What follows belongs to an exercise in optimizing a design on an open flow for small area and a short achievable clock period; a production flow would make more cautious choices. Only simulation tests tie the RTL to the original design; equivalence was not proved. Some runs may be left out. An edit can pass the tests and still lose a function that they never use. No activity file was given, so power comes from the tool's default toggle rates. The flow treats the clock pin as an ideal source, which a real chip does not have.

**Run 1: metal 1**

(1 px per um) Supply wires on this layer in gray.
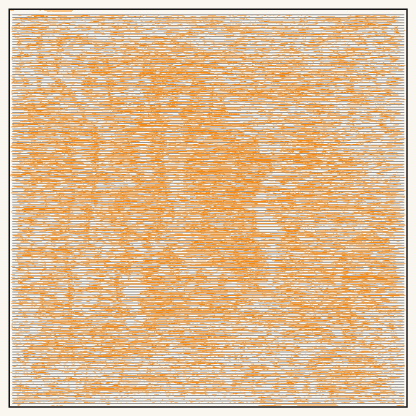
**Run 1: the metal 2 layer**

(1 px per um) Cells faint in the background.
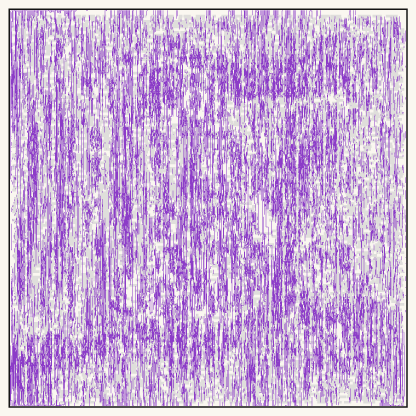
**Run 1: met3 routing**

(1.5 px per um) Cells faint in the background.
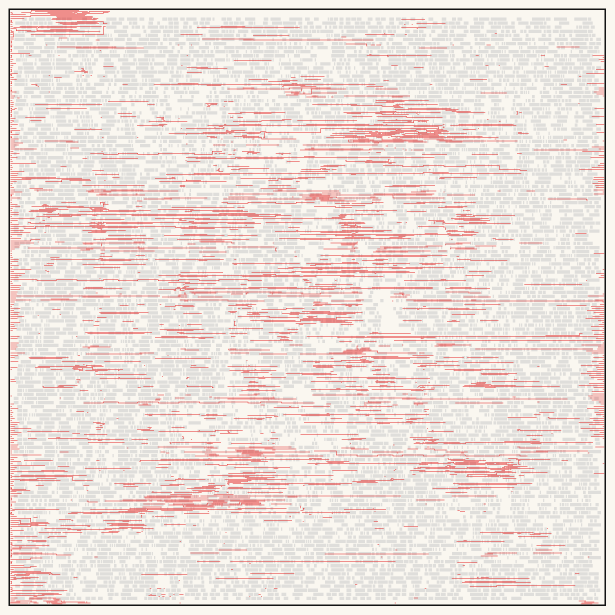
`constraint.sdc`:
```
create_clock -name core_clock -period 10.0 [get_ports {clk}]
set_input_delay 2.0000 -clock core_clock [delete_from_list [all_inputs] [get_ports {clk}]]
set_output_delay 2.0000 -clock core_clock [all_outputs]
set_load 0.01 [all_outputs]
```
`config.mk`:
```
export PLATFORM = sky130hd
export DESIGN_NAME = resa_subarray
export DESIGN_NICKNAME = resa_subarray
export VERILOG_FILES = /design/flow/design.v
export SDC_FILE = /design/flow/constraint.sdc
export NUM_CORES = 4
export LEC_CHECK = 0
export CAP_MARGIN = 20
export CORE_MARGIN = 2
export CORE_UTILIZATION = 60
export PLACE_DENSITY = 0.68
export SETUP_SLACK_MARGIN = 5.0
export SLEW_MARGIN = 20
export SYNTH_HIERARCHICAL = 1
```
`run.sh`:
```
#!/bin/bash
# synth_recipe.tcl (not shown) runs the flow's synth.tcl, then flattens the netlist and writes it again
# the make line also repeats each setting of config.mk as NAME=value (left out here)
make -C /OpenROAD-flow-scripts/flow DESIGN_CONFIG=/design/flow/config.mk WORK_HOME=/design/flow/orfs CLKGATE_MAP_FILE= SYNTH_SCRIPT=/design/flow/synth_recipe.tcl finish
```
`design.v`:
```
module mac_cs (
    input  wire [15:0] a,
    input  wire [17:0] b,
    input  wire [31:0] p,
    output wire [31:0] s,
    output wire [6:0] g
);
    wire [31:0] x, y;
    wire pp0_0 = a[0] & b[0];
    wire pp0_1 = a[0] & b[1];
    wire pp0_2 = a[0] & b[2];
    wire pp0_3 = a[0] & b[3];
    wire pp0_4 = a[0] & b[4];
    wire pp0_5 = a[0] & b[5];
    wire pp0_6 = a[0] & b[6];
    wire pp0_7 = a[0] & b[7];
    wire pp0_8 = a[0] & b[8];
    wire pp0_9 = a[0] & b[9];
    wire pp0_10 = a[0] & b[10];
    wire pp0_11 = a[0] & b[11];
    wire pp0_12 = a[0] & b[12];
    wire pp0_13 = a[0] & b[13];
    wire pp0_14 = a[0] & b[14];
    wire pp0_15 = a[0] & b[15];
    wire pp0_16 = a[0] & b[16];
    wire pp0_17 = a[0] & b[17];
    wire pp1_0 = a[1] & b[0];
    wire pp1_1 = a[1] & b[1];
    wire pp1_2 = a[1] & b[2];
    wire pp1_3 = a[1] & b[3];
    wire pp1_4 = a[1] & b[4];
    wire pp1_5 = a[1] & b[5];
    wire pp1_6 = a[1] & b[6];
    wire pp1_7 = a[1] & b[7];
    wire pp1_8 = a[1] & b[8];
    wire pp1_9 = a[1] & b[9];
    wire pp1_10 = a[1] & b[10];
    wire pp1_11 = a[1] & b[11];
    wire pp1_12 = a[1] & b[12];
    wire pp1_13 = a[1] & b[13];
    wire pp1_14 = a[1] & b[14];
    wire pp1_15 = a[1] & b[15];
    wire pp1_16 = a[1] & b[16];
    wire pp1_17 = a[1] & b[17];
    wire pp2_0 = a[2] & b[0];
    wire pp2_1 = a[2] & b[1];
    wire pp2_2 = a[2] & b[2];
    wire pp2_3 = a[2] & b[3];
    wire pp2_4 = a[2] & b[4];
    wire pp2_5 = a[2] & b[5];
    wire pp2_6 = a[2] & b[6];
    wire pp2_7 = a[2] & b[7];
    wire pp2_8 = a[2] & b[8];
    wire pp2_9 = a[2] & b[9];
    wire pp2_10 = a[2] & b[10];
    wire pp2_11 = a[2] & b[11];
    wire pp2_12 = a[2] & b[12];
    wire pp2_13 = a[2] & b[13];
    wire pp2_14 = a[2] & b[14];
    wire pp2_15 = a[2] & b[15];
    wire pp2_16 = a[2] & b[16];
    wire pp2_17 = a[2] & b[17];
    wire pp3_0 = a[3] & b[0];
    wire pp3_1 = a[3] & b[1];
    wire pp3_2 = a[3] & b[2];
    wire pp3_3 = a[3] & b[3];
    wire pp3_4 = a[3] & b[4];
    wire pp3_5 = a[3] & b[5];
    wire pp3_6 = a[3] & b[6];
    wire pp3_7 = a[3] & b[7];
    wire pp3_8 = a[3] & b[8];
    wire pp3_9 = a[3] & b[9];
    wire pp3_10 = a[3] & b[10];
    wire pp3_11 = a[3] & b[11];
    wire pp3_12 = a[3] & b[12];
    wire pp3_13 = a[3] & b[13];
    wire pp3_14 = a[3] & b[14];
    wire pp3_15 = a[3] & b[15];
    wire pp3_16 = a[3] & b[16];
    wire pp3_17 = a[3] & b[17];
    wire pp4_0 = a[4] & b[0];
    wire pp4_1 = a[4] & b[1];
    wire pp4_2 = a[4] & b[2];
    wire pp4_3 = a[4] & b[3];
    wire pp4_4 = a[4] & b[4];
    wire pp4_5 = a[4] & b[5];
    wire pp4_6 = a[4] & b[6];
    wire pp4_7 = a[4] & b[7];
    wire pp4_8 = a[4] & b[8];
    wire pp4_9 = a[4] & b[9];
    wire pp4_10 = a[4] & b[10];
    wire pp4_11 = a[4] & b[11];
    wire pp4_12 = a[4] & b[12];
    wire pp4_13 = a[4] & b[13];
    wire pp4_14 = a[4] & b[14];
    wire pp4_15 = a[4] & b[15];
    wire pp4_16 = a[4] & b[16];
    wire pp4_17 = a[4] & b[17];
    wire pp5_0 = a[5] & b[0];
    wire pp5_1 = a[5] & b[1];
    wire pp5_2 = a[5] & b[2];
    wire pp5_3 = a[5] & b[3];
    wire pp5_4 = a[5] & b[4];
    wire pp5_5 = a[5] & b[5];
    wire pp5_6 = a[5] & b[6];
    wire pp5_7 = a[5] & b[7];
    wire pp5_8 = a[5] & b[8];
    wire pp5_9 = a[5] & b[9];
    wire pp5_10 = a[5] & b[10];
    wire pp5_11 = a[5] & b[11];
    wire pp5_12 = a[5] & b[12];
    wire pp5_13 = a[5] & b[13];
    wire pp5_14 = a[5] & b[14];
    wire pp5_15 = a[5] & b[15];
    wire pp5_16 = a[5] & b[16];
    wire pp5_17 = a[5] & b[17];
    wire pp6_0 = a[6] & b[0];
    wire pp6_1 = a[6] & b[1];
    wire pp6_2 = a[6] & b[2];
    wire pp6_3 = a[6] & b[3];
    wire pp6_4 = a[6] & b[4];
    wire pp6_5 = a[6] & b[5];
    wire pp6_6 = a[6] & b[6];
    wire pp6_7 = a[6] & b[7];
    wire pp6_8 = a[6] & b[8];
    wire pp6_9 = a[6] & b[9];
    wire pp6_10 = a[6] & b[10];
    wire pp6_11 = a[6] & b[11];
    wire pp6_12 = a[6] & b[12];
    wire pp6_13 = a[6] & b[13];
    wire pp6_14 = a[6] & b[14];
    wire pp6_15 = a[6] & b[15];
    wire pp6_16 = a[6] & b[16];
    wire pp6_17 = a[6] & b[17];
    wire pp7_0 = a[7] & b[0];
    wire pp7_1 = a[7] & b[1];
    wire pp7_2 = a[7] & b[2];
    wire pp7_3 = a[7] & b[3];
    wire pp7_4 = a[7] & b[4];
    wire pp7_5 = a[7] & b[5];
    wire pp7_6 = a[7] & b[6];
    wire pp7_7 = a[7] & b[7];
    wire pp7_8 = a[7] & b[8];
    wire pp7_9 = a[7] & b[9];
    wire pp7_10 = a[7] & b[10];
    wire pp7_11 = a[7] & b[11];
    wire pp7_12 = a[7] & b[12];
    wire pp7_13 = a[7] & b[13];
    wire pp7_14 = a[7] & b[14];
    wire pp7_15 = a[7] & b[15];
    wire pp7_16 = a[7] & b[16];
    wire pp7_17 = a[7] & b[17];
    wire pp8_0 = a[8] & b[0];
    wire pp8_1 = a[8] & b[1];
    wire pp8_2 = a[8] & b[2];
    wire pp8_3 = a[8] & b[3];
    wire pp8_4 = a[8] & b[4];
    wire pp8_5 = a[8] & b[5];
    wire pp8_6 = a[8] & b[6];
    wire pp8_7 = a[8] & b[7];
    wire pp8_8 = a[8] & b[8];
    wire pp8_9 = a[8] & b[9];
    wire pp8_10 = a[8] & b[10];
    wire pp8_11 = a[8] & b[11];
    wire pp8_12 = a[8] & b[12];
    wire pp8_13 = a[8] & b[13];
    wire pp8_14 = a[8] & b[14];
    wire pp8_15 = a[8] & b[15];
    wire pp8_16 = a[8] & b[16];
    wire pp8_17 = a[8] & b[17];
    wire pp9_0 = a[9] & b[0];
    wire pp9_1 = a[9] & b[1];
    wire pp9_2 = a[9] & b[2];
    wire pp9_3 = a[9] & b[3];
    wire pp9_4 = a[9] & b[4];
    wire pp9_5 = a[9] & b[5];
    wire pp9_6 = a[9] & b[6];
    wire pp9_7 = a[9] & b[7];
    wire pp9_8 = a[9] & b[8];
    wire pp9_9 = a[9] & b[9];
    wire pp9_10 = a[9] & b[10];
    wire pp9_11 = a[9] & b[11];
    wire pp9_12 = a[9] & b[12];
    wire pp9_13 = a[9] & b[13];
    wire pp9_14 = a[9] & b[14];
    wire pp9_15 = a[9] & b[15];
    wire pp9_16 = a[9] & b[16];
    wire pp9_17 = a[9] & b[17];
    wire pp10_0 = a[10] & b[0];
    wire pp10_1 = a[10] & b[1];
    wire pp10_2 = a[10] & b[2];
    wire pp10_3 = a[10] & b[3];
    wire pp10_4 = a[10] & b[4];
    wire pp10_5 = a[10] & b[5];
    wire pp10_6 = a[10] & b[6];
    wire pp10_7 = a[10] & b[7];
    wire pp10_8 = a[10] & b[8];
    wire pp10_9 = a[10] & b[9];
    wire pp10_10 = a[10] & b[10];
    wire pp10_11 = a[10] & b[11];
    wire pp10_12 = a[10] & b[12];
    wire pp10_13 = a[10] & b[13];
    wire pp10_14 = a[10] & b[14];
    wire pp10_15 = a[10] & b[15];
    wire pp10_16 = a[10] & b[16];
    wire pp10_17 = a[10] & b[17];
    wire pp11_0 = a[11] & b[0];
    wire pp11_1 = a[11] & b[1];
    wire pp11_2 = a[11] & b[2];
    wire pp11_3 = a[11] & b[3];
    wire pp11_4 = a[11] & b[4];
    wire pp11_5 = a[11] & b[5];
    wire pp11_6 = a[11] & b[6];
    wire pp11_7 = a[11] & b[7];
    wire pp11_8 = a[11] & b[8];
    wire pp11_9 = a[11] & b[9];
    wire pp11_10 = a[11] & b[10];
    wire pp11_11 = a[11] & b[11];
    wire pp11_12 = a[11] & b[12];
    wire pp11_13 = a[11] & b[13];
    wire pp11_14 = a[11] & b[14];
    wire pp11_15 = a[11] & b[15];
    wire pp11_16 = a[11] & b[16];
    wire pp11_17 = a[11] & b[17];
    wire pp12_0 = a[12] & b[0];
    wire pp12_1 = a[12] & b[1];
    wire pp12_2 = a[12] & b[2];
    wire pp12_3 = a[12] & b[3];
    wire pp12_4 = a[12] & b[4];
    wire pp12_5 = a[12] & b[5];
    wire pp12_6 = a[12] & b[6];
    wire pp12_7 = a[12] & b[7];
    wire pp12_8 = a[12] & b[8];
    wire pp12_9 = a[12] & b[9];
    wire pp12_10 = a[12] & b[10];
    wire pp12_11 = a[12] & b[11];
    wire pp12_12 = a[12] & b[12];
    wire pp12_13 = a[12] & b[13];
    wire pp12_14 = a[12] & b[14];
    wire pp12_15 = a[12] & b[15];
    wire pp12_16 = a[12] & b[16];
    wire pp12_17 = a[12] & b[17];
    wire pp13_0 = a[13] & b[0];
    wire pp13_1 = a[13] & b[1];
    wire pp13_2 = a[13] & b[2];
    wire pp13_3 = a[13] & b[3];
    wire pp13_4 = a[13] & b[4];
    wire pp13_5 = a[13] & b[5];
    wire pp13_6 = a[13] & b[6];
    wire pp13_7 = a[13] & b[7];
    wire pp13_8 = a[13] & b[8];
    wire pp13_9 = a[13] & b[9];
    wire pp13_10 = a[13] & b[10];
    wire pp13_11 = a[13] & b[11];
    wire pp13_12 = a[13] & b[12];
    wire pp13_13 = a[13] & b[13];
    wire pp13_14 = a[13] & b[14];
    wire pp13_15 = a[13] & b[15];
    wire pp13_16 = a[13] & b[16];
    wire pp13_17 = a[13] & b[17];
    wire pp14_0 = a[14] & b[0];
    wire pp14_1 = a[14] & b[1];
    wire pp14_2 = a[14] & b[2];
    wire pp14_3 = a[14] & b[3];
    wire pp14_4 = a[14] & b[4];
    wire pp14_5 = a[14] & b[5];
    wire pp14_6 = a[14] & b[6];
    wire pp14_7 = a[14] & b[7];
    wire pp14_8 = a[14] & b[8];
    wire pp14_9 = a[14] & b[9];
    wire pp14_10 = a[14] & b[10];
    wire pp14_11 = a[14] & b[11];
    wire pp14_12 = a[14] & b[12];
    wire pp14_13 = a[14] & b[13];
    wire pp14_14 = a[14] & b[14];
    wire pp14_15 = a[14] & b[15];
    wire pp14_16 = a[14] & b[16];
    wire pp14_17 = a[14] & b[17];
    wire pp15_0 = a[15] & b[0];
    wire pp15_1 = a[15] & b[1];
    wire pp15_2 = a[15] & b[2];
    wire pp15_3 = a[15] & b[3];
    wire pp15_4 = a[15] & b[4];
    wire pp15_5 = a[15] & b[5];
    wire pp15_6 = a[15] & b[6];
    wire pp15_7 = a[15] & b[7];
    wire pp15_8 = a[15] & b[8];
    wire pp15_9 = a[15] & b[9];
    wire pp15_10 = a[15] & b[10];
    wire pp15_11 = a[15] & b[11];
    wire pp15_12 = a[15] & b[12];
    wire pp15_13 = a[15] & b[13];
    wire pp15_14 = a[15] & b[14];
    wire pp15_15 = a[15] & b[15];
    wire pp15_16 = a[15] & b[16];
    wire t1 = pp0_12 ^ pp1_11;
    wire t2 = pp0_12 & pp1_11;
    wire t3 = pp0_13 ^ pp1_12 ^ pp2_11;
    wire t4 = (pp0_13 & pp1_12) | (pp0_13 & pp2_11) | (pp1_12 & pp2_11);
    wire t5 = pp3_10 ^ pp4_9;
    wire t6 = pp3_10 & pp4_9;
    wire t7 = pp0_14 ^ pp1_13 ^ pp2_12;
    wire t8 = (pp0_14 & pp1_13) | (pp0_14 & pp2_12) | (pp1_13 & pp2_12);
    wire t9 = pp3_11 ^ pp4_10 ^ pp5_9;
    wire t10 = (pp3_11 & pp4_10) | (pp3_11 & pp5_9) | (pp4_10 & pp5_9);
    wire t11 = pp6_8 ^ pp7_7;
    wire t12 = pp6_8 & pp7_7;
    wire t13 = pp0_15 ^ pp1_14 ^ pp2_13;
    wire t14 = (pp0_15 & pp1_14) | (pp0_15 & pp2_13) | (pp1_14 & pp2_13);
    wire t15 = pp3_12 ^ pp4_11 ^ pp5_10;
    wire t16 = (pp3_12 & pp4_11) | (pp3_12 & pp5_10) | (pp4_11 & pp5_10);
    wire t17 = pp6_9 ^ pp7_8 ^ pp8_7;
    wire t18 = (pp6_9 & pp7_8) | (pp6_9 & pp8_7) | (pp7_8 & pp8_7);
    wire t19 = pp9_6 ^ pp10_5;
    wire t20 = pp9_6 & pp10_5;
    wire t21 = pp0_16 ^ pp1_15 ^ pp2_14;
    wire t22 = (pp0_16 & pp1_15) | (pp0_16 & pp2_14) | (pp1_15 & pp2_14);
    wire t23 = pp3_13 ^ pp4_12 ^ pp5_11;
    wire t24 = (pp3_13 & pp4_12) | (pp3_13 & pp5_11) | (pp4_12 & pp5_11);
    wire t25 = pp6_10 ^ pp7_9 ^ pp8_8;
    wire t26 = (pp6_10 & pp7_9) | (pp6_10 & pp8_8) | (pp7_9 & pp8_8);
    wire t27 = pp9_7 ^ pp10_6 ^ pp11_5;
    wire t28 = (pp9_7 & pp10_6) | (pp9_7 & pp11_5) | (pp10_6 & pp11_5);
    wire t29 = pp0_17 ^ pp1_16 ^ pp2_15;
    wire t30 = (pp0_17 & pp1_16) | (pp0_17 & pp2_15) | (pp1_16 & pp2_15);
    wire t31 = pp3_14 ^ pp4_13 ^ pp5_12;
    wire t32 = (pp3_14 & pp4_13) | (pp3_14 & pp5_12) | (pp4_13 & pp5_12);
    wire t33 = pp6_11 ^ pp7_10 ^ pp8_9;
    wire t34 = (pp6_11 & pp7_10) | (pp6_11 & pp8_9) | (pp7_10 & pp8_9);
    wire t35 = pp9_8 ^ pp10_7 ^ pp11_6;
    wire t36 = (pp9_8 & pp10_7) | (pp9_8 & pp11_6) | (pp10_7 & pp11_6);
    wire t37 = pp1_17 ^ pp2_16 ^ pp3_15;
    wire t38 = (pp1_17 & pp2_16) | (pp1_17 & pp3_15) | (pp2_16 & pp3_15);
    wire t39 = pp4_14 ^ pp5_13 ^ pp6_12;
    wire t40 = (pp4_14 & pp5_13) | (pp4_14 & pp6_12) | (pp5_13 & pp6_12);
    wire t41 = pp7_11 ^ pp8_10 ^ pp9_9;
    wire t42 = (pp7_11 & pp8_10) | (pp7_11 & pp9_9) | (pp8_10 & pp9_9);
    wire t43 = pp10_8 ^ pp11_7;
    wire t44 = pp10_8 & pp11_7;
    wire t45 = pp2_17 ^ pp3_16 ^ pp4_15;
    wire t46 = (pp2_17 & pp3_16) | (pp2_17 & pp4_15) | (pp3_16 & pp4_15);
    wire t47 = pp5_14 ^ pp6_13 ^ pp7_12;
    wire t48 = (pp5_14 & pp6_13) | (pp5_14 & pp7_12) | (pp6_13 & pp7_12);
    wire t49 = pp8_11 ^ pp9_10 ^ pp10_9;
    wire t50 = (pp8_11 & pp9_10) | (pp8_11 & pp10_9) | (pp9_10 & pp10_9);
    wire t51 = pp3_17 ^ pp4_16 ^ pp5_15;
    wire t52 = (pp3_17 & pp4_16) | (pp3_17 & pp5_15) | (pp4_16 & pp5_15);
    wire t53 = pp6_14 ^ pp7_13 ^ pp8_12;
    wire t54 = (pp6_14 & pp7_13) | (pp6_14 & pp8_12) | (pp7_13 & pp8_12);
    wire t55 = pp4_17 ^ pp5_16 ^ pp6_15;
    wire t56 = (pp4_17 & pp5_16) | (pp4_17 & pp6_15) | (pp5_16 & pp6_15);
    wire t57 = pp0_8 ^ pp1_7;
    wire t58 = pp0_8 & pp1_7;
    wire t59 = pp0_9 ^ pp1_8 ^ pp2_7;
    wire t60 = (pp0_9 & pp1_8) | (pp0_9 & pp2_7) | (pp1_8 & pp2_7);
    wire t61 = pp3_6 ^ pp4_5;
    wire t62 = pp3_6 & pp4_5;
    wire t63 = pp0_10 ^ pp1_9 ^ pp2_8;
    wire t64 = (pp0_10 & pp1_9) | (pp0_10 & pp2_8) | (pp1_9 & pp2_8);
    wire t65 = pp3_7 ^ pp4_6 ^ pp5_5;
    wire t66 = (pp3_7 & pp4_6) | (pp3_7 & pp5_5) | (pp4_6 & pp5_5);
    wire t67 = pp6_4 ^ pp7_3;
    wire t68 = pp6_4 & pp7_3;
    wire t69 = pp0_11 ^ pp1_10 ^ pp2_9;
    wire t70 = (pp0_11 & pp1_10) | (pp0_11 & pp2_9) | (pp1_10 & pp2_9);
    wire t71 = pp3_8 ^ pp4_7 ^ pp5_6;
    wire t72 = (pp3_8 & pp4_7) | (pp3_8 & pp5_6) | (pp4_7 & pp5_6);
    wire t73 = pp6_5 ^ pp7_4 ^ pp8_3;
    wire t74 = (pp6_5 & pp7_4) | (pp6_5 & pp8_3) | (pp7_4 & pp8_3);
    wire t75 = pp9_2 ^ pp10_1;
    wire t76 = pp9_2 & pp10_1;
    wire t77 = t1 ^ pp2_10 ^ pp3_9;
    wire t78 = (t1 & pp2_10) | (t1 & pp3_9) | (pp2_10 & pp3_9);
    wire t79 = pp4_8 ^ pp5_7 ^ pp6_6;
    wire t80 = (pp4_8 & pp5_7) | (pp4_8 & pp6_6) | (pp5_7 & pp6_6);
    wire t81 = pp7_5 ^ pp8_4 ^ pp9_3;
    wire t82 = (pp7_5 & pp8_4) | (pp7_5 & pp9_3) | (pp8_4 & pp9_3);
    wire t83 = pp10_2 ^ pp11_1 ^ pp12_0;
    wire t84 = (pp10_2 & pp11_1) | (pp10_2 & pp12_0) | (pp11_1 & pp12_0);
    wire t85 = t2 ^ t3 ^ t5;
    wire t86 = (t2 & t3) | (t2 & t5) | (t3 & t5);
    wire t87 = pp5_8 ^ pp6_7 ^ pp7_6;
    wire t88 = (pp5_8 & pp6_7) | (pp5_8 & pp7_6) | (pp6_7 & pp7_6);
    wire t89 = pp8_5 ^ pp9_4 ^ pp10_3;
    wire t90 = (pp8_5 & pp9_4) | (pp8_5 & pp10_3) | (pp9_4 & pp10_3);
    wire t91 = pp11_2 ^ pp12_1 ^ pp13_0;
    wire t92 = (pp11_2 & pp12_1) | (pp11_2 & pp13_0) | (pp12_1 & pp13_0);
    wire t93 = t4 ^ t6 ^ t7;
    wire t94 = (t4 & t6) | (t4 & t7) | (t6 & t7);
    wire t95 = t9 ^ t11 ^ pp8_6;
    wire t96 = (t9 & t11) | (t9 & pp8_6) | (t11 & pp8_6);
    wire t97 = pp9_5 ^ pp10_4 ^ pp11_3;
    wire t98 = (pp9_5 & pp10_4) | (pp9_5 & pp11_3) | (pp10_4 & pp11_3);
    wire t99 = pp12_2 ^ pp13_1 ^ pp14_0;
    wire t100 = (pp12_2 & pp13_1) | (pp12_2 & pp14_0) | (pp13_1 & pp14_0);
    wire t101 = t8 ^ t10 ^ t12;
    wire t102 = (t8 & t10) | (t8 & t12) | (t10 & t12);
    wire t103 = t13 ^ t15 ^ t17;
    wire t104 = (t13 & t15) | (t13 & t17) | (t15 & t17);
    wire t105 = t19 ^ pp11_4 ^ pp12_3;
    wire t106 = (t19 & pp11_4) | (t19 & pp12_3) | (pp11_4 & pp12_3);
    wire t107 = pp13_2 ^ pp14_1 ^ pp15_0;
    wire t108 = (pp13_2 & pp14_1) | (pp13_2 & pp15_0) | (pp14_1 & pp15_0);
    wire t109 = t14 ^ t16 ^ t18;
    wire t110 = (t14 & t16) | (t14 & t18) | (t16 & t18);
    wire t111 = t20 ^ t21 ^ t23;
    wire t112 = (t20 & t21) | (t20 & t23) | (t21 & t23);
    wire t113 = t25 ^ t27 ^ pp12_4;
    wire t114 = (t25 & t27) | (t25 & pp12_4) | (t27 & pp12_4);
    wire t115 = pp13_3 ^ pp14_2 ^ pp15_1;
    wire t116 = (pp13_3 & pp14_2) | (pp13_3 & pp15_1) | (pp14_2 & pp15_1);
    wire t117 = t22 ^ t24 ^ t26;
    wire t118 = (t22 & t24) | (t22 & t26) | (t24 & t26);
    wire t119 = t28 ^ t29 ^ t31;
    wire t120 = (t28 & t29) | (t28 & t31) | (t29 & t31);
    wire t121 = t33 ^ t35 ^ pp12_5;
    wire t122 = (t33 & t35) | (t33 & pp12_5) | (t35 & pp12_5);
    wire t123 = pp13_4 ^ pp14_3 ^ pp15_2;
    wire t124 = (pp13_4 & pp14_3) | (pp13_4 & pp15_2) | (pp14_3 & pp15_2);
    wire t125 = t30 ^ t32 ^ t34;
    wire t126 = (t30 & t32) | (t30 & t34) | (t32 & t34);
    wire t127 = t36 ^ t37 ^ t39;
    wire t128 = (t36 & t37) | (t36 & t39) | (t37 & t39);
    wire t129 = t41 ^ t43 ^ pp12_6;
    wire t130 = (t41 & t43) | (t41 & pp12_6) | (t43 & pp12_6);
    wire t131 = pp13_5 ^ pp14_4 ^ pp15_3;
    wire t132 = (pp13_5 & pp14_4) | (pp13_5 & pp15_3) | (pp14_4 & pp15_3);
    wire t133 = t38 ^ t40 ^ t42;
    wire t134 = (t38 & t40) | (t38 & t42) | (t40 & t42);
    wire t135 = t44 ^ t45 ^ t47;
    wire t136 = (t44 & t45) | (t44 & t47) | (t45 & t47);
    wire t137 = t49 ^ pp11_8 ^ pp12_7;
    wire t138 = (t49 & pp11_8) | (t49 & pp12_7) | (pp11_8 & pp12_7);
    wire t139 = pp13_6 ^ pp14_5 ^ pp15_4;
    wire t140 = (pp13_6 & pp14_5) | (pp13_6 & pp15_4) | (pp14_5 & pp15_4);
    wire t141 = t46 ^ t48 ^ t50;
    wire t142 = (t46 & t48) | (t46 & t50) | (t48 & t50);
    wire t143 = t51 ^ t53 ^ pp9_11;
    wire t144 = (t51 & t53) | (t51 & pp9_11) | (t53 & pp9_11);
    wire t145 = pp10_10 ^ pp11_9 ^ pp12_8;
    wire t146 = (pp10_10 & pp11_9) | (pp10_10 & pp12_8) | (pp11_9 & pp12_8);
    wire t147 = pp13_7 ^ pp14_6 ^ pp15_5;
    wire t148 = (pp13_7 & pp14_6) | (pp13_7 & pp15_5) | (pp14_6 & pp15_5);
    wire t149 = t52 ^ t54 ^ t55;
    wire t150 = (t52 & t54) | (t52 & t55) | (t54 & t55);
    wire t151 = pp7_14 ^ pp8_13 ^ pp9_12;
    wire t152 = (pp7_14 & pp8_13) | (pp7_14 & pp9_12) | (pp8_13 & pp9_12);
    wire t153 = pp10_11 ^ pp11_10 ^ pp12_9;
    wire t154 = (pp10_11 & pp11_10) | (pp10_11 & pp12_9) | (pp11_10 & pp12_9);
    wire t155 = pp13_8 ^ pp14_7 ^ pp15_6;
    wire t156 = (pp13_8 & pp14_7) | (pp13_8 & pp15_6) | (pp14_7 & pp15_6);
    wire t157 = t56 ^ pp5_17 ^ pp6_16;
    wire t158 = (t56 & pp5_17) | (t56 & pp6_16) | (pp5_17 & pp6_16);
    wire t159 = pp7_15 ^ pp8_14 ^ pp9_13;
    wire t160 = (pp7_15 & pp8_14) | (pp7_15 & pp9_13) | (pp8_14 & pp9_13);
    wire t161 = pp10_12 ^ pp11_11 ^ pp12_10;
    wire t162 = (pp10_12 & pp11_11) | (pp10_12 & pp12_10) | (pp11_11 & pp12_10);
    wire t163 = pp13_9 ^ pp14_8 ^ pp15_7;
    wire t164 = (pp13_9 & pp14_8) | (pp13_9 & pp15_7) | (pp14_8 & pp15_7);
    wire t165 = pp6_17 ^ pp7_16 ^ pp8_15;
    wire t166 = (pp6_17 & pp7_16) | (pp6_17 & pp8_15) | (pp7_16 & pp8_15);
    wire t167 = pp9_14 ^ pp10_13 ^ pp11_12;
    wire t168 = (pp9_14 & pp10_13) | (pp9_14 & pp11_12) | (pp10_13 & pp11_12);
    wire t169 = pp12_11 ^ pp13_10 ^ pp14_9;
    wire t170 = (pp12_11 & pp13_10) | (pp12_11 & pp14_9) | (pp13_10 & pp14_9);
    wire t171 = pp7_17 ^ pp8_16 ^ pp9_15;
    wire t172 = (pp7_17 & pp8_16) | (pp7_17 & pp9_15) | (pp8_16 & pp9_15);
    wire t173 = pp10_14 ^ pp11_13 ^ pp12_12;
    wire t174 = (pp10_14 & pp11_13) | (pp10_14 & pp12_12) | (pp11_13 & pp12_12);
    wire t175 = pp8_17 ^ pp9_16 ^ pp10_15;
    wire t176 = (pp8_17 & pp9_16) | (pp8_17 & pp10_15) | (pp9_16 & pp10_15);
    wire t177 = pp0_5 ^ pp1_4;
    wire t178 = pp0_5 & pp1_4;
    wire t179 = pp0_6 ^ pp1_5 ^ pp2_4;
    wire t180 = (pp0_6 & pp1_5) | (pp0_6 & pp2_4) | (pp1_5 & pp2_4);
    wire t181 = pp3_3 ^ pp4_2;
    wire t182 = pp3_3 & pp4_2;
    wire t183 = pp0_7 ^ pp1_6 ^ pp2_5;
    wire t184 = (pp0_7 & pp1_6) | (pp0_7 & pp2_5) | (pp1_6 & pp2_5);
    wire t185 = pp3_4 ^ pp4_3 ^ pp5_2;
    wire t186 = (pp3_4 & pp4_3) | (pp3_4 & pp5_2) | (pp4_3 & pp5_2);
    wire t187 = pp6_1 ^ pp7_0;
    wire t188 = pp6_1 & pp7_0;
    wire t189 = t57 ^ pp2_6 ^ pp3_5;
    wire t190 = (t57 & pp2_6) | (t57 & pp3_5) | (pp2_6 & pp3_5);
    wire t191 = pp4_4 ^ pp5_3 ^ pp6_2;
    wire t192 = (pp4_4 & pp5_3) | (pp4_4 & pp6_2) | (pp5_3 & pp6_2);
    wire t193 = pp7_1 ^ pp8_0 ^ p[8];
    wire t194 = (pp7_1 & pp8_0) | (pp7_1 & p[8]) | (pp8_0 & p[8]);
    wire t195 = t58 ^ t59 ^ t61;
    wire t196 = (t58 & t59) | (t58 & t61) | (t59 & t61);
    wire t197 = pp5_4 ^ pp6_3 ^ pp7_2;
    wire t198 = (pp5_4 & pp6_3) | (pp5_4 & pp7_2) | (pp6_3 & pp7_2);
    wire t199 = pp8_1 ^ pp9_0 ^ p[9];
    wire t200 = (pp8_1 & pp9_0) | (pp8_1 & p[9]) | (pp9_0 & p[9]);
    wire t201 = t60 ^ t62 ^ t63;
    wire t202 = (t60 & t62) | (t60 & t63) | (t62 & t63);
    wire t203 = t65 ^ t67 ^ pp8_2;
    wire t204 = (t65 & t67) | (t65 & pp8_2) | (t67 & pp8_2);
    wire t205 = pp9_1 ^ pp10_0 ^ p[10];
    wire t206 = (pp9_1 & pp10_0) | (pp9_1 & p[10]) | (pp10_0 & p[10]);
    wire t207 = t64 ^ t66 ^ t68;
    wire t208 = (t64 & t66) | (t64 & t68) | (t66 & t68);
    wire t209 = t69 ^ t71 ^ t73;
    wire t210 = (t69 & t71) | (t69 & t73) | (t71 & t73);
    wire t211 = t75 ^ pp11_0 ^ p[11];
    wire t212 = (t75 & pp11_0) | (t75 & p[11]) | (pp11_0 & p[11]);
    wire t213 = t70 ^ t72 ^ t74;
    wire t214 = (t70 & t72) | (t70 & t74) | (t72 & t74);
    wire t215 = t76 ^ t77 ^ t79;
    wire t216 = (t76 & t77) | (t76 & t79) | (t77 & t79);
    wire t217 = t81 ^ t83 ^ p[12];
    wire t218 = (t81 & t83) | (t81 & p[12]) | (t83 & p[12]);
    wire t219 = t78 ^ t80 ^ t82;
    wire t220 = (t78 & t80) | (t78 & t82) | (t80 & t82);
    wire t221 = t84 ^ t85 ^ t87;
    wire t222 = (t84 & t85) | (t84 & t87) | (t85 & t87);
    wire t223 = t89 ^ t91 ^ p[13];
    wire t224 = (t89 & t91) | (t89 & p[13]) | (t91 & p[13]);
    wire t225 = t86 ^ t88 ^ t90;
    wire t226 = (t86 & t88) | (t86 & t90) | (t88 & t90);
    wire t227 = t92 ^ t93 ^ t95;
    wire t228 = (t92 & t93) | (t92 & t95) | (t93 & t95);
    wire t229 = t97 ^ t99 ^ p[14];
    wire t230 = (t97 & t99) | (t97 & p[14]) | (t99 & p[14]);
    wire t231 = t94 ^ t96 ^ t98;
    wire t232 = (t94 & t96) | (t94 & t98) | (t96 & t98);
    wire t233 = t100 ^ t101 ^ t103;
    wire t234 = (t100 & t101) | (t100 & t103) | (t101 & t103);
    wire t235 = t105 ^ t107 ^ p[15];
    wire t236 = (t105 & t107) | (t105 & p[15]) | (t107 & p[15]);
    wire t237 = t102 ^ t104 ^ t106;
    wire t238 = (t102 & t104) | (t102 & t106) | (t104 & t106);
    wire t239 = t108 ^ t109 ^ t111;
    wire t240 = (t108 & t109) | (t108 & t111) | (t109 & t111);
    wire t241 = t113 ^ t115 ^ p[16];
    wire t242 = (t113 & t115) | (t113 & p[16]) | (t115 & p[16]);
    wire t243 = t110 ^ t112 ^ t114;
    wire t244 = (t110 & t112) | (t110 & t114) | (t112 & t114);
    wire t245 = t116 ^ t117 ^ t119;
    wire t246 = (t116 & t117) | (t116 & t119) | (t117 & t119);
    wire t247 = t121 ^ t123 ^ p[17];
    wire t248 = (t121 & t123) | (t121 & p[17]) | (t123 & p[17]);
    wire t249 = t118 ^ t120 ^ t122;
    wire t250 = (t118 & t120) | (t118 & t122) | (t120 & t122);
    wire t251 = t124 ^ t125 ^ t127;
    wire t252 = (t124 & t125) | (t124 & t127) | (t125 & t127);
    wire t253 = t129 ^ t131 ^ p[18];
    wire t254 = (t129 & t131) | (t129 & p[18]) | (t131 & p[18]);
    wire t255 = t126 ^ t128 ^ t130;
    wire t256 = (t126 & t128) | (t126 & t130) | (t128 & t130);
    wire t257 = t132 ^ t133 ^ t135;
    wire t258 = (t132 & t133) | (t132 & t135) | (t133 & t135);
    wire t259 = t137 ^ t139 ^ p[19];
    wire t260 = (t137 & t139) | (t137 & p[19]) | (t139 & p[19]);
    wire t261 = t134 ^ t136 ^ t138;
    wire t262 = (t134 & t136) | (t134 & t138) | (t136 & t138);
    wire t263 = t140 ^ t141 ^ t143;
    wire t264 = (t140 & t141) | (t140 & t143) | (t141 & t143);
    wire t265 = t145 ^ t147 ^ p[20];
    wire t266 = (t145 & t147) | (t145 & p[20]) | (t147 & p[20]);
    wire t267 = t142 ^ t144 ^ t146;
    wire t268 = (t142 & t144) | (t142 & t146) | (t144 & t146);
    wire t269 = t148 ^ t149 ^ t151;
    wire t270 = (t148 & t149) | (t148 & t151) | (t149 & t151);
    wire t271 = t153 ^ t155 ^ p[21];
    wire t272 = (t153 & t155) | (t153 & p[21]) | (t155 & p[21]);
    wire t273 = t150 ^ t152 ^ t154;
    wire t274 = (t150 & t152) | (t150 & t154) | (t152 & t154);
    wire t275 = t156 ^ t157 ^ t159;
    wire t276 = (t156 & t157) | (t156 & t159) | (t157 & t159);
    wire t277 = t161 ^ t163 ^ p[22];
    wire t278 = (t161 & t163) | (t161 & p[22]) | (t163 & p[22]);
    wire t279 = t158 ^ t160 ^ t162;
    wire t280 = (t158 & t160) | (t158 & t162) | (t160 & t162);
    wire t281 = t164 ^ t165 ^ t167;
    wire t282 = (t164 & t165) | (t164 & t167) | (t165 & t167);
    wire t283 = t169 ^ pp15_8 ^ p[23];
    wire t284 = (t169 & pp15_8) | (t169 & p[23]) | (pp15_8 & p[23]);
    wire t285 = t166 ^ t168 ^ t170;
    wire t286 = (t166 & t168) | (t166 & t170) | (t168 & t170);
    wire t287 = t171 ^ t173 ^ pp13_11;
    wire t288 = (t171 & t173) | (t171 & pp13_11) | (t173 & pp13_11);
    wire t289 = pp14_10 ^ pp15_9 ^ p[24];
    wire t290 = (pp14_10 & pp15_9) | (pp14_10 & p[24]) | (pp15_9 & p[24]);
    wire t291 = t172 ^ t174 ^ t175;
    wire t292 = (t172 & t174) | (t172 & t175) | (t174 & t175);
    wire t293 = pp11_14 ^ pp12_13 ^ pp13_12;
    wire t294 = (pp11_14 & pp12_13) | (pp11_14 & pp13_12) | (pp12_13 & pp13_12);
    wire t295 = pp14_11 ^ pp15_10 ^ p[25];
    wire t296 = (pp14_11 & pp15_10) | (pp14_11 & p[25]) | (pp15_10 & p[25]);
    wire t297 = t176 ^ pp9_17 ^ pp10_16;
    wire t298 = (t176 & pp9_17) | (t176 & pp10_16) | (pp9_17 & pp10_16);
    wire t299 = pp11_15 ^ pp12_14 ^ pp13_13;
    wire t300 = (pp11_15 & pp12_14) | (pp11_15 & pp13_13) | (pp12_14 & pp13_13);
    wire t301 = pp14_12 ^ pp15_11 ^ p[26];
    wire t302 = (pp14_12 & pp15_11) | (pp14_12 & p[26]) | (pp15_11 & p[26]);
    wire t303 = pp10_17 ^ pp11_16 ^ pp12_15;
    wire t304 = (pp10_17 & pp11_16) | (pp10_17 & pp12_15) | (pp11_16 & pp12_15);
    wire t305 = pp13_14 ^ pp14_13 ^ pp15_12;
    wire t306 = (pp13_14 & pp14_13) | (pp13_14 & pp15_12) | (pp14_13 & pp15_12);
    wire t307 = pp11_17 ^ pp12_16 ^ pp13_15;
    wire t308 = (pp11_17 & pp12_16) | (pp11_17 & pp13_15) | (pp12_16 & pp13_15);
    wire t309 = pp0_3 ^ pp1_2;
    wire t310 = pp0_3 & pp1_2;
    wire t311 = pp0_4 ^ pp1_3 ^ pp2_2;
    wire t312 = (pp0_4 & pp1_3) | (pp0_4 & pp2_2) | (pp1_3 & pp2_2);
    wire t313 = pp3_1 ^ pp4_0;
    wire t314 = pp3_1 & pp4_0;
    wire t315 = t177 ^ pp2_3 ^ pp3_2;
    wire t316 = (t177 & pp2_3) | (t177 & pp3_2) | (pp2_3 & pp3_2);
    wire t317 = pp4_1 ^ pp5_0 ^ p[5];
    wire t318 = (pp4_1 & pp5_0) | (pp4_1 & p[5]) | (pp5_0 & p[5]);
    wire t319 = t178 ^ t179 ^ t181;
    wire t320 = (t178 & t179) | (t178 & t181) | (t179 & t181);
    wire t321 = pp5_1 ^ pp6_0 ^ p[6];
    wire t322 = (pp5_1 & pp6_0) | (pp5_1 & p[6]) | (pp6_0 & p[6]);
    wire t323 = t180 ^ t182 ^ t183;
    wire t324 = (t180 & t182) | (t180 & t183) | (t182 & t183);
    wire t325 = t185 ^ t187 ^ p[7];
    wire t326 = (t185 & t187) | (t185 & p[7]) | (t187 & p[7]);
    wire t327 = t184 ^ t186 ^ t188;
    wire t328 = (t184 & t186) | (t184 & t188) | (t186 & t188);
    wire t329 = t189 ^ t191 ^ t193;
    wire t330 = (t189 & t191) | (t189 & t193) | (t191 & t193);
    wire t331 = t190 ^ t192 ^ t194;
    wire t332 = (t190 & t192) | (t190 & t194) | (t192 & t194);
    wire t333 = t195 ^ t197 ^ t199;
    wire t334 = (t195 & t197) | (t195 & t199) | (t197 & t199);
    wire t335 = t196 ^ t198 ^ t200;
    wire t336 = (t196 & t198) | (t196 & t200) | (t198 & t200);
    wire t337 = t201 ^ t203 ^ t205;
    wire t338 = (t201 & t203) | (t201 & t205) | (t203 & t205);
    wire t339 = t202 ^ t204 ^ t206;
    wire t340 = (t202 & t204) | (t202 & t206) | (t204 & t206);
    wire t341 = t207 ^ t209 ^ t211;
    wire t342 = (t207 & t209) | (t207 & t211) | (t209 & t211);
    wire t343 = t208 ^ t210 ^ t212;
    wire t344 = (t208 & t210) | (t208 & t212) | (t210 & t212);
    wire t345 = t213 ^ t215 ^ t217;
    wire t346 = (t213 & t215) | (t213 & t217) | (t215 & t217);
    wire t347 = t214 ^ t216 ^ t218;
    wire t348 = (t214 & t216) | (t214 & t218) | (t216 & t218);
    wire t349 = t219 ^ t221 ^ t223;
    wire t350 = (t219 & t221) | (t219 & t223) | (t221 & t223);
    wire t351 = t220 ^ t222 ^ t224;
    wire t352 = (t220 & t222) | (t220 & t224) | (t222 & t224);
    wire t353 = t225 ^ t227 ^ t229;
    wire t354 = (t225 & t227) | (t225 & t229) | (t227 & t229);
    wire t355 = t226 ^ t228 ^ t230;
    wire t356 = (t226 & t228) | (t226 & t230) | (t228 & t230);
    wire t357 = t231 ^ t233 ^ t235;
    wire t358 = (t231 & t233) | (t231 & t235) | (t233 & t235);
    wire t359 = t232 ^ t234 ^ t236;
    wire t360 = (t232 & t234) | (t232 & t236) | (t234 & t236);
    wire t361 = t237 ^ t239 ^ t241;
    wire t362 = (t237 & t239) | (t237 & t241) | (t239 & t241);
    wire t363 = t238 ^ t240 ^ t242;
    wire t364 = (t238 & t240) | (t238 & t242) | (t240 & t242);
    wire t365 = t243 ^ t245 ^ t247;
    wire t366 = (t243 & t245) | (t243 & t247) | (t245 & t247);
    wire t367 = t244 ^ t246 ^ t248;
    wire t368 = (t244 & t246) | (t244 & t248) | (t246 & t248);
    wire t369 = t249 ^ t251 ^ t253;
    wire t370 = (t249 & t251) | (t249 & t253) | (t251 & t253);
    wire t371 = t250 ^ t252 ^ t254;
    wire t372 = (t250 & t252) | (t250 & t254) | (t252 & t254);
    wire t373 = t255 ^ t257 ^ t259;
    wire t374 = (t255 & t257) | (t255 & t259) | (t257 & t259);
    wire t375 = t256 ^ t258 ^ t260;
    wire t376 = (t256 & t258) | (t256 & t260) | (t258 & t260);
    wire t377 = t261 ^ t263 ^ t265;
    wire t378 = (t261 & t263) | (t261 & t265) | (t263 & t265);
    wire t379 = t262 ^ t264 ^ t266;
    wire t380 = (t262 & t264) | (t262 & t266) | (t264 & t266);
    wire t381 = t267 ^ t269 ^ t271;
    wire t382 = (t267 & t269) | (t267 & t271) | (t269 & t271);
    wire t383 = t268 ^ t270 ^ t272;
    wire t384 = (t268 & t270) | (t268 & t272) | (t270 & t272);
    wire t385 = t273 ^ t275 ^ t277;
    wire t386 = (t273 & t275) | (t273 & t277) | (t275 & t277);
    wire t387 = t274 ^ t276 ^ t278;
    wire t388 = (t274 & t276) | (t274 & t278) | (t276 & t278);
    wire t389 = t279 ^ t281 ^ t283;
    wire t390 = (t279 & t281) | (t279 & t283) | (t281 & t283);
    wire t391 = t280 ^ t282 ^ t284;
    wire t392 = (t280 & t282) | (t280 & t284) | (t282 & t284);
    wire t393 = t285 ^ t287 ^ t289;
    wire t394 = (t285 & t287) | (t285 & t289) | (t287 & t289);
    wire t395 = t286 ^ t288 ^ t290;
    wire t396 = (t286 & t288) | (t286 & t290) | (t288 & t290);
    wire t397 = t291 ^ t293 ^ t295;
    wire t398 = (t291 & t293) | (t291 & t295) | (t293 & t295);
    wire t399 = t292 ^ t294 ^ t296;
    wire t400 = (t292 & t294) | (t292 & t296) | (t294 & t296);
    wire t401 = t297 ^ t299 ^ t301;
    wire t402 = (t297 & t299) | (t297 & t301) | (t299 & t301);
    wire t403 = t298 ^ t300 ^ t302;
    wire t404 = (t298 & t300) | (t298 & t302) | (t300 & t302);
    wire t405 = t303 ^ t305 ^ p[27];
    wire t406 = (t303 & t305) | (t303 & p[27]) | (t305 & p[27]);
    wire t407 = t304 ^ t306 ^ t307;
    wire t408 = (t304 & t306) | (t304 & t307) | (t306 & t307);
    wire t409 = pp14_14 ^ pp15_13 ^ p[28];
    wire t410 = (pp14_14 & pp15_13) | (pp14_14 & p[28]) | (pp15_13 & p[28]);
    wire t411 = t308 ^ pp12_17 ^ pp13_16;
    wire t412 = (t308 & pp12_17) | (t308 & pp13_16) | (pp12_17 & pp13_16);
    wire t413 = pp14_15 ^ pp15_14 ^ p[29];
    wire t414 = (pp14_15 & pp15_14) | (pp14_15 & p[29]) | (pp15_14 & p[29]);
    wire t415 = pp13_17 ^ pp14_16 ^ pp15_15;
    wire t416 = (pp13_17 & pp14_16) | (pp13_17 & pp15_15) | (pp14_16 & pp15_15);
    wire t417 = pp0_2 ^ pp1_1;
    wire t418 = pp0_2 & pp1_1;
    wire t419 = t309 ^ pp2_1 ^ pp3_0;
    wire t420 = (t309 & pp2_1) | (t309 & pp3_0) | (pp2_1 & pp3_0);
    wire t421 = t310 ^ t311 ^ t313;
    wire t422 = (t310 & t311) | (t310 & t313) | (t311 & t313);
    wire t423 = t312 ^ t314 ^ t315;
    wire t424 = (t312 & t314) | (t312 & t315) | (t314 & t315);
    wire t425 = t316 ^ t318 ^ t319;
    wire t426 = (t316 & t318) | (t316 & t319) | (t318 & t319);
    wire t427 = t320 ^ t322 ^ t323;
    wire t428 = (t320 & t322) | (t320 & t323) | (t322 & t323);
    wire t429 = t324 ^ t326 ^ t327;
    wire t430 = (t324 & t326) | (t324 & t327) | (t326 & t327);
    wire t431 = t328 ^ t330 ^ t331;
    wire t432 = (t328 & t330) | (t328 & t331) | (t330 & t331);
    wire t433 = t332 ^ t334 ^ t335;
    wire t434 = (t332 & t334) | (t332 & t335) | (t334 & t335);
    wire t435 = t336 ^ t338 ^ t339;
    wire t436 = (t336 & t338) | (t336 & t339) | (t338 & t339);
    wire t437 = t340 ^ t342 ^ t343;
    wire t438 = (t340 & t342) | (t340 & t343) | (t342 & t343);
    wire t439 = t344 ^ t346 ^ t347;
    wire t440 = (t344 & t346) | (t344 & t347) | (t346 & t347);
    wire t441 = t348 ^ t350 ^ t351;
    wire t442 = (t348 & t350) | (t348 & t351) | (t350 & t351);
    wire t443 = t352 ^ t354 ^ t355;
    wire t444 = (t352 & t354) | (t352 & t355) | (t354 & t355);
    wire t445 = t356 ^ t358 ^ t359;
    wire t446 = (t356 & t358) | (t356 & t359) | (t358 & t359);
    wire t447 = t360 ^ t362 ^ t363;
    wire t448 = (t360 & t362) | (t360 & t363) | (t362 & t363);
    wire t449 = t364 ^ t366 ^ t367;
    wire t450 = (t364 & t366) | (t364 & t367) | (t366 & t367);
    wire t451 = t368 ^ t370 ^ t371;
    wire t452 = (t368 & t370) | (t368 & t371) | (t370 & t371);
    wire t453 = t372 ^ t374 ^ t375;
    wire t454 = (t372 & t374) | (t372 & t375) | (t374 & t375);
    wire t455 = t376 ^ t378 ^ t379;
    wire t456 = (t376 & t378) | (t376 & t379) | (t378 & t379);
    wire t457 = t380 ^ t382 ^ t383;
    wire t458 = (t380 & t382) | (t380 & t383) | (t382 & t383);
    wire t459 = t384 ^ t386 ^ t387;
    wire t460 = (t384 & t386) | (t384 & t387) | (t386 & t387);
    wire t461 = t388 ^ t390 ^ t391;
    wire t462 = (t388 & t390) | (t388 & t391) | (t390 & t391);
    wire t463 = t392 ^ t394 ^ t395;
    wire t464 = (t392 & t394) | (t392 & t395) | (t394 & t395);
    wire t465 = t396 ^ t398 ^ t399;
    wire t466 = (t396 & t398) | (t396 & t399) | (t398 & t399);
    wire t467 = t400 ^ t402 ^ t403;
    wire t468 = (t400 & t402) | (t400 & t403) | (t402 & t403);
    wire t469 = t404 ^ t406 ^ t407;
    wire t470 = (t404 & t406) | (t404 & t407) | (t406 & t407);
    wire t471 = t408 ^ t410 ^ t411;
    wire t472 = (t408 & t410) | (t408 & t411) | (t410 & t411);
    wire t473 = t412 ^ t414 ^ t415;
    wire t474 = (t412 & t414) | (t412 & t415) | (t414 & t415);
    wire t475 = t416 ^ pp14_17 ^ pp15_16;
    wire t476 = (t416 & pp14_17) | (t416 & pp15_16) | (pp14_17 & pp15_16);
    wire t477 = pp0_1 ^ pp1_0;
    wire t478 = pp0_1 & pp1_0;
    wire t479 = t417 ^ pp2_0 ^ p[2];
    wire t480 = (t417 & pp2_0) | (t417 & p[2]) | (pp2_0 & p[2]);
    wire t481 = t418 ^ t419 ^ p[3];
    wire t482 = (t418 & t419) | (t418 & p[3]) | (t419 & p[3]);
    wire t483 = t420 ^ t421 ^ p[4];
    wire t484 = (t420 & t421) | (t420 & p[4]) | (t421 & p[4]);
    wire t485 = t422 ^ t423 ^ t317;
    wire t486 = (t422 & t423) | (t422 & t317) | (t423 & t317);
    wire t487 = t424 ^ t425 ^ t321;
    wire t488 = (t424 & t425) | (t424 & t321) | (t425 & t321);
    wire t489 = t426 ^ t427 ^ t325;
    wire t490 = (t426 & t427) | (t426 & t325) | (t427 & t325);
    wire t491 = t428 ^ t429 ^ t329;
    wire t492 = (t428 & t429) | (t428 & t329) | (t429 & t329);
    wire t493 = t430 ^ t431 ^ t333;
    wire t494 = (t430 & t431) | (t430 & t333) | (t431 & t333);
    wire t495 = t432 ^ t433 ^ t337;
    wire t496 = (t432 & t433) | (t432 & t337) | (t433 & t337);
    wire t497 = t434 ^ t435 ^ t341;
    wire t498 = (t434 & t435) | (t434 & t341) | (t435 & t341);
    wire t499 = t436 ^ t437 ^ t345;
    wire t500 = (t436 & t437) | (t436 & t345) | (t437 & t345);
    wire t501 = t438 ^ t439 ^ t349;
    wire t502 = (t438 & t439) | (t438 & t349) | (t439 & t349);
    wire t503 = t440 ^ t441 ^ t353;
    wire t504 = (t440 & t441) | (t440 & t353) | (t441 & t353);
    wire t505 = t442 ^ t443 ^ t357;
    wire t506 = (t442 & t443) | (t442 & t357) | (t443 & t357);
    wire t507 = t444 ^ t445 ^ t361;
    wire t508 = (t444 & t445) | (t444 & t361) | (t445 & t361);
    wire t509 = t446 ^ t447 ^ t365;
    wire t510 = (t446 & t447) | (t446 & t365) | (t447 & t365);
    wire t511 = t448 ^ t449 ^ t369;
    wire t512 = (t448 & t449) | (t448 & t369) | (t449 & t369);
    wire t513 = t450 ^ t451 ^ t373;
    wire t514 = (t450 & t451) | (t450 & t373) | (t451 & t373);
    wire t515 = t452 ^ t453 ^ t377;
    wire t516 = (t452 & t453) | (t452 & t377) | (t453 & t377);
    wire t517 = t454 ^ t455 ^ t381;
    wire t518 = (t454 & t455) | (t454 & t381) | (t455 & t381);
    wire t519 = t456 ^ t457 ^ t385;
    wire t520 = (t456 & t457) | (t456 & t385) | (t457 & t385);
    wire t521 = t458 ^ t459 ^ t389;
    wire t522 = (t458 & t459) | (t458 & t389) | (t459 & t389);
    wire t523 = t460 ^ t461 ^ t393;
    wire t524 = (t460 & t461) | (t460 & t393) | (t461 & t393);
    wire t525 = t462 ^ t463 ^ t397;
    wire t526 = (t462 & t463) | (t462 & t397) | (t463 & t397);
    wire t527 = t464 ^ t465 ^ t401;
    wire t528 = (t464 & t465) | (t464 & t401) | (t465 & t401);
    wire t529 = t466 ^ t467 ^ t405;
    wire t530 = (t466 & t467) | (t466 & t405) | (t467 & t405);
    wire t531 = t468 ^ t469 ^ t409;
    wire t532 = (t468 & t469) | (t468 & t409) | (t469 & t409);
    wire t533 = t470 ^ t471 ^ t413;
    wire t534 = (t470 & t471) | (t470 & t413) | (t471 & t413);
    wire t535 = t472 ^ t473 ^ p[30];
    wire t536 = (t472 & t473) | (t472 & p[30]) | (t473 & p[30]);
    wire t537 = t474 ^ t475 ^ p[31];
    wire t538 = (t474 & t475) | (t474 & p[31]) | (t475 & p[31]);
    assign x[0] = pp0_0;
    assign x[1] = t477;
    assign x[2] = t478;
    assign x[3] = t480;
    assign x[4] = t482;
    assign x[5] = t484;
    assign x[6] = t486;
    assign x[7] = t488;
    assign x[8] = t490;
    assign x[9] = t492;
    assign x[10] = t494;
    assign x[11] = t496;
    assign x[12] = t498;
    assign x[13] = t500;
    assign x[14] = t502;
    assign x[15] = t504;
    assign x[16] = t506;
    assign x[17] = t508;
    assign x[18] = t510;
    assign x[19] = t512;
    assign x[20] = t514;
    assign x[21] = t516;
    assign x[22] = t518;
    assign x[23] = t520;
    assign x[24] = t522;
    assign x[25] = t524;
    assign x[26] = t526;
    assign x[27] = t528;
    assign x[28] = t530;
    assign x[29] = t532;
    assign x[30] = t534;
    assign x[31] = t536;
    assign y[0] = p[0];
    assign y[1] = p[1];
    assign y[2] = t479;
    assign y[3] = t481;
    assign y[4] = t483;
    assign y[5] = t485;
    assign y[6] = t487;
    assign y[7] = t489;
    assign y[8] = t491;
    assign y[9] = t493;
    assign y[10] = t495;
    assign y[11] = t497;
    assign y[12] = t499;
    assign y[13] = t501;
    assign y[14] = t503;
    assign y[15] = t505;
    assign y[16] = t507;
    assign y[17] = t509;
    assign y[18] = t511;
    assign y[19] = t513;
    assign y[20] = t515;
    assign y[21] = t517;
    assign y[22] = t519;
    assign y[23] = t521;
    assign y[24] = t523;
    assign y[25] = t525;
    assign y[26] = t527;
    assign y[27] = t529;
    assign y[28] = t531;
    assign y[29] = t533;
    assign y[30] = t535;
    assign y[31] = t537;
    assign {g[0], s[3:0]} = {1'b0, x[3:0]} + {1'b0, y[3:0]};
    assign {g[1], s[7:4]} = {1'b0, x[7:4]} + {1'b0, y[7:4]};
    assign {g[2], s[11:8]} = {1'b0, x[11:8]} + {1'b0, y[11:8]};
    assign {g[3], s[15:12]} = {1'b0, x[15:12]} + {1'b0, y[15:12]};
    assign {g[4], s[19:16]} = {1'b0, x[19:16]} + {1'b0, y[19:16]};
    assign {g[5], s[23:20]} = {1'b0, x[23:20]} + {1'b0, y[23:20]};
    assign {g[6], s[27:24]} = {1'b0, x[27:24]} + {1'b0, y[27:24]};
    assign s[31:28] = x[31:28] + y[31:28];
endmodule
module sub_array (
    input  wire         clk,
    input  wire         rst,
    input  wire [1:0]   dataflow_sel,
    input  wire         stationary_sel,
    input  wire [63:0]  array_ifmap_in,
    input  wire [63:0]  array_weight_in,
    input  wire [127:0] array_psum_in_v,
    input  wire [127:0] array_psum_in_h,
    output wire [63:0]  array_ifmap_out,
    output wire [63:0]  array_weight_out,
    output wire [127:0] psum_s,          
    output wire [27:0]  psum_g,          
    output wire [127:0] array_psum_out_h
);
    wire m_os  = (dataflow_sel == 2'b10);
    wire m_clr = (dataflow_sel == 2'b11);
    wire m_mac = ~dataflow_sel[1];
    wire ld_x0 = (dataflow_sel == 2'b00);
    reg [3:0] v0, v2;
    reg       lbv, acc_ok;
    reg [2:1] pv;
    wire [3:0] v0i = {v0[2:0], 1'b1};    
    wire [3:0] v2i = {v2[2:0], 1'b1};    
    wire lbv_n = lbv | stationary_sel;
    always @(posedge clk or posedge rst) begin
        if (rst) begin
            v0 <= 4'd0;
            v2 <= 4'd0;
            lbv <= 1'b0;
            acc_ok <= 1'b0;
            pv <= 2'd0;
        end else begin
            v0 <= {4{m_os}} & v0i;
            v2 <= {4{~m_clr}} & v2i;
            lbv <= lbv_n;
            acc_ok <= m_mac & lbv;
            pv <= {2{m_mac}} & {pv[1], 1'b1};
        end
    end
    reg  [255:0] d0;             
    reg  [255:0] d2;             
    reg  [255:0] lb;             
    wire [255:0] x0, x2;         
    wire [255:0] lbn;            
    always @(posedge clk) begin
        d0 <= x0;
        d2 <= x2;
        lb <= lbn;
    end
    wire sum_ok   = m_mac & lbv;
    wire sel_keep = sum_ok & ~stationary_sel;
    wire sel_load = sum_ok & stationary_sel;
    wire sel_lb   = ~sum_ok;
    genvar r, c;
    generate
        for (r = 0; r < 4; r = r + 1) begin: row
            for (c = 0; c < 4; c = c + 1) begin: col
                if (c == 0) begin: w0
                    assign x0[16*(4*(r)+(c)) +: 16] = array_ifmap_in[16*r +: 16];
                end else begin: wn
                    assign x0[16*(4*(r)+(c)) +: 16] = d0[16*(4*(r)+(c-1)) +: 16];
                end
                if (r == 0) begin: n0
                    assign x2[16*(4*(r)+(c)) +: 16] = array_weight_in[16*c +: 16];
                end else begin: nn
                    assign x2[16*(4*(r)+(c)) +: 16] = d2[16*(4*(r-1)+(c)) +: 16];
                end
                wire ld_zero = ld_x0 ? ~v0i[c] : ~v2i[r];
                assign lbn[16*(4*(r)+(c)) +: 16] = stationary_sel ?
                    ((ld_x0 ? x0[16*(4*(r)+(c)) +: 16] : x2[16*(4*(r)+(c)) +: 16]) & {16{~ld_zero}}) :
                    lb[16*(4*(r)+(c)) +: 16];
            end
        end
        for (c = 0; c < 4; c = c + 1) begin: pcol
            reg  [15:0] a1;              
            reg  [16:0] a2;              
            reg  [17:0] s3;              
            reg  [31:0] pd1, pd2, pd3;   
            reg  [31:0] os;              
            reg  [6:0]  og;              
            wire [16:0] a2n = (acc_ok ? {1'b0, a1} : 17'd0) + {1'b0, lb[16*(4*(1)+(c)) +: 16]};
            wire [17:0] s3n = (acc_ok ? {1'b0, a2} : 18'd0) + {2'b0, lb[16*(4*(2)+(c)) +: 16]};
            wire [15:0] x0_3 = x0[16*(4*(3)+(c)) +: 16] & {16{v0i[c]}};
            wire [15:0] x2_3 = x2[16*(4*(3)+(c)) +: 16] & {16{v2[2]}};
            wire [17:0] s_keep = s3n + {2'b0, lb[16*(4*(3)+(c)) +: 16]};
            wire [17:0] s_load = s3n + {2'b0, ld_x0 ? x0_3 : x2_3};
            wire [17:0] s3m = ({18{sel_keep}} & s_keep) | ({18{sel_load}} & s_load) |
                              ({18{sel_lb}} & {2'b0, lbn[16*(4*(3)+(c)) +: 16]});
            wire s3_ok = ~m_clr & v2[1] & lbv_n;
            wire [31:0] ms;
            wire [6:0]  mg;
            mac_cs u_mac (.a(d2[16*(4*(2)+(c)) +: 16]), .b(s3), .p(pd3), .s(ms), .g(mg));
            always @(posedge clk) begin
                a1  <= lb[16*(4*(0)+(c)) +: 16];
                a2  <= a2n;
                s3  <= s3m & {18{s3_ok}};
                pd1 <= array_psum_in_v[32*c +: 32];
                pd2 <= pd1;
                pd3 <= pd2 & {32{m_mac & pv[2]}};
            end
            always @(posedge clk or posedge rst) begin
                if (rst) begin
                    os <= 32'd0;
                    og <= 7'd0;
                end else begin
                    os <= ms & {32{m_mac}};
                    og <= mg & {7{m_mac}};
                end
            end
            assign psum_s[32*c +: 32] = os;
            assign psum_g[7*c +: 7] = og;
            assign array_weight_out[16*c +: 16] = d2[16*(4*(3)+(c)) +: 16] & {16{v2[3]}};
        end
        for (r = 0; r < 4; r = r + 1) begin: orow
            assign array_ifmap_out[16*r +: 16] = d0[16*(4*(r)+(3)) +: 16] & {16{v0[3]}};
        end
    endgenerate
    assign array_psum_out_h = array_psum_in_h;
endmodule
module cinc (
    input  wire [31:0] s,
    input  wire [6:0]  g,
    output wire [31:0] y
);
    wire [6:0] p;
    genvar b;
    generate
        for (b = 0; b < 7; b = b + 1) begin: bp
            assign p[b] = &s[4*b +: 4];
        end
    endgenerate
    wire [6:0] g1, p1, g2, p2, c;
    generate
        for (b = 0; b < 7; b = b + 1) begin: l1
            if (b >= 1) begin: a
                assign g1[b] = g[b] | (p[b] & g[b-1]);
                assign p1[b] = p[b] & p[b-1];
            end else begin: z
                assign g1[b] = g[b];
                assign p1[b] = p[b];
            end
        end
        for (b = 0; b < 7; b = b + 1) begin: l2
            if (b >= 2) begin: a
                assign g2[b] = g1[b] | (p1[b] & g1[b-2]);
                assign p2[b] = p1[b] & p1[b-2];
            end else begin: z
                assign g2[b] = g1[b];
                assign p2[b] = p1[b];
            end
        end
        for (b = 0; b < 7; b = b + 1) begin: l3
            if (b >= 4) begin: a
                assign c[b] = g2[b] | (p2[b] & g2[b-4]);
            end else begin: z
                assign c[b] = g2[b];
            end
        end
    endgenerate
    assign y[3:0] = s[3:0];
    generate
        for (b = 1; b < 8; b = b + 1) begin: inc
            assign y[4*b +: 4] = s[4*b +: 4] + {3'b0, c[b-1]};
        end
    endgenerate
endmodule
module resa_subarray (
    input  wire         clk,
    input  wire         rst,
    input  wire [1:0]   dataflow_sel,
    input  wire         stationary_sel,
    input  wire [63:0]  array_ifmap_in,
    input  wire [63:0]  array_weight_in,
    input  wire [127:0] array_psum_in_v,
    input  wire [127:0] array_psum_in_h,
    output wire [63:0]  array_ifmap_out,
    output wire [63:0]  array_weight_out,
    output wire [127:0] array_psum_out_v,
    output wire [127:0] array_psum_out_h
);
    wire [127:0] psum_s;
    wire [27:0]  psum_g;
    sub_array u_array (
        .clk(clk),
        .rst(rst),
        .dataflow_sel(dataflow_sel),
        .stationary_sel(stationary_sel),
        .array_ifmap_in(array_ifmap_in),
        .array_weight_in(array_weight_in),
        .array_psum_in_v(array_psum_in_v),
        .array_psum_in_h(array_psum_in_h),
        .array_ifmap_out(array_ifmap_out),
        .array_weight_out(array_weight_out),
        .psum_s(psum_s),
        .psum_g(psum_g),
        .array_psum_out_h(array_psum_out_h)
    );
    genvar c;
    generate
        for (c = 0; c < 4; c = c + 1) begin: out
            cinc u_out (.s(psum_s[32*c +: 32]), .g(psum_g[7*c +: 7]),
                        .y(array_psum_out_v[32*c +: 32]));
        end
    endgenerate
endmodule
```
==> flow_summary.toml, run 1 <==
[outcome]
status = "timing/DRC/antenna clean"

[sta]
finClkSkew_ns = 0.0646
finalHoldViolations = 0
finalWorstSetupSlack_ns = 5.04
slew_viol_final = 0
maxSlewHeadroom_pct = 25.8
finalCritPeriodShare_pct = 49.6
rsz0062_at_grt = "yes"
min_period_ns = 4.96
hold_slack_ns = 0.323
worst_pin_slew_ns = 1.11
max_freq_ghz = 0.202

[power_and_ir_drop]
leakage_nw = 48.8
pg_clk_mw = 6.16
ir_worst_vdd_mv = 0.190
power.density_nw_per_um2 = 216
power_frac_clock_pct = 26.7
power.group.top = "combinational cells"
p_int_mw = 14.9
swShare_pct = 35.5
total_power_mw = 23.1
switchingPower_mw = 8.19
p_seq_mw = 7.44

[cells_and_area]
multi_input_cells = 5887
nClkBuffers = 221
reg_top3 = "u_array.d0 x256, u_array.d2 x256, u_array.lb x256"
finalInstanceArea_sq_um = 107000
fin_nets = 11500
seq_area_share_pct = 31.4
fin_cells = 11700
antennaDiodeCount = 9
multi_input_area_share_pct = 49.2
seqCellArea_sq_um = 33600
inv_count = 1241
multi_input_area_sq_um = 52700
final_cell_mix = "inv_1 (1233), nand2_1 (1093), and2_1 (1090)"
final_common_cell = "inv_1"
drive_above_1_share_pct = 7.72
utilization_pct = 70.2
nNonClkBuffers = 730
design.seq.count = 1524
fill_cells = 11500
clkCellAreaFrac_pct = 5.25
bufAreaShareNonClock_pct = 7.40

[route]
met3WireLength_mm = 25.9
vias_per_cell = 5.55
wl_met2_mm = 117
wl_met1_mm = 112
post_drt_wl_per_cell_um = 22.7
drt_iter0_markers = 5712
top_layer = "met5"
drc = 0

[setup_path]
worstPathRequired_ns = 8.00
cpLargestDelayFamily = "compound AO/OA/AOI/OAI gates"
cp.arrival_ns = 2.96
path_cells = "nand3_2 > o21ai_2 > o311ai_4 > buf_12 > o311ai_4 > ha_2 > buf_4 > nand3_1 > xnor2_1 > buf_2"
cp.depth = 10
cp_max_fo = 4
endpoint = "array_psum_out_v[95]"
cp.buffers_inverters = 3
timing.rr.end = "u_array.pcol[3].os[18]$_DFF_PP0_"
reg2reg_setup_slack_ns = 5.14
endpoint_kind = "primary output"
worstSetupStartpoint = "u_array.pcol[2].os[7]$_DFF_PP0_"
cpMaxStageDelayCell = "o311ai_4"
critPathMostFrequentCell = "o311ai_4"
crit_path_start_kind = "register"
critPathMaxStageDelay_ns = 0.42
ff2ff_path_depth = 18

[grt]
overflow = 0
grt_usage_pct = 32.5
grt.busiest_layer = "met2"
grt_pass1_wl_mm = 390
grt_pass1_vias = 66700

[die]
chipHeight_um = 396
tap_cells = 2030
die-width_um = 396
die-area_sq_um = 157000
start_util_pct = 60.6
fp-row-count = 143
core_sq_um = 152000

[cts]
ctsHoldBuffers = 0
clk_pin_slew_ns = 0.06
tritoncts = "built"
cts.repair.resized = 196
cts_buffers = 157
cts.root.buffer_cell = "clkbuf_16"
clock_latency_ns = 0.82
numClockSinks = 1524

[job]
cap_violations = 0

[hold_path]
hold_class = "reg2reg"
whs_path_depth = 0

[synth]
synth-edff-count = 192
netlist-cell-type-count = 83
synth-xor-area-share_pct = 3.12
synth_simple_gate_area_share_pct = 16.5
synthAdderAreaFrac_pct = 29.6
synth_area_leaders = "dfxtp_1 (25%), fa_1 (23%), and2_1 (7.4%), ha_1 (6.8%), edfxtp_1 (6.2%)"
synth_common_cells = "inv_1 (1239), dfxtp_1 (1164), and2_1 (1094), nand2_1 (1094), fa_1 (1052)"
synth_area_leader_cell = "dfxtp_1"
postSynth.asyncResetShare_pct = 11.0
syn_avg_cell_area_sq_um = 10.1
synth_fp_nets = 11100
synth_top_family_by_area = "adder cells"
syn-cell-area_sq_um = 92400
ys_ff_latch = 1524
synthFlopType = "dfxtp_1"
synth_top_area_share_pct = 25.2
muxShareOfSynthArea_pct = 0.542
ys_warn_count = 7
yosysMostFrequentCell = "inv_1"
synth_compound_area_share_pct = 6.63
synthCells = 9118

[placement]
hpwlAfterDp_mm = 189
place.port_buffers = 516
dp_slack_ns = 3.30
dp.cells = 11300
place_area_sq_um = 98600
-- 'metal 1' (at the start) --
nets with wire on the layer: 10533
wire length on this layer: 112 mm
via count: 65100
WL final: 266 mm
routing usage on met1: 44.8%

-- 'the metal 2 layer' (at the start) --
nets with wire on the layer: 9722
wire length on this layer: 117 mm
main direction: vertical
longest straight run: 108 um
met2 Use GR: 50.6%

-- 'met3 routing' (at the start) --
main direction: horizontal
longest straight run: 158 um
grt met3 use: 6.31%

==> run 2, diff against run 1 <==
--- a/design.v
+++ b/design.v
@@ -926,3 +926,3 @@
     reg [3:0] v0, v2;
-    reg       lbv, acc_ok;
+    reg       lbv;
     reg [2:1] pv;
@@ -936,3 +936,2 @@
             lbv <= 1'b0;
-            acc_ok <= 1'b0;
             pv <= 2'd0;
@@ -942,3 +941,2 @@
             lbv <= lbv_n;
-            acc_ok <= m_mac & lbv;
             pv <= {2{m_mac}} & {pv[1], 1'b1};
@@ -987,4 +985,4 @@
             reg  [6:0]  og;              
-            wire [16:0] a2n = (acc_ok ? {1'b0, a1} : 17'd0) + {1'b0, lb[16*(4*(1)+(c)) +: 16]};
-            wire [17:0] s3n = (acc_ok ? {1'b0, a2} : 18'd0) + {2'b0, lb[16*(4*(2)+(c)) +: 16]};
+            wire [16:0] a2n = a1 + lb[16*(4*(1)+(c)) +: 16];
+            wire [17:0] s3n = a2 + lb[16*(4*(2)+(c)) +: 16];
             wire [15:0] x0_3 = x0[16*(4*(3)+(c)) +: 16] & {16{v0i[c]}};
@@ -1000,4 +998,4 @@
             always @(posedge clk) begin
-                a1  <= lb[16*(4*(0)+(c)) +: 16];
-                a2  <= a2n;
+                a1  <= lb[16*(4*(0)+(c)) +: 16] & {16{sum_ok}};
+                a2  <= a2n & {17{sum_ok}};
                 s3  <= s3m & {18{s3_ok}};
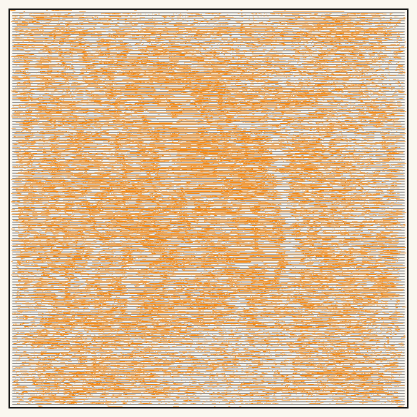
**Above:** run 2 (metal 1).
(1 px per um) Supply wires on this layer in gray.
main direction: horizontal
wire length on this layer: 111 mm
nets with wire on the layer: 10609
share of all routed wire: 42%
via count: 65400
routing usage on met1: 45.3%

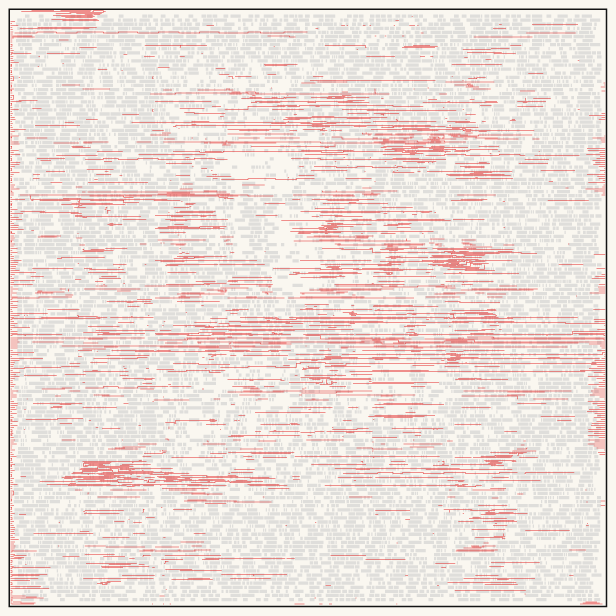
**Above:** run 2 (met3 routing).
(1.5 px per um) Cells faint in the background.
main direction: horizontal
share of all routed wire: 9.5%
wire length on this layer: 25.5 mm
grt met3 use: 6.44%
WL final: 267 mm

==> run 2 against run 1 <==
  * Largest power group unchanged
  * Still clean
  * Largest cell class unchanged
  * Critical path depth fell by 3
  * Setup slack improved by 0.014 ns
  * Global-route usage rose by 0.22 points
  * Hold slack got worse by 0.0017 ns
  * Combinational power rose by 2%
  * Clock skew rose by 0.00056 ns
==> flow_summary.toml, run 2 <==
[grt]
grt.busiest_layer = "met2"
grtUsageMet2_pct = 51.5
overflow = 0
grt_pass1_vias = 66900
grt_usage_pct = 32.8

[route]
met3WireLength_mm = 25.5
wl_met2_mm = 121
post_drt_wl_per_cell_um = 22.7
drt_iter0_markers = 5241
top_layer = "met5"
drc = 0
vias_per_cell = 5.55

[setup_path]
ff2ff_path_depth = 18
cpMaxStageDelayCell = "clkdlybuf4s50_1"
critPathMostFrequentCell = "o311ai_4"
endpoint = "array_psum_out_v[28]"
critPathMaxStageDelay_ns = 0.48
reg2reg_setup_slack_ns = 5.12
cp.buffers_inverters = 2
worstPathRequired_ns = 8.00
timing.rr.end = "u_array.pcol[2].og[5]$_DFF_PP0_"
cp.arrival_ns = 2.95
cpLargestDelayFamily = "compound AO/OA/AOI/OAI gates"

[cells_and_area]
design.seq.count = 1523
multi_input_area_share_pct = 49.4
clkCellAreaFrac_pct = 5.15
bufAreaShareNonClock_pct = 7.25
fill_cells = 11800
final_common_cell = "inv_1"
seq_area_share_pct = 31.4
seqCellArea_sq_um = 33500
finalInstanceArea_sq_um = 107000
multi_input_cells = 5938
utilization_pct = 69.5
reg_top3 = "u_array.d0 x256, u_array.d2 x256, u_array.lb x256"
fin_nets = 11500

[sta]
min_period_ns = 4.95
rsz0062_at_grt = "yes"
finalHoldViolations = 0
hold_slack_ns = 0.321
finClkSkew_ns = 0.0651
max_freq_ghz = 0.202
finalWorstSetupSlack_ns = 5.05

[synth]
synth_area_leader_cell = "dfxtp_1"
ys_ff_latch = 1523
syn-cell-area_sq_um = 92700
synth_compound_area_share_pct = 7.03
syn_avg_cell_area_sq_um = 10.1
netlist-cell-type-count = 92
synth-xor-area-share_pct = 3.10
synth_fp_nets = 11100
synth_top_family_by_area = "adder cells"
synthAdderAreaFrac_pct = 29.5
synth_simple_gate_area_share_pct = 16.3
synth_common_cells = "inv_1 (1254), dfxtp_1 (1164), fa_1 (1052), nand2_1 (1045), and2_1 (1042)"
synth_area_leaders = "dfxtp_1 (25%), fa_1 (23%), and2_1 (7.0%), ha_1 (6.8%), edfxtp_1 (6.2%)"
synth_top_area_share_pct = 25.1
ys_warn_count = 7

[power_and_ir_drop]
switchingPower_mw = 8.31
power_frac_clock_pct = 26.4
power.group.top = "combinational cells"
p_seq_mw = 7.40
p_int_mw = 14.8
total_power_mw = 23.2
pg_clk_mw = 6.10

[die]
fp-row-count = 144
die-width_um = 397
core_sq_um = 154000
start_util_pct = 60.3
tap_cells = 2044
chipHeight_um = 397

[placement]
dp.cells = 11400
place.port_buffers = 516
dp_slack_ns = 3.21

[hold_path]
whs_path_depth = 0
hold_class = "reg2reg"

[cts]
ctsHoldBuffers = 0
clk_pin_slew_ns = 0.06
cts_buffers = 155
cts.root.buffer_cell = "clkbuf_16"
cts.repair.resized = 175
clock_latency_ns = 0.82

[outcome]
status = "timing/DRC/antenna clean"
==> run 3, diff against run 2 <==
--- a/config.mk
+++ b/config.mk
@@ -11,3 +11,3 @@
 export PLACE_DENSITY = 0.68
-export SETUP_SLACK_MARGIN = 5.0
+export SETUP_SLACK_MARGIN = 4.5
 export SLEW_MARGIN = 20
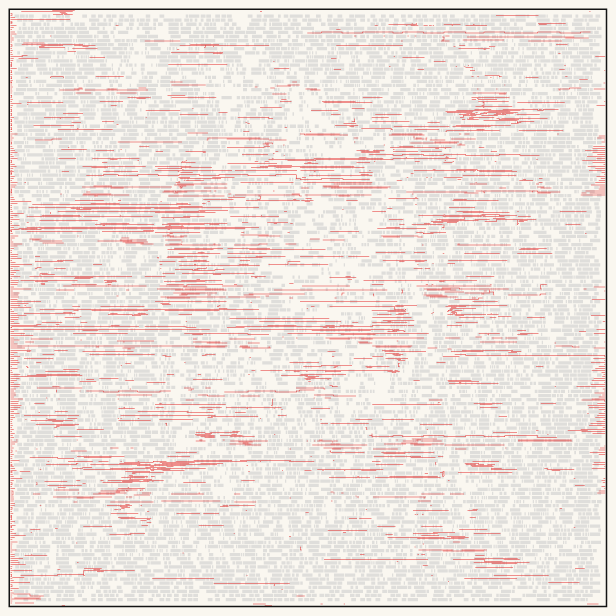
**Above:** run 3 (met3 routing).
(1.5 px per um) Cells faint in the background.
share of all routed wire: 7.3%
wire length on this layer: 19100 um
WL final: 262 mm
grt met3 use: 5.75%
via count: 64600

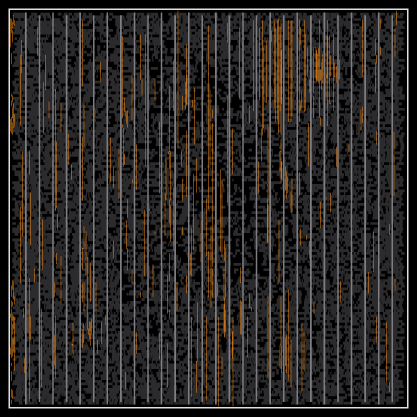
**Above:** run 3 (M4 wires).
(1 px per um) Supply wires on this layer in gray. Cells faint in the background.
nets with wire on the layer: 211
share of all routed wire: 4.0%
longest straight run: 184 um
main direction: vertical

==> run 3 against run 2 <==
  * Global-route usage up 0.75 points
  * Fmax is 8.1% lower
  * Total power fell by 0.99%
  * Clock skew shrank 0.0058 ns
  * Clock power about the same
  * Final area fell by 2.2%
  * First-iteration DRC count is 12% lower
==> flow_summary.toml, run 3 <==
[cts]
clk_pin_slew_ns = 0.07
clock_path_buffers = 3
post_cts.repair.setup_buffers = 0
cts.repair.resized = 6
cts_buffers = 157
ctsHoldBuffers = 0
cts.root.buffer_cell = "clkbuf_16"
clock_latency_ns = 0.83

[cells_and_area]
syn_to_final_growth_pct = 12.7
fill_cells = 12100
multi_input_cells = 5938
finalInstanceArea_sq_um = 104000
final_common_cell = "inv_1"
multi_input_area_share_pct = 50.3
nClkBuffers = 211
seq_area_share_pct = 31.9
design.seq.count = 1523
reg_top3 = "u_array.d0 x256, u_array.d2 x256, u_array.lb x256"
antennaDiodeCount = 14
fin_nets = 11400
seqCellArea_sq_um = 33300
bufAreaShareNonClock_pct = 5.66
clkCellAreaFrac_pct = 5.20
utilization_pct = 68.0

[synth]
syn_avg_cell_area_sq_um = 10.1
synth_simple_gate_area_share_pct = 16.3
synth_top_family_by_area = "adder cells"
synthAdderAreaFrac_pct = 29.5
synth_compound_area_share_pct = 7.03
synth-xor-area-share_pct = 3.10
synthCells = 9186
syn-cell-area_sq_um = 92700
synth_top_area_share_pct = 25.1
ys_warn_count = 7
synth_area_leaders = "dfxtp_1 (25%), fa_1 (23%), and2_1 (7.0%), ha_1 (6.8%), edfxtp_1 (6.2%)"
synth_common_cells = "inv_1 (1254), dfxtp_1 (1164), fa_1 (1052), nand2_1 (1045), and2_1 (1042)"
synth_fp_nets = 11100
netlist-cell-type-count = 92
ys_ff_latch = 1523
synth_area_leader_cell = "dfxtp_1"

[route]
vias_per_cell = 5.53
wl_met2_mm = 123
met3WireLength_mm = 19.1
drt_iter0_markers = 4631
top_layer = "met5"
post_drt_wl_per_cell_um = 22.5
drc = 0

[setup_path]
endpoint = "array_psum_out_v[94]"
worstPathRequired_ns = 8.00
cp.buffers_inverters = 1
reg2reg_setup_slack_ns = 4.66
critPathMostFrequentCell = "ha_1"
cpLargestDelayFamily = "compound AO/OA/AOI/OAI gates"
cpMaxStageDelayCell = "clkdlybuf4s50_1"
cp.depth = 8
critPathMaxStageDelay_ns = 0.56
timing.rr.end = "u_array.pcol[0].og[5]$_DFF_PP0_"
ff2ff_path_depth = 17
rr_startpoint = "u_array.pcol[0].s3[16]$_DFF_P_"
cp.arrival_ns = 3.38

[sta]
maxSlewHeadroom_pct = 18.0
finalHoldViolations = 0
hold_slack_ns = 0.318
min_period_ns = 5.38
finClkSkew_ns = 0.0593
rsz0062_at_grt = "no"
slew_viol_final = 0
max_freq_ghz = 0.186
finalWorstSetupSlack_ns = 4.62

[placement]
place.port_buffers = 516
dp_slack_ns = 3.43
hpwlAfterDp_mm = 195
dp.cells = 11400

[grt]
overflow = 0
antenna_found_initial = 13
grtUsageMet2_pct = 53.7
grt.busiest_layer = "met2"
grt_usage_pct = 33.5
grt_pass1_vias = 67200
use_met1_pct = 45.5

[die]
fp-row-count = 144
start_util_pct = 60.3
die-width_um = 397
num_io_pins = 773
tap_cells = 2044
core_sq_um = 154000
chipHeight_um = 397
die-area_sq_um = 158000

[power_and_ir_drop]
power_frac_clock_pct = 26.5
switchingPower_mw = 8.25
p_int_mw = 14.7
pg_clk_mw = 6.07
p_seq_mw = 7.42
power.group.top = "combinational cells"
total_power_mw = 22.9
combinationalPowerShare_pct = 41.2

[hold_path]
whs_path_depth = 0
hold_class = "reg2reg"

[outcome]
status = "timing/DRC/antenna clean"
==> run 4, diff against run 3 <==
==> flow/run.sh (new file) <==
#!/bin/bash
# The standard layout, with two changes made through ORFS's own variables:
# clock tree synthesis without dummy loads, and timing repair aiming at a
# 5.5 ns setup margin. Each tool's output is kept in the ORFS logs under
# orfs/logs; make's own output goes to make_finish.log here.
set -euo pipefail
export CTS_ARGS="-sink_clustering_enable -repair_clock_nets -dont_use_dummy_load"
export SETUP_SLACK_MARGIN=5.5
bash standard.sh finish > make_finish.log 2>&1
==> standard.sh (new file) <==
#!/bin/bash
# synth_recipe.tcl (not shown) runs the flow's synth.tcl, then flattens the netlist and writes it again
# the make line also repeats each setting of config.mk as NAME=value (left out here)
make -C /OpenROAD-flow-scripts/flow DESIGN_CONFIG=/design/flow/config.mk WORK_HOME=/design/flow/orfs CLKGATE_MAP_FILE= SYNTH_SCRIPT=/design/flow/synth_recipe.tcl "${@:-finish}"
--- a/config.mk
+++ b/config.mk
@@ -11,3 +11,2 @@
 export PLACE_DENSITY = 0.68
-export SETUP_SLACK_MARGIN = 4.5
 export SLEW_MARGIN = 20
removed: run.sh
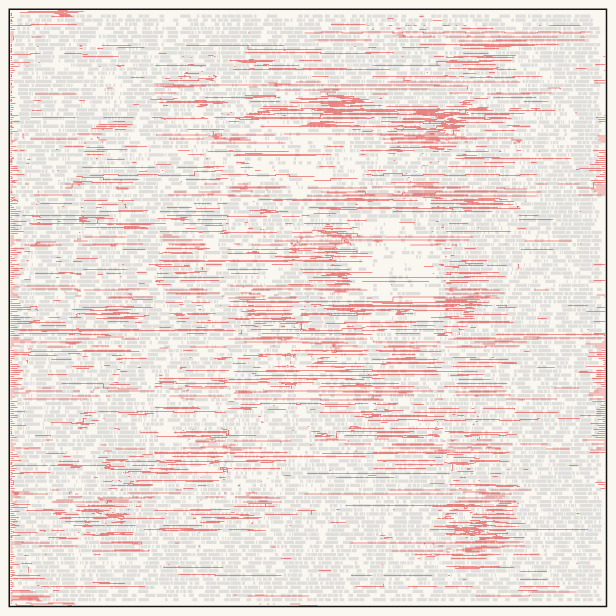
**Above:** run 4 (met3 routing).
(1.5 px per um) Cells faint in the background.
longest straight run: 167 um
nets with wire on the layer: 1236
share of all routed wire: 9.8%
via count: 68200
grt met3 use: 7.93%
WL final: 293 mm

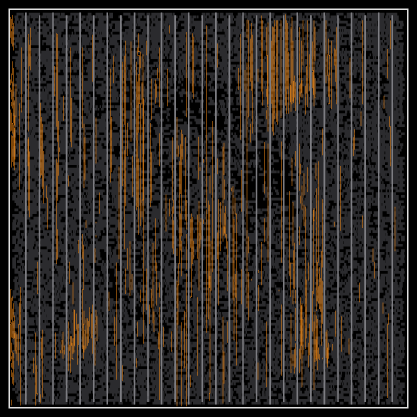
**Above:** run 4 (M4 wires).
(1 px per um) Supply wires on this layer in gray. Cells faint in the background.
nets with wire on the layer: 321
share of all routed wire: 6.1%

==> run 4 against run 3 <==
  * Still clean
  * Synthesized cell count unchanged
  * Global-route usage up 3.4 points
  * Setup slack better by 0.51 ns
  * Final area up 5.6%
  * Non-clock buffer count up 423
  * Critical endpoint is now u_array.pcol[2].og[5]$_DFF_PP0_
  * Largest power group unchanged
==> flow_summary.toml, run 4 <==
[outcome]
status = "timing/DRC/antenna clean"

[route]
drc = 0
met3WireLength_mm = 28.6
vias_per_cell = 5.70
top_layer = "met5"
post_drt_wl_per_cell_um = 24.5
wl_met2_mm = 132

[synth]
synth_simple_gate_area_share_pct = 16.3
netlist-cell-type-count = 92
synthCells = 9186
synth_top_family_by_area = "adder cells"
synth_common_cells = "inv_1 (1254), dfxtp_1 (1164), fa_1 (1052), nand2_1 (1045), and2_1 (1042)"
synth_area_leaders = "dfxtp_1 (25%), fa_1 (23%), and2_1 (7.0%), ha_1 (6.8%), edfxtp_1 (6.2%)"
synth_top_area_share_pct = 25.1
synthAdderAreaFrac_pct = 29.5
syn-cell-area_sq_um = 92700
syn_avg_cell_area_sq_um = 10.1
synth_fp_nets = 11100
synth_compound_area_share_pct = 7.03
ys_ff_latch = 1523
ys_warn_count = 7
synth-xor-area-share_pct = 3.10
synth_area_leader_cell = "dfxtp_1"

[grt]
grt_usage_pct = 36.9
use_met1_pct = 48.5
grt.busiest_layer = "met2"
grt_pass1_vias = 70300
overflow = 0

[setup_path]
cpMaxStageDelayCell = "fa_1"
rr_startpoint = "u_array.pcol[2].s3[14]$_DFF_P_"
timing.rr.end = "u_array.pcol[2].og[5]$_DFF_PP0_"
cp.arrival_ns = 5.51
endpoint = "u_array.pcol[2].og[5]$_DFF_PP0_"
worstPathRequired_ns = 10.64
ff2ff_path_depth = 18
cp.depth = 18
cpLargestDelayFamily = "adder cells"
reg2reg_setup_slack_ns = 5.13
cp.buffers_inverters = 5

[cells_and_area]
nClkBuffers = 158
syn_to_final_growth_pct = 19.0
reg_top3 = "u_array.d0 x256, u_array.d2 x256, u_array.lb x256"
utilization_pct = 71.8
multi_input_area_share_pct = 50.0
bufAreaShareNonClock_pct = 9.30
multi_input_cells = 5939
final_common_cell = "inv_1"
fin_nets = 11900
design.seq.count = 1523
finalInstanceArea_sq_um = 110000
clkCellAreaFrac_pct = 3.58
seqCellArea_sq_um = 33600

[power_and_ir_drop]
power_frac_clock_pct = 21.0
p_int_mw = 15.0
total_power_mw = 23.6
p_seq_mw = 7.43
power.group.top = "combinational cells"
pg_clk_mw = 4.97
switchingPower_mw = 8.60
combinationalPowerShare_pct = 47.5

[cts]
post_cts.repair.setup_buffers = 360
cts.root.buffer_cell = "clkbuf_16"
ctsHoldBuffers = 0
cts_buffers = 158
clock_latency_ns = 0.80
clock_path_buffers = 3
clk_pin_slew_ns = 0.06
cts.repair.resized = 857

[placement]
dp_slack_ns = 3.51
hpwlAfterDp_mm = 196
dp.cells = 11300
place.port_buffers = 516

[sta]
maxSlewHeadroom_pct = 28.8
max_freq_ghz = 0.205
rsz0062_at_grt = "yes"
min_period_ns = 4.87
finalWorstSetupSlack_ns = 5.13
finClkSkew_ns = 0.105
slew_viol_final = 0
hold_slack_ns = 0.294

[die]
die-area_sq_um = 158000
fp-row-count = 144
chipHeight_um = 397
tap_cells = 2044
num_io_pins = 773
start_util_pct = 60.3
core_sq_um = 154000
die-width_um = 397

[hold_path]
whs_path_depth = 0
hold_class = "reg2reg"
==> run 5, diff against run 4 <==
--- a/design.v
+++ b/design.v
@@ -925,3 +925,3 @@
     wire ld_x0 = (dataflow_sel == 2'b00);
-    reg [3:0] v0, v2;
+    reg [2:0] v0, v2;
     reg       lbv;
@@ -933,4 +933,4 @@
         if (rst) begin
-            v0 <= 4'd0;
-            v2 <= 4'd0;
+            v0 <= 3'd0;
+            v2 <= 3'd0;
             lbv <= 1'b0;
@@ -938,4 +938,4 @@
         end else begin
-            v0 <= {4{m_os}} & v0i;
-            v2 <= {4{~m_clr}} & v2i;
+            v0 <= {3{m_os}} & v0i[2:0];
+            v2 <= {3{~m_clr}} & v2i[2:0];
             lbv <= lbv_n;
@@ -949,2 +949,4 @@
     wire [255:0] lbn;            
+    reg  [63:0]  o0;             
+    reg  [63:0]  o2;             
     always @(posedge clk) begin
@@ -954,2 +956,11 @@
     end
+    always @(posedge clk or posedge rst) begin
+        if (rst) begin
+            o0 <= 64'd0;
+            o2 <= 64'd0;
+        end else begin
+            o0 <= {x0[16*(4*(3)+(3)) +: 16], x0[16*(4*(2)+(3)) +: 16], x0[16*(4*(1)+(3)) +: 16], x0[16*(4*(0)+(3)) +: 16]} & {64{m_os & v0[2]}};
+            o2 <= {x2[16*(4*(3)+(3)) +: 16], x2[16*(4*(3)+(2)) +: 16], x2[16*(4*(3)+(1)) +: 16], x2[16*(4*(3)+(0)) +: 16]} & {64{~m_clr & v2[2]}};
+        end
+    end
     wire sum_ok   = m_mac & lbv;
@@ -1016,6 +1027,6 @@
             assign psum_g[7*c +: 7] = og;
-            assign array_weight_out[16*c +: 16] = d2[16*(4*(3)+(c)) +: 16] & {16{v2[3]}};
+            assign array_weight_out[16*c +: 16] = o2[16*c +: 16];
         end
         for (r = 0; r < 4; r = r + 1) begin: orow
-            assign array_ifmap_out[16*r +: 16] = d0[16*(4*(r)+(3)) +: 16] & {16{v0[3]}};
+            assign array_ifmap_out[16*r +: 16] = o0[16*r +: 16];
         end
==> run.sh (new file) <==
#!/bin/bash
# synth_recipe.tcl (not shown) runs the flow's synth.tcl, then flattens the netlist and writes it again
# the make line also repeats each setting of config.mk as NAME=value (left out here)
make -C /OpenROAD-flow-scripts/flow DESIGN_CONFIG=/design/flow/config.mk WORK_HOME=/design/flow/orfs CLKGATE_MAP_FILE= SYNTH_SCRIPT=/design/flow/synth_recipe.tcl finish
--- a/config.mk
+++ b/config.mk
@@ -11,2 +11,3 @@
 export PLACE_DENSITY = 0.68
+export SETUP_SLACK_MARGIN = 5.0
 export SLEW_MARGIN = 20
removed: flow/run.sh
removed: standard.sh
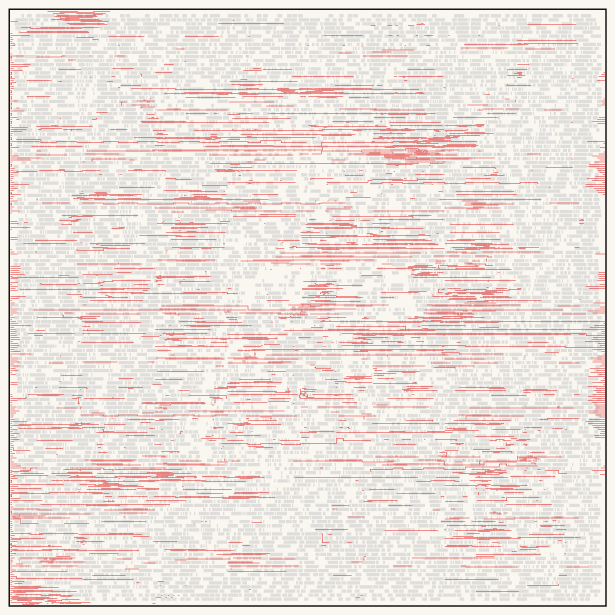
**Above:** run 5 (met3 routing).
(1.5 px per um) Cells faint in the background.
wire length on this layer: 25.0 mm
nets with wire on the layer: 1041
grt met3 use: 5.92%
WL final: 271 mm

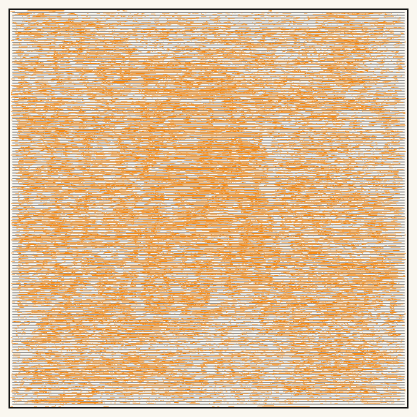
**Above:** run 5 (metal 1).
(1 px per um) Supply wires on this layer in gray.
nets with wire on the layer: 10460
main direction: horizontal
longest straight run: 113 um
share of all routed wire: 41%
via count: 65100
routing usage on met1: 46.0%

==> run 5 against run 4 <==
  * Combinational power shrank 15%
  * Core utilization shrank 2.3 points
  * Sequential cell count shrank 2
  * Sequential share of layout area grew 1.5 points
  * Final cell count shrank 3.0%
  * Critical path depth shrank 12
  * Still clean on timing, DRC and antenna
  * Clock-buffer cell count grew 56
  * Via count shrank 4.5%
==> flow_summary.toml, run 5 <==
[synth]
synth_top_family_by_area = "adder cells"
ys_warn_count = 7
synth_fp_nets = 11000
synth_compound_area_share_pct = 6.79
synth_common_cells = "inv_1 (1233), nand2_1 (1068), fa_1 (1052), dfxtp_1 (1036), and2_1 (909)"
netlist-cell-type-count = 90
ys_ff_latch = 1521
synth-xor-area-share_pct = 3.23
synth_simple_gate_area_share_pct = 15.7
syn_avg_cell_area_sq_um = 10.3
synth_area_leader_cell = "fa_1"
syn-cell-area_sq_um = 92600
synth_area_leaders = "fa_1 (23%), dfxtp_1 (22%), dfrtp_1 (7.9%), ha_1 (6.8%), edfxtp_1 (6.2%)"

[sta]
finClkSkew_ns = 0.0529
worst_pin_slew_ns = 1.12
min_period_ns = 4.95
rsz0062_at_grt = "yes"
finalWorstSetupSlack_ns = 5.05
max_freq_ghz = 0.202
hold_slack_ns = 0.319
maxSlewHeadroom_pct = 25.2
slew_viol_final = 0

[cts]
ctsHoldBuffers = 0
cts.repair.resized = 152
clk_pin_slew_ns = 0.06
clock_path_buffers = 3
clock_latency_ns = 0.82
cts_buffers = 159
post_cts.repair.setup_buffers = 9

[cells_and_area]
syn_to_final_growth_pct = 15.4
largest_register_ffs = 256
utilization_pct = 69.5
reg_top3 = "u_array.lb x256, u_array.d0 x192, u_array.d2 x192"
clkCellAreaFrac_pct = 5.33
bufAreaShareNonClock_pct = 7.22
fin_nets = 11400
seqCellArea_sq_um = 34100
design.seq.count = 1521
nClkBuffers = 214
finalInstanceArea_sq_um = 107000
final_common_cell = "inv_1"
fin_cells = 11600
multi_input_cells = 5798

[setup_path]
endpoint = "array_psum_out_v[28]"
cp.arrival_ns = 2.95
ff2ff_path_depth = 13
cp.depth = 6
rr_startpoint = "u_array.pcol[2].s3[3]$_DFF_P_"
timing.rr.end = "u_array.pcol[2].og[3]$_DFF_PP0_"
cp.buffers_inverters = 2
cpMaxStageDelayCell = "clkdlybuf4s50_1"
worstPathRequired_ns = 8.00
reg2reg_setup_slack_ns = 5.13
cpLargestDelayFamily = "buffers and inverters"

[placement]
place.port_buffers = 516
dp_slack_ns = 3.48
dp.cells = 11200
hpwlAfterDp_mm = 192

[hold_path]
hold_class = "reg2reg"
whs_path_depth = 0

[die]
tap_cells = 2044
die-width_um = 397
fp-row-count = 144
start_util_pct = 60.3
core_sq_um = 154000
num_io_pins = 773
chipHeight_um = 397

[power_and_ir_drop]
power.group.top = "combinational cells"
p_int_mw = 14.9
switchingPower_mw = 8.22
power_frac_clock_pct = 27.1
p_seq_mw = 7.39
total_power_mw = 23.1
seqPwrFrac_pct = 32.0
pg_clk_mw = 6.27
combinationalPowerShare_pct = 40.9

[grt]
antenna_found_initial = 22
grt_usage_pct = 33.3
grt_pass1_vias = 66800
overflow = 0
grtUsageMet2_pct = 52.7

[route]
post_drt_wl_per_cell_um = 23.4
drc = 0
top_layer = "met5"
vias_per_cell = 5.61
met3WireLength_mm = 25.0
wl_met2_mm = 124

[outcome]
status = "timing/DRC/antenna clean"
==> run 6, diff against run 5 <==
==> flow/run.sh (new file) <==
#!/bin/bash
# The standard layout, with changes made through ORFS's own variables only:
# clock tree synthesis without dummy loads, port buffers of cell buf_2, and
# timing repair aiming at a 5.0 ns setup margin. Each tool's output is kept
# in the ORFS logs under orfs/logs; make's own output goes to
# make_finish.log here.
set -euo pipefail
export CTS_ARGS="-sink_clustering_enable -repair_clock_nets -dont_use_dummy_load"
export BUFFER_PORTS_ARGS="-buffer_cell sky130_fd_sc_hd__buf_2"
export SETUP_SLACK_MARGIN=5.0
bash standard.sh finish > make_finish.log 2>&1
==> standard.sh (new file) <==
#!/bin/bash
# synth_recipe.tcl (not shown) runs the flow's synth.tcl, then flattens the netlist and writes it again
# the make line also repeats each setting of config.mk as NAME=value (left out here)
make -C /OpenROAD-flow-scripts/flow DESIGN_CONFIG=/design/flow/config.mk WORK_HOME=/design/flow/orfs CLKGATE_MAP_FILE= SYNTH_SCRIPT=/design/flow/synth_recipe.tcl "${@:-finish}"
--- a/config.mk
+++ b/config.mk
@@ -11,3 +11,2 @@
 export PLACE_DENSITY = 0.68
-export SETUP_SLACK_MARGIN = 5.0
 export SLEW_MARGIN = 20
removed: run.sh
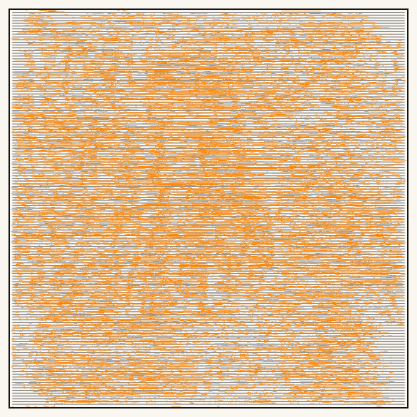
**Above:** run 6 (metal 1).
(1 px per um) Supply wires on this layer in gray.
nets with wire on the layer: 10343
main direction: horizontal
wire length on this layer: 110 mm
WL final: 263 mm
via count: 64100
routing usage on met1: 45.7%

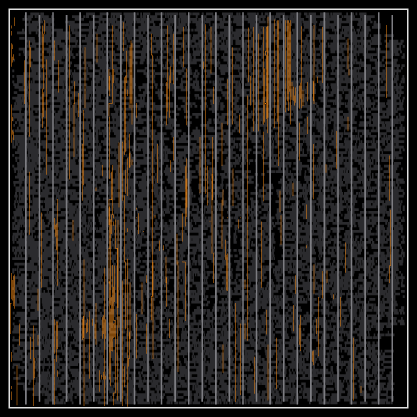
**Above:** run 6 (M4 wires).
(1 px per um) Supply wires on this layer in gray. Cells faint in the background.
longest straight run: 245 um
main direction: vertical
wire length on this layer: 10800 um
nets with wire on the layer: 202

==> run 6 against run 5 <==
  * Still clean on timing, DRC and antenna
  * Via count down 1.6%
  * Sequential cell count unchanged
  * Setup slack better by 0.064 ns
  * Sequential share of layout area up 1.5 points
  * First-iteration DRC count down 7.3%
  * Core utilization down 3.1 points
  * Total power down 7.1%
  * Hold slack worse by 0.018 ns
  * Fmax up 1.3%
  * Register-to-register slack about the same
  * Routed wire length down 3.1%
  * Critical path depth up 1
  * Highest routed layer unchanged
==> flow_summary.toml, run 6 <==
[power_and_ir_drop]
switchingPower_mw = 7.73
p_seq_mw = 7.40
total_power_mw = 21.5
combinationalPowerShare_pct = 42.5
ir_worst_vdd_mv = 0.172
seqPwrFrac_pct = 34.4
power.group.top = "combinational cells"
power_frac_clock_pct = 23.0
p_int_mw = 13.8
pg_clk_mw = 4.95

[route]
met3WireLength_mm = 23.8
drc = 0
vias_per_cell = 5.60
top_layer = "met5"
post_drt_wl_per_cell_um = 23.0
wl_met2_mm = 118

[setup_path]
rr_startpoint = "u_array.d2[164]$_DFF_P_"
timing.rr.end = "u_array.pcol[2].os[17]$_DFF_PP0_"
worstPathRequired_ns = 8.00
cpMaxStageDelayCell = "o311ai_4"
cp.buffers_inverters = 1
crit_path_start_kind = "register"
cpLargestDelayFamily = "compound AO/OA/AOI/OAI gates"
reg2reg_setup_slack_ns = 5.13
cp.arrival_ns = 2.88
endpoint = "array_psum_out_v[126]"
ff2ff_path_depth = 17
worstSetupPathType = "reg2out"
cp.depth = 7

[sta]
finalWorstSetupSlack_ns = 5.12
finalHoldViolations = 0
hold_slack_ns = 0.301
slew_viol_final = 0
worst_pin_slew_ns = 1.09
max_freq_ghz = 0.205
rsz0062_at_grt = "no"
min_period_ns = 4.88
maxSlewHeadroom_pct = 27.6
finClkSkew_ns = 0.0825

[placement]
dp_slack_ns = 3.54
place_area_sq_um = 96300
dp.cells = 11200
place.port_buffers = 516
hpwlAfterDp_mm = 189

[synth]
syn-cell-area_sq_um = 92600
ys_ff_latch = 1521
synth_area_leader_cell = "fa_1"
synth_top_family_by_area = "adder cells"
syn_avg_cell_area_sq_um = 10.3
synthAdderAreaFrac_pct = 29.5
ys_warn_count = 7
synth-xor-area-share_pct = 3.23
synth_simple_gate_area_share_pct = 15.7
synth_fp_nets = 11000
synth_top_area_share_pct = 22.7
synth_compound_area_share_pct = 6.79
synth_area_leaders = "fa_1 (23%), dfxtp_1 (22%), dfrtp_1 (7.9%), ha_1 (6.8%), edfxtp_1 (6.2%)"
netlist-cell-type-count = 90
synth_common_cells = "inv_1 (1233), nand2_1 (1068), fa_1 (1052), dfxtp_1 (1036), and2_1 (909)"

[cells_and_area]
utilization_pct = 66.4
nClkBuffers = 157
clkCellAreaFrac_pct = 3.85
bufAreaShareNonClock_pct = 4.64
final_common_cell = "inv_1"
multi_input_cells = 5797
largest_register_ffs = 256
syn_to_final_growth_pct = 10.1
design.seq.count = 1521
inv_count = 1233
fin_nets = 11300
finalInstanceArea_sq_um = 102000
top_area_cell_class = "multi-input gates"
reg_top3 = "u_array.lb x256, u_array.d0 x192, u_array.d2 x192"
seqCellArea_sq_um = 34100
fin_cells = 11400

[cts]
ctsHoldBuffers = 0
post_cts.repair.setup_buffers = 4
clock_path_buffers = 3
clk_pin_slew_ns = 0.06
clock_latency_ns = 0.82
cts.repair.resized = 89
h-tree-depth = 4
cts_buffers = 157

[die]
fp-row-count = 144
die-width_um = 397
core_sq_um = 154000
num_io_pins = 773
die-area_sq_um = 158000
tap_cells = 2044
chipHeight_um = 397
start_util_pct = 60.3

[outcome]
status = "timing/DRC/antenna clean"

[hold_path]
whs_path_depth = 0
hold_path_startpoint = "u_array.pcol[1].pd1[9]$_DFF_P_"
hold_class = "reg2reg"
hold_path_end = "u_array.pcol[1].pd2[9]$_DFF_P_"

[grt]
use_met3_pct = 6.46
grtUsageMet2_pct = 51.0
grt_pass1_wl_mm = 392
overflow = 0
antenna_found_initial = 36
grt_pass1_vias = 65900
grt_usage_pct = 32.9
==> run 7, diff against run 6 <==
--- a/config.mk
+++ b/config.mk
@@ -9,4 +9,6 @@
 export CORE_MARGIN = 2
-export CORE_UTILIZATION = 60
-export PLACE_DENSITY = 0.68
+export CORE_UTILIZATION = 70
+export CTS_CLUSTER_DIAMETER = 100
+export CTS_CLUSTER_SIZE = 30
+export PLACE_DENSITY = 0.75
 export SLEW_MARGIN = 20
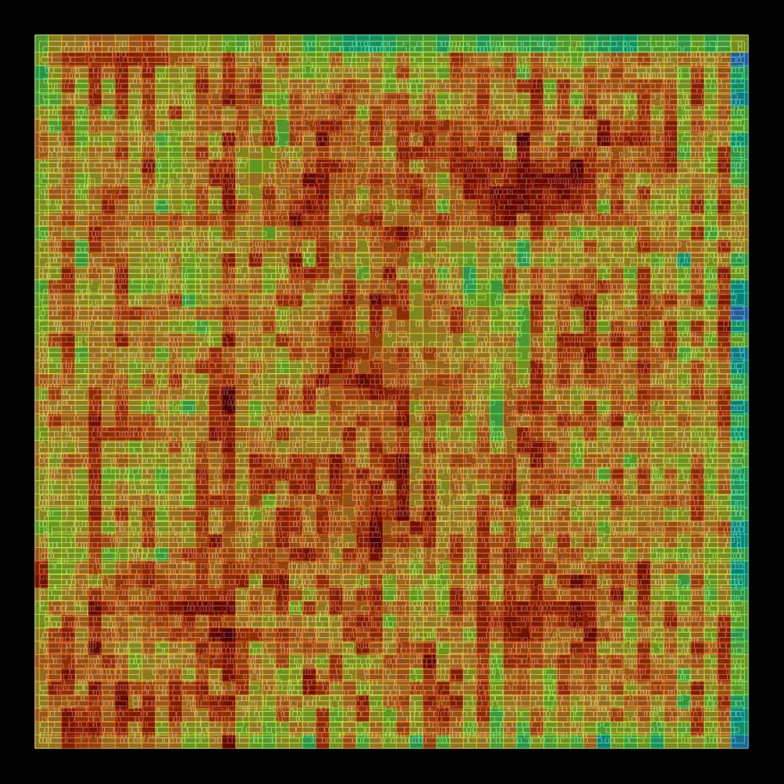
**Above:** run 7 (track usage over the die).
gr usage total: 37.9%
routing usage on met1: 51.3%
Routed WL per cell: 23.6 um
met2 Use GR: 58.2%

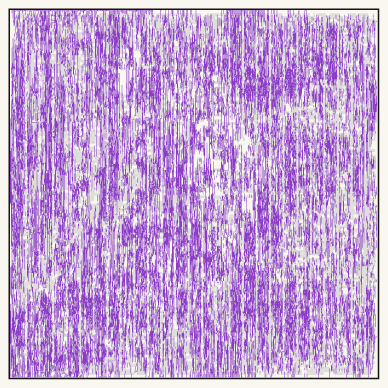
**Above:** run 7 (the metal 2 layer).
(1 px per um) Cells faint in the background.
main direction: vertical
nets with wire on the layer: 9706
share of all routed wire: 45%
via count: 65500
WL final: 263 mm

==> run 7 against run 6 <==
  * Synthesized area stayed put
  * Critical path depth is 10 higher
  * Die area is 14% lower
  * Final area is 0.47% lower
  * Final cell count is 2.6% lower
  * Global-route usage is 5.0 points higher
==> flow_summary.toml, run 7 <==
[setup_path]
reg2reg_setup_slack_ns = 5.07
rr_startpoint = "u_array.d2[180]$_DFF_P_"
worstPathRequired_ns = 10.60
timing.rr.end = "u_array.pcol[3].os[21]$_DFF_PP0_"
endpoint = "u_array.pcol[3].os[21]$_DFF_PP0_"
cp_max_fo = 8
cpLargestDelayFamily = "adder cells"
ff2ff_path_depth = 17
cp.buffers_inverters = 7
crit_path_start_kind = "register"
worstSetupPathType = "reg2reg"
cp.depth = 17
cp.arrival_ns = 5.53
cpMaxStageDelayCell = "fa_1"

[route]
vias_per_cell = 5.87
ant_nets = 0
wl_met2_mm = 117
drt_iter0_markers = 6283
top_layer = "met5"
drc = 0
met3WireLength_mm = 30.1

[synth]
yosysMostFrequentCell = "inv_1"
muxShareOfSynthArea_pct = 0.624
ys_warn_count = 7
synth_compound_area_share_pct = 6.79
synth_common_cells = "inv_1 (1233), nand2_1 (1068), fa_1 (1052), dfxtp_1 (1036), and2_1 (909)"
synth_area_leaders = "fa_1 (23%), dfxtp_1 (22%), dfrtp_1 (7.9%), ha_1 (6.8%), edfxtp_1 (6.2%)"
synthFlopType = "dfxtp_1"
synthCells = 9026
synth-edff-count = 192
synth_simple_gate_area_share_pct = 15.7
syn_avg_cell_area_sq_um = 10.3
syn-cell-area_sq_um = 92600
synth_area_leader_cell = "fa_1"
netlist-cell-type-count = 90
postSynth.asyncResetShare_pct = 19.3
synth-xor-area-share_pct = 3.23
synth_top_family_by_area = "adder cells"
ys_ff_latch = 1521
yosysSeqAreaShare_pct = 36.5
synthAdderAreaFrac_pct = 29.5
synth_fp_nets = 11000
synth_top_area_share_pct = 22.7

[sta]
rsz0062_at_grt = "yes"
slew_viol_final = 0
hold_slack_ns = 0.306
max_freq_ghz = 0.203
maxSlewHeadroom_pct = 27.3
min_period_ns = 4.93
finalCritPeriodShare_pct = 49.3
finalHoldViolations = 0
finalWorstSetupSlack_ns = 5.07
worst_pin_slew_ns = 1.09
finClkSkew_ns = 0.118

[cts]
clk_pin_slew_ns = 0.06
clock_path_buffers = 3
h-tree-depth = 4
tritoncts = "built"
cts.root.buffer_cell = "clkbuf_16"
cts_buffers = 150
numClockSinks = 1521
clock_latency_ns = 0.84
post_cts.repair.setup_buffers = 3
ctsHoldBuffers = 0
cts.repair.resized = 117

[cells_and_area]
design.seq.count = 1521
drive_above_1_share_pct = 11.4
nClkBuffers = 150
regMostFlops = "u_array.lb"
final_cell_mix = "inv_1 (1222), nand2_1 (1065), fa_1 (1030)"
seqCellArea_sq_um = 34100
inv_count = 1233
reg_top3 = "u_array.lb x256, u_array.d0 x192, u_array.d2 x192"
multi_input_cells = 5796
bufAreaShareNonClock_pct = 4.63
clkCellAreaFrac_pct = 3.70
utilization_pct = 77.2
largest_register_ffs = 256
fill_cells = 8732
final_common_cell = "inv_1"
multi_input_area_sq_um = 52100
nNonClkBuffers = 672
top_area_cell_class = "multi-input gates"
syn_to_final_growth_pct = 9.63
fin_cells = 11100
seq_area_share_pct = 33.6
finalInstanceArea_sq_um = 102000
multi_input_area_share_pct = 51.3
fin_nets = 11300

[placement]
dp_slack_ns = 3.99
hpwlAfterDp_mm = 185
place.port_buffers = 516
place_area_sq_um = 95800
dp.cells = 10900

[die]
die-width_um = 368
chipHeight_um = 368
die-area_sq_um = 135000
tap_cells = 1755
num_io_pins = 773
core_sq_um = 131000
start_util_pct = 70.4
fp-row-count = 133

[outcome]
status = "timing/DRC/antenna clean"

[grt]
antenna_found_initial = 31
grt_pass1_wl_mm = 389
use_met3_pct = 9.49
grt_pass1_vias = 67400
grt_max_degree = 198
overflow = 0

[power_and_ir_drop]
switchingPower_mw = 7.81
ir_worst_vdd_mv = 0.206
power_frac_clock_pct = 22.3
p_int_mw = 13.7
seqPwrFrac_pct = 34.5
p_seq_mw = 7.42
swShare_pct = 36.3
power.group.top = "combinational cells"
combinationalPowerShare_pct = 43.1
pg_clk_mw = 4.80
total_power_mw = 21.5
leakage_nw = 48.3

[hold_path]
whs_path_depth = 0
hold_class = "reg2reg"
hold_path_end = "u_array.pcol[2].pd2[13]$_DFF_P_"
hold_path_startpoint = "u_array.pcol[2].pd1[13]$_DFF_P_"

[job]
cap_violations = 0
==> run 8, diff against run 7 <==
==> flow/run.sh (replaced) <==
#!/bin/bash
# The standard layout, with changes made through ORFS's own variables only:
# clock tree synthesis without dummy loads and with larger sink clusters, port buffers of cell buf_2, and
# timing repair aiming at a 5.0 ns setup margin. Each tool's output is kept
# in the ORFS logs under orfs/logs; make's own output goes to
# make_finish.log here.
set -euo pipefail
export CTS_ARGS="-sink_clustering_enable -repair_clock_nets -dont_use_dummy_load -sink_clustering_size 30 -sink_clustering_max_diameter 120"
export BUFFER_PORTS_ARGS="-buffer_cell sky130_fd_sc_hd__buf_2"
export SETUP_SLACK_MARGIN=5.0
bash standard.sh finish > make_finish.log 2>&1
--- a/config.mk
+++ b/config.mk
@@ -9,6 +9,4 @@
 export CORE_MARGIN = 2
-export CORE_UTILIZATION = 70
-export CTS_CLUSTER_DIAMETER = 100
-export CTS_CLUSTER_SIZE = 30
-export PLACE_DENSITY = 0.75
+export CORE_UTILIZATION = 60
+export PLACE_DENSITY = 0.68
 export SLEW_MARGIN = 20
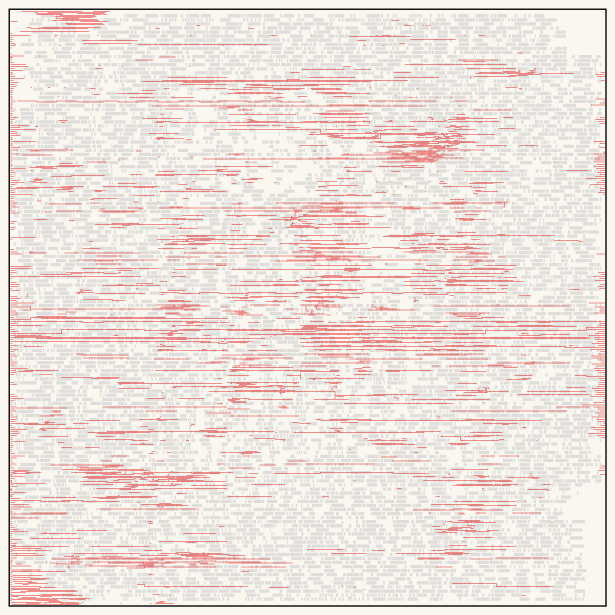
**Above:** run 8 (met3 routing).
(1.5 px per um) Cells faint in the background.
main direction: horizontal
longest straight run: 182 um
nets with wire on the layer: 1045
share of all routed wire: 9.3%
via count: 63600
grt met3 use: 5.34%
WL final: 263 mm

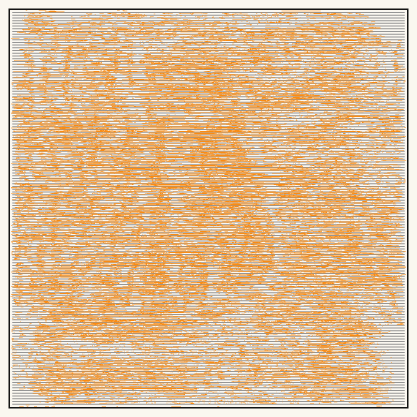
**Above:** run 8 (metal 1).
(1 px per um) Supply wires on this layer in gray.
main direction: horizontal
nets with wire on the layer: 10293
wire length on this layer: 110 mm
longest straight run: 118 um
share of all routed wire: 42%
routing usage on met1: 45.8%

==> run 8 against run 7 <==
  * Final area shrank 1.3%
  * Combinational power is essentially flat
  * Critical path depth fell by 2
  * Non-clock buffer count increased by 36
  * Critical path type unchanged
  * Largest cell class unchanged
  * Highest routed layer unchanged
==> flow_summary.toml, run 8 <==
[cells_and_area]
fin_nets = 11300
top_area_cell_class = "multi-input gates"
regMostFlops = "u_array.lb"
finalInstanceArea_sq_um = 100000
fin_cells = 11400
inv_count = 1233
multi_input_area_share_pct = 52.0
multi_input_area_sq_um = 52100
final_common_cell = "inv_1"
drive_above_1_share_pct = 11.3
utilization_pct = 65.2
nNonClkBuffers = 708
seqCellArea_sq_um = 34100
clkCellAreaFrac_pct = 1.50
nClkBuffers = 60
antennaDiodeCount = 18
design.seq.count = 1521
bufAreaShareNonClock_pct = 5.18
largest_register_ffs = 256
seq_area_share_pct = 34.1
syn_to_final_growth_pct = 8.15
final_cell_mix = "inv_1 (1219), nand2_1 (1066), fa_1 (1014)"
multi_input_cells = 5797
fill_cells = 12500
reg_top3 = "u_array.lb x256, u_array.d0 x192, u_array.d2 x192"

[power_and_ir_drop]
power_frac_clock_pct = 15.0
seqPwrFrac_pct = 37.8
total_power_mw = 19.5
combinationalPowerShare_pct = 47.3
power.group.top = "combinational cells"
leakage_nw = 47.4
comb_power_mw = 9.24
switchingPower_mw = 7.40
p_seq_mw = 7.38
power.density_nw_per_um2 = 195
swShare_pct = 37.9
pg_clk_mw = 2.93
ir_worst_vdd_mv = 0.211
p_int_mw = 12.1

[sta]
rsz0062_at_grt = "yes"
finalWorstSetupSlack_ns = 5.07
finClkSkew_ns = 0.171
min_period_ns = 4.93
maxSlewHeadroom_pct = 27.4
tns_ns = 0
slew_viol_final = 0
finalSetupViolCount = 0
worst_pin_slew_ns = 1.09
finalHoldViolations = 0
hold_slack_ns = 0.299
max_freq_ghz = 0.203
finalCritPeriodShare_pct = 49.3

[placement]
hpwlAfterDp_mm = 189
dp_slack_ns = 3.54
place.port_buffers = 516
place_area_sq_um = 96300
globalplace.congestion = 0.918
dp.cells = 11200

[setup_path]
rr_startpoint = "u_array.pcol[3].s3[12]$_DFF_P_"
endpoint_kind = "register"
ff2ff_path_depth = 15
cp.depth = 15
path_cells = "buf_12 > buf_4 > and2_1 > fa_1 > inv_1 > fa_1 > fa_1 > fa_1 > fa_1 > fa_1 > inv_1 > ha_1 > a21o_1 > a21o_1 > nor2b_1"
critPathMostFrequentCell = "fa_1"
worstPathRequired_ns = 10.54
worstSetupStartpoint = "u_array.pcol[3].s3[12]$_DFF_P_"
timing.rr.end = "u_array.pcol[3].og[3]$_DFF_PP0_"
cpMaxStageDelayCell = "fa_1"
crit_path_start_kind = "register"
reg2reg_setup_slack_ns = 5.07
critPathMaxStageDelay_ns = 0.55
worstSetupPathType = "reg2reg"
cpLargestDelayFamily = "adder cells"
endpoint = "u_array.pcol[3].og[3]$_DFF_PP0_"
cp.arrival_ns = 5.47
cp_max_fo = 11
cp.buffers_inverters = 4

[hold_path]
whs_path_depth = 0
hold_path_startpoint = "u_array.pcol[2].pd1[4]$_DFF_P_"
hold_path_end = "u_array.pcol[2].pd2[4]$_DFF_P_"
hold_class = "reg2reg"

[cts]
cts.root.buffer_cell = "clkbuf_16"
clk_pin_slew_ns = 0.12
cts.repair.resized = 157
h-tree-depth = 2
post_cts.repair.setup_buffers = 7
ctsHoldBuffers = 0
tritoncts = "built"
clock_latency_ns = 0.80
cts_buffers = 60
numClockSinks = 1521
clock_path_buffers = 3

[synth]
synth_top_area_share_pct = 22.7
synth-edff-count = 192
yosysSeqAreaShare_pct = 36.5
synth_area_leader_cell = "fa_1"
syn-cell-area_sq_um = 92600
muxShareOfSynthArea_pct = 0.624
ys_warn_count = 7
synth-xor-area-share_pct = 3.23
netlist-cell-type-count = 90
postSynth.asyncResetShare_pct = 19.3
synthCells = 9026
synth_compound_area_share_pct = 6.79
ys_ff_latch = 1521
synthAdderAreaFrac_pct = 29.5
synthFlopType = "dfxtp_1"
yosysMostFrequentCell = "inv_1"
synth_fp_nets = 11000
synth_area_leaders = "fa_1 (23%), dfxtp_1 (22%), dfrtp_1 (7.9%), ha_1 (6.8%), edfxtp_1 (6.2%)"
synth_top_family_by_area = "adder cells"
synth_common_cells = "inv_1 (1233), nand2_1 (1068), fa_1 (1052), dfxtp_1 (1036), and2_1 (909)"
synth_simple_gate_area_share_pct = 15.7
syn_avg_cell_area_sq_um = 10.3

[route]
drc = 0
wl_met1_mm = 110
top_layer = "met5"
drt_iter0_markers = 5314
vias_per_cell = 5.59
firstDrtPassIters = 6
post_drt_wl_per_cell_um = 23.1
wl_met2_mm = 117
ant_nets = 0
met3WireLength_mm = 24.6

[die]
core_sq_um = 154000
chipHeight_um = 397
die-width_um = 397
die-area_sq_um = 158000
fp-row-count = 144
start_util_pct = 60.3
tap_cells = 2044
num_io_pins = 773

[grt]
grt_pass1_wl_mm = 388
grtUsageMet2_pct = 50.7
grt_max_degree = 158
antenna_found_initial = 39
grt_pass1_vias = 64800
grt.busiest_layer = "met2"
grt_usage_pct = 32.4
overflow = 0

[outcome]
status = "timing/DRC/antenna clean"

[job]
cap_violations = 0
==> run 9, diff against run 8 <==
--- a/flow/run.sh
+++ b/flow/run.sh
@@ -7,3 +7,3 @@
 set -euo pipefail
-export CTS_ARGS="-sink_clustering_enable -repair_clock_nets -dont_use_dummy_load -sink_clustering_size 30 -sink_clustering_max_diameter 120"
+export CTS_ARGS="-sink_clustering_enable -repair_clock_nets -dont_use_dummy_load -sink_clustering_size 20 -sink_clustering_max_diameter 80"
 export BUFFER_PORTS_ARGS="-buffer_cell sky130_fd_sc_hd__buf_2"
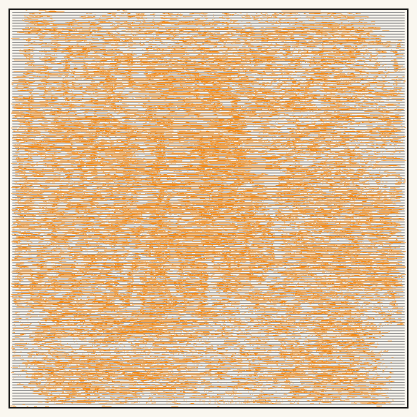
**Above:** run 9 (metal 1).
(1 px per um) Supply wires on this layer in gray.
longest straight run: 112 um
share of all routed wire: 42%
wire length on this layer: 110 mm
routing usage on met1: 45.7%
via count: 63700
WL final: 263 mm

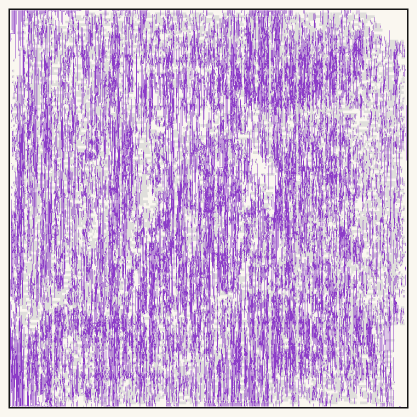
**Above:** run 9 (the metal 2 layer).
(1 px per um) Cells faint in the background.
longest straight run: 97.9 um
main direction: vertical
share of all routed wire: 45%
wire length on this layer: 118 mm
met2 Use GR: 50.9%

==> run 9 against run 8 <==
  * Still clean on timing, DRC and antenna
  * Clock skew down 0.081 ns
  * Core utilization up 0.37 points
  * Global-route usage up 0.20 points
  * Synthesized cell count unchanged
  * Hold slack better by 0.010 ns
  * Highest routed layer unchanged
==> flow_summary.toml, run 9 <==
[sta]
hold_slack_ns = 0.309
worst_pin_slew_ns = 1.08
slew_viol_final = 0
tns_ns = 0
finClkSkew_ns = 0.0903
finalSetupViolCount = 0
finalWorstSetupSlack_ns = 5.11
min_period_ns = 4.89
rsz0062_at_grt = "yes"
maxSlewHeadroom_pct = 28.3
max_freq_ghz = 0.205
finalCritPeriodShare_pct = 48.9
finalHoldViolations = 0

[cells_and_area]
finalInstanceArea_sq_um = 101000
fin_nets = 11300
bufAreaShareNonClock_pct = 4.84
reg_top3 = "u_array.lb x256, u_array.d0 x192, u_array.d2 x192"
seqCellArea_sq_um = 34100
regMostFlops = "u_array.lb"
final_cell_mix = "inv_1 (1226), nand2_1 (1066), fa_1 (1039)"
largest_register_ffs = 256
inv_count = 1233
syn_to_final_growth_pct = 8.77
clkCellAreaFrac_pct = 2.46
design.seq.count = 1521
fin_cells = 11400
top_area_cell_class = "multi-input gates"
nClkBuffers = 99
multi_input_area_share_pct = 51.7
final_common_cell = "inv_1"
seq_area_share_pct = 33.9
nNonClkBuffers = 682
fill_cells = 12400
antennaDiodeCount = 14
drive_above_1_share_pct = 10.9
multi_input_area_sq_um = 52000
multi_input_cells = 5797
utilization_pct = 65.5

[setup_path]
critPathMostFrequentCell = "fa_1"
crit_path_start_kind = "register"
path_cells = "buf_6 > nand2_1 > fa_1 > fa_1 > inv_1 > fa_1 > inv_1 > fa_1 > fa_1 > inv_1 > fa_1 > ha_1 > inv_1 > fa_1 > nor2b_1 > o21ai_0 > nand2b_1 > nor2b_1"
rr_startpoint = "u_array.pcol[3].s3[14]$_DFF_P_"
endpoint = "u_array.pcol[3].og[5]$_DFF_PP0_"
reg2reg_setup_slack_ns = 5.11
cp.arrival_ns = 5.55
cp.depth = 18
critPathMaxStageDelay_ns = 0.52
ff2ff_path_depth = 18
worstPathRequired_ns = 10.66
cpLargestDelayFamily = "adder cells"
worstSetupStartpoint = "u_array.pcol[3].s3[14]$_DFF_P_"
cp_max_fo = 16
timing.rr.end = "u_array.pcol[3].og[5]$_DFF_PP0_"
worstSetupPathType = "reg2reg"
cpMaxStageDelayCell = "fa_1"
endpoint_kind = "register"

[synth]
synth_area_leader_cell = "fa_1"
synth-edff-count = 192
synth_fp_nets = 11000
synthAdderAreaFrac_pct = 29.5
yosysMostFrequentCell = "inv_1"
postSynth.asyncResetShare_pct = 19.3
synth_top_area_share_pct = 22.7
synth_area_leaders = "fa_1 (23%), dfxtp_1 (22%), dfrtp_1 (7.9%), ha_1 (6.8%), edfxtp_1 (6.2%)"
syn_avg_cell_area_sq_um = 10.3
synthFlopType = "dfxtp_1"
synth_common_cells = "inv_1 (1233), nand2_1 (1068), fa_1 (1052), dfxtp_1 (1036), and2_1 (909)"
synthCells = 9026
synth-xor-area-share_pct = 3.23
synth_compound_area_share_pct = 6.79
ys_ff_latch = 1521
ys_warn_count = 7
muxShareOfSynthArea_pct = 0.624
yosysSeqAreaShare_pct = 36.5
synth_simple_gate_area_share_pct = 15.7
syn-cell-area_sq_um = 92600
netlist-cell-type-count = 90

[route]
met3WireLength_mm = 25.0
wl_met1_mm = 110
firstDrtPassIters = 6
wl_met2_mm = 118
post_drt_wl_per_cell_um = 23.1
drt_iter0_markers = 5233
drc = 0
top_layer = "met5"
ant_nets = 0
vias_per_cell = 5.60

[cts]
numClockSinks = 1521
ctsHoldBuffers = 0
tritoncts = "built"
clock_latency_ns = 0.74
clock_path_buffers = 3
post_cts.repair.setup_buffers = 5
cts.repair.resized = 103
cts_buffers = 99
h-tree-depth = 3
cts.root.buffer_cell = "clkbuf_16"

[power_and_ir_drop]
combinationalPowerShare_pct = 45.2
ir_worst_vdd_mv = 0.175
comb_power_mw = 9.17
p_seq_mw = 7.39
power_frac_clock_pct = 18.5
total_power_mw = 20.3
switchingPower_mw = 7.55
pg_clk_mw = 3.75
p_int_mw = 12.8
leakage_nw = 47.7
swShare_pct = 37.1
power.group.top = "combinational cells"
seqPwrFrac_pct = 36.4
power.density_nw_per_um2 = 202

[die]
die-width_um = 397
core_sq_um = 154000
chipHeight_um = 397
start_util_pct = 60.3
fp-row-count = 144
tap_cells = 2044
num_io_pins = 773
die-area_sq_um = 158000

[grt]
antenna_found_initial = 39
use_met3_pct = 5.72
overflow = 0
grt_pass1_vias = 65200
grt_pass1_wl_mm = 390
grt.busiest_layer = "met2"
grt_max_degree = 158
grt_usage_pct = 32.6

[outcome]
status = "timing/DRC/antenna clean"

[hold_path]
hold_path_startpoint = "u_array.pcol[0].pd1[20]$_DFF_P_"
hold_path_end = "u_array.pcol[0].pd2[20]$_DFF_P_"
hold_class = "reg2reg"
whs_path_depth = 0

[placement]
globalplace.congestion = 0.918
place.port_buffers = 516
hpwlAfterDp_mm = 189
dp.cells = 11200
dp_slack_ns = 3.54
place_area_sq_um = 96300

[job]
cap_violations = 0
==> run 10, diff against run 9 <==
--- a/design.v
+++ b/design.v
@@ -966,5 +966,2 @@
     wire sum_ok   = m_mac & lbv;
-    wire sel_keep = sum_ok & ~stationary_sel;
-    wire sel_load = sum_ok & stationary_sel;
-    wire sel_lb   = ~sum_ok;
     genvar r, c;
@@ -998,8 +995,3 @@
             wire [17:0] s3n = a2 + lb[16*(4*(2)+(c)) +: 16];
-            wire [15:0] x0_3 = x0[16*(4*(3)+(c)) +: 16] & {16{v0i[c]}};
-            wire [15:0] x2_3 = x2[16*(4*(3)+(c)) +: 16] & {16{v2[2]}};
-            wire [17:0] s_keep = s3n + {2'b0, lb[16*(4*(3)+(c)) +: 16]};
-            wire [17:0] s_load = s3n + {2'b0, ld_x0 ? x0_3 : x2_3};
-            wire [17:0] s3m = ({18{sel_keep}} & s_keep) | ({18{sel_load}} & s_load) |
-                              ({18{sel_lb}} & {2'b0, lbn[16*(4*(3)+(c)) +: 16]});
+            wire [17:0] s3m = (s3n & {18{sum_ok}}) + {2'b0, lbn[16*(4*(3)+(c)) +: 16]};
             wire s3_ok = ~m_clr & v2[1] & lbv_n;
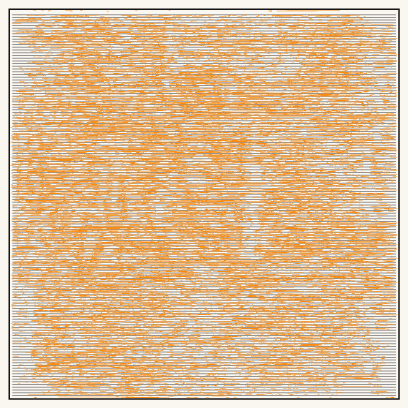
**Above:** run 10 (metal 1).
(1 px per um) Supply wires on this layer in gray.
longest straight run: 95.7 um
wire length on this layer: 103 mm
WL final: 249 mm
routing usage on met1: 44.2%
via count: 59300

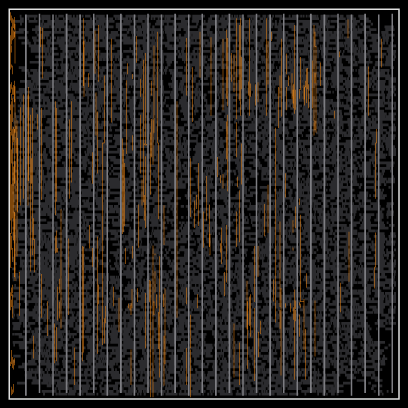
**Above:** run 10 (M4 wires).
(1 px per um) Supply wires on this layer in gray. Cells faint in the background.
share of all routed wire: 4.6%
longest straight run: 216 um

==> run 10 against run 9 <==
  * Final area shrank 3.8%
  * Register-to-register slack improved by 0.03 ns
  * Fmax decreased by 0.24%
  * Via count is 6.9% lower
  * First-iteration DRC count decreased by 14%
  * Clock-buffer cell count decreased by 3
  * Synthesized cell count fell by 6.3%
  * Critical path type is now in2reg
  * Routed wire length is 5.4% lower
  * Highest routed layer unchanged
  * Clock skew grew 0.0052 ns
  * Synthesized area shrank 4.4%
==> flow_summary.toml, run 10 <==
[outcome]
status = "timing/DRC/antenna clean"

[setup_path]
endpoint_kind = "register"
critPathMostFrequentCell = "nor2_1"
cpMaxStageDelayCell = "a2111oi_1"
worstSetupStartpoint = "dataflow_sel[1]"
timing.rr.end = "u_array.pcol[3].og[5]$_DFF_PP0_"
cp_max_fo = 34
ff2ff_path_depth = 17
reg2reg_setup_slack_ns = 5.14
cp.buffers_inverters = 3
worstPathRequired_ns = 10.58
critPathMaxStageDelay_ns = 0.41
cp.arrival_ns = 5.48
endpoint = "u_array.pcol[1].s3[17]$_DFF_P_"
cpLargestDelayFamily = "compound AO/OA/AOI/OAI gates"
cp.depth = 16
crit_path_start_kind = "primary input"
worstSetupPathType = "in2reg"
path_cells = "buf_16 > nor2_4 > buf_12 > buf_8 > mux2i_1 > o22ai_2 > ha_1 > a211oi_1 > nor2_1 > o41ai_2 > a21oi_2 > a2111oi_1 > nor2_1 > o211ai_1 > xnor2_1 > nor2_1"
rr_startpoint = "u_array.d2[186]$_DFF_P_"

[cells_and_area]
largest_register_ffs = 256
drive_above_1_share_pct = 11.5
antennaDiodeCount = 15
fill_cells = 11600
fin_nets = 10700
multi_input_cells = 5252
design.seq.count = 1521
top_area_cell_class = "multi-input gates"
reg_top3 = "u_array.lb x256, u_array.d0 x192, u_array.d2 x192"
fin_cells = 10700
clkCellAreaFrac_pct = 2.48
multi_input_area_share_pct = 49.8
regMostFlops = "u_array.lb"
syn_to_final_growth_pct = 9.38
seq_area_share_pct = 35.3
nClkBuffers = 96
final_common_cell = "inv_1"
utilization_pct = 66.3
inv_count = 1241
multi_input_area_sq_um = 48200
seqCellArea_sq_um = 34200
final_cell_mix = "inv_1 (1239), fa_1 (1030), dfxtp_1 (942)"
finalInstanceArea_sq_um = 96900
bufAreaShareNonClock_pct = 5.13
nNonClkBuffers = 705

[cts]
clock_path_buffers = 3
clock_latency_ns = 0.76
h-tree-depth = 3
numClockSinks = 1521
tritoncts = "built"
cts_buffers = 96
ctsHoldBuffers = 0
cts.repair.resized = 144
clk_pin_slew_ns = 0.08
cts.root.buffer_cell = "clkbuf_16"
post_cts.repair.setup_buffers = 11

[synth]
synth_fp_nets = 10300
ys_ff_latch = 1521
netlist-cell-type-count = 70
syn_avg_cell_area_sq_um = 10.5
synth_compound_area_share_pct = 4.96
postSynth.asyncResetShare_pct = 19.3
yosysSeqAreaShare_pct = 38.2
yosysMostFrequentCell = "inv_1"
synth_area_leader_cell = "fa_1"
ys_warn_count = 7
synth-xor-area-share_pct = 2.81
synth_simple_gate_area_share_pct = 15.8
synthFlopType = "dfxtp_1"
synth_top_family_by_area = "adder cells"
synth-edff-count = 192
synthAdderAreaFrac_pct = 29.9
synth_common_cells = "inv_1 (1241), fa_1 (1048), dfxtp_1 (1036), nand2_1 (935), and2_1 (925)"
muxShareOfSynthArea_pct = 0.565
synth_area_leaders = "fa_1 (24%), dfxtp_1 (23%), dfrtp_1 (8.3%), and2_1 (6.5%), edfxtp_1 (6.5%)"
synthCells = 8459
synth_top_area_share_pct = 23.7
syn-cell-area_sq_um = 88600

[route]
post_drt_wl_per_cell_um = 23.2
wl_met1_mm = 103
firstDrtPassIters = 6
ant_nets = 0
top_layer = "met5"
vias_per_cell = 5.52
wl_met2_mm = 114
met3WireLength_mm = 20.7
drc = 0
drt_iter0_markers = 4503

[hold_path]
hold_path_end = "u_array.pcol[2].pd2[29]$_DFF_P_"
hold_path_startpoint = "u_array.pcol[2].pd1[29]$_DFF_P_"
whs_path_depth = 0
hold_class = "reg2reg"

[die]
num_io_pins = 773
core_sq_um = 146000
start_util_pct = 60.6
die-area_sq_um = 151000
tap_cells = 1917
die-width_um = 388
chipHeight_um = 388
fp-row-count = 140

[placement]
dp.cells = 10500
place_area_sq_um = 92100
place.port_buffers = 516
dp_slack_ns = 3.26
globalplace.congestion = 0.914
hpwlAfterDp_mm = 178

[grt]
grt.busiest_layer = "met2"
use_met3_pct = 4.70
grt_max_degree = 145
grt_pass1_wl_mm = 367
grt_usage_pct = 32.0
overflow = 0
antenna_found_initial = 24
grt_pass1_vias = 61100
grtUsageMet2_pct = 50.9

[power_and_ir_drop]
ir_worst_vdd_mv = 0.235
power.density_nw_per_um2 = 212
comb_power_mw = 9.44
power.group.top = "combinational cells"
p_seq_mw = 7.46
p_int_mw = 12.9
total_power_mw = 20.6
swShare_pct = 37.4
seqPwrFrac_pct = 36.3
combinationalPowerShare_pct = 45.9
leakage_nw = 45.9
pg_clk_mw = 3.67
power_frac_clock_pct = 17.8
switchingPower_mw = 7.70

[sta]
slew_viol_final = 0
hold_slack_ns = 0.293
worst_pin_slew_ns = 1.12
rsz0062_at_grt = "yes"
finClkSkew_ns = 0.0954
min_period_ns = 4.90
finalSetupViolCount = 0
max_freq_ghz = 0.204
finalCritPeriodShare_pct = 49.0
tns_ns = 0
finalHoldViolations = 0
finalWorstSetupSlack_ns = 5.10
maxSlewHeadroom_pct = 25.1

[job]
cap_violations = 0
==> run 11, diff against run 10 <==
--- a/flow/run.sh
+++ b/flow/run.sh
@@ -7,3 +7,3 @@
 set -euo pipefail
-export CTS_ARGS="-sink_clustering_enable -repair_clock_nets -dont_use_dummy_load -sink_clustering_size 20 -sink_clustering_max_diameter 80"
+export CTS_ARGS="-sink_clustering_enable -repair_clock_nets -dont_use_dummy_load -sink_clustering_size 26 -sink_clustering_max_diameter 100"
 export BUFFER_PORTS_ARGS="-buffer_cell sky130_fd_sc_hd__buf_2"
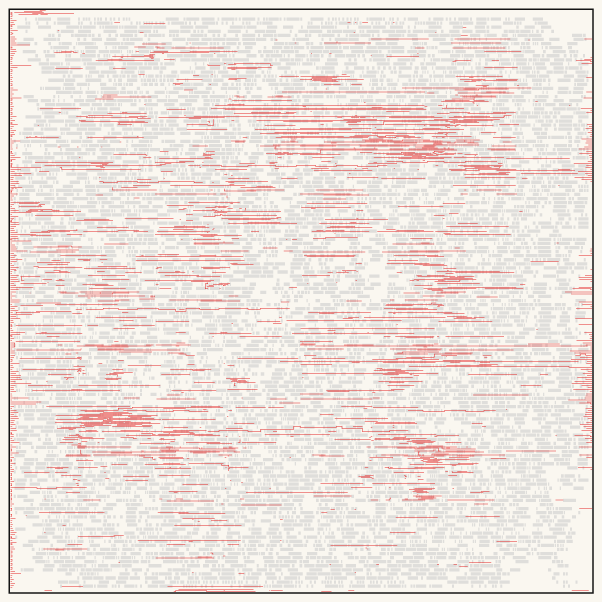
**Above:** run 11 (met3 routing).
(1.5 px per um) Cells faint in the background.
nets with wire on the layer: 919
wire length on this layer: 20.4 mm
longest straight run: 199 um
grt met3 use: 4.57%
via count: 59100
WL final: 249 mm

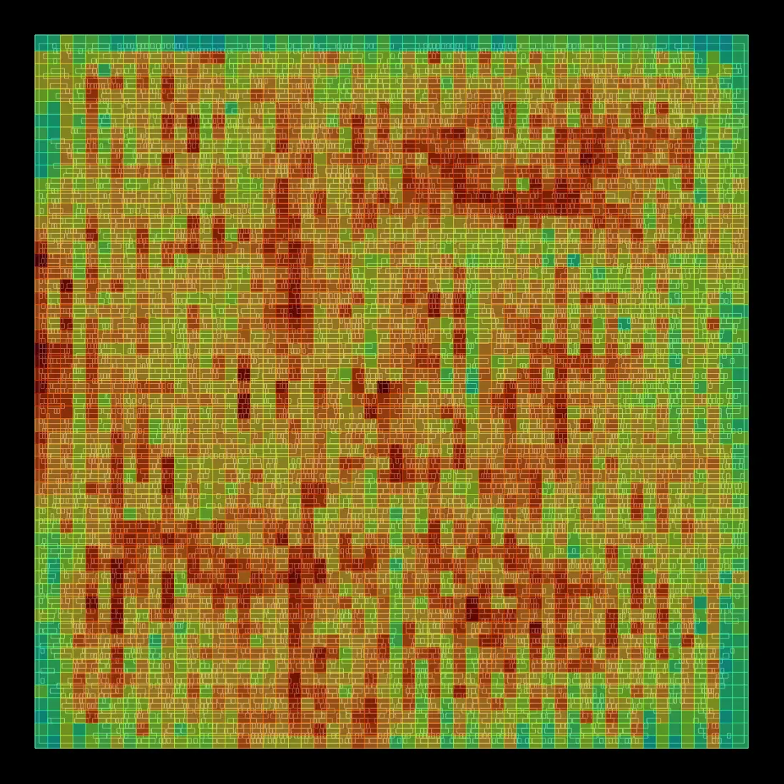
**Above:** run 11 (track usage over the die).
gr usage total: 31.9%
met2 Use GR: 50.9%

==> run 11 against run 10 <==
  * Still clean on timing, DRC and antenna
  * Die area is the same
  * Synthesized area is the same
  * Core utilization shrank 0.44 points
  * Total power shrank 2.3%
  * Final area shrank 0.66%
  * Setup slack lost 0.034 ns
  * Hold slack gained 0.024 ns
  * Synthesized cell count is the same
  * First-iteration DRC count grew 8.7%
  * Routed wire length shrank 0.13%
  * Sequential power is essentially flat
==> flow_summary.toml, run 11 <==
[outcome]
status = "timing/DRC/antenna clean"

[setup_path]
cp.arrival_ns = 5.42
path_cells = "buf_16 > nor2_4 > buf_4 > and2_1 > o21ai_4 > buf_6 > o22ai_2 > ha_2 > fa_2 > a21o_1 > a21oi_4 > o21ai_1 > a31oi_2 > o31ai_2 > a2111oi_2 > nor2_1 > xor2_1 > nor2_1"
cpMaxStageDelayCell = "fa_2"
endpoint = "u_array.pcol[1].s3[16]$_DFF_P_"
cpLargestDelayFamily = "compound AO/OA/AOI/OAI gates"
worstSetupPathType = "in2reg"
worstSetupStartpoint = "dataflow_sel[1]"
ff2ff_path_depth = 18
reg2reg_setup_slack_ns = 5.16
crit_path_start_kind = "primary input"
critPathMostFrequentCell = "nor2_1"
timing.rr.end = "u_array.pcol[3].og[4]$_DFF_PP0_"
cp.buffers_inverters = 3
endpoint_kind = "register"
cp.depth = 18
cp_max_fo = 17
rr_startpoint = "u_array.pcol[3].s3[14]$_DFF_P_"
worstPathRequired_ns = 10.49
critPathMaxStageDelay_ns = 0.37

[placement]
dp.cells = 10500
place_area_sq_um = 92100
hpwlAfterDp_mm = 178
dp_slack_ns = 3.26
place.port_buffers = 516
globalplace.congestion = 0.914

[cells_and_area]
reg_top3 = "u_array.lb x256, u_array.d0 x192, u_array.d2 x192"
bufAreaShareNonClock_pct = 5.07
final_common_cell = "inv_1"
drive_above_1_share_pct = 11.2
largest_register_ffs = 256
fill_cells = 11700
utilization_pct = 65.9
multi_input_area_sq_um = 48200
regMostFlops = "u_array.lb"
inv_count = 1241
seq_area_share_pct = 35.5
final_cell_mix = "inv_1 (1239), fa_1 (1032), dfxtp_1 (940)"
clkCellAreaFrac_pct = 1.92
syn_to_final_growth_pct = 8.66
multi_input_cells = 5252
fin_cells = 10700
top_area_cell_class = "multi-input gates"
fin_nets = 10700
design.seq.count = 1521
seqCellArea_sq_um = 34200
multi_input_area_share_pct = 50.1
nClkBuffers = 74
antennaDiodeCount = 18

[sta]
worst_pin_slew_ns = 1.13
finalHoldViolations = 0
rsz0062_at_grt = "yes"
finalSetupViolCount = 0
slew_viol_final = 0
min_period_ns = 4.93
finClkSkew_ns = 0.152
maxSlewHeadroom_pct = 24.4
tns_ns = 0
hold_slack_ns = 0.316
finalWorstSetupSlack_ns = 5.07

[hold_path]
hold_class = "reg2reg"
hold_path_end = "u_array.pcol[0].pd2[7]$_DFF_P_"
hold_path_startpoint = "u_array.pcol[0].pd1[7]$_DFF_P_"
whs_path_depth = 0

[power_and_ir_drop]
swShare_pct = 37.9
p_seq_mw = 7.48
ir_worst_vdd_mv = 0.228
p_int_mw = 12.5
power.density_nw_per_um2 = 209
leakage_nw = 45.6
pg_clk_mw = 3.22
combinationalPowerShare_pct = 46.8
total_power_mw = 20.1
comb_power_mw = 9.39
switchingPower_mw = 7.60
power_frac_clock_pct = 16.0
seqPwrFrac_pct = 37.2
power.group.top = "combinational cells"

[cts]
clock_latency_ns = 0.78
numClockSinks = 1521
cts.repair.resized = 125
tritoncts = "built"
post_cts.repair.setup_buffers = 9
cts.root.buffer_cell = "clkbuf_16"
h-tree-depth = 3
ctsHoldBuffers = 0
clock_path_buffers = 3
cts_buffers = 74

[die]
die-area_sq_um = 151000
num_io_pins = 773
chipHeight_um = 388
core_sq_um = 146000
tap_cells = 1917
die-width_um = 388
start_util_pct = 60.6

[route]
drt_iter0_markers = 4893
top_layer = "met5"
vias_per_cell = 5.51
post_drt_wl_per_cell_um = 23.2
wl_met1_mm = 103
firstDrtPassIters = 5
wl_met2_mm = 114
met3WireLength_mm = 20.4
drc = 0
ant_nets = 0

[grt]
grt_pass1_wl_mm = 365
grt_pass1_vias = 60500
overflow = 0
use_met1_pct = 44.3
grt_max_degree = 145
antenna_found_initial = 25
grt.busiest_layer = "met2"

[synth]
syn_avg_cell_area_sq_um = 10.5
postSynth.asyncResetShare_pct = 19.3
synth_simple_gate_area_share_pct = 15.8
ys_ff_latch = 1521
synth_top_area_share_pct = 23.7
synthCells = 8459
yosysMostFrequentCell = "inv_1"
synth-xor-area-share_pct = 2.81
ys_warn_count = 7
yosysSeqAreaShare_pct = 38.2
synth_fp_nets = 10300
muxShareOfSynthArea_pct = 0.565
syn-cell-area_sq_um = 88600
synth-edff-count = 192
synth_top_family_by_area = "adder cells"
synthAdderAreaFrac_pct = 29.9
synthFlopType = "dfxtp_1"
netlist-cell-type-count = 70
synth_area_leaders = "fa_1 (24%), dfxtp_1 (23%), dfrtp_1 (8.3%), and2_1 (6.5%), edfxtp_1 (6.5%)"
synth_area_leader_cell = "fa_1"
synth_compound_area_share_pct = 4.96

[job]
cap_violations = 0
==> run 12, diff against run 11 <==
==> flow/run.sh (replaced) <==
#!/bin/bash
# The standard layout, with changes made through ORFS's own variables only:
# clock tree synthesis without dummy loads, port buffers of cell buf_2, and
# timing repair aiming at a 5.0 ns setup margin. Each tool's output is kept
# in the ORFS logs under orfs/logs; make's own output goes to
# make_finish.log here.
set -euo pipefail
export CTS_ARGS="-sink_clustering_enable -repair_clock_nets -dont_use_dummy_load"
export BUFFER_PORTS_ARGS="-buffer_cell sky130_fd_sc_hd__buf_2"
export SETUP_SLACK_MARGIN=5.0
bash standard.sh finish > make_finish.log 2>&1
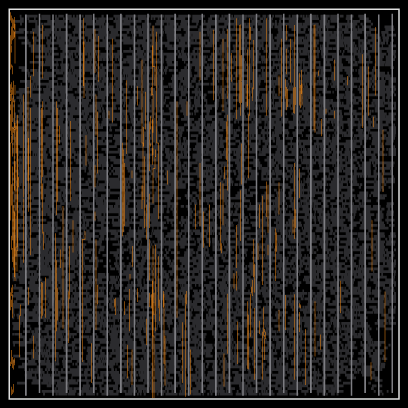
**Above:** run 12 (M4 wires).
(1 px per um) Supply wires on this layer in gray. Cells faint in the background.
share of all routed wire: 4.3%
nets with wire on the layer: 219
main direction: vertical
wire length on this layer: 10600 um
longest straight run: 216 um
WL final: 249 mm
via count: 59500

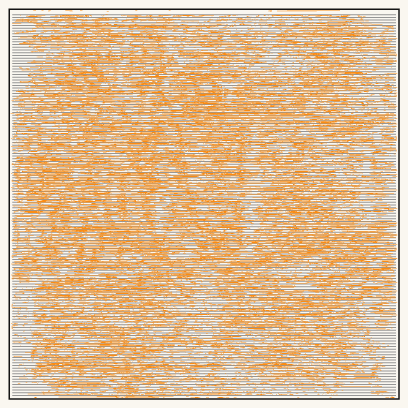
**Above:** run 12 (metal 1).
(1 px per um) Supply wires on this layer in gray.
wire length on this layer: 103 mm
nets with wire on the layer: 9848
main direction: horizontal
longest straight run: 84.2 um
share of all routed wire: 41%
routing usage on met1: 44.4%

==> run 12 against run 11 <==
  * Register-to-register slack worse by 0.03 ns
  * Still clean on timing, DRC and antenna
  * Global-route usage rose by 0.35 points
  * Critical path depth decreased by 1
  * Sequential cell count unchanged
  * Sequential share of layout area shrank 0.61 points
  * Critical path type unchanged
  * Synthesized cell count unchanged
  * Synthesized area did not move
  * Largest power group unchanged
==> flow_summary.toml, run 12 <==
[cells_and_area]
reg_top3 = "u_array.lb x256, u_array.d0 x192, u_array.d2 x192"
fin_nets = 10700
inv_count = 1241
multi_input_area_share_pct = 49.2
syn_to_final_growth_pct = 10.5
clkCellAreaFrac_pct = 3.94
final_cell_mix = "inv_1 (1239), fa_1 (1032), dfxtp_1 (946)"
utilization_pct = 67.0
multi_input_area_sq_um = 48200
seqCellArea_sq_um = 34200
final_common_cell = "inv_1"
nClkBuffers = 154
largest_register_ffs = 256
fin_cells = 10800
seq_area_share_pct = 34.9

[synth]
netlist-cell-type-count = 70
synth_area_leader_cell = "fa_1"
synth_simple_gate_area_share_pct = 15.8
synth_compound_area_share_pct = 4.96
yosysSeqAreaShare_pct = 38.2
ys_ff_latch = 1521
synth_top_family_by_area = "adder cells"
synth_area_leaders = "fa_1 (24%), dfxtp_1 (23%), dfrtp_1 (8.3%), and2_1 (6.5%), edfxtp_1 (6.5%)"
synth-xor-area-share_pct = 2.81
synth-edff-count = 192
synthFlopType = "dfxtp_1"
syn_avg_cell_area_sq_um = 10.5
postSynth.asyncResetShare_pct = 19.3
synth_top_area_share_pct = 23.7
syn-cell-area_sq_um = 88600

[cts]
post_cts.repair.setup_buffers = 9
cts.repair.resized = 133
cts.root.buffer_cell = "clkbuf_16"
tritoncts = "built"
ctsHoldBuffers = 0

[die]
start_util_pct = 60.6
chipHeight_um = 388
die-area_sq_um = 151000
tap_cells = 1917
core_sq_um = 146000
num_io_pins = 773

[hold_path]
hold_class = "reg2reg"
whs_path_depth = 0

[setup_path]
cpLargestDelayFamily = "compound AO/OA/AOI/OAI gates"
worstSetupPathType = "in2reg"
cp.arrival_ns = 5.55
timing.rr.end = "u_array.pcol[3].og[5]$_DFF_PP0_"
critPathMostFrequentCell = "nor2_1"
path_cells = "buf_16 > nor2_4 > buf_4 > and2_1 > o21ai_4 > buf_4 > o22ai_2 > ha_2 > a211oi_1 > nor2_1 > o41ai_2 > a21oi_1 > a2111oi_0 > nor2_1 > o211ai_1 > xnor2_1 > nor2_1"
worstPathRequired_ns = 10.60
cp.depth = 17
rr_startpoint = "u_array.d2[186]$_DFF_P_"
crit_path_start_kind = "primary input"
endpoint_kind = "register"
cp_max_fo = 35
cpMaxStageDelayCell = "a2111oi_0"
cp.buffers_inverters = 3
ff2ff_path_depth = 17
critPathMaxStageDelay_ns = 0.43
worstSetupStartpoint = "dataflow_sel[1]"

[placement]
dp.cells = 10500
place_area_sq_um = 92100
globalplace.congestion = 0.914

[grt]
use_met3_pct = 5.24
grt_usage_pct = 32.2
grt.busiest_layer = "met2"

[route]
wl_met1_mm = 103
wl_met2_mm = 115
firstDrtPassIters = 6
drt_iter0_markers = 4685
top_layer = "met4"
ant_nets = 0
vias_per_cell = 5.53

[power_and_ir_drop]
leakage_nw = 46.4
total_power_mw = 21.7
ir_worst_vdd_mv = 0.230
swShare_pct = 36.2
p_seq_mw = 7.51
power.group.top = "combinational cells"
switchingPower_mw = 7.86
seqPwrFrac_pct = 34.6
comb_power_mw = 9.34

[sta]
tns_ns = 0
min_period_ns = 4.95
finClkSkew_ns = 0.109
rsz0062_at_grt = "yes"
hold_slack_ns = 0.298
maxSlewHeadroom_pct = 24.9
finalHoldViolations = 0
finalSetupViolCount = 0

[outcome]
status = "timing/DRC/antenna clean"
==> run 13, diff against run 12 <==
--- a/design.v
+++ b/design.v
@@ -926,3 +926,3 @@
     reg [2:0] v0, v2;
-    reg       lbv;
+    reg       lbv, run;
     reg [2:1] pv;
@@ -936,2 +936,3 @@
             lbv <= 1'b0;
+            run <= 1'b0;
             pv <= 2'd0;
@@ -941,2 +942,3 @@
             lbv <= lbv_n;
+            run <= 1'b1;
             pv <= {2{m_mac}} & {pv[1], 1'b1};
@@ -966,2 +968,3 @@
     wire sum_ok   = m_mac & lbv;
+    wire o_ok     = m_mac & run;
     genvar r, c;
@@ -1013,4 +1016,4 @@
                 end else begin
-                    os <= ms & {32{m_mac}};
-                    og <= mg & {7{m_mac}};
+                    os <= ms & {32{o_ok}};
+                    og <= mg & {7{o_ok}};
                 end
==> flow/run.sh (replaced) <==
#!/bin/bash
# The standard layout, with changes made through ORFS's own variables only:
# clock tree synthesis without dummy loads and with larger sink clusters, port buffers of cell buf_2, and
# timing repair aiming at a 5.0 ns setup margin. Each tool's output is kept
# in the ORFS logs under orfs/logs; make's own output goes to
# make_finish.log here.
set -euo pipefail
export CTS_ARGS="-sink_clustering_enable -repair_clock_nets -dont_use_dummy_load -sink_clustering_size 20 -sink_clustering_max_diameter 80"
export BUFFER_PORTS_ARGS="-buffer_cell sky130_fd_sc_hd__buf_2"
export SETUP_SLACK_MARGIN=5.0
bash standard.sh finish > make_finish.log 2>&1
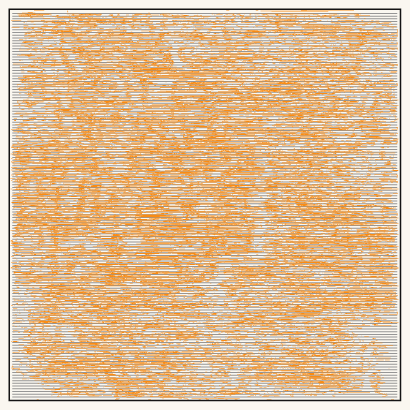
**Above:** run 13 (metal 1).
(1 px per um) Supply wires on this layer in gray.
share of all routed wire: 42%
main direction: horizontal
WL final: 251 mm
routing usage on met1: 44.9%
via count: 60300

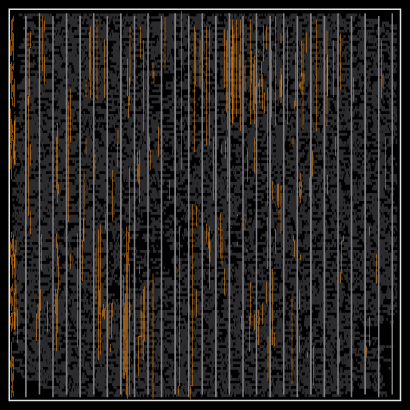
**Above:** run 13 (M4 wires).
(1 px per um) Supply wires on this layer in gray. Cells faint in the background.
nets with wire on the layer: 215
wire length on this layer: 9900 um
share of all routed wire: 4.0%
main direction: vertical
longest straight run: 182 um

==> run 13 against run 12 <==
  * Sequential share of layout area increased by 0.23 points
  * Non-clock buffer count increased by 25
  * Final cell count increased by 0.67%
  * Final area decreased by 0.66%
  * Clock-buffer cell count decreased by 55
  * Total power decreased by 8.5%
==> flow_summary.toml, run 13 <==
[synth]
ys_ff_latch = 1522
syn-cell-area_sq_um = 89200
postSynth.asyncResetShare_pct = 19.3
syn_avg_cell_area_sq_um = 10.4
synth_area_leader_cell = "fa_1"
synth_simple_gate_area_share_pct = 15.8
synth_area_leaders = "fa_1 (24%), dfxtp_1 (23%), dfrtp_1 (8.2%), and2_1 (7.6%), edfxtp_1 (6.5%)"
synth-xor-area-share_pct = 2.63
synth-edff-count = 192
synth_top_area_share_pct = 23.5
synth_top_family_by_area = "adder cells"
netlist-cell-type-count = 81
synthFlopType = "dfxtp_1"

[route]
drt_iter0_markers = 4979
firstDrtPassIters = 8
wl_met1_mm = 105
top_layer = "met5"
ant_nets = 0
vias_per_cell = 5.56
wl_met2_mm = 115

[setup_path]
timing.rr.end = "u_array.pcol[0].og[3]$_DFF_PP0_"
worstSetupPathType = "reg2reg"
cp.arrival_ns = 5.50
cpLargestDelayFamily = "adder cells"
path_cells = "and2_1 > fa_1 > inv_1 > fa_1 > fa_1 > fa_1 > inv_1 > fa_1 > ha_1 > fa_1 > a21o_1 > a21o_1 > and2_1"
worstPathRequired_ns = 10.59
cp_max_fo = 16
worstSetupStartpoint = "u_array.pcol[0].s3[4]$_DFF_P_"
cp.buffers_inverters = 2
critPathMostFrequentCell = "fa_1"
endpoint_kind = "register"
cpMaxStageDelayCell = "dfxtp_1"
crit_path_start_kind = "register"
ff2ff_path_depth = 13

[cells_and_area]
fin_nets = 10800
fin_cells = 10800
multi_input_area_share_pct = 50.0
seq_area_share_pct = 35.1
final_cell_mix = "inv_1 (1234), and2_1 (1077), fa_1 (1031)"
bufAreaShareNonClock_pct = 4.99
multi_input_area_sq_um = 48700
reg_top3 = "u_array.lb x256, u_array.d0 x192, u_array.d2 x192"
nClkBuffers = 99
seqCellArea_sq_um = 34200
syn_to_final_growth_pct = 8.97
final_common_cell = "inv_1"
clkCellAreaFrac_pct = 2.55

[placement]
place_area_sq_um = 92700
place.port_buffers = 516
dp.cells = 10600

[sta]
tns_ns = 0
min_period_ns = 4.91
maxSlewHeadroom_pct = 26.0
finalHoldViolations = 0
finalSetupViolCount = 0
hold_slack_ns = 0.299
finalWorstSetupSlack_ns = 5.09

[power_and_ir_drop]
switchingPower_mw = 7.41
ir_worst_vdd_mv = 0.213
p_seq_mw = 7.34
power.group.top = "combinational cells"
comb_power_mw = 8.81
seqPwrFrac_pct = 36.9
swShare_pct = 37.3
total_power_mw = 19.9
leakage_nw = 46.1

[die]
start_util_pct = 60.4
num_io_pins = 773
tap_cells = 1930
chipHeight_um = 390
die-area_sq_um = 152000

[cts]
ctsHoldBuffers = 0
post_cts.repair.setup_buffers = 0
cts.repair.resized = 98
cts.root.buffer_cell = "clkbuf_16"
tritoncts = "built"

[outcome]
status = "timing/DRC/antenna clean"

[grt]
grt_usage_pct = 32.2
use_met3_pct = 5.23
grt.busiest_layer = "met2"

[hold_path]
hold_class = "reg2reg"
whs_path_depth = 0
==> run 14, diff against run 13 <==
--- a/flow/run.sh
+++ b/flow/run.sh
@@ -3,3 +3,3 @@
 # clock tree synthesis without dummy loads and with larger sink clusters, port buffers of cell buf_2, and
-# timing repair aiming at a 5.0 ns setup margin. Each tool's output is kept
+# timing repair aiming at a 5.15 ns setup margin. Each tool's output is kept
 # in the ORFS logs under orfs/logs; make's own output goes to
@@ -9,3 +9,3 @@
 export BUFFER_PORTS_ARGS="-buffer_cell sky130_fd_sc_hd__buf_2"
-export SETUP_SLACK_MARGIN=5.0
+export SETUP_SLACK_MARGIN=5.15
 bash standard.sh finish > make_finish.log 2>&1
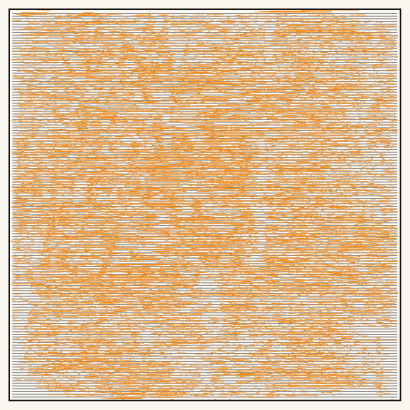
**Above:** run 14 (metal 1).
(1 px per um) Supply wires on this layer in gray.
main direction: horizontal
wire length on this layer: 107 mm
nets with wire on the layer: 9885
share of all routed wire: 41%
longest straight run: 79.6 um
routing usage on met1: 46.1%
WL final: 259 mm
via count: 60900

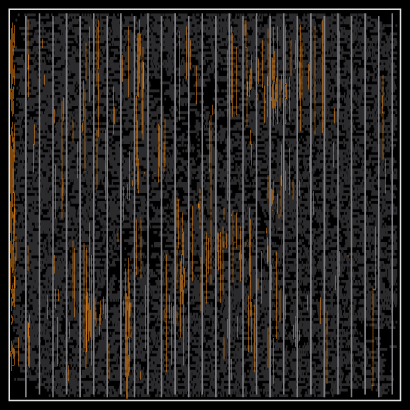
**Above:** run 14 (M4 wires).
(1 px per um) Supply wires on this layer in gray. Cells faint in the background.
nets with wire on the layer: 217
wire length on this layer: 10500 um
longest straight run: 169 um
main direction: vertical
share of all routed wire: 4.0%

==> run 14 against run 13 <==
  * Highest routed layer unchanged
  * Fmax up 1.2%
  * Total power up 1.5%
  * Routed wire length up 3.2%
  * Critical path depth up 6
  * Sequential cell count unchanged
  * Core utilization up 0.63 points
  * First-iteration DRC count down 5.3%
  * Setup slack better by 0.060 ns
==> flow_summary.toml, run 14 <==
[cells_and_area]
syn_to_final_growth_pct = 10.0
regMostFlops = "u_array.lb"
reg_top3 = "u_array.lb x256, u_array.d0 x192, u_array.d2 x192"
multi_input_area_sq_um = 48900
seqCellArea_sq_um = 34200
fin_cells = 10900
multi_input_area_share_pct = 49.8
final_cell_mix = "inv_1 (1217), and2_1 (1065), fa_1 (986)"
bufAreaShareNonClock_pct = 5.59
final_common_cell = "inv_1"
inv_count = 1235
clkCellAreaFrac_pct = 2.50
nClkBuffers = 98
fin_nets = 10800
design.seq.count = 1522
seq_area_share_pct = 34.9

[synth]
syn-cell-area_sq_um = 89200
postSynth.asyncResetShare_pct = 19.3
synth_area_leader_cell = "fa_1"
muxShareOfSynthArea_pct = 0.607
synth_top_area_share_pct = 23.5
synth-edff-count = 192
synth_simple_gate_area_share_pct = 15.8
synth_common_cells = "inv_1 (1235), and2_1 (1079), fa_1 (1048), dfxtp_1 (1036), nand2_1 (938)"
synth_top_family_by_area = "adder cells"
synthFlopType = "dfxtp_1"
synth-xor-area-share_pct = 2.63
ys_ff_latch = 1522
netlist-cell-type-count = 81
synth_fp_nets = 10400
synth_area_leaders = "fa_1 (24%), dfxtp_1 (23%), dfrtp_1 (8.2%), and2_1 (7.6%), edfxtp_1 (6.5%)"
syn_avg_cell_area_sq_um = 10.4
synth_compound_area_share_pct = 5.59

[sta]
tns_ns = 0
finalHoldViolations = 0
finalSetupViolCount = 0
max_freq_ghz = 0.206
min_period_ns = 4.85
finalCritPeriodShare_pct = 48.5
hold_slack_ns = 0.287
finalWorstSetupSlack_ns = 5.15
worst_pin_slew_ns = 1.10
maxSlewHeadroom_pct = 26.5

[power_and_ir_drop]
comb_power_mw = 9.11
total_power_mw = 20.2
swShare_pct = 37.6
seqPwrFrac_pct = 36.4
switchingPower_mw = 7.58
ir_worst_vdd_mv = 0.250
power.group.top = "combinational cells"
p_seq_mw = 7.33
leakage_nw = 46.5
combinationalPowerShare_pct = 45.2

[hold_path]
hold_class = "reg2reg"
whs_path_depth = 0

[placement]
place.port_buffers = 516
globalplace.congestion = 0.934
dp.cells = 10600
place_area_sq_um = 92700
dp_slack_ns = 3.57

[setup_path]
critPathMaxStageDelay_ns = 0.55
crit_path_start_kind = "register"
cp_max_fo = 6
endpoint_kind = "register"
cp.depth = 19
ff2ff_path_depth = 19
cp.buffers_inverters = 6
timing.rr.end = "u_array.pcol[1].og[4]$_DFF_PP0_"
worstSetupStartpoint = "u_array.d2[147]$_DFF_P_"
worstPathRequired_ns = 10.62
path_cells = "buf_12 > and2_4 > fa_1 > inv_1 > fa_1 > inv_2 > fa_2 > inv_2 > fa_2 > fa_1 > inv_2 > fa_1 > ha_2 > inv_2 > fa_2 > nor2b_1 > o21ai_1 > nand2b_1 > and2_1"
cp.arrival_ns = 5.46
cpMaxStageDelayCell = "fa_1"
worstSetupPathType = "reg2reg"
cpLargestDelayFamily = "adder cells"

[grt]
overflow = 0
grt_usage_pct = 32.9
grt_max_degree = 134
grt.busiest_layer = "met2"
grt_pass1_wl_mm = 376
use_met3_pct = 5.57

[cts]
cts.repair.resized = 240
cts.root.buffer_cell = "clkbuf_16"
post_cts.repair.setup_buffers = 47
tritoncts = "built"
ctsHoldBuffers = 0
clock_path_buffers = 3

[die]
chipHeight_um = 390
die-area_sq_um = 152000
num_io_pins = 773
start_util_pct = 60.4
tap_cells = 1930

[route]
drt_iter0_markers = 4717
ant_nets = 0
wl_met1_mm = 107
firstDrtPassIters = 8
vias_per_cell = 5.61
met3WireLength_mm = 23.0
wl_met2_mm = 118
top_layer = "met5"

[outcome]
status = "timing/DRC/antenna clean"

[job]
cap_violations = 0
==> run 15, diff against run 14 <==
==> flow/run.sh (replaced) <==
#!/bin/bash
# The standard layout, with changes made through ORFS's own variables only:
# clock tree synthesis without dummy loads and with larger sink clusters, port buffers of cell buf_1, and
# timing repair aiming at a 5.15 ns setup margin. Each tool's output is kept
# in the ORFS logs under orfs/logs; make's own output goes to
# make_finish.log here.
set -euo pipefail
export CTS_ARGS="-sink_clustering_enable -repair_clock_nets -dont_use_dummy_load -sink_clustering_size 20 -sink_clustering_max_diameter 80"
export BUFFER_PORTS_ARGS="-buffer_cell sky130_fd_sc_hd__buf_1"
export SETUP_SLACK_MARGIN=5.15
bash standard.sh finish > make_finish.log 2>&1
--- a/config.mk
+++ b/config.mk
@@ -9,4 +9,4 @@
 export CORE_MARGIN = 2
-export CORE_UTILIZATION = 60
-export PLACE_DENSITY = 0.68
+export CORE_UTILIZATION = 65
+export PLACE_DENSITY = 0.7
 export SLEW_MARGIN = 20
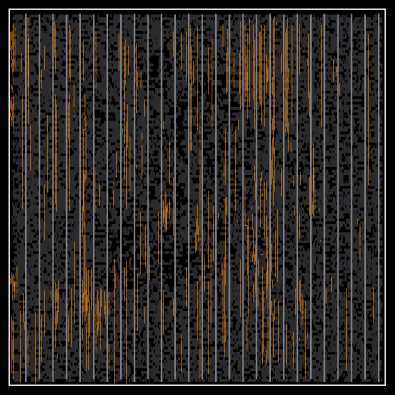
**Above:** run 15 (M4 wires).
(1 px per um) Supply wires on this layer in gray. Cells faint in the background.
main direction: vertical
wire length on this layer: 11500 um
WL final: 256 mm
via count: 61200

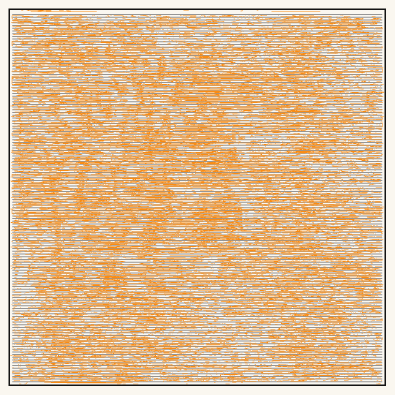
**Above:** run 15 (metal 1).
(1 px per um) Supply wires on this layer in gray.
share of all routed wire: 40%
wire length on this layer: 103 mm
nets with wire on the layer: 9942
longest straight run: 141 um
main direction: horizontal
routing usage on met1: 49.2%

==> run 15 against run 14 <==
  * Final cell count is 0.92% lower
  * Via count is 0.40% higher
  * Setup slack worse by 0.049 ns
  * Global-route usage is 2.6 points higher
  * Register-to-register slack worse by 0.05 ns
  * Fmax is 1.0% lower
  * Critical path depth is 9 lower
  * Non-clock buffer count is 51 higher
  * Critical path type is now reg2out
  * Critical endpoint is now array_psum_out_v[94]
==> flow_summary.toml, run 15 <==
[cts]
post_cts.repair.setup_buffers = 43
h-tree-depth = 3
tritoncts = "built"
clock_path_buffers = 3
cts.repair.resized = 302
ctsHoldBuffers = 0
cts.root.buffer_cell = "clkbuf_16"
clock_latency_ns = 0.79

[setup_path]
critPathMaxStageDelay_ns = 0.40
timing.rr.end = "u_array.pcol[2].os[18]$_DFF_PP0_"
cp.buffers_inverters = 3
ff2ff_path_depth = 18
worstPathRequired_ns = 8.00
cpLargestDelayFamily = "compound AO/OA/AOI/OAI gates"
rr_startpoint = "u_array.d2[164]$_DFF_P_"
cp.arrival_ns = 2.90
endpoint_kind = "primary output"
worstSetupPathType = "reg2out"
cpMaxStageDelayCell = "dfrtp_1"
cp.depth = 10
worstSetupStartpoint = "u_array.pcol[2].os[5]$_DFF_PP0_"
cp_max_fo = 4
crit_path_start_kind = "register"
path_cells = "nand2_2 > o21ai_2 > o311ai_4 > buf_6 > o311ai_4 > ha_4 > buf_6 > ha_4 > xor2_4 > buf_6"

[synth]
synth-xor-area-share_pct = 2.63
synth_common_cells = "inv_1 (1235), and2_1 (1079), fa_1 (1048), dfxtp_1 (1036), nand2_1 (938)"
synth_area_leader_cell = "fa_1"
ys_warn_count = 7
synth_top_family_by_area = "adder cells"
synth_area_leaders = "fa_1 (24%), dfxtp_1 (23%), dfrtp_1 (8.2%), and2_1 (7.6%), edfxtp_1 (6.5%)"
synthFlopType = "dfxtp_1"
synth_top_area_share_pct = 23.5
synth_fp_nets = 10400
synthCells = 8556
synth_compound_area_share_pct = 5.59
yosysMostFrequentCell = "inv_1"
muxShareOfSynthArea_pct = 0.607
synth_simple_gate_area_share_pct = 15.8
syn-cell-area_sq_um = 89200
netlist-cell-type-count = 81
postSynth.asyncResetShare_pct = 19.3
synth-edff-count = 192
ys_ff_latch = 1522
syn_avg_cell_area_sq_um = 10.4

[hold_path]
whs_path_depth = 0
hold_path_startpoint = "u_array.pcol[2].pd1[2]$_DFF_P_"
hold_class = "reg2reg"
hold_path_end = "u_array.pcol[2].pd2[2]$_DFF_P_"

[grt]
grt_pass1_wl_mm = 376
overflow = 0
use_met3_pct = 8.00
grt_max_degree = 134
antenna_found_initial = 26
grt_usage_pct = 35.6
grt.busiest_layer = "met2"

[power_and_ir_drop]
power.group.top = "combinational cells"
swShare_pct = 38.0
comb_power_mw = 9.36
p_seq_mw = 7.34
leakage_nw = 45.3
ir_worst_vdd_mv = 0.496
power.density_nw_per_um2 = 207
switchingPower_mw = 7.72
seqPwrFrac_pct = 36.1
combinationalPowerShare_pct = 46.0
total_power_mw = 20.3

[route]
top_layer = "met5"
drt_iter0_markers = 5471
met3WireLength_mm = 25.9
wl_met2_mm = 116
firstDrtPassIters = 7
vias_per_cell = 5.68
wl_met1_mm = 103
ant_nets = 0
drc = 0
post_drt_wl_per_cell_um = 23.8

[cells_and_area]
bufAreaShareNonClock_pct = 5.62
regMostFlops = "u_array.lb"
fin_cells = 10800
finalInstanceArea_sq_um = 98200
multi_input_area_share_pct = 50.1
final_cell_mix = "inv_1 (1213), and2_1 (1061), fa_1 (968)"
multi_input_area_sq_um = 49200
inv_count = 1235
reg_top3 = "u_array.lb x256, u_array.d0 x192, u_array.d2 x192"
fin_nets = 10900
clkCellAreaFrac_pct = 2.42
nClkBuffers = 95
final_common_cell = "inv_1"
design.seq.count = 1522
seq_area_share_pct = 34.9
nNonClkBuffers = 780
seqCellArea_sq_um = 34200
syn_to_final_growth_pct = 10.1

[placement]
hpwlAfterDp_mm = 178
place.port_buffers = 516
dp_slack_ns = 3.84
place_area_sq_um = 91900
globalplace.congestion = 0.915
dp.cells = 10500

[sta]
hold_slack_ns = 0.312
maxSlewHeadroom_pct = 20.0
finalCritPeriodShare_pct = 49.0
min_period_ns = 4.90
worst_pin_slew_ns = 1.19
max_freq_ghz = 0.204
finalWorstSetupSlack_ns = 5.10
tns_ns = 0
finalHoldViolations = 0
finalSetupViolCount = 0
slew_viol_final = 0

[die]
chipHeight_um = 375
tap_cells = 1781
num_io_pins = 773
start_util_pct = 65.7
die-area_sq_um = 140000
die-width_um = 375

[outcome]
status = "timing/DRC/antenna clean"

[job]
cap_violations = 0
==> run 16, diff against run 15 <==
--- a/flow/run.sh
+++ b/flow/run.sh
@@ -3,3 +3,3 @@
 # clock tree synthesis without dummy loads and with larger sink clusters, port buffers of cell buf_1, and
-# timing repair aiming at a 5.15 ns setup margin. Each tool's output is kept
+# timing repair aiming at a 5.0 ns setup margin. Each tool's output is kept
 # in the ORFS logs under orfs/logs; make's own output goes to
@@ -9,3 +9,3 @@
 export BUFFER_PORTS_ARGS="-buffer_cell sky130_fd_sc_hd__buf_1"
-export SETUP_SLACK_MARGIN=5.15
+export SETUP_SLACK_MARGIN=5.0
 bash standard.sh finish > make_finish.log 2>&1
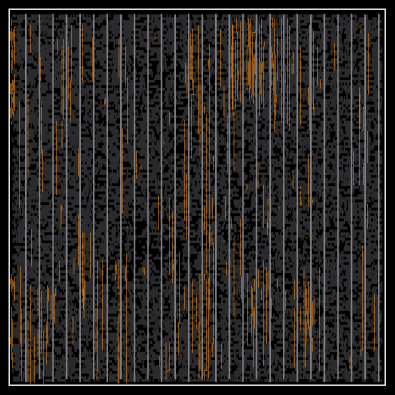
**Above:** run 16 (M4 wires).
(1 px per um) Supply wires on this layer in gray. Cells faint in the background.
main direction: vertical
nets with wire on the layer: 198
longest straight run: 266 um
share of all routed wire: 4.0%
wire length on this layer: 10000 um
via count: 60300
WL final: 248 mm

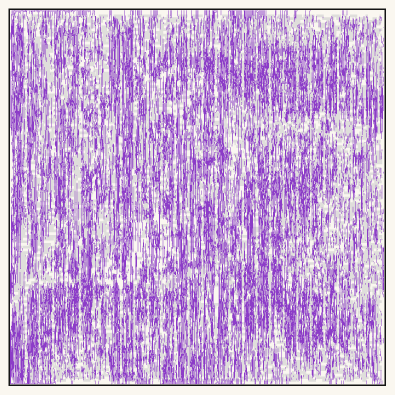
**Above:** run 16 (the metal 2 layer).
(1 px per um) Cells faint in the background.
longest straight run: 92.5 um
nets with wire on the layer: 9059
met2 Use GR: 53.8%

==> run 16 against run 15 <==
  * Still clean on timing, DRC and antenna
  * Core utilization decreased by 1.6 points
  * Synthesized cell count unchanged
  * Clock-buffer cell count unchanged
  * Total power decreased by 2.8%
  * Clock power about the same
  * Non-clock buffer count decreased by 121
  * Global-route usage decreased by 1.0 points
  * First-iteration DRC count decreased by 7.6%
  * Largest power group unchanged
==> flow_summary.toml, run 16 <==
[route]
firstDrtPassIters = 6
wl_met2_mm = 113
met3WireLength_mm = 24.1
drt_iter0_markers = 5053
wl_met1_mm = 101
top_layer = "met5"
post_drt_wl_per_cell_um = 23.3
vias_per_cell = 5.66
drc = 0
ant_nets = 0

[cts]
ctsHoldBuffers = 0
numClockSinks = 1522
cts_buffers = 95
h-tree-depth = 3
clk_pin_slew_ns = 0.07
cts.root.buffer_cell = "clkbuf_16"
cts.repair.resized = 105
clock_latency_ns = 0.79
tritoncts = "built"
clock_path_buffers = 3
post_cts.repair.setup_buffers = 0

[setup_path]
worstSetupStartpoint = "u_array.pcol[2].os[7]$_DFF_PP0_"
worstPathRequired_ns = 8.00
cp.arrival_ns = 2.92
critPathMostFrequentCell = "o311ai_4"
reg2reg_setup_slack_ns = 5.14
endpoint_kind = "primary output"
cp.depth = 8
path_cells = "nand3_1 > o21ai_2 > o311ai_4 > o311ai_4 > ha_2 > ha_1 > xor2_2 > buf_1"
worstSetupPathType = "reg2out"
critPathMaxStageDelay_ns = 0.41
ff2ff_path_depth = 18
crit_path_start_kind = "register"
rr_startpoint = "u_array.d2[165]$_DFF_P_"
cpLargestDelayFamily = "compound AO/OA/AOI/OAI gates"
cpMaxStageDelayCell = "dfrtp_1"
endpoint = "array_psum_out_v[94]"
cp_max_fo = 4
timing.rr.end = "u_array.pcol[2].os[18]$_DFF_PP0_"
cp.buffers_inverters = 1

[sta]
finClkSkew_ns = 0.139
max_freq_ghz = 0.203
finalHoldViolations = 0
finalSetupViolCount = 0
rsz0062_at_grt = "yes"
worst_pin_slew_ns = 1.12
maxSlewHeadroom_pct = 25.1
hold_slack_ns = 0.314
min_period_ns = 4.92
slew_viol_final = 0
finalWorstSetupSlack_ns = 5.08
tns_ns = 0
finalCritPeriodShare_pct = 49.2

[power_and_ir_drop]
leakage_nw = 44.2
p_seq_mw = 7.34
swShare_pct = 37.6
comb_power_mw = 8.79
combinationalPowerShare_pct = 44.5
p_int_mw = 12.3
switchingPower_mw = 7.43
ir_worst_vdd_mv = 0.448
pg_clk_mw = 3.63
power_frac_clock_pct = 18.3
power.group.top = "combinational cells"
total_power_mw = 19.8
power.density_nw_per_um2 = 206
seqPwrFrac_pct = 37.1

[hold_path]
hold_path_startpoint = "u_array.pcol[0].pd1[13]$_DFF_P_"
hold_class = "reg2reg"
hold_path_end = "u_array.pcol[0].pd2[13]$_DFF_P_"
whs_path_depth = 0

[synth]
synth_top_area_share_pct = 23.5
synth_top_family_by_area = "adder cells"
ys_warn_count = 7
syn_avg_cell_area_sq_um = 10.4
synthFlopType = "dfxtp_1"
ys_ff_latch = 1522
muxShareOfSynthArea_pct = 0.607
synth_compound_area_share_pct = 5.59
synthAdderAreaFrac_pct = 29.6
synth-edff-count = 192
yosysSeqAreaShare_pct = 37.9
synth_area_leaders = "fa_1 (24%), dfxtp_1 (23%), dfrtp_1 (8.2%), and2_1 (7.6%), edfxtp_1 (6.5%)"
synth-xor-area-share_pct = 2.63
netlist-cell-type-count = 81
synth_simple_gate_area_share_pct = 15.8
synth_area_leader_cell = "fa_1"
synth_fp_nets = 10400
postSynth.asyncResetShare_pct = 19.3
yosysMostFrequentCell = "inv_1"
syn-cell-area_sq_um = 89200
synthCells = 8556
synth_common_cells = "inv_1 (1235), and2_1 (1079), fa_1 (1048), dfxtp_1 (1036), nand2_1 (938)"

[placement]
dp_slack_ns = 4.12
place.port_buffers = 516
place_area_sq_um = 91900
dp.cells = 10500
hpwlAfterDp_mm = 179
globalplace.congestion = 0.917

[grt]
use_met1_pct = 48.1
grt.busiest_layer = "met2"
use_met3_pct = 7.68
grt_usage_pct = 34.5
overflow = 0
grt_pass1_vias = 61700
grt_pass1_wl_mm = 367
antenna_found_initial = 28
grt_max_degree = 184

[outcome]
status = "timing/DRC/antenna clean"

[cells_and_area]
antennaDiodeCount = 11
fin_nets = 10700
top_area_cell_class = "multi-input gates"
multi_input_area_sq_um = 48700
largest_register_ffs = 256
utilization_pct = 70.7
design.seq.count = 1522
fin_cells = 10600
finalInstanceArea_sq_um = 96100
regMostFlops = "u_array.lb"
final_common_cell = "inv_1"
inv_count = 1235
fill_cells = 10300
multi_input_cells = 5344
final_cell_mix = "inv_1 (1234), and2_1 (1076), fa_1 (1032)"
seqCellArea_sq_um = 34200
nClkBuffers = 95
reg_top3 = "u_array.lb x256, u_array.d0 x192, u_array.d2 x192"
nNonClkBuffers = 659
drive_above_1_share_pct = 4.73
syn_to_final_growth_pct = 7.64
bufAreaShareNonClock_pct = 4.09
seq_area_share_pct = 35.6
clkCellAreaFrac_pct = 2.47
multi_input_area_share_pct = 50.7

[die]
tap_cells = 1781
die-area_sq_um = 140000
start_util_pct = 65.7
chipHeight_um = 375
fp-row-count = 135
num_io_pins = 773
core_sq_um = 136000
die-width_um = 375

[job]
cap_violations = 0
==> run 17, diff against run 16 <==
--- a/design.v
+++ b/design.v
@@ -5,3 +5,3 @@
     output wire [31:0] s,
-    output wire [6:0] g
+    output wire [14:0] g
 );
@@ -897,10 +897,18 @@
     assign y[31] = t537;
-    assign {g[0], s[3:0]} = {1'b0, x[3:0]} + {1'b0, y[3:0]};
-    assign {g[1], s[7:4]} = {1'b0, x[7:4]} + {1'b0, y[7:4]};
-    assign {g[2], s[11:8]} = {1'b0, x[11:8]} + {1'b0, y[11:8]};
-    assign {g[3], s[15:12]} = {1'b0, x[15:12]} + {1'b0, y[15:12]};
-    assign {g[4], s[19:16]} = {1'b0, x[19:16]} + {1'b0, y[19:16]};
-    assign {g[5], s[23:20]} = {1'b0, x[23:20]} + {1'b0, y[23:20]};
-    assign {g[6], s[27:24]} = {1'b0, x[27:24]} + {1'b0, y[27:24]};
-    assign s[31:28] = x[31:28] + y[31:28];
+    assign {g[0], s[1:0]} = {1'b0, x[1:0]} + {1'b0, y[1:0]};
+    assign {g[1], s[3:2]} = {1'b0, x[3:2]} + {1'b0, y[3:2]};
+    assign {g[2], s[5:4]} = {1'b0, x[5:4]} + {1'b0, y[5:4]};
+    assign {g[3], s[7:6]} = {1'b0, x[7:6]} + {1'b0, y[7:6]};
+    assign {g[4], s[9:8]} = {1'b0, x[9:8]} + {1'b0, y[9:8]};
+    assign {g[5], s[11:10]} = {1'b0, x[11:10]} + {1'b0, y[11:10]};
+    assign {g[6], s[13:12]} = {1'b0, x[13:12]} + {1'b0, y[13:12]};
+    assign {g[7], s[15:14]} = {1'b0, x[15:14]} + {1'b0, y[15:14]};
+    assign {g[8], s[17:16]} = {1'b0, x[17:16]} + {1'b0, y[17:16]};
+    assign {g[9], s[19:18]} = {1'b0, x[19:18]} + {1'b0, y[19:18]};
+    assign {g[10], s[21:20]} = {1'b0, x[21:20]} + {1'b0, y[21:20]};
+    assign {g[11], s[23:22]} = {1'b0, x[23:22]} + {1'b0, y[23:22]};
+    assign {g[12], s[25:24]} = {1'b0, x[25:24]} + {1'b0, y[25:24]};
+    assign {g[13], s[27:26]} = {1'b0, x[27:26]} + {1'b0, y[27:26]};
+    assign {g[14], s[29:28]} = {1'b0, x[29:28]} + {1'b0, y[29:28]};
+    assign s[31:30] = x[31:30] + y[31:30];
 endmodule
@@ -918,3 +926,3 @@
     output wire [127:0] psum_s,          
-    output wire [27:0]  psum_g,          
+    output wire [59:0]  psum_g,          
     output wire [127:0] array_psum_out_h
@@ -995,3 +1003,3 @@
             reg  [31:0] os;              
-            reg  [6:0]  og;              
+            reg  [14:0] og;              
             wire [16:0] a2n = a1 + lb[16*(4*(1)+(c)) +: 16];
@@ -1001,3 +1009,3 @@
             wire [31:0] ms;
-            wire [6:0]  mg;
+            wire [14:0] mg;
             mac_cs u_mac (.a(d2[16*(4*(2)+(c)) +: 16]), .b(s3), .p(pd3), .s(ms), .g(mg));
@@ -1014,6 +1022,6 @@
                     os <= 32'd0;
-                    og <= 7'd0;
+                    og <= 15'd0;
                 end else begin
                     os <= ms & {32{o_ok}};
-                    og <= mg & {7{o_ok}};
+                    og <= mg & {15{o_ok}};
                 end
@@ -1021,3 +1029,3 @@
             assign psum_s[32*c +: 32] = os;
-            assign psum_g[7*c +: 7] = og;
+            assign psum_g[15*c +: 15] = og;
             assign array_weight_out[16*c +: 16] = o2[16*c +: 16];
@@ -1032,44 +1040,24 @@
     input  wire [31:0] s,
-    input  wire [6:0]  g,
+    input  wire [14:0] g,
     output wire [31:0] y
 );
-    wire [6:0] p;
+    wire [14:0] p;
     genvar b;
     generate
-        for (b = 0; b < 7; b = b + 1) begin: bp
-            assign p[b] = &s[4*b +: 4];
+        for (b = 0; b < 15; b = b + 1) begin: bp
+            assign p[b] = s[2*b] & s[2*b+1];
         end
     endgenerate
-    wire [6:0] g1, p1, g2, p2, c;
+    wire [14:0] g1 = g | (p & {g[13:0], 1'b0});
+    wire [14:0] p1 = p & {p[13:0], 1'b0};
+    wire [14:0] g2 = g1 | (p1 & {g1[12:0], 2'b0});
+    wire [14:0] p2 = p1 & {p1[12:0], 2'b0};
+    wire [14:0] g3 = g2 | (p2 & {g2[10:0], 4'b0});
+    wire [14:0] p3 = p2 & {p2[10:0], 4'b0};
+    wire [14:0] c  = g3 | (p3 & {g3[6:0], 8'b0});
+    assign y[1:0] = s[1:0];
     generate
-        for (b = 0; b < 7; b = b + 1) begin: l1
-            if (b >= 1) begin: a
-                assign g1[b] = g[b] | (p[b] & g[b-1]);
-                assign p1[b] = p[b] & p[b-1];
-            end else begin: z
-                assign g1[b] = g[b];
-                assign p1[b] = p[b];
-            end
-        end
-        for (b = 0; b < 7; b = b + 1) begin: l2
-            if (b >= 2) begin: a
-                assign g2[b] = g1[b] | (p1[b] & g1[b-2]);
-                assign p2[b] = p1[b] & p1[b-2];
-            end else begin: z
-                assign g2[b] = g1[b];
-                assign p2[b] = p1[b];
-            end
-        end
-        for (b = 0; b < 7; b = b + 1) begin: l3
-            if (b >= 4) begin: a
-                assign c[b] = g2[b] | (p2[b] & g2[b-4]);
-            end else begin: z
-                assign c[b] = g2[b];
-            end
-        end
-    endgenerate
-    assign y[3:0] = s[3:0];
-    generate
-        for (b = 1; b < 8; b = b + 1) begin: inc
-            assign y[4*b +: 4] = s[4*b +: 4] + {3'b0, c[b-1]};
+        for (b = 1; b < 16; b = b + 1) begin: inc
+            assign y[2*b]   = s[2*b] ^ c[b-1];
+            assign y[2*b+1] = s[2*b+1] ^ (c[b-1] & s[2*b]);
         end
@@ -1092,3 +1080,3 @@
     wire [127:0] psum_s;
-    wire [27:0]  psum_g;
+    wire [59:0]  psum_g;
     sub_array u_array (
@@ -1111,3 +1099,3 @@
         for (c = 0; c < 4; c = c + 1) begin: out
-            cinc u_out (.s(psum_s[32*c +: 32]), .g(psum_g[7*c +: 7]),
+            cinc u_out (.s(psum_s[32*c +: 32]), .g(psum_g[15*c +: 15]),
                         .y(array_psum_out_v[32*c +: 32]));
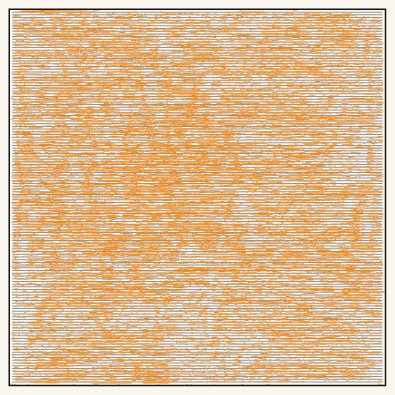
**Above:** run 17 (metal 1).
(1 px per um) Supply wires on this layer in gray.
main direction: horizontal
nets with wire on the layer: 9625
longest straight run: 111 um
share of all routed wire: 42%
wire length on this layer: 100 mm
routing usage on met1: 49.1%
via count: 59900

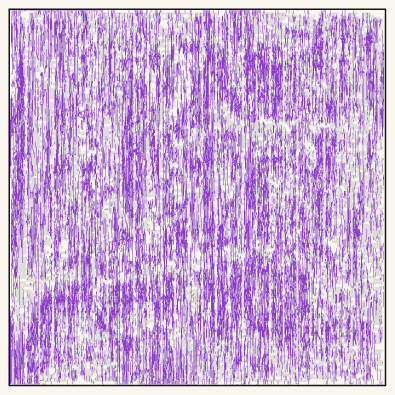
**Above:** run 17 (the metal 2 layer).
(1 px per um) Cells faint in the background.
nets with wire on the layer: 8845
main direction: vertical
share of all routed wire: 45%
wire length on this layer: 108 mm
longest straight run: 110 um
met2 Use GR: 53.0%
WL final: 240 mm

==> run 17 against run 16 <==
  * Still clean
  * First-iteration DRC count shrank 0.87%
  * Total power fell by 8.1%
  * Non-clock buffer count down 49
  * Synthesized area increased by 0.13%
  * Hold slack got worse by 0.018 ns
  * Final cell count fell by 1.1%
  * Largest cell class unchanged
==> flow_summary.toml, run 17 <==
[power_and_ir_drop]
p_seq_mw = 7.56
power.density_nw_per_um2 = 191
power.group.top = "registers"
comb_power_mw = 6.96
seqPwrFrac_pct = 41.6
ir_worst_vdd_mv = 0.183
p_int_mw = 11.5
switchingPower_mw = 6.67
swShare_pct = 36.7
power_frac_clock_pct = 20.1

[route]
vias_per_cell = 5.69
drc = 0
firstDrtPassIters = 6
ant_nets = 0
post_drt_wl_per_cell_um = 22.8
drt_iter0_markers = 5009

[cells_and_area]
nClkBuffers = 95
top_area_cell_class = "multi-input gates"
multi_input_cells = 5253
fin_cells = 10500
multi_input_area_sq_um = 48200
nNonClkBuffers = 610
reg_top3 = "u_array.lb x256, u_array.d0 x192, u_array.d2 x192"
fin_nets = 10600
inv_count = 1212
bufAreaShareNonClock_pct = 2.99
regMostFlops = "u_array.lb"
drive_above_1_share_pct = 4.30
antennaDiodeCount = 8

[synth]
synthCells = 8467
synth_fp_nets = 10300
netlist-cell-type-count = 85
synth_top_family_by_area = "adder cells"
synthFlopType = "dfxtp_1"
yosysMostFrequentCell = "inv_1"
syn-cell-area_sq_um = 89400
muxShareOfSynthArea_pct = 0.606
synth_area_leader_cell = "fa_1"
syn_avg_cell_area_sq_um = 10.6
yosysSeqAreaShare_pct = 38.8
synth_simple_gate_area_share_pct = 15.7
synth_common_cells = "inv_1 (1208), and2_1 (1130), fa_1 (1076), dfxtp_1 (1036), nand2_1 (943)"
ys_ff_latch = 1554

[sta]
tns_ns = 0
rsz0062_at_grt = "yes"
finalHoldViolations = 0
hold_slack_ns = 0.296
finalSetupViolCount = 0
worst_pin_slew_ns = 1.16

[placement]
place.port_buffers = 516
hpwlAfterDp_mm = 178

[die]
chipHeight_um = 375
tap_cells = 1794
fp-row-count = 136
die-width_um = 375
core_sq_um = 137000
die-area_sq_um = 140000
start_util_pct = 65.2

[hold_path]
hold_path_startpoint = "u_array.pcol[2].pd1[19]$_DFF_P_"

[setup_path]
worstSetupStartpoint = "u_array.pcol[3].os[5]$_DFF_PP0_"
cp_max_fo = 3
critPathMaxStageDelay_ns = 0.42
cpMaxStageDelayCell = "dfrtp_1"
worstSetupPathType = "reg2out"
cpLargestDelayFamily = "compound AO/OA/AOI/OAI gates"
crit_path_start_kind = "register"

[grt]
grt.busiest_layer = "met2"
grt_pass1_vias = 61500
overflow = 0
grt_usage_pct = 34.5

[outcome]
status = "timing/DRC/antenna clean"

[cts]
ctsHoldBuffers = 0
clock_latency_ns = 0.78
clk_pin_slew_ns = 0.08
==> run 18, diff against run 17 <==
--- a/config.mk
+++ b/config.mk
@@ -9,4 +9,4 @@
 export CORE_MARGIN = 2
-export CORE_UTILIZATION = 65
-export PLACE_DENSITY = 0.7
+export CORE_UTILIZATION = 70
+export PLACE_DENSITY = 0.74
 export SLEW_MARGIN = 20
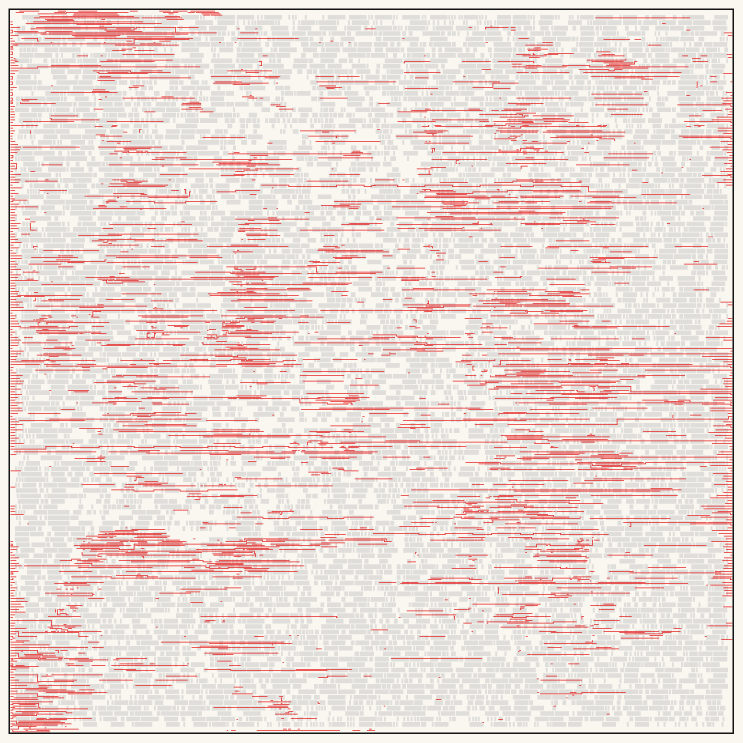
**Above:** run 18 (met3 routing).
(2 px per um) Cells faint in the background.
main direction: horizontal
share of all routed wire: 11%
grt met3 use: 8.91%
WL final: 244 mm
via count: 60800

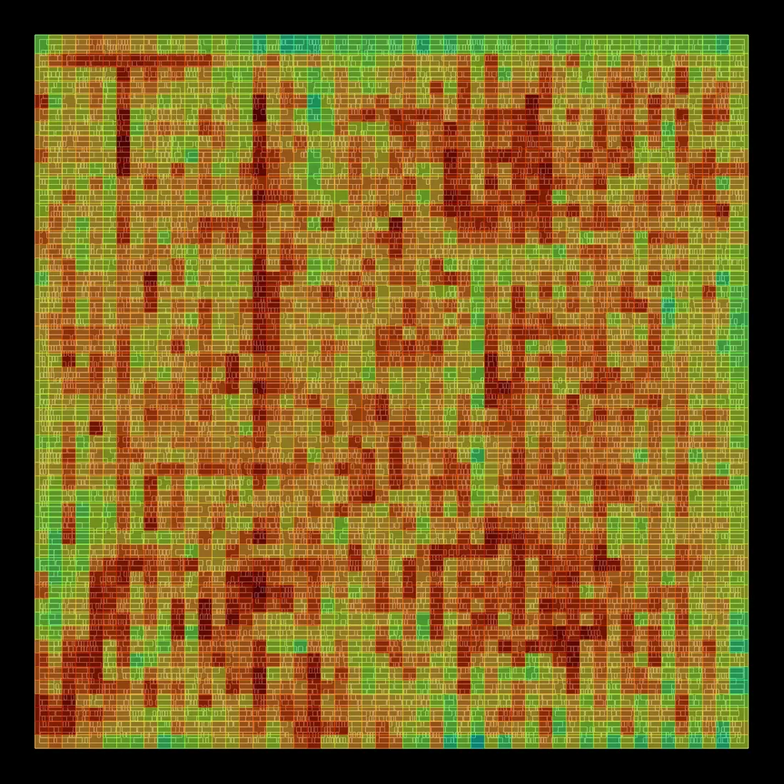
**Above:** run 18 (track usage over the die).
most used routing layer: met2
routing usage on met1: 51.9%
met2 Use GR: 57.8%

==> run 18 against run 17 <==
  * Still clean
  * Sequential cell count stayed put
  * Clock-buffer cell count is 2 higher
  * Clock skew is 0.028 ns lower
  * Routed wire length is 1.4% higher
  * Largest cell class unchanged
  * Largest power group unchanged
==> flow_summary.toml, run 18 <==
[outcome]
status = "timing/DRC/antenna clean"

[route]
drc = 0
vias_per_cell = 5.84
drt_iter0_markers = 5598
ant_nets = 0
post_drt_wl_per_cell_um = 23.4
firstDrtPassIters = 6

[setup_path]
cp_max_fo = 5
worstSetupPathType = "reg2out"
cpMaxStageDelayCell = "dfrtp_1"
critPathMaxStageDelay_ns = 0.45
worstSetupStartpoint = "u_array.pcol[1].os[21]$_DFF_PP0_"
crit_path_start_kind = "register"

[cells_and_area]
reg_top3 = "u_array.lb x256, u_array.d0 x192, u_array.d2 x192"
clkCellAreaFrac_pct = 2.56
multi_input_cells = 5256
drive_above_1_share_pct = 4.26
seqCellArea_sq_um = 34800
nClkBuffers = 97
top_area_cell_class = "multi-input gates"
fin_nets = 10600
regMostFlops = "u_array.lb"
inv_count = 1212
nNonClkBuffers = 607
bufAreaShareNonClock_pct = 2.97
antennaDiodeCount = 12

[synth]
synth-xor-area-share_pct = 2.12
synth_top_family_by_area = "adder cells"
synthCells = 8467
syn_avg_cell_area_sq_um = 10.6
synthFlopType = "dfxtp_1"
ys_ff_latch = 1554
synthAdderAreaFrac_pct = 29.4
yosysMostFrequentCell = "inv_1"
synth_common_cells = "inv_1 (1208), and2_1 (1130), fa_1 (1076), dfxtp_1 (1036), nand2_1 (943)"
synth-edff-count = 192
muxShareOfSynthArea_pct = 0.606
synth_area_leader_cell = "fa_1"
netlist-cell-type-count = 85
yosysSeqAreaShare_pct = 38.8
synth_fp_nets = 10300
synth_simple_gate_area_share_pct = 15.7
syn-cell-area_sq_um = 89400

[grt]
grt_usage_pct = 37.5
overflow = 0
grt_pass1_vias = 62600

[power_and_ir_drop]
p_seq_mw = 7.57
comb_power_mw = 6.94
p_int_mw = 11.5
switchingPower_mw = 6.70
seqPwrFrac_pct = 41.6
power.density_nw_per_um2 = 192
power.group.top = "registers"
swShare_pct = 36.8
power_frac_clock_pct = 20.4
ir_worst_vdd_mv = 0.182

[sta]
hold_slack_ns = 0.306
rsz0062_at_grt = "yes"
finalHoldViolations = 0
tns_ns = 0
worst_pin_slew_ns = 1.15
finalSetupViolCount = 0

[die]
tap_cells = 1662
die-area_sq_um = 131000
core_sq_um = 127000
num_io_pins = 773
chipHeight_um = 361
die-width_um = 361
start_util_pct = 70.3
fp-row-count = 131

[hold_path]
hold_path_end = "u_array.pcol[2].pd2[13]$_DFF_P_"
hold_path_startpoint = "u_array.pcol[2].pd1[13]$_DFF_P_"

[cts]
post_cts.repair.setup_buffers = 11
clock_latency_ns = 0.76
ctsHoldBuffers = 0
clk_pin_slew_ns = 0.08
clock_path_buffers = 3

[placement]
hpwlAfterDp_mm = 177
place.port_buffers = 516
dp_slack_ns = 3.28
==> run 19, diff against run 18 <==
--- a/flow/run.sh
+++ b/flow/run.sh
@@ -3,3 +3,3 @@
 # clock tree synthesis without dummy loads and with larger sink clusters, port buffers of cell buf_1, and
-# timing repair aiming at a 5.0 ns setup margin. Each tool's output is kept
+# timing repair aiming at a 5.15 ns setup margin. Each tool's output is kept
 # in the ORFS logs under orfs/logs; make's own output goes to
@@ -9,3 +9,3 @@
 export BUFFER_PORTS_ARGS="-buffer_cell sky130_fd_sc_hd__buf_1"
-export SETUP_SLACK_MARGIN=5.0
+export SETUP_SLACK_MARGIN=5.15
 bash standard.sh finish > make_finish.log 2>&1
--- a/config.mk
+++ b/config.mk
@@ -9,4 +9,4 @@
 export CORE_MARGIN = 2
-export CORE_UTILIZATION = 70
-export PLACE_DENSITY = 0.74
+export CORE_UTILIZATION = 65
+export PLACE_DENSITY = 0.7
 export SLEW_MARGIN = 20
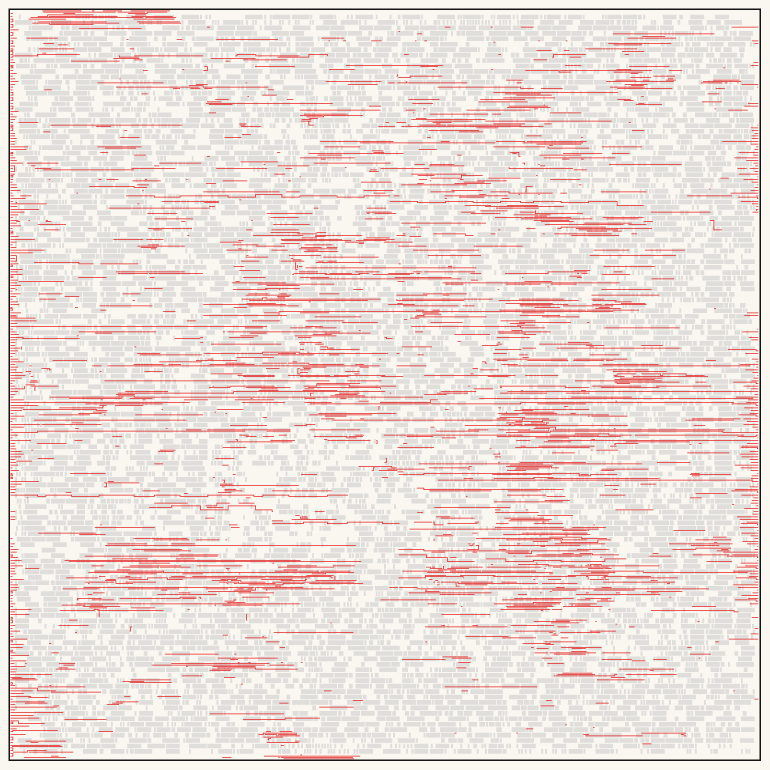
**Above:** run 19 (met3 routing).
(2 px per um) Cells faint in the background.
main direction: horizontal
share of all routed wire: 10%
WL final: 249 mm
via count: 60300
grt met3 use: 7.67%

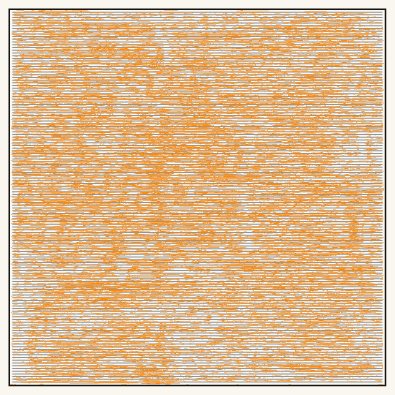
**Above:** run 19 (metal 1).
(1 px per um) Supply wires on this layer in gray.
main direction: horizontal
share of all routed wire: 41%
nets with wire on the layer: 9720
routing usage on met1: 49.2%

==> run 19 against run 18 <==
  * Sequential cell count did not move
  * Routed wire length increased by 2.1%
  * Synthesized cell count unchanged
  * Clock power barely moved
  * Sequential share of layout area fell by 0.48 points
  * Core utilization is 4.2 points lower
  * Final area grew 1.6%
  * Critical endpoint is now array_psum_out_v[123]
  * Largest power group unchanged
==> flow_summary.toml, run 19 <==
[outcome]
status = "timing/DRC/antenna clean"

[die]
die-width_um = 375
core_sq_um = 137000
num_io_pins = 773
start_util_pct = 65.2
tap_cells = 1794
fp-row-count = 136
chipHeight_um = 375
die-area_sq_um = 140000

[power_and_ir_drop]
pg_clk_mw = 3.73
leakage_nw = 44.7
power_frac_clock_pct = 20.4
switchingPower_mw = 6.74
comb_power_mw = 7.02
p_seq_mw = 7.54
p_int_mw = 11.6
total_power_mw = 18.3
power.density_nw_per_um2 = 190
power.group.top = "registers"
ir_worst_vdd_mv = 0.179
seqPwrFrac_pct = 41.2
swShare_pct = 36.8

[setup_path]
worstPathRequired_ns = 8.00
cpLargestDelayFamily = "compound AO/OA/AOI/OAI gates"
cpMaxStageDelayCell = "dfrtp_1"
rr_startpoint = "u_array.d2[168]$_DFF_P_"
ff2ff_path_depth = 14
worstSetupPathType = "reg2out"
worstSetupStartpoint = "u_array.pcol[3].os[4]$_DFF_PP0_"
endpoint_kind = "primary output"
cp.buffers_inverters = 3
path_cells = "a211oi_2 > a211oi_4 > a31oi_2 > inv_2 > o21ai_4 > buf_6 > o31ai_4 > ha_2 > xor2_2 > buf_2"
timing.rr.end = "u_array.pcol[2].os[21]$_DFF_PP0_"
cp.depth = 10
endpoint = "array_psum_out_v[123]"
cp.arrival_ns = 2.84
cp_max_fo = 3
critPathMaxStageDelay_ns = 0.40
reg2reg_setup_slack_ns = 5.25
crit_path_start_kind = "register"

[synth]
synth_area_leader_cell = "fa_1"
netlist-cell-type-count = 85
synth_common_cells = "inv_1 (1208), and2_1 (1130), fa_1 (1076), dfxtp_1 (1036), nand2_1 (943)"
synth_simple_gate_area_share_pct = 15.7
syn_avg_cell_area_sq_um = 10.6
synth_top_area_share_pct = 24.1
synthFlopType = "dfxtp_1"
ys_ff_latch = 1554
synth_fp_nets = 10300
yosysMostFrequentCell = "inv_1"
postSynth.asyncResetShare_pct = 21.0
syn-cell-area_sq_um = 89400
synthAdderAreaFrac_pct = 29.4
synth_top_family_by_area = "adder cells"
synth_area_leaders = "fa_1 (24%), dfxtp_1 (23%), dfrtp_1 (9.1%), and2_1 (7.9%), edfxtp_1 (6.5%)"
ys_warn_count = 7
synth-edff-count = 192
yosysSeqAreaShare_pct = 38.8
synth_compound_area_share_pct = 5.75
muxShareOfSynthArea_pct = 0.606
synthCells = 8467
synth-xor-area-share_pct = 2.12

[route]
drc = 0
met3WireLength_mm = 24.8
vias_per_cell = 5.70
drt_iter0_markers = 5150
wl_met2_mm = 111
ant_nets = 0
firstDrtPassIters = 9
post_drt_wl_per_cell_um = 23.5
wl_met1_mm = 103

[grt]
grt_usage_pct = 34.7
antenna_found_initial = 20
grtUsageMet2_pct = 52.7
grt_pass1_wl_mm = 367
grt_pass1_vias = 61300
overflow = 0
grt.busiest_layer = "met2"

[cts]
clock_path_buffers = 3
cts.repair.resized = 96
cts_buffers = 97
post_cts.repair.setup_buffers = 24
ctsHoldBuffers = 0
h-tree-depth = 3
clk_pin_slew_ns = 0.08
numClockSinks = 1554
tritoncts = "built"
clock_latency_ns = 0.79

[cells_and_area]
fill_cells = 10500
final_common_cell = "inv_1"
multi_input_area_share_pct = 50.2
nClkBuffers = 97
seq_area_share_pct = 36.2
inv_count = 1212
drive_above_1_share_pct = 5.40
reg_top3 = "u_array.lb x256, u_array.d0 x192, u_array.d2 x192"
bufAreaShareNonClock_pct = 3.99
fin_nets = 10600
nNonClkBuffers = 667
multi_input_cells = 5252
antennaDiodeCount = 11
largest_register_ffs = 256
seqCellArea_sq_um = 34900
clkCellAreaFrac_pct = 2.52
fin_cells = 10600
utilization_pct = 70.3
design.seq.count = 1554
regMostFlops = "u_array.lb"
final_cell_mix = "inv_1 (1207), and2_1 (1129), fa_1 (1072)"
syn_to_final_growth_pct = 7.82
top_area_cell_class = "multi-input gates"
finalInstanceArea_sq_um = 96300

[sta]
tns_ns = 0
finalWorstSetupSlack_ns = 5.16
slew_viol_final = 0
worst_pin_slew_ns = 1.11
hold_slack_ns = 0.308
finalHoldViolations = 0
finClkSkew_ns = 0.121
maxSlewHeadroom_pct = 26.2
rsz0062_at_grt = "yes"
finalSetupViolCount = 0

[placement]
place.port_buffers = 516
hpwlAfterDp_mm = 177
dp_slack_ns = 3.88
globalplace.congestion = 0.939

[job]
cap_violations = 0

[hold_path]
hold_path_end = "u_array.d0[153]$_DFF_P_"
whs_path_depth = 0
hold_path_startpoint = "u_array.d0[137]$_DFF_P_"
hold_class = "reg2reg"
==> run 20, diff against run 19 <==
--- a/flow/run.sh
+++ b/flow/run.sh
@@ -3,3 +3,3 @@
 # clock tree synthesis without dummy loads and with larger sink clusters, port buffers of cell buf_1, and
-# timing repair aiming at a 5.15 ns setup margin. Each tool's output is kept
+# timing repair aiming at a 5.25 ns setup margin. Each tool's output is kept
 # in the ORFS logs under orfs/logs; make's own output goes to
@@ -9,3 +9,3 @@
 export BUFFER_PORTS_ARGS="-buffer_cell sky130_fd_sc_hd__buf_1"
-export SETUP_SLACK_MARGIN=5.15
+export SETUP_SLACK_MARGIN=5.25
 bash standard.sh finish > make_finish.log 2>&1
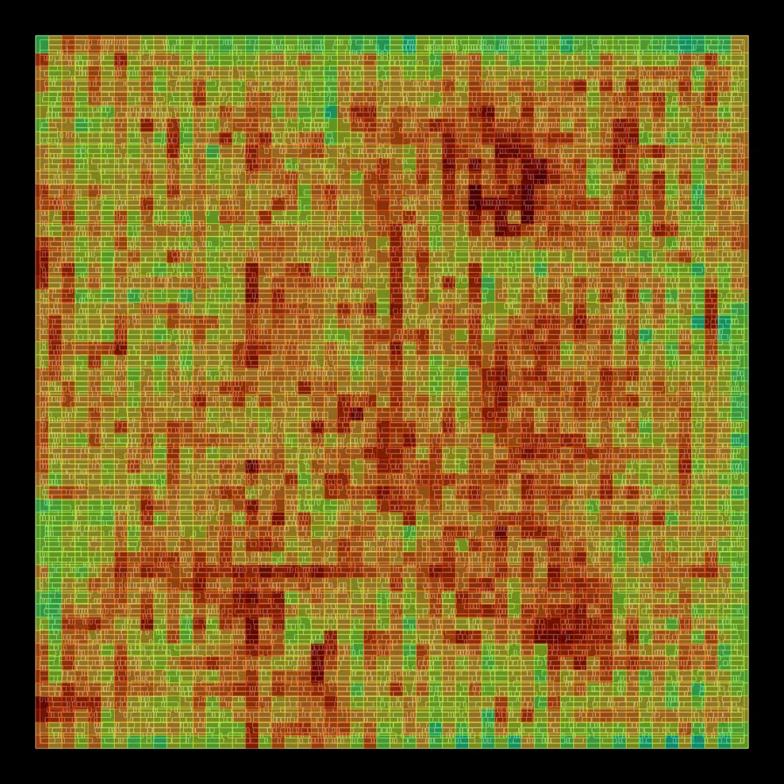
**Above:** run 20 (track usage over the die).
final core utilization: 71.5%
routing usage on met1: 49.8%
met2 Use GR: 53.8%
gr usage total: 35.2%
grt met3 use: 7.79%

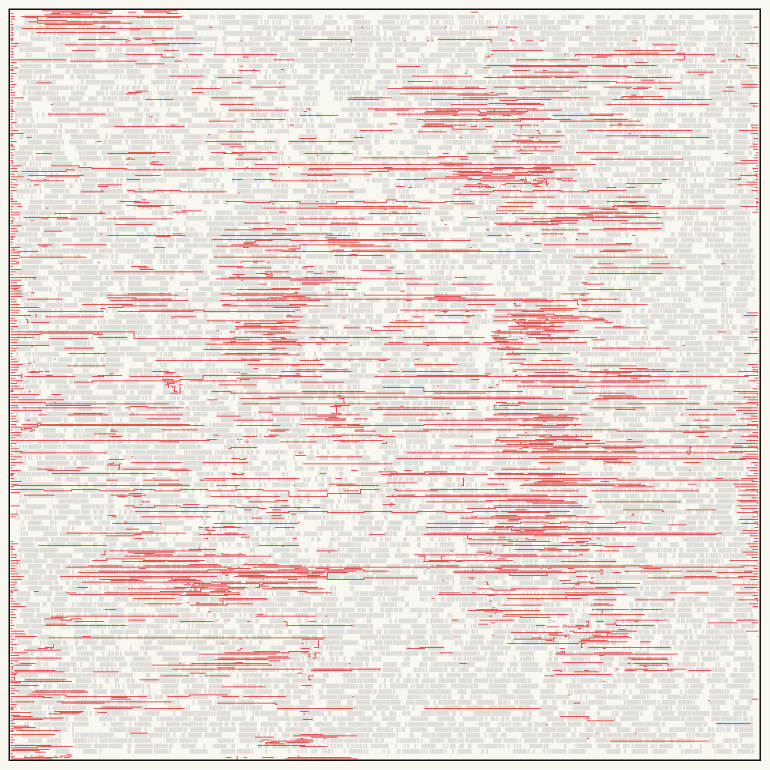
**Above:** run 20 (met3 routing).
(2 px per um) Cells faint in the background.
wire length on this layer: 27.9 mm
longest straight run: 187 um
main direction: horizontal
share of all routed wire: 11%
nets with wire on the layer: 1113
via count: 61300
WL final: 257 mm

==> run 20 against run 19 <==
  * Largest cell class unchanged
  * Critical path type unchanged
  * Synthesized area is the same
  * Fmax grew 0.39%
  * Still clean on timing, DRC and antenna
  * Non-clock buffer count is 88 higher
==> flow_summary.toml, run 20 <==
[sta]
maxSlewHeadroom_pct = 29.2
finalWorstSetupSlack_ns = 5.18
max_freq_ghz = 0.208
worst_pin_slew_ns = 1.06
rsz0062_at_grt = "yes"
tns_ns = 0
finalSetupViolCount = 0
hold_slack_ns = 0.321
slew_viol_final = 0
finClkSkew_ns = 0.102
finalHoldViolations = 0

[grt]
grt_pass1_wl_mm = 373
grt.busiest_layer = "met2"
antenna_found_initial = 32
overflow = 0
grt_pass1_vias = 62000

[hold_path]
hold_path_end = "u_array.pcol[2].pd2[7]$_DFF_P_"
hold_class = "reg2reg"
whs_path_depth = 0
hold_path_startpoint = "u_array.pcol[2].pd1[7]$_DFF_P_"

[setup_path]
endpoint = "array_psum_out_v[121]"
reg2reg_setup_slack_ns = 5.29
cp.buffers_inverters = 3
cp_max_fo = 3
endpoint_kind = "primary output"
worstPathRequired_ns = 8.00
critPathMostFrequentCell = "a31oi_4"
crit_path_start_kind = "register"
timing.rr.end = "u_array.pcol[1].os[17]$_DFF_PP0_"
critPathMaxStageDelay_ns = 0.41
worstSetupStartpoint = "u_array.pcol[3].os[2]$_DFF_PP0_"
rr_startpoint = "u_array.d2[147]$_DFF_P_"
cp.arrival_ns = 2.82
cpMaxStageDelayCell = "dfrtp_1"
worstSetupPathType = "reg2out"
cp.depth = 10
path_cells = "a31oi_4 > a211oi_2 > buf_4 > buf_6 > a41oi_4 > a31oi_4 > a21bo_2 > ha_4 > xor2_2 > buf_2"
cpLargestDelayFamily = "compound AO/OA/AOI/OAI gates"
ff2ff_path_depth = 14

[synth]
muxShareOfSynthArea_pct = 0.606
synthFlopType = "dfxtp_1"
synthCells = 8467
synth_compound_area_share_pct = 5.75
syn-cell-area_sq_um = 89400
postSynth.asyncResetShare_pct = 21.0
ys_warn_count = 7
synth_top_area_share_pct = 24.1
synth_area_leaders = "fa_1 (24%), dfxtp_1 (23%), dfrtp_1 (9.1%), and2_1 (7.9%), edfxtp_1 (6.5%)"
synth-edff-count = 192
synth_area_leader_cell = "fa_1"
netlist-cell-type-count = 85
synth-xor-area-share_pct = 2.12
yosysSeqAreaShare_pct = 38.8
synth_simple_gate_area_share_pct = 15.7
synthAdderAreaFrac_pct = 29.4
yosysMostFrequentCell = "inv_1"
synth_common_cells = "inv_1 (1208), and2_1 (1130), fa_1 (1076), dfxtp_1 (1036), nand2_1 (943)"
synth_fp_nets = 10300
syn_avg_cell_area_sq_um = 10.6
synth_top_family_by_area = "adder cells"
ys_ff_latch = 1554

[cells_and_area]
seqCellArea_sq_um = 35000
syn_to_final_growth_pct = 9.61
bufAreaShareNonClock_pct = 5.18
seq_area_share_pct = 35.7
antennaDiodeCount = 13
inv_count = 1212
fin_nets = 10700
reg_top3 = "u_array.lb x256, u_array.d0 x192, u_array.d2 x192"
top_area_cell_class = "multi-input gates"
regMostFlops = "u_array.lb"
largest_register_ffs = 256
finalInstanceArea_sq_um = 98000
final_cell_mix = "inv_1 (1204), and2_1 (1124), fa_1 (1038)"
multi_input_area_sq_um = 48600
design.seq.count = 1554
multi_input_area_share_pct = 49.6
clkCellAreaFrac_pct = 2.48
nNonClkBuffers = 755
drive_above_1_share_pct = 7.66
multi_input_cells = 5252
fill_cells = 10100
nClkBuffers = 97
fin_cells = 10700
final_common_cell = "inv_1"

[cts]
cts_buffers = 97
h-tree-depth = 3
clk_pin_slew_ns = 0.08
tritoncts = "built"
ctsHoldBuffers = 0
clock_latency_ns = 0.78
post_cts.repair.setup_buffers = 33
clock_path_buffers = 3
cts.root.buffer_cell = "clkbuf_16"
cts.repair.resized = 203
numClockSinks = 1554

[placement]
place.port_buffers = 516
globalplace.congestion = 0.907
hpwlAfterDp_mm = 179
place_area_sq_um = 92100
dp_slack_ns = 3.67
dp.cells = 10400

[die]
die-area_sq_um = 140000
start_util_pct = 65.2
num_io_pins = 773
chipHeight_um = 375
die-width_um = 375
core_sq_um = 137000
fp-row-count = 136
tap_cells = 1794

[route]
vias_per_cell = 5.74
ant_nets = 0
wl_met2_mm = 113
top_layer = "met5"
drc = 0
wl_met1_mm = 104
met3WireLength_mm = 27.9
firstDrtPassIters = 6
post_drt_wl_per_cell_um = 24.1
drt_iter0_markers = 5342

[power_and_ir_drop]
power_frac_clock_pct = 20.1
comb_power_mw = 7.26
switchingPower_mw = 6.83
combinationalPowerShare_pct = 39.2
total_power_mw = 18.5
p_int_mw = 11.7
power.group.top = "registers"
pg_clk_mw = 3.73
seqPwrFrac_pct = 40.7
ir_worst_vdd_mv = 0.192
swShare_pct = 36.9
leakage_nw = 45.4
p_seq_mw = 7.54
power.density_nw_per_um2 = 189

[job]
cap_violations = 0

[outcome]
status = "timing/DRC/antenna clean"
==> run 21, diff against run 20 <==
--- a/design.v
+++ b/design.v
@@ -934,3 +934,3 @@
     reg [2:0] v0, v2;
-    reg       lbv, run;
+    reg       lbv;
     reg [2:1] pv;
@@ -944,3 +944,2 @@
             lbv <= 1'b0;
-            run <= 1'b0;
             pv <= 2'd0;
@@ -950,3 +949,2 @@
             lbv <= lbv_n;
-            run <= 1'b1;
             pv <= {2{m_mac}} & {pv[1], 1'b1};
@@ -976,3 +974,5 @@
     wire sum_ok   = m_mac & lbv;
-    wire o_ok     = m_mac & run;
+    wire sel_keep = sum_ok & ~stationary_sel;
+    wire sel_load = sum_ok & stationary_sel;
+    wire sel_lb   = ~sum_ok;
     genvar r, c;
@@ -1006,3 +1006,8 @@
             wire [17:0] s3n = a2 + lb[16*(4*(2)+(c)) +: 16];
-            wire [17:0] s3m = (s3n & {18{sum_ok}}) + {2'b0, lbn[16*(4*(3)+(c)) +: 16]};
+            wire [15:0] x0_3 = x0[16*(4*(3)+(c)) +: 16] & {16{v0i[c]}};
+            wire [15:0] x2_3 = x2[16*(4*(3)+(c)) +: 16] & {16{v2[2]}};
+            wire [17:0] s_keep = s3n + {2'b0, lb[16*(4*(3)+(c)) +: 16]};
+            wire [17:0] s_load = s3n + {2'b0, ld_x0 ? x0_3 : x2_3};
+            wire [17:0] s3m = ({18{sel_keep}} & s_keep) | ({18{sel_load}} & s_load) |
+                              ({18{sel_lb}} & {2'b0, lbn[16*(4*(3)+(c)) +: 16]});
             wire s3_ok = ~m_clr & v2[1] & lbv_n;
@@ -1024,4 +1029,4 @@
                 end else begin
-                    os <= ms & {32{o_ok}};
-                    og <= mg & {15{o_ok}};
+                    os <= ms & {32{m_mac}};
+                    og <= mg & {15{m_mac}};
                 end
@@ -1044,3 +1049,3 @@
     wire [14:0] p;
-    genvar b;
+    genvar b, l;
     generate
@@ -1050,9 +1055,19 @@
     endgenerate
-    wire [14:0] g1 = g | (p & {g[13:0], 1'b0});
-    wire [14:0] p1 = p & {p[13:0], 1'b0};
-    wire [14:0] g2 = g1 | (p1 & {g1[12:0], 2'b0});
-    wire [14:0] p2 = p1 & {p1[12:0], 2'b0};
-    wire [14:0] g3 = g2 | (p2 & {g2[10:0], 4'b0});
-    wire [14:0] p3 = p2 & {p2[10:0], 4'b0};
-    wire [14:0] c  = g3 | (p3 & {g3[6:0], 8'b0});
+    wire [74:0] gl, pl;      
+    assign gl[14:0] = g;
+    assign pl[14:0] = p;
+    generate
+        for (l = 0; l < 4; l = l + 1) begin: lvl
+            for (b = 0; b < 15; b = b + 1) begin: bt
+                if (b >= (1 << l)) begin: a
+                    assign gl[15*(l+1)+b] = gl[15*l+b] | (pl[15*l+b] & gl[15*l+b-(1 << l)]);
+                    assign pl[15*(l+1)+b] = pl[15*l+b] & pl[15*l+b-(1 << l)];
+                end else begin: z
+                    assign gl[15*(l+1)+b] = gl[15*l+b];
+                    assign pl[15*(l+1)+b] = pl[15*l+b];
+                end
+            end
+        end
+    endgenerate
+    wire [14:0] c = gl[60 +: 15];
     assign y[1:0] = s[1:0];
==> flow/run.sh (replaced) <==
#!/bin/bash
# The standard layout, with changes made through ORFS's own variables only:
# clock tree synthesis without dummy loads, port buffers of cell buf_2, and
# timing repair aiming at a 5.0 ns setup margin. Each tool's output is kept
# in the ORFS logs under orfs/logs; make's own output goes to
# make_finish.log here.
set -euo pipefail
export CTS_ARGS="-sink_clustering_enable -repair_clock_nets -dont_use_dummy_load"
export BUFFER_PORTS_ARGS="-buffer_cell sky130_fd_sc_hd__buf_2"
export SETUP_SLACK_MARGIN=5.0
bash standard.sh finish > make_finish.log 2>&1
--- a/config.mk
+++ b/config.mk
@@ -9,4 +9,4 @@
 export CORE_MARGIN = 2
-export CORE_UTILIZATION = 65
-export PLACE_DENSITY = 0.7
+export CORE_UTILIZATION = 60
+export PLACE_DENSITY = 0.68
 export SLEW_MARGIN = 20
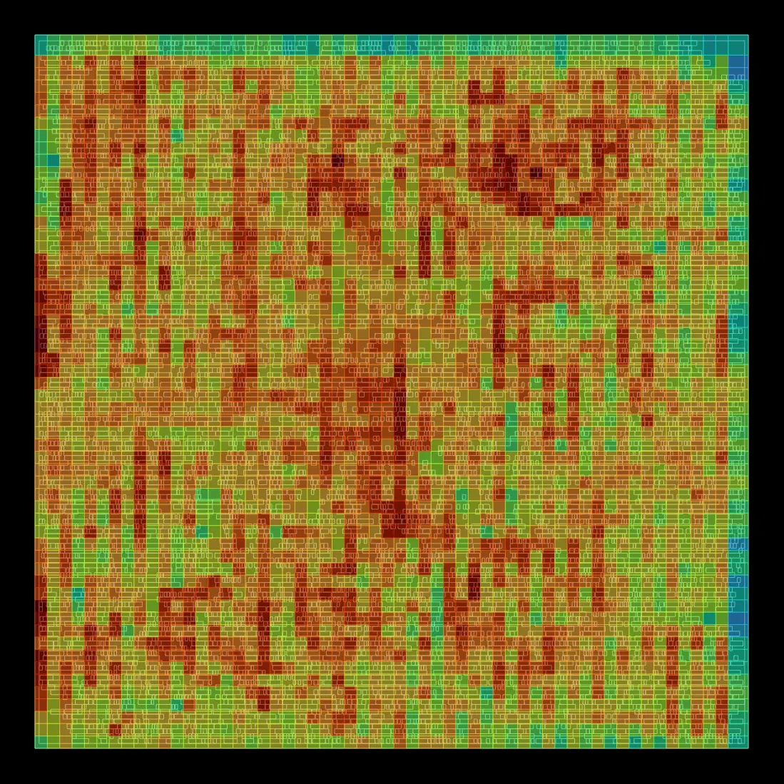
**Above:** run 21 (track usage over the die).
final core utilization: 65.8%
grt met3 use: 5.74%
met2 Use GR: 54.4%
Routed WL per cell: 23.3 um
gr usage total: 33.7%

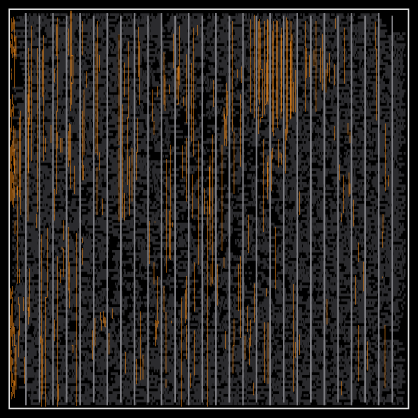
**Above:** run 21 (M4 wires).
(1 px per um) Supply wires on this layer in gray. Cells faint in the background.
share of all routed wire: 4.8%
wire length on this layer: 12600 um
longest straight run: 206 um
via count: 64100
WL final: 266 mm

==> run 21 against run 20 <==
  * Register-to-register slack got worse by 0.18 ns
  * Fmax fell by 2.8%
  * Core utilization fell by 5.7 points
  * Critical endpoint is now array_psum_out_v[127]
  * Highest routed layer unchanged
==> flow_summary.toml, run 21 <==
[power_and_ir_drop]
p_int_mw = 13.2
swShare_pct = 35.7
combinationalPowerShare_pct = 38.1
switchingPower_mw = 7.31
total_power_mw = 20.5
power.density_nw_per_um2 = 202
pg_clk_mw = 5.02
power.group.top = "combinational cells"
p_seq_mw = 7.66
comb_power_mw = 7.82
leakage_nw = 48.4
seqPwrFrac_pct = 37.4
power_frac_clock_pct = 24.5

[die]
die-area_sq_um = 158000
die-width_um = 398
num_io_pins = 773
core_sq_um = 154000
fp-row-count = 144
chipHeight_um = 398

[cts]
cts.repair.resized = 48
clock_latency_ns = 0.84
clk_pin_slew_ns = 0.05
cts_buffers = 160
cts.root.buffer_cell = "clkbuf_16"
clock_path_buffers = 3
tritoncts = "built"
post_cts.repair.setup_buffers = 11
numClockSinks = 1553
h-tree-depth = 4
ctsHoldBuffers = 0

[placement]
dp_slack_ns = 3.75
place.port_buffers = 516
dp.cells = 11200
place_area_sq_um = 96600

[synth]
synth_compound_area_share_pct = 7.35
syn-cell-area_sq_um = 93000
postSynth.asyncResetShare_pct = 20.9
synth_top_family_by_area = "adder cells"
synth_common_cells = "inv_1 (1199), fa_1 (1080), nand2_1 (1076), dfxtp_1 (1036), and2_1 (931)"
synthCells = 9027
netlist-cell-type-count = 87
synth-xor-area-share_pct = 2.50
ys_warn_count = 7
yosysMostFrequentCell = "inv_1"
muxShareOfSynthArea_pct = 0.546
synth_top_area_share_pct = 23.3
syn_avg_cell_area_sq_um = 10.3
synth_area_leaders = "fa_1 (23%), dfxtp_1 (22%), dfrtp_1 (8.7%), and2_1 (6.3%), edfxtp_1 (6.2%)"
ys_ff_latch = 1553
synth_fp_nets = 10900
yosysSeqAreaShare_pct = 37.3

[setup_path]
cp.depth = 11
cp.arrival_ns = 2.95
critPathMostFrequentCell = "a31oi_4"
ff2ff_path_depth = 14
crit_path_start_kind = "register"
worstSetupPathType = "reg2out"
endpoint = "array_psum_out_v[127]"
worstSetupStartpoint = "u_array.pcol[3].og[0]$_DFF_PP0_"
cp.buffers_inverters = 4
cpMaxStageDelayCell = "dfrtp_1"
rr_startpoint = "u_array.d2[184]$_DFF_P_"
reg2reg_setup_slack_ns = 5.11
timing.rr.end = "u_array.pcol[3].os[19]$_DFF_PP0_"
endpoint_kind = "primary output"

[cells_and_area]
nClkBuffers = 160
seqCellArea_sq_um = 34700
antennaDiodeCount = 21
drive_above_1_share_pct = 10.9
fin_cells = 11400
regMostFlops = "u_array.lb"
nNonClkBuffers = 639
fill_cells = 12500
multi_input_cells = 5796
bufAreaShareNonClock_pct = 3.59
fin_nets = 11300
syn_to_final_growth_pct = 9.10
clkCellAreaFrac_pct = 3.95
inv_count = 1204
finalInstanceArea_sq_um = 101000
multi_input_area_share_pct = 51.2
final_common_cell = "inv_1"
final_cell_mix = "inv_1 (1198), fa_1 (1078), nand2_1 (1074)"

[grt]
use_met1_pct = 45.2
grt_pass1_vias = 66100
overflow = 0
grt_pass1_wl_mm = 400
grt.busiest_layer = "met2"

[route]
vias_per_cell = 5.62
firstDrtPassIters = 6
drt_iter0_markers = 5042
ant_nets = 0
wl_met1_mm = 109

[sta]
finalSetupViolCount = 0
worst_pin_slew_ns = 1.21
hold_slack_ns = 0.303
tns_ns = 0
rsz0062_at_grt = "yes"
maxSlewHeadroom_pct = 19.4
finClkSkew_ns = 0.132

[hold_path]
hold_path_startpoint = "u_array.pcol[1].pd1[22]$_DFF_P_"
hold_class = "reg2reg"
whs_path_depth = 0
hold_path_end = "u_array.pcol[1].pd2[22]$_DFF_P_"

[outcome]
status = "timing/DRC/antenna clean"

## Gallery

Met3 routing.
Plate I
(2 px per um) Cells faint in the background.
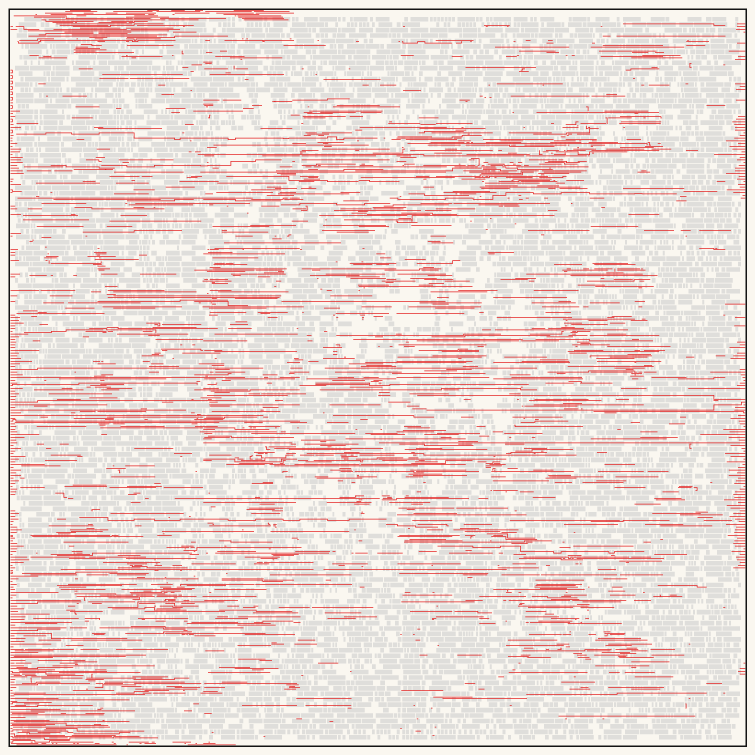
Plate II
(1.5 px per um) Cells faint in the background.
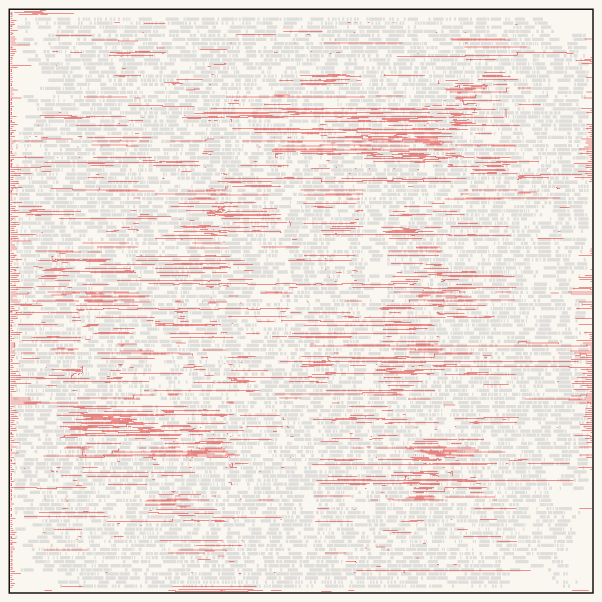
Plate III
(1.5 px per um) Cells faint in the background.
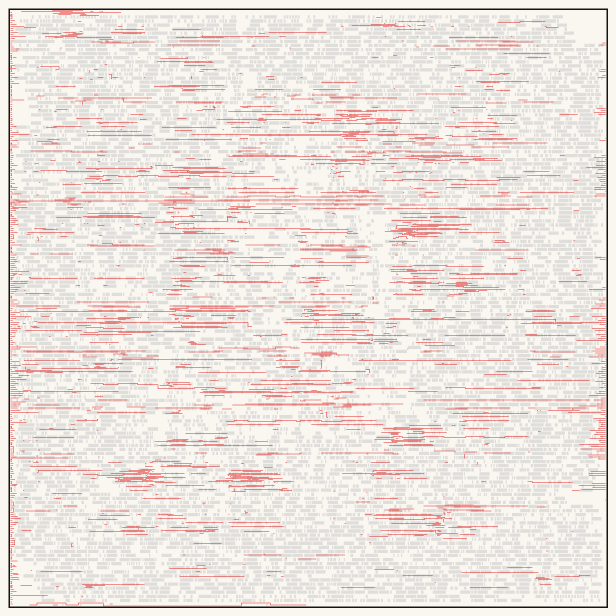
Plate IV
(1.5 px per um) Cells faint in the background.
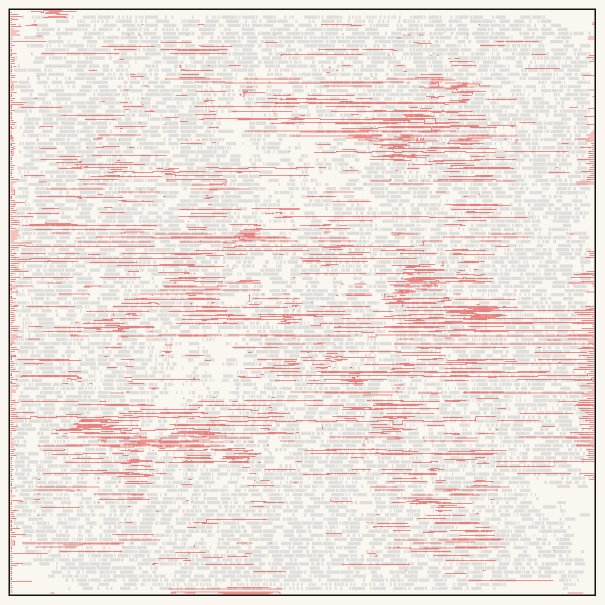
Plate V
(2 px per um) Cells faint in the background.
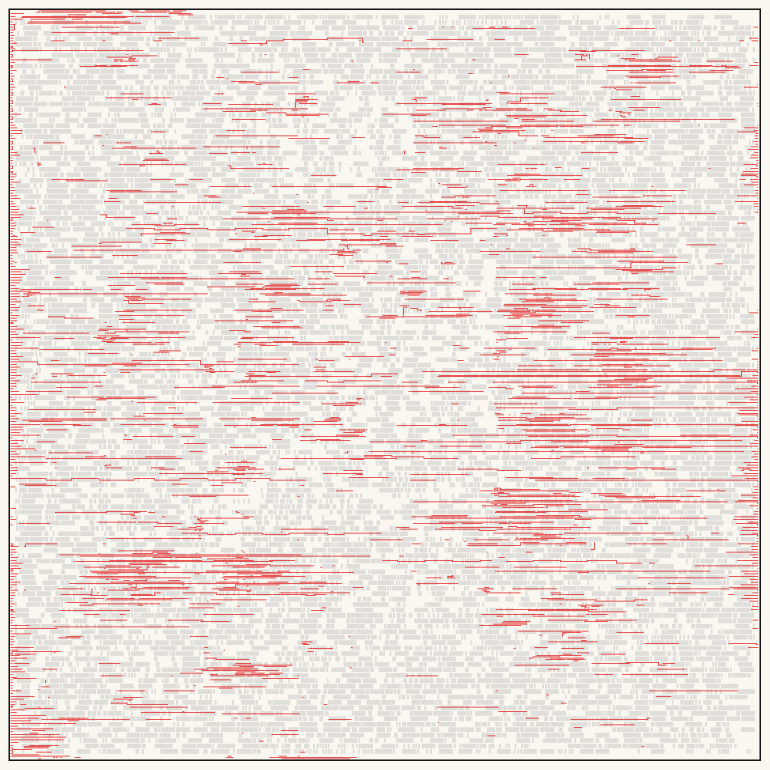
For run 10, see Plate II.
For run 14, see Plate IV.
For run 17, see Plate V.
For run 7, see Plate I.
For run 21, see Plate III.

Key to Plate II:
wire length on this layer: 20.7 mm
longest straight run: 199 um
share of all routed wire: 8.3%


==> screenshots <==
Met3 routing.
image #1
(1.5 px per um) Cells faint in the background.
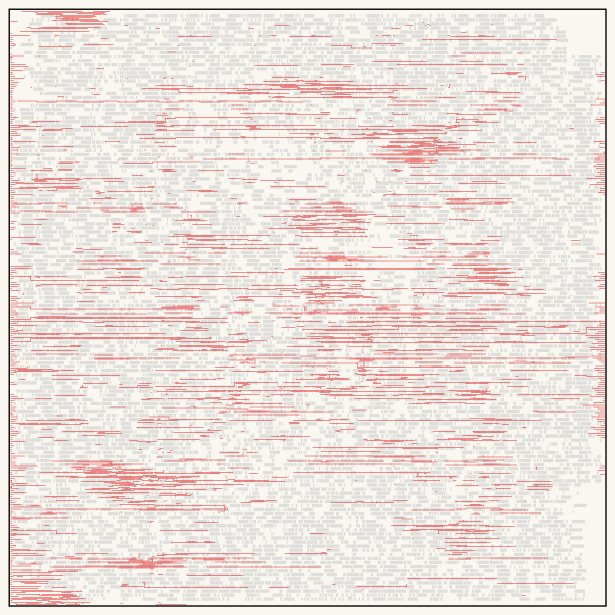
image #2
(1.5 px per um) Cells faint in the background.
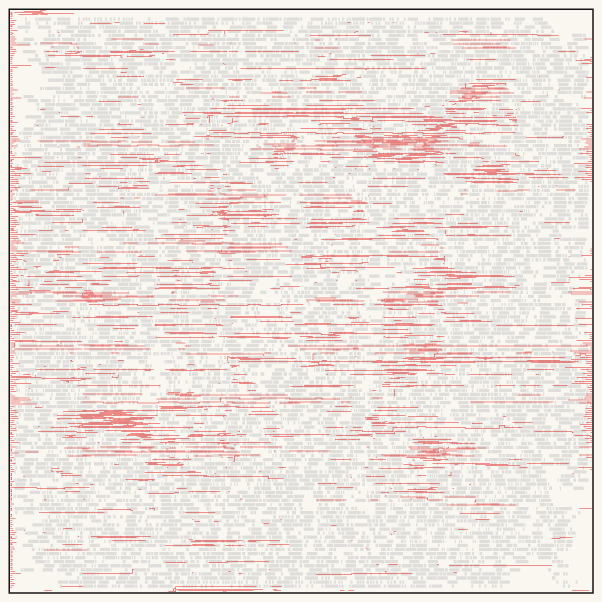
image #3
(2 px per um) Cells faint in the background.
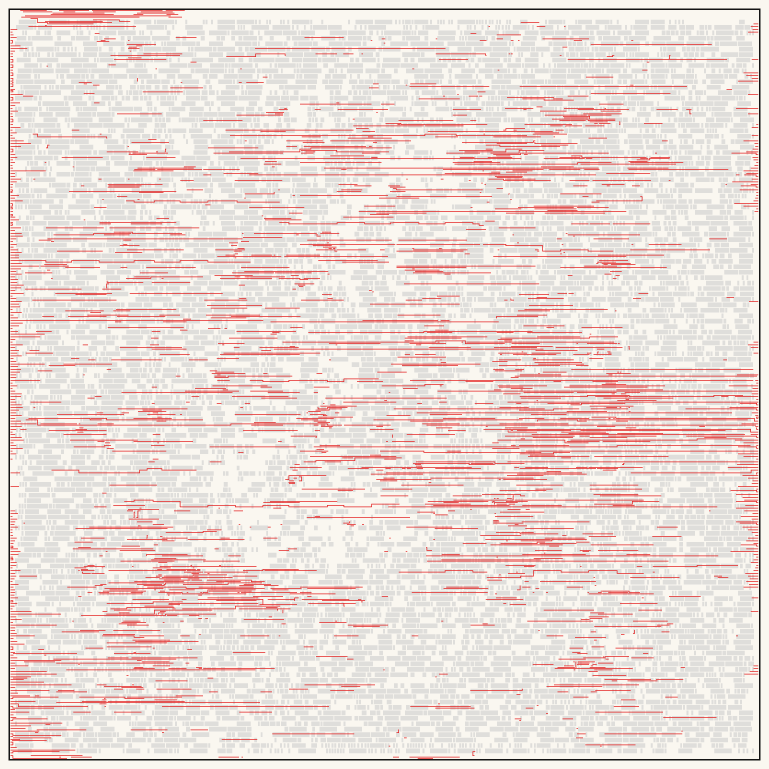
image #4
(2 px per um) Cells faint in the background.
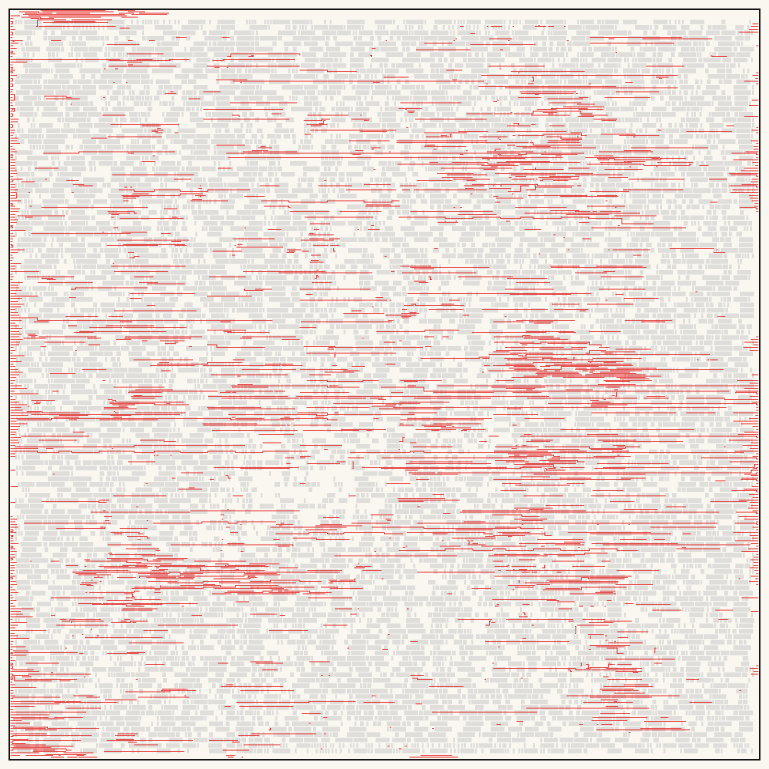
Run 12 is image #2.
Run 9 is image #1.
Run 15 is image #3.
Run 16 is image #4.

## static timing again, ports no longer ideal
Ports are ideal in the flow. The routed layouts listed here were re-timed in OpenROAD. Step 1 sets driving cells, clkbuf_16 on the clock port and buf_2 on the other inputs (assumed; they add their load-dependent delay and slew). Step 2 times the ports against the registers' clock, not the clock port: input delays grow and output delays shrink by t, the midpoint of the rising clock arrivals with the driver on. Three values: ideal ports, drivers, drivers and shift; two values: the first two.
run	t (ns)	setup WS [ns]	worst setup path after step 2	slew at the worst register clock pin (ns)	cell pins on the clock port's net
run 1	0.856	5.039 / 4.977 / 4.262	input to register	0.07 / 0.07	1
run 2	0.881	5.053 / 4.963 / 4.181	input to register	0.07 / 0.07	1
run 3	0.887	4.619 / 4.528 / 3.822	input to register	0.07 / 0.07	1
run 4	0.848	5.125 / 5.070 / 4.305	input to register	0.06 / 0.06	1
run 5	0.890	5.051 / 4.957 / 4.257	input to register	0.07 / 0.07	1
run 6	0.869	5.115 / 5.027 / 4.254	input to register	0.07 / 0.07	1
run 7	0.860	5.071 / 4.988 / 4.249	input to register	0.07 / 0.07	1
run 8	0.804	5.065 / 5.036 / 4.232	input to register	0.12 / 0.12	1
run 9	0.801	5.115 / 5.042 / 4.257	input to register	0.09 / 0.09	1
run 10	0.798	5.103 / 5.062 / 4.264	input to register	0.09 / 0.09	1
run 11	0.788	5.069 / 4.754 / 3.966	input to register	0.11 / 0.11	1
run 12	0.843	5.050 / 4.965 / 4.123	input to register	0.06 / 0.06	1
run 13	0.785	5.093 / 5.048 / 4.263	input to register	0.09 / 0.09	1
run 14	0.786	5.153 / 5.153 / 4.451	input to register	0.09 / 0.09	1
run 15	0.790	5.104 / 5.035 / 4.565	input to register	0.09 / 0.09	1
run 16	0.781	5.078 / 5.015 / 4.329	input to register	0.09 / 0.09	1
run 17	0.781	5.118 / 5.051 / 4.379	input to register	0.09 / 0.09	1
run 18	0.774	5.082 / 5.017 / 4.364	input to register	0.09 / 0.09	1
run 19	0.789	5.164 / 5.096 / 4.534	input to register	0.09 / 0.09	1
run 20	0.789	5.183 / 5.114 / 4.565	input to register	0.09 / 0.09	1
run 21	0.859	5.046 / 4.960 / 4.396	input to register	0.06 / 0.06	1
After both steps every run listed still meets setup and hold. The setup slack of run 11, which loses most, moves by -0.315 ns with the drivers and by -1.103 ns with both steps.
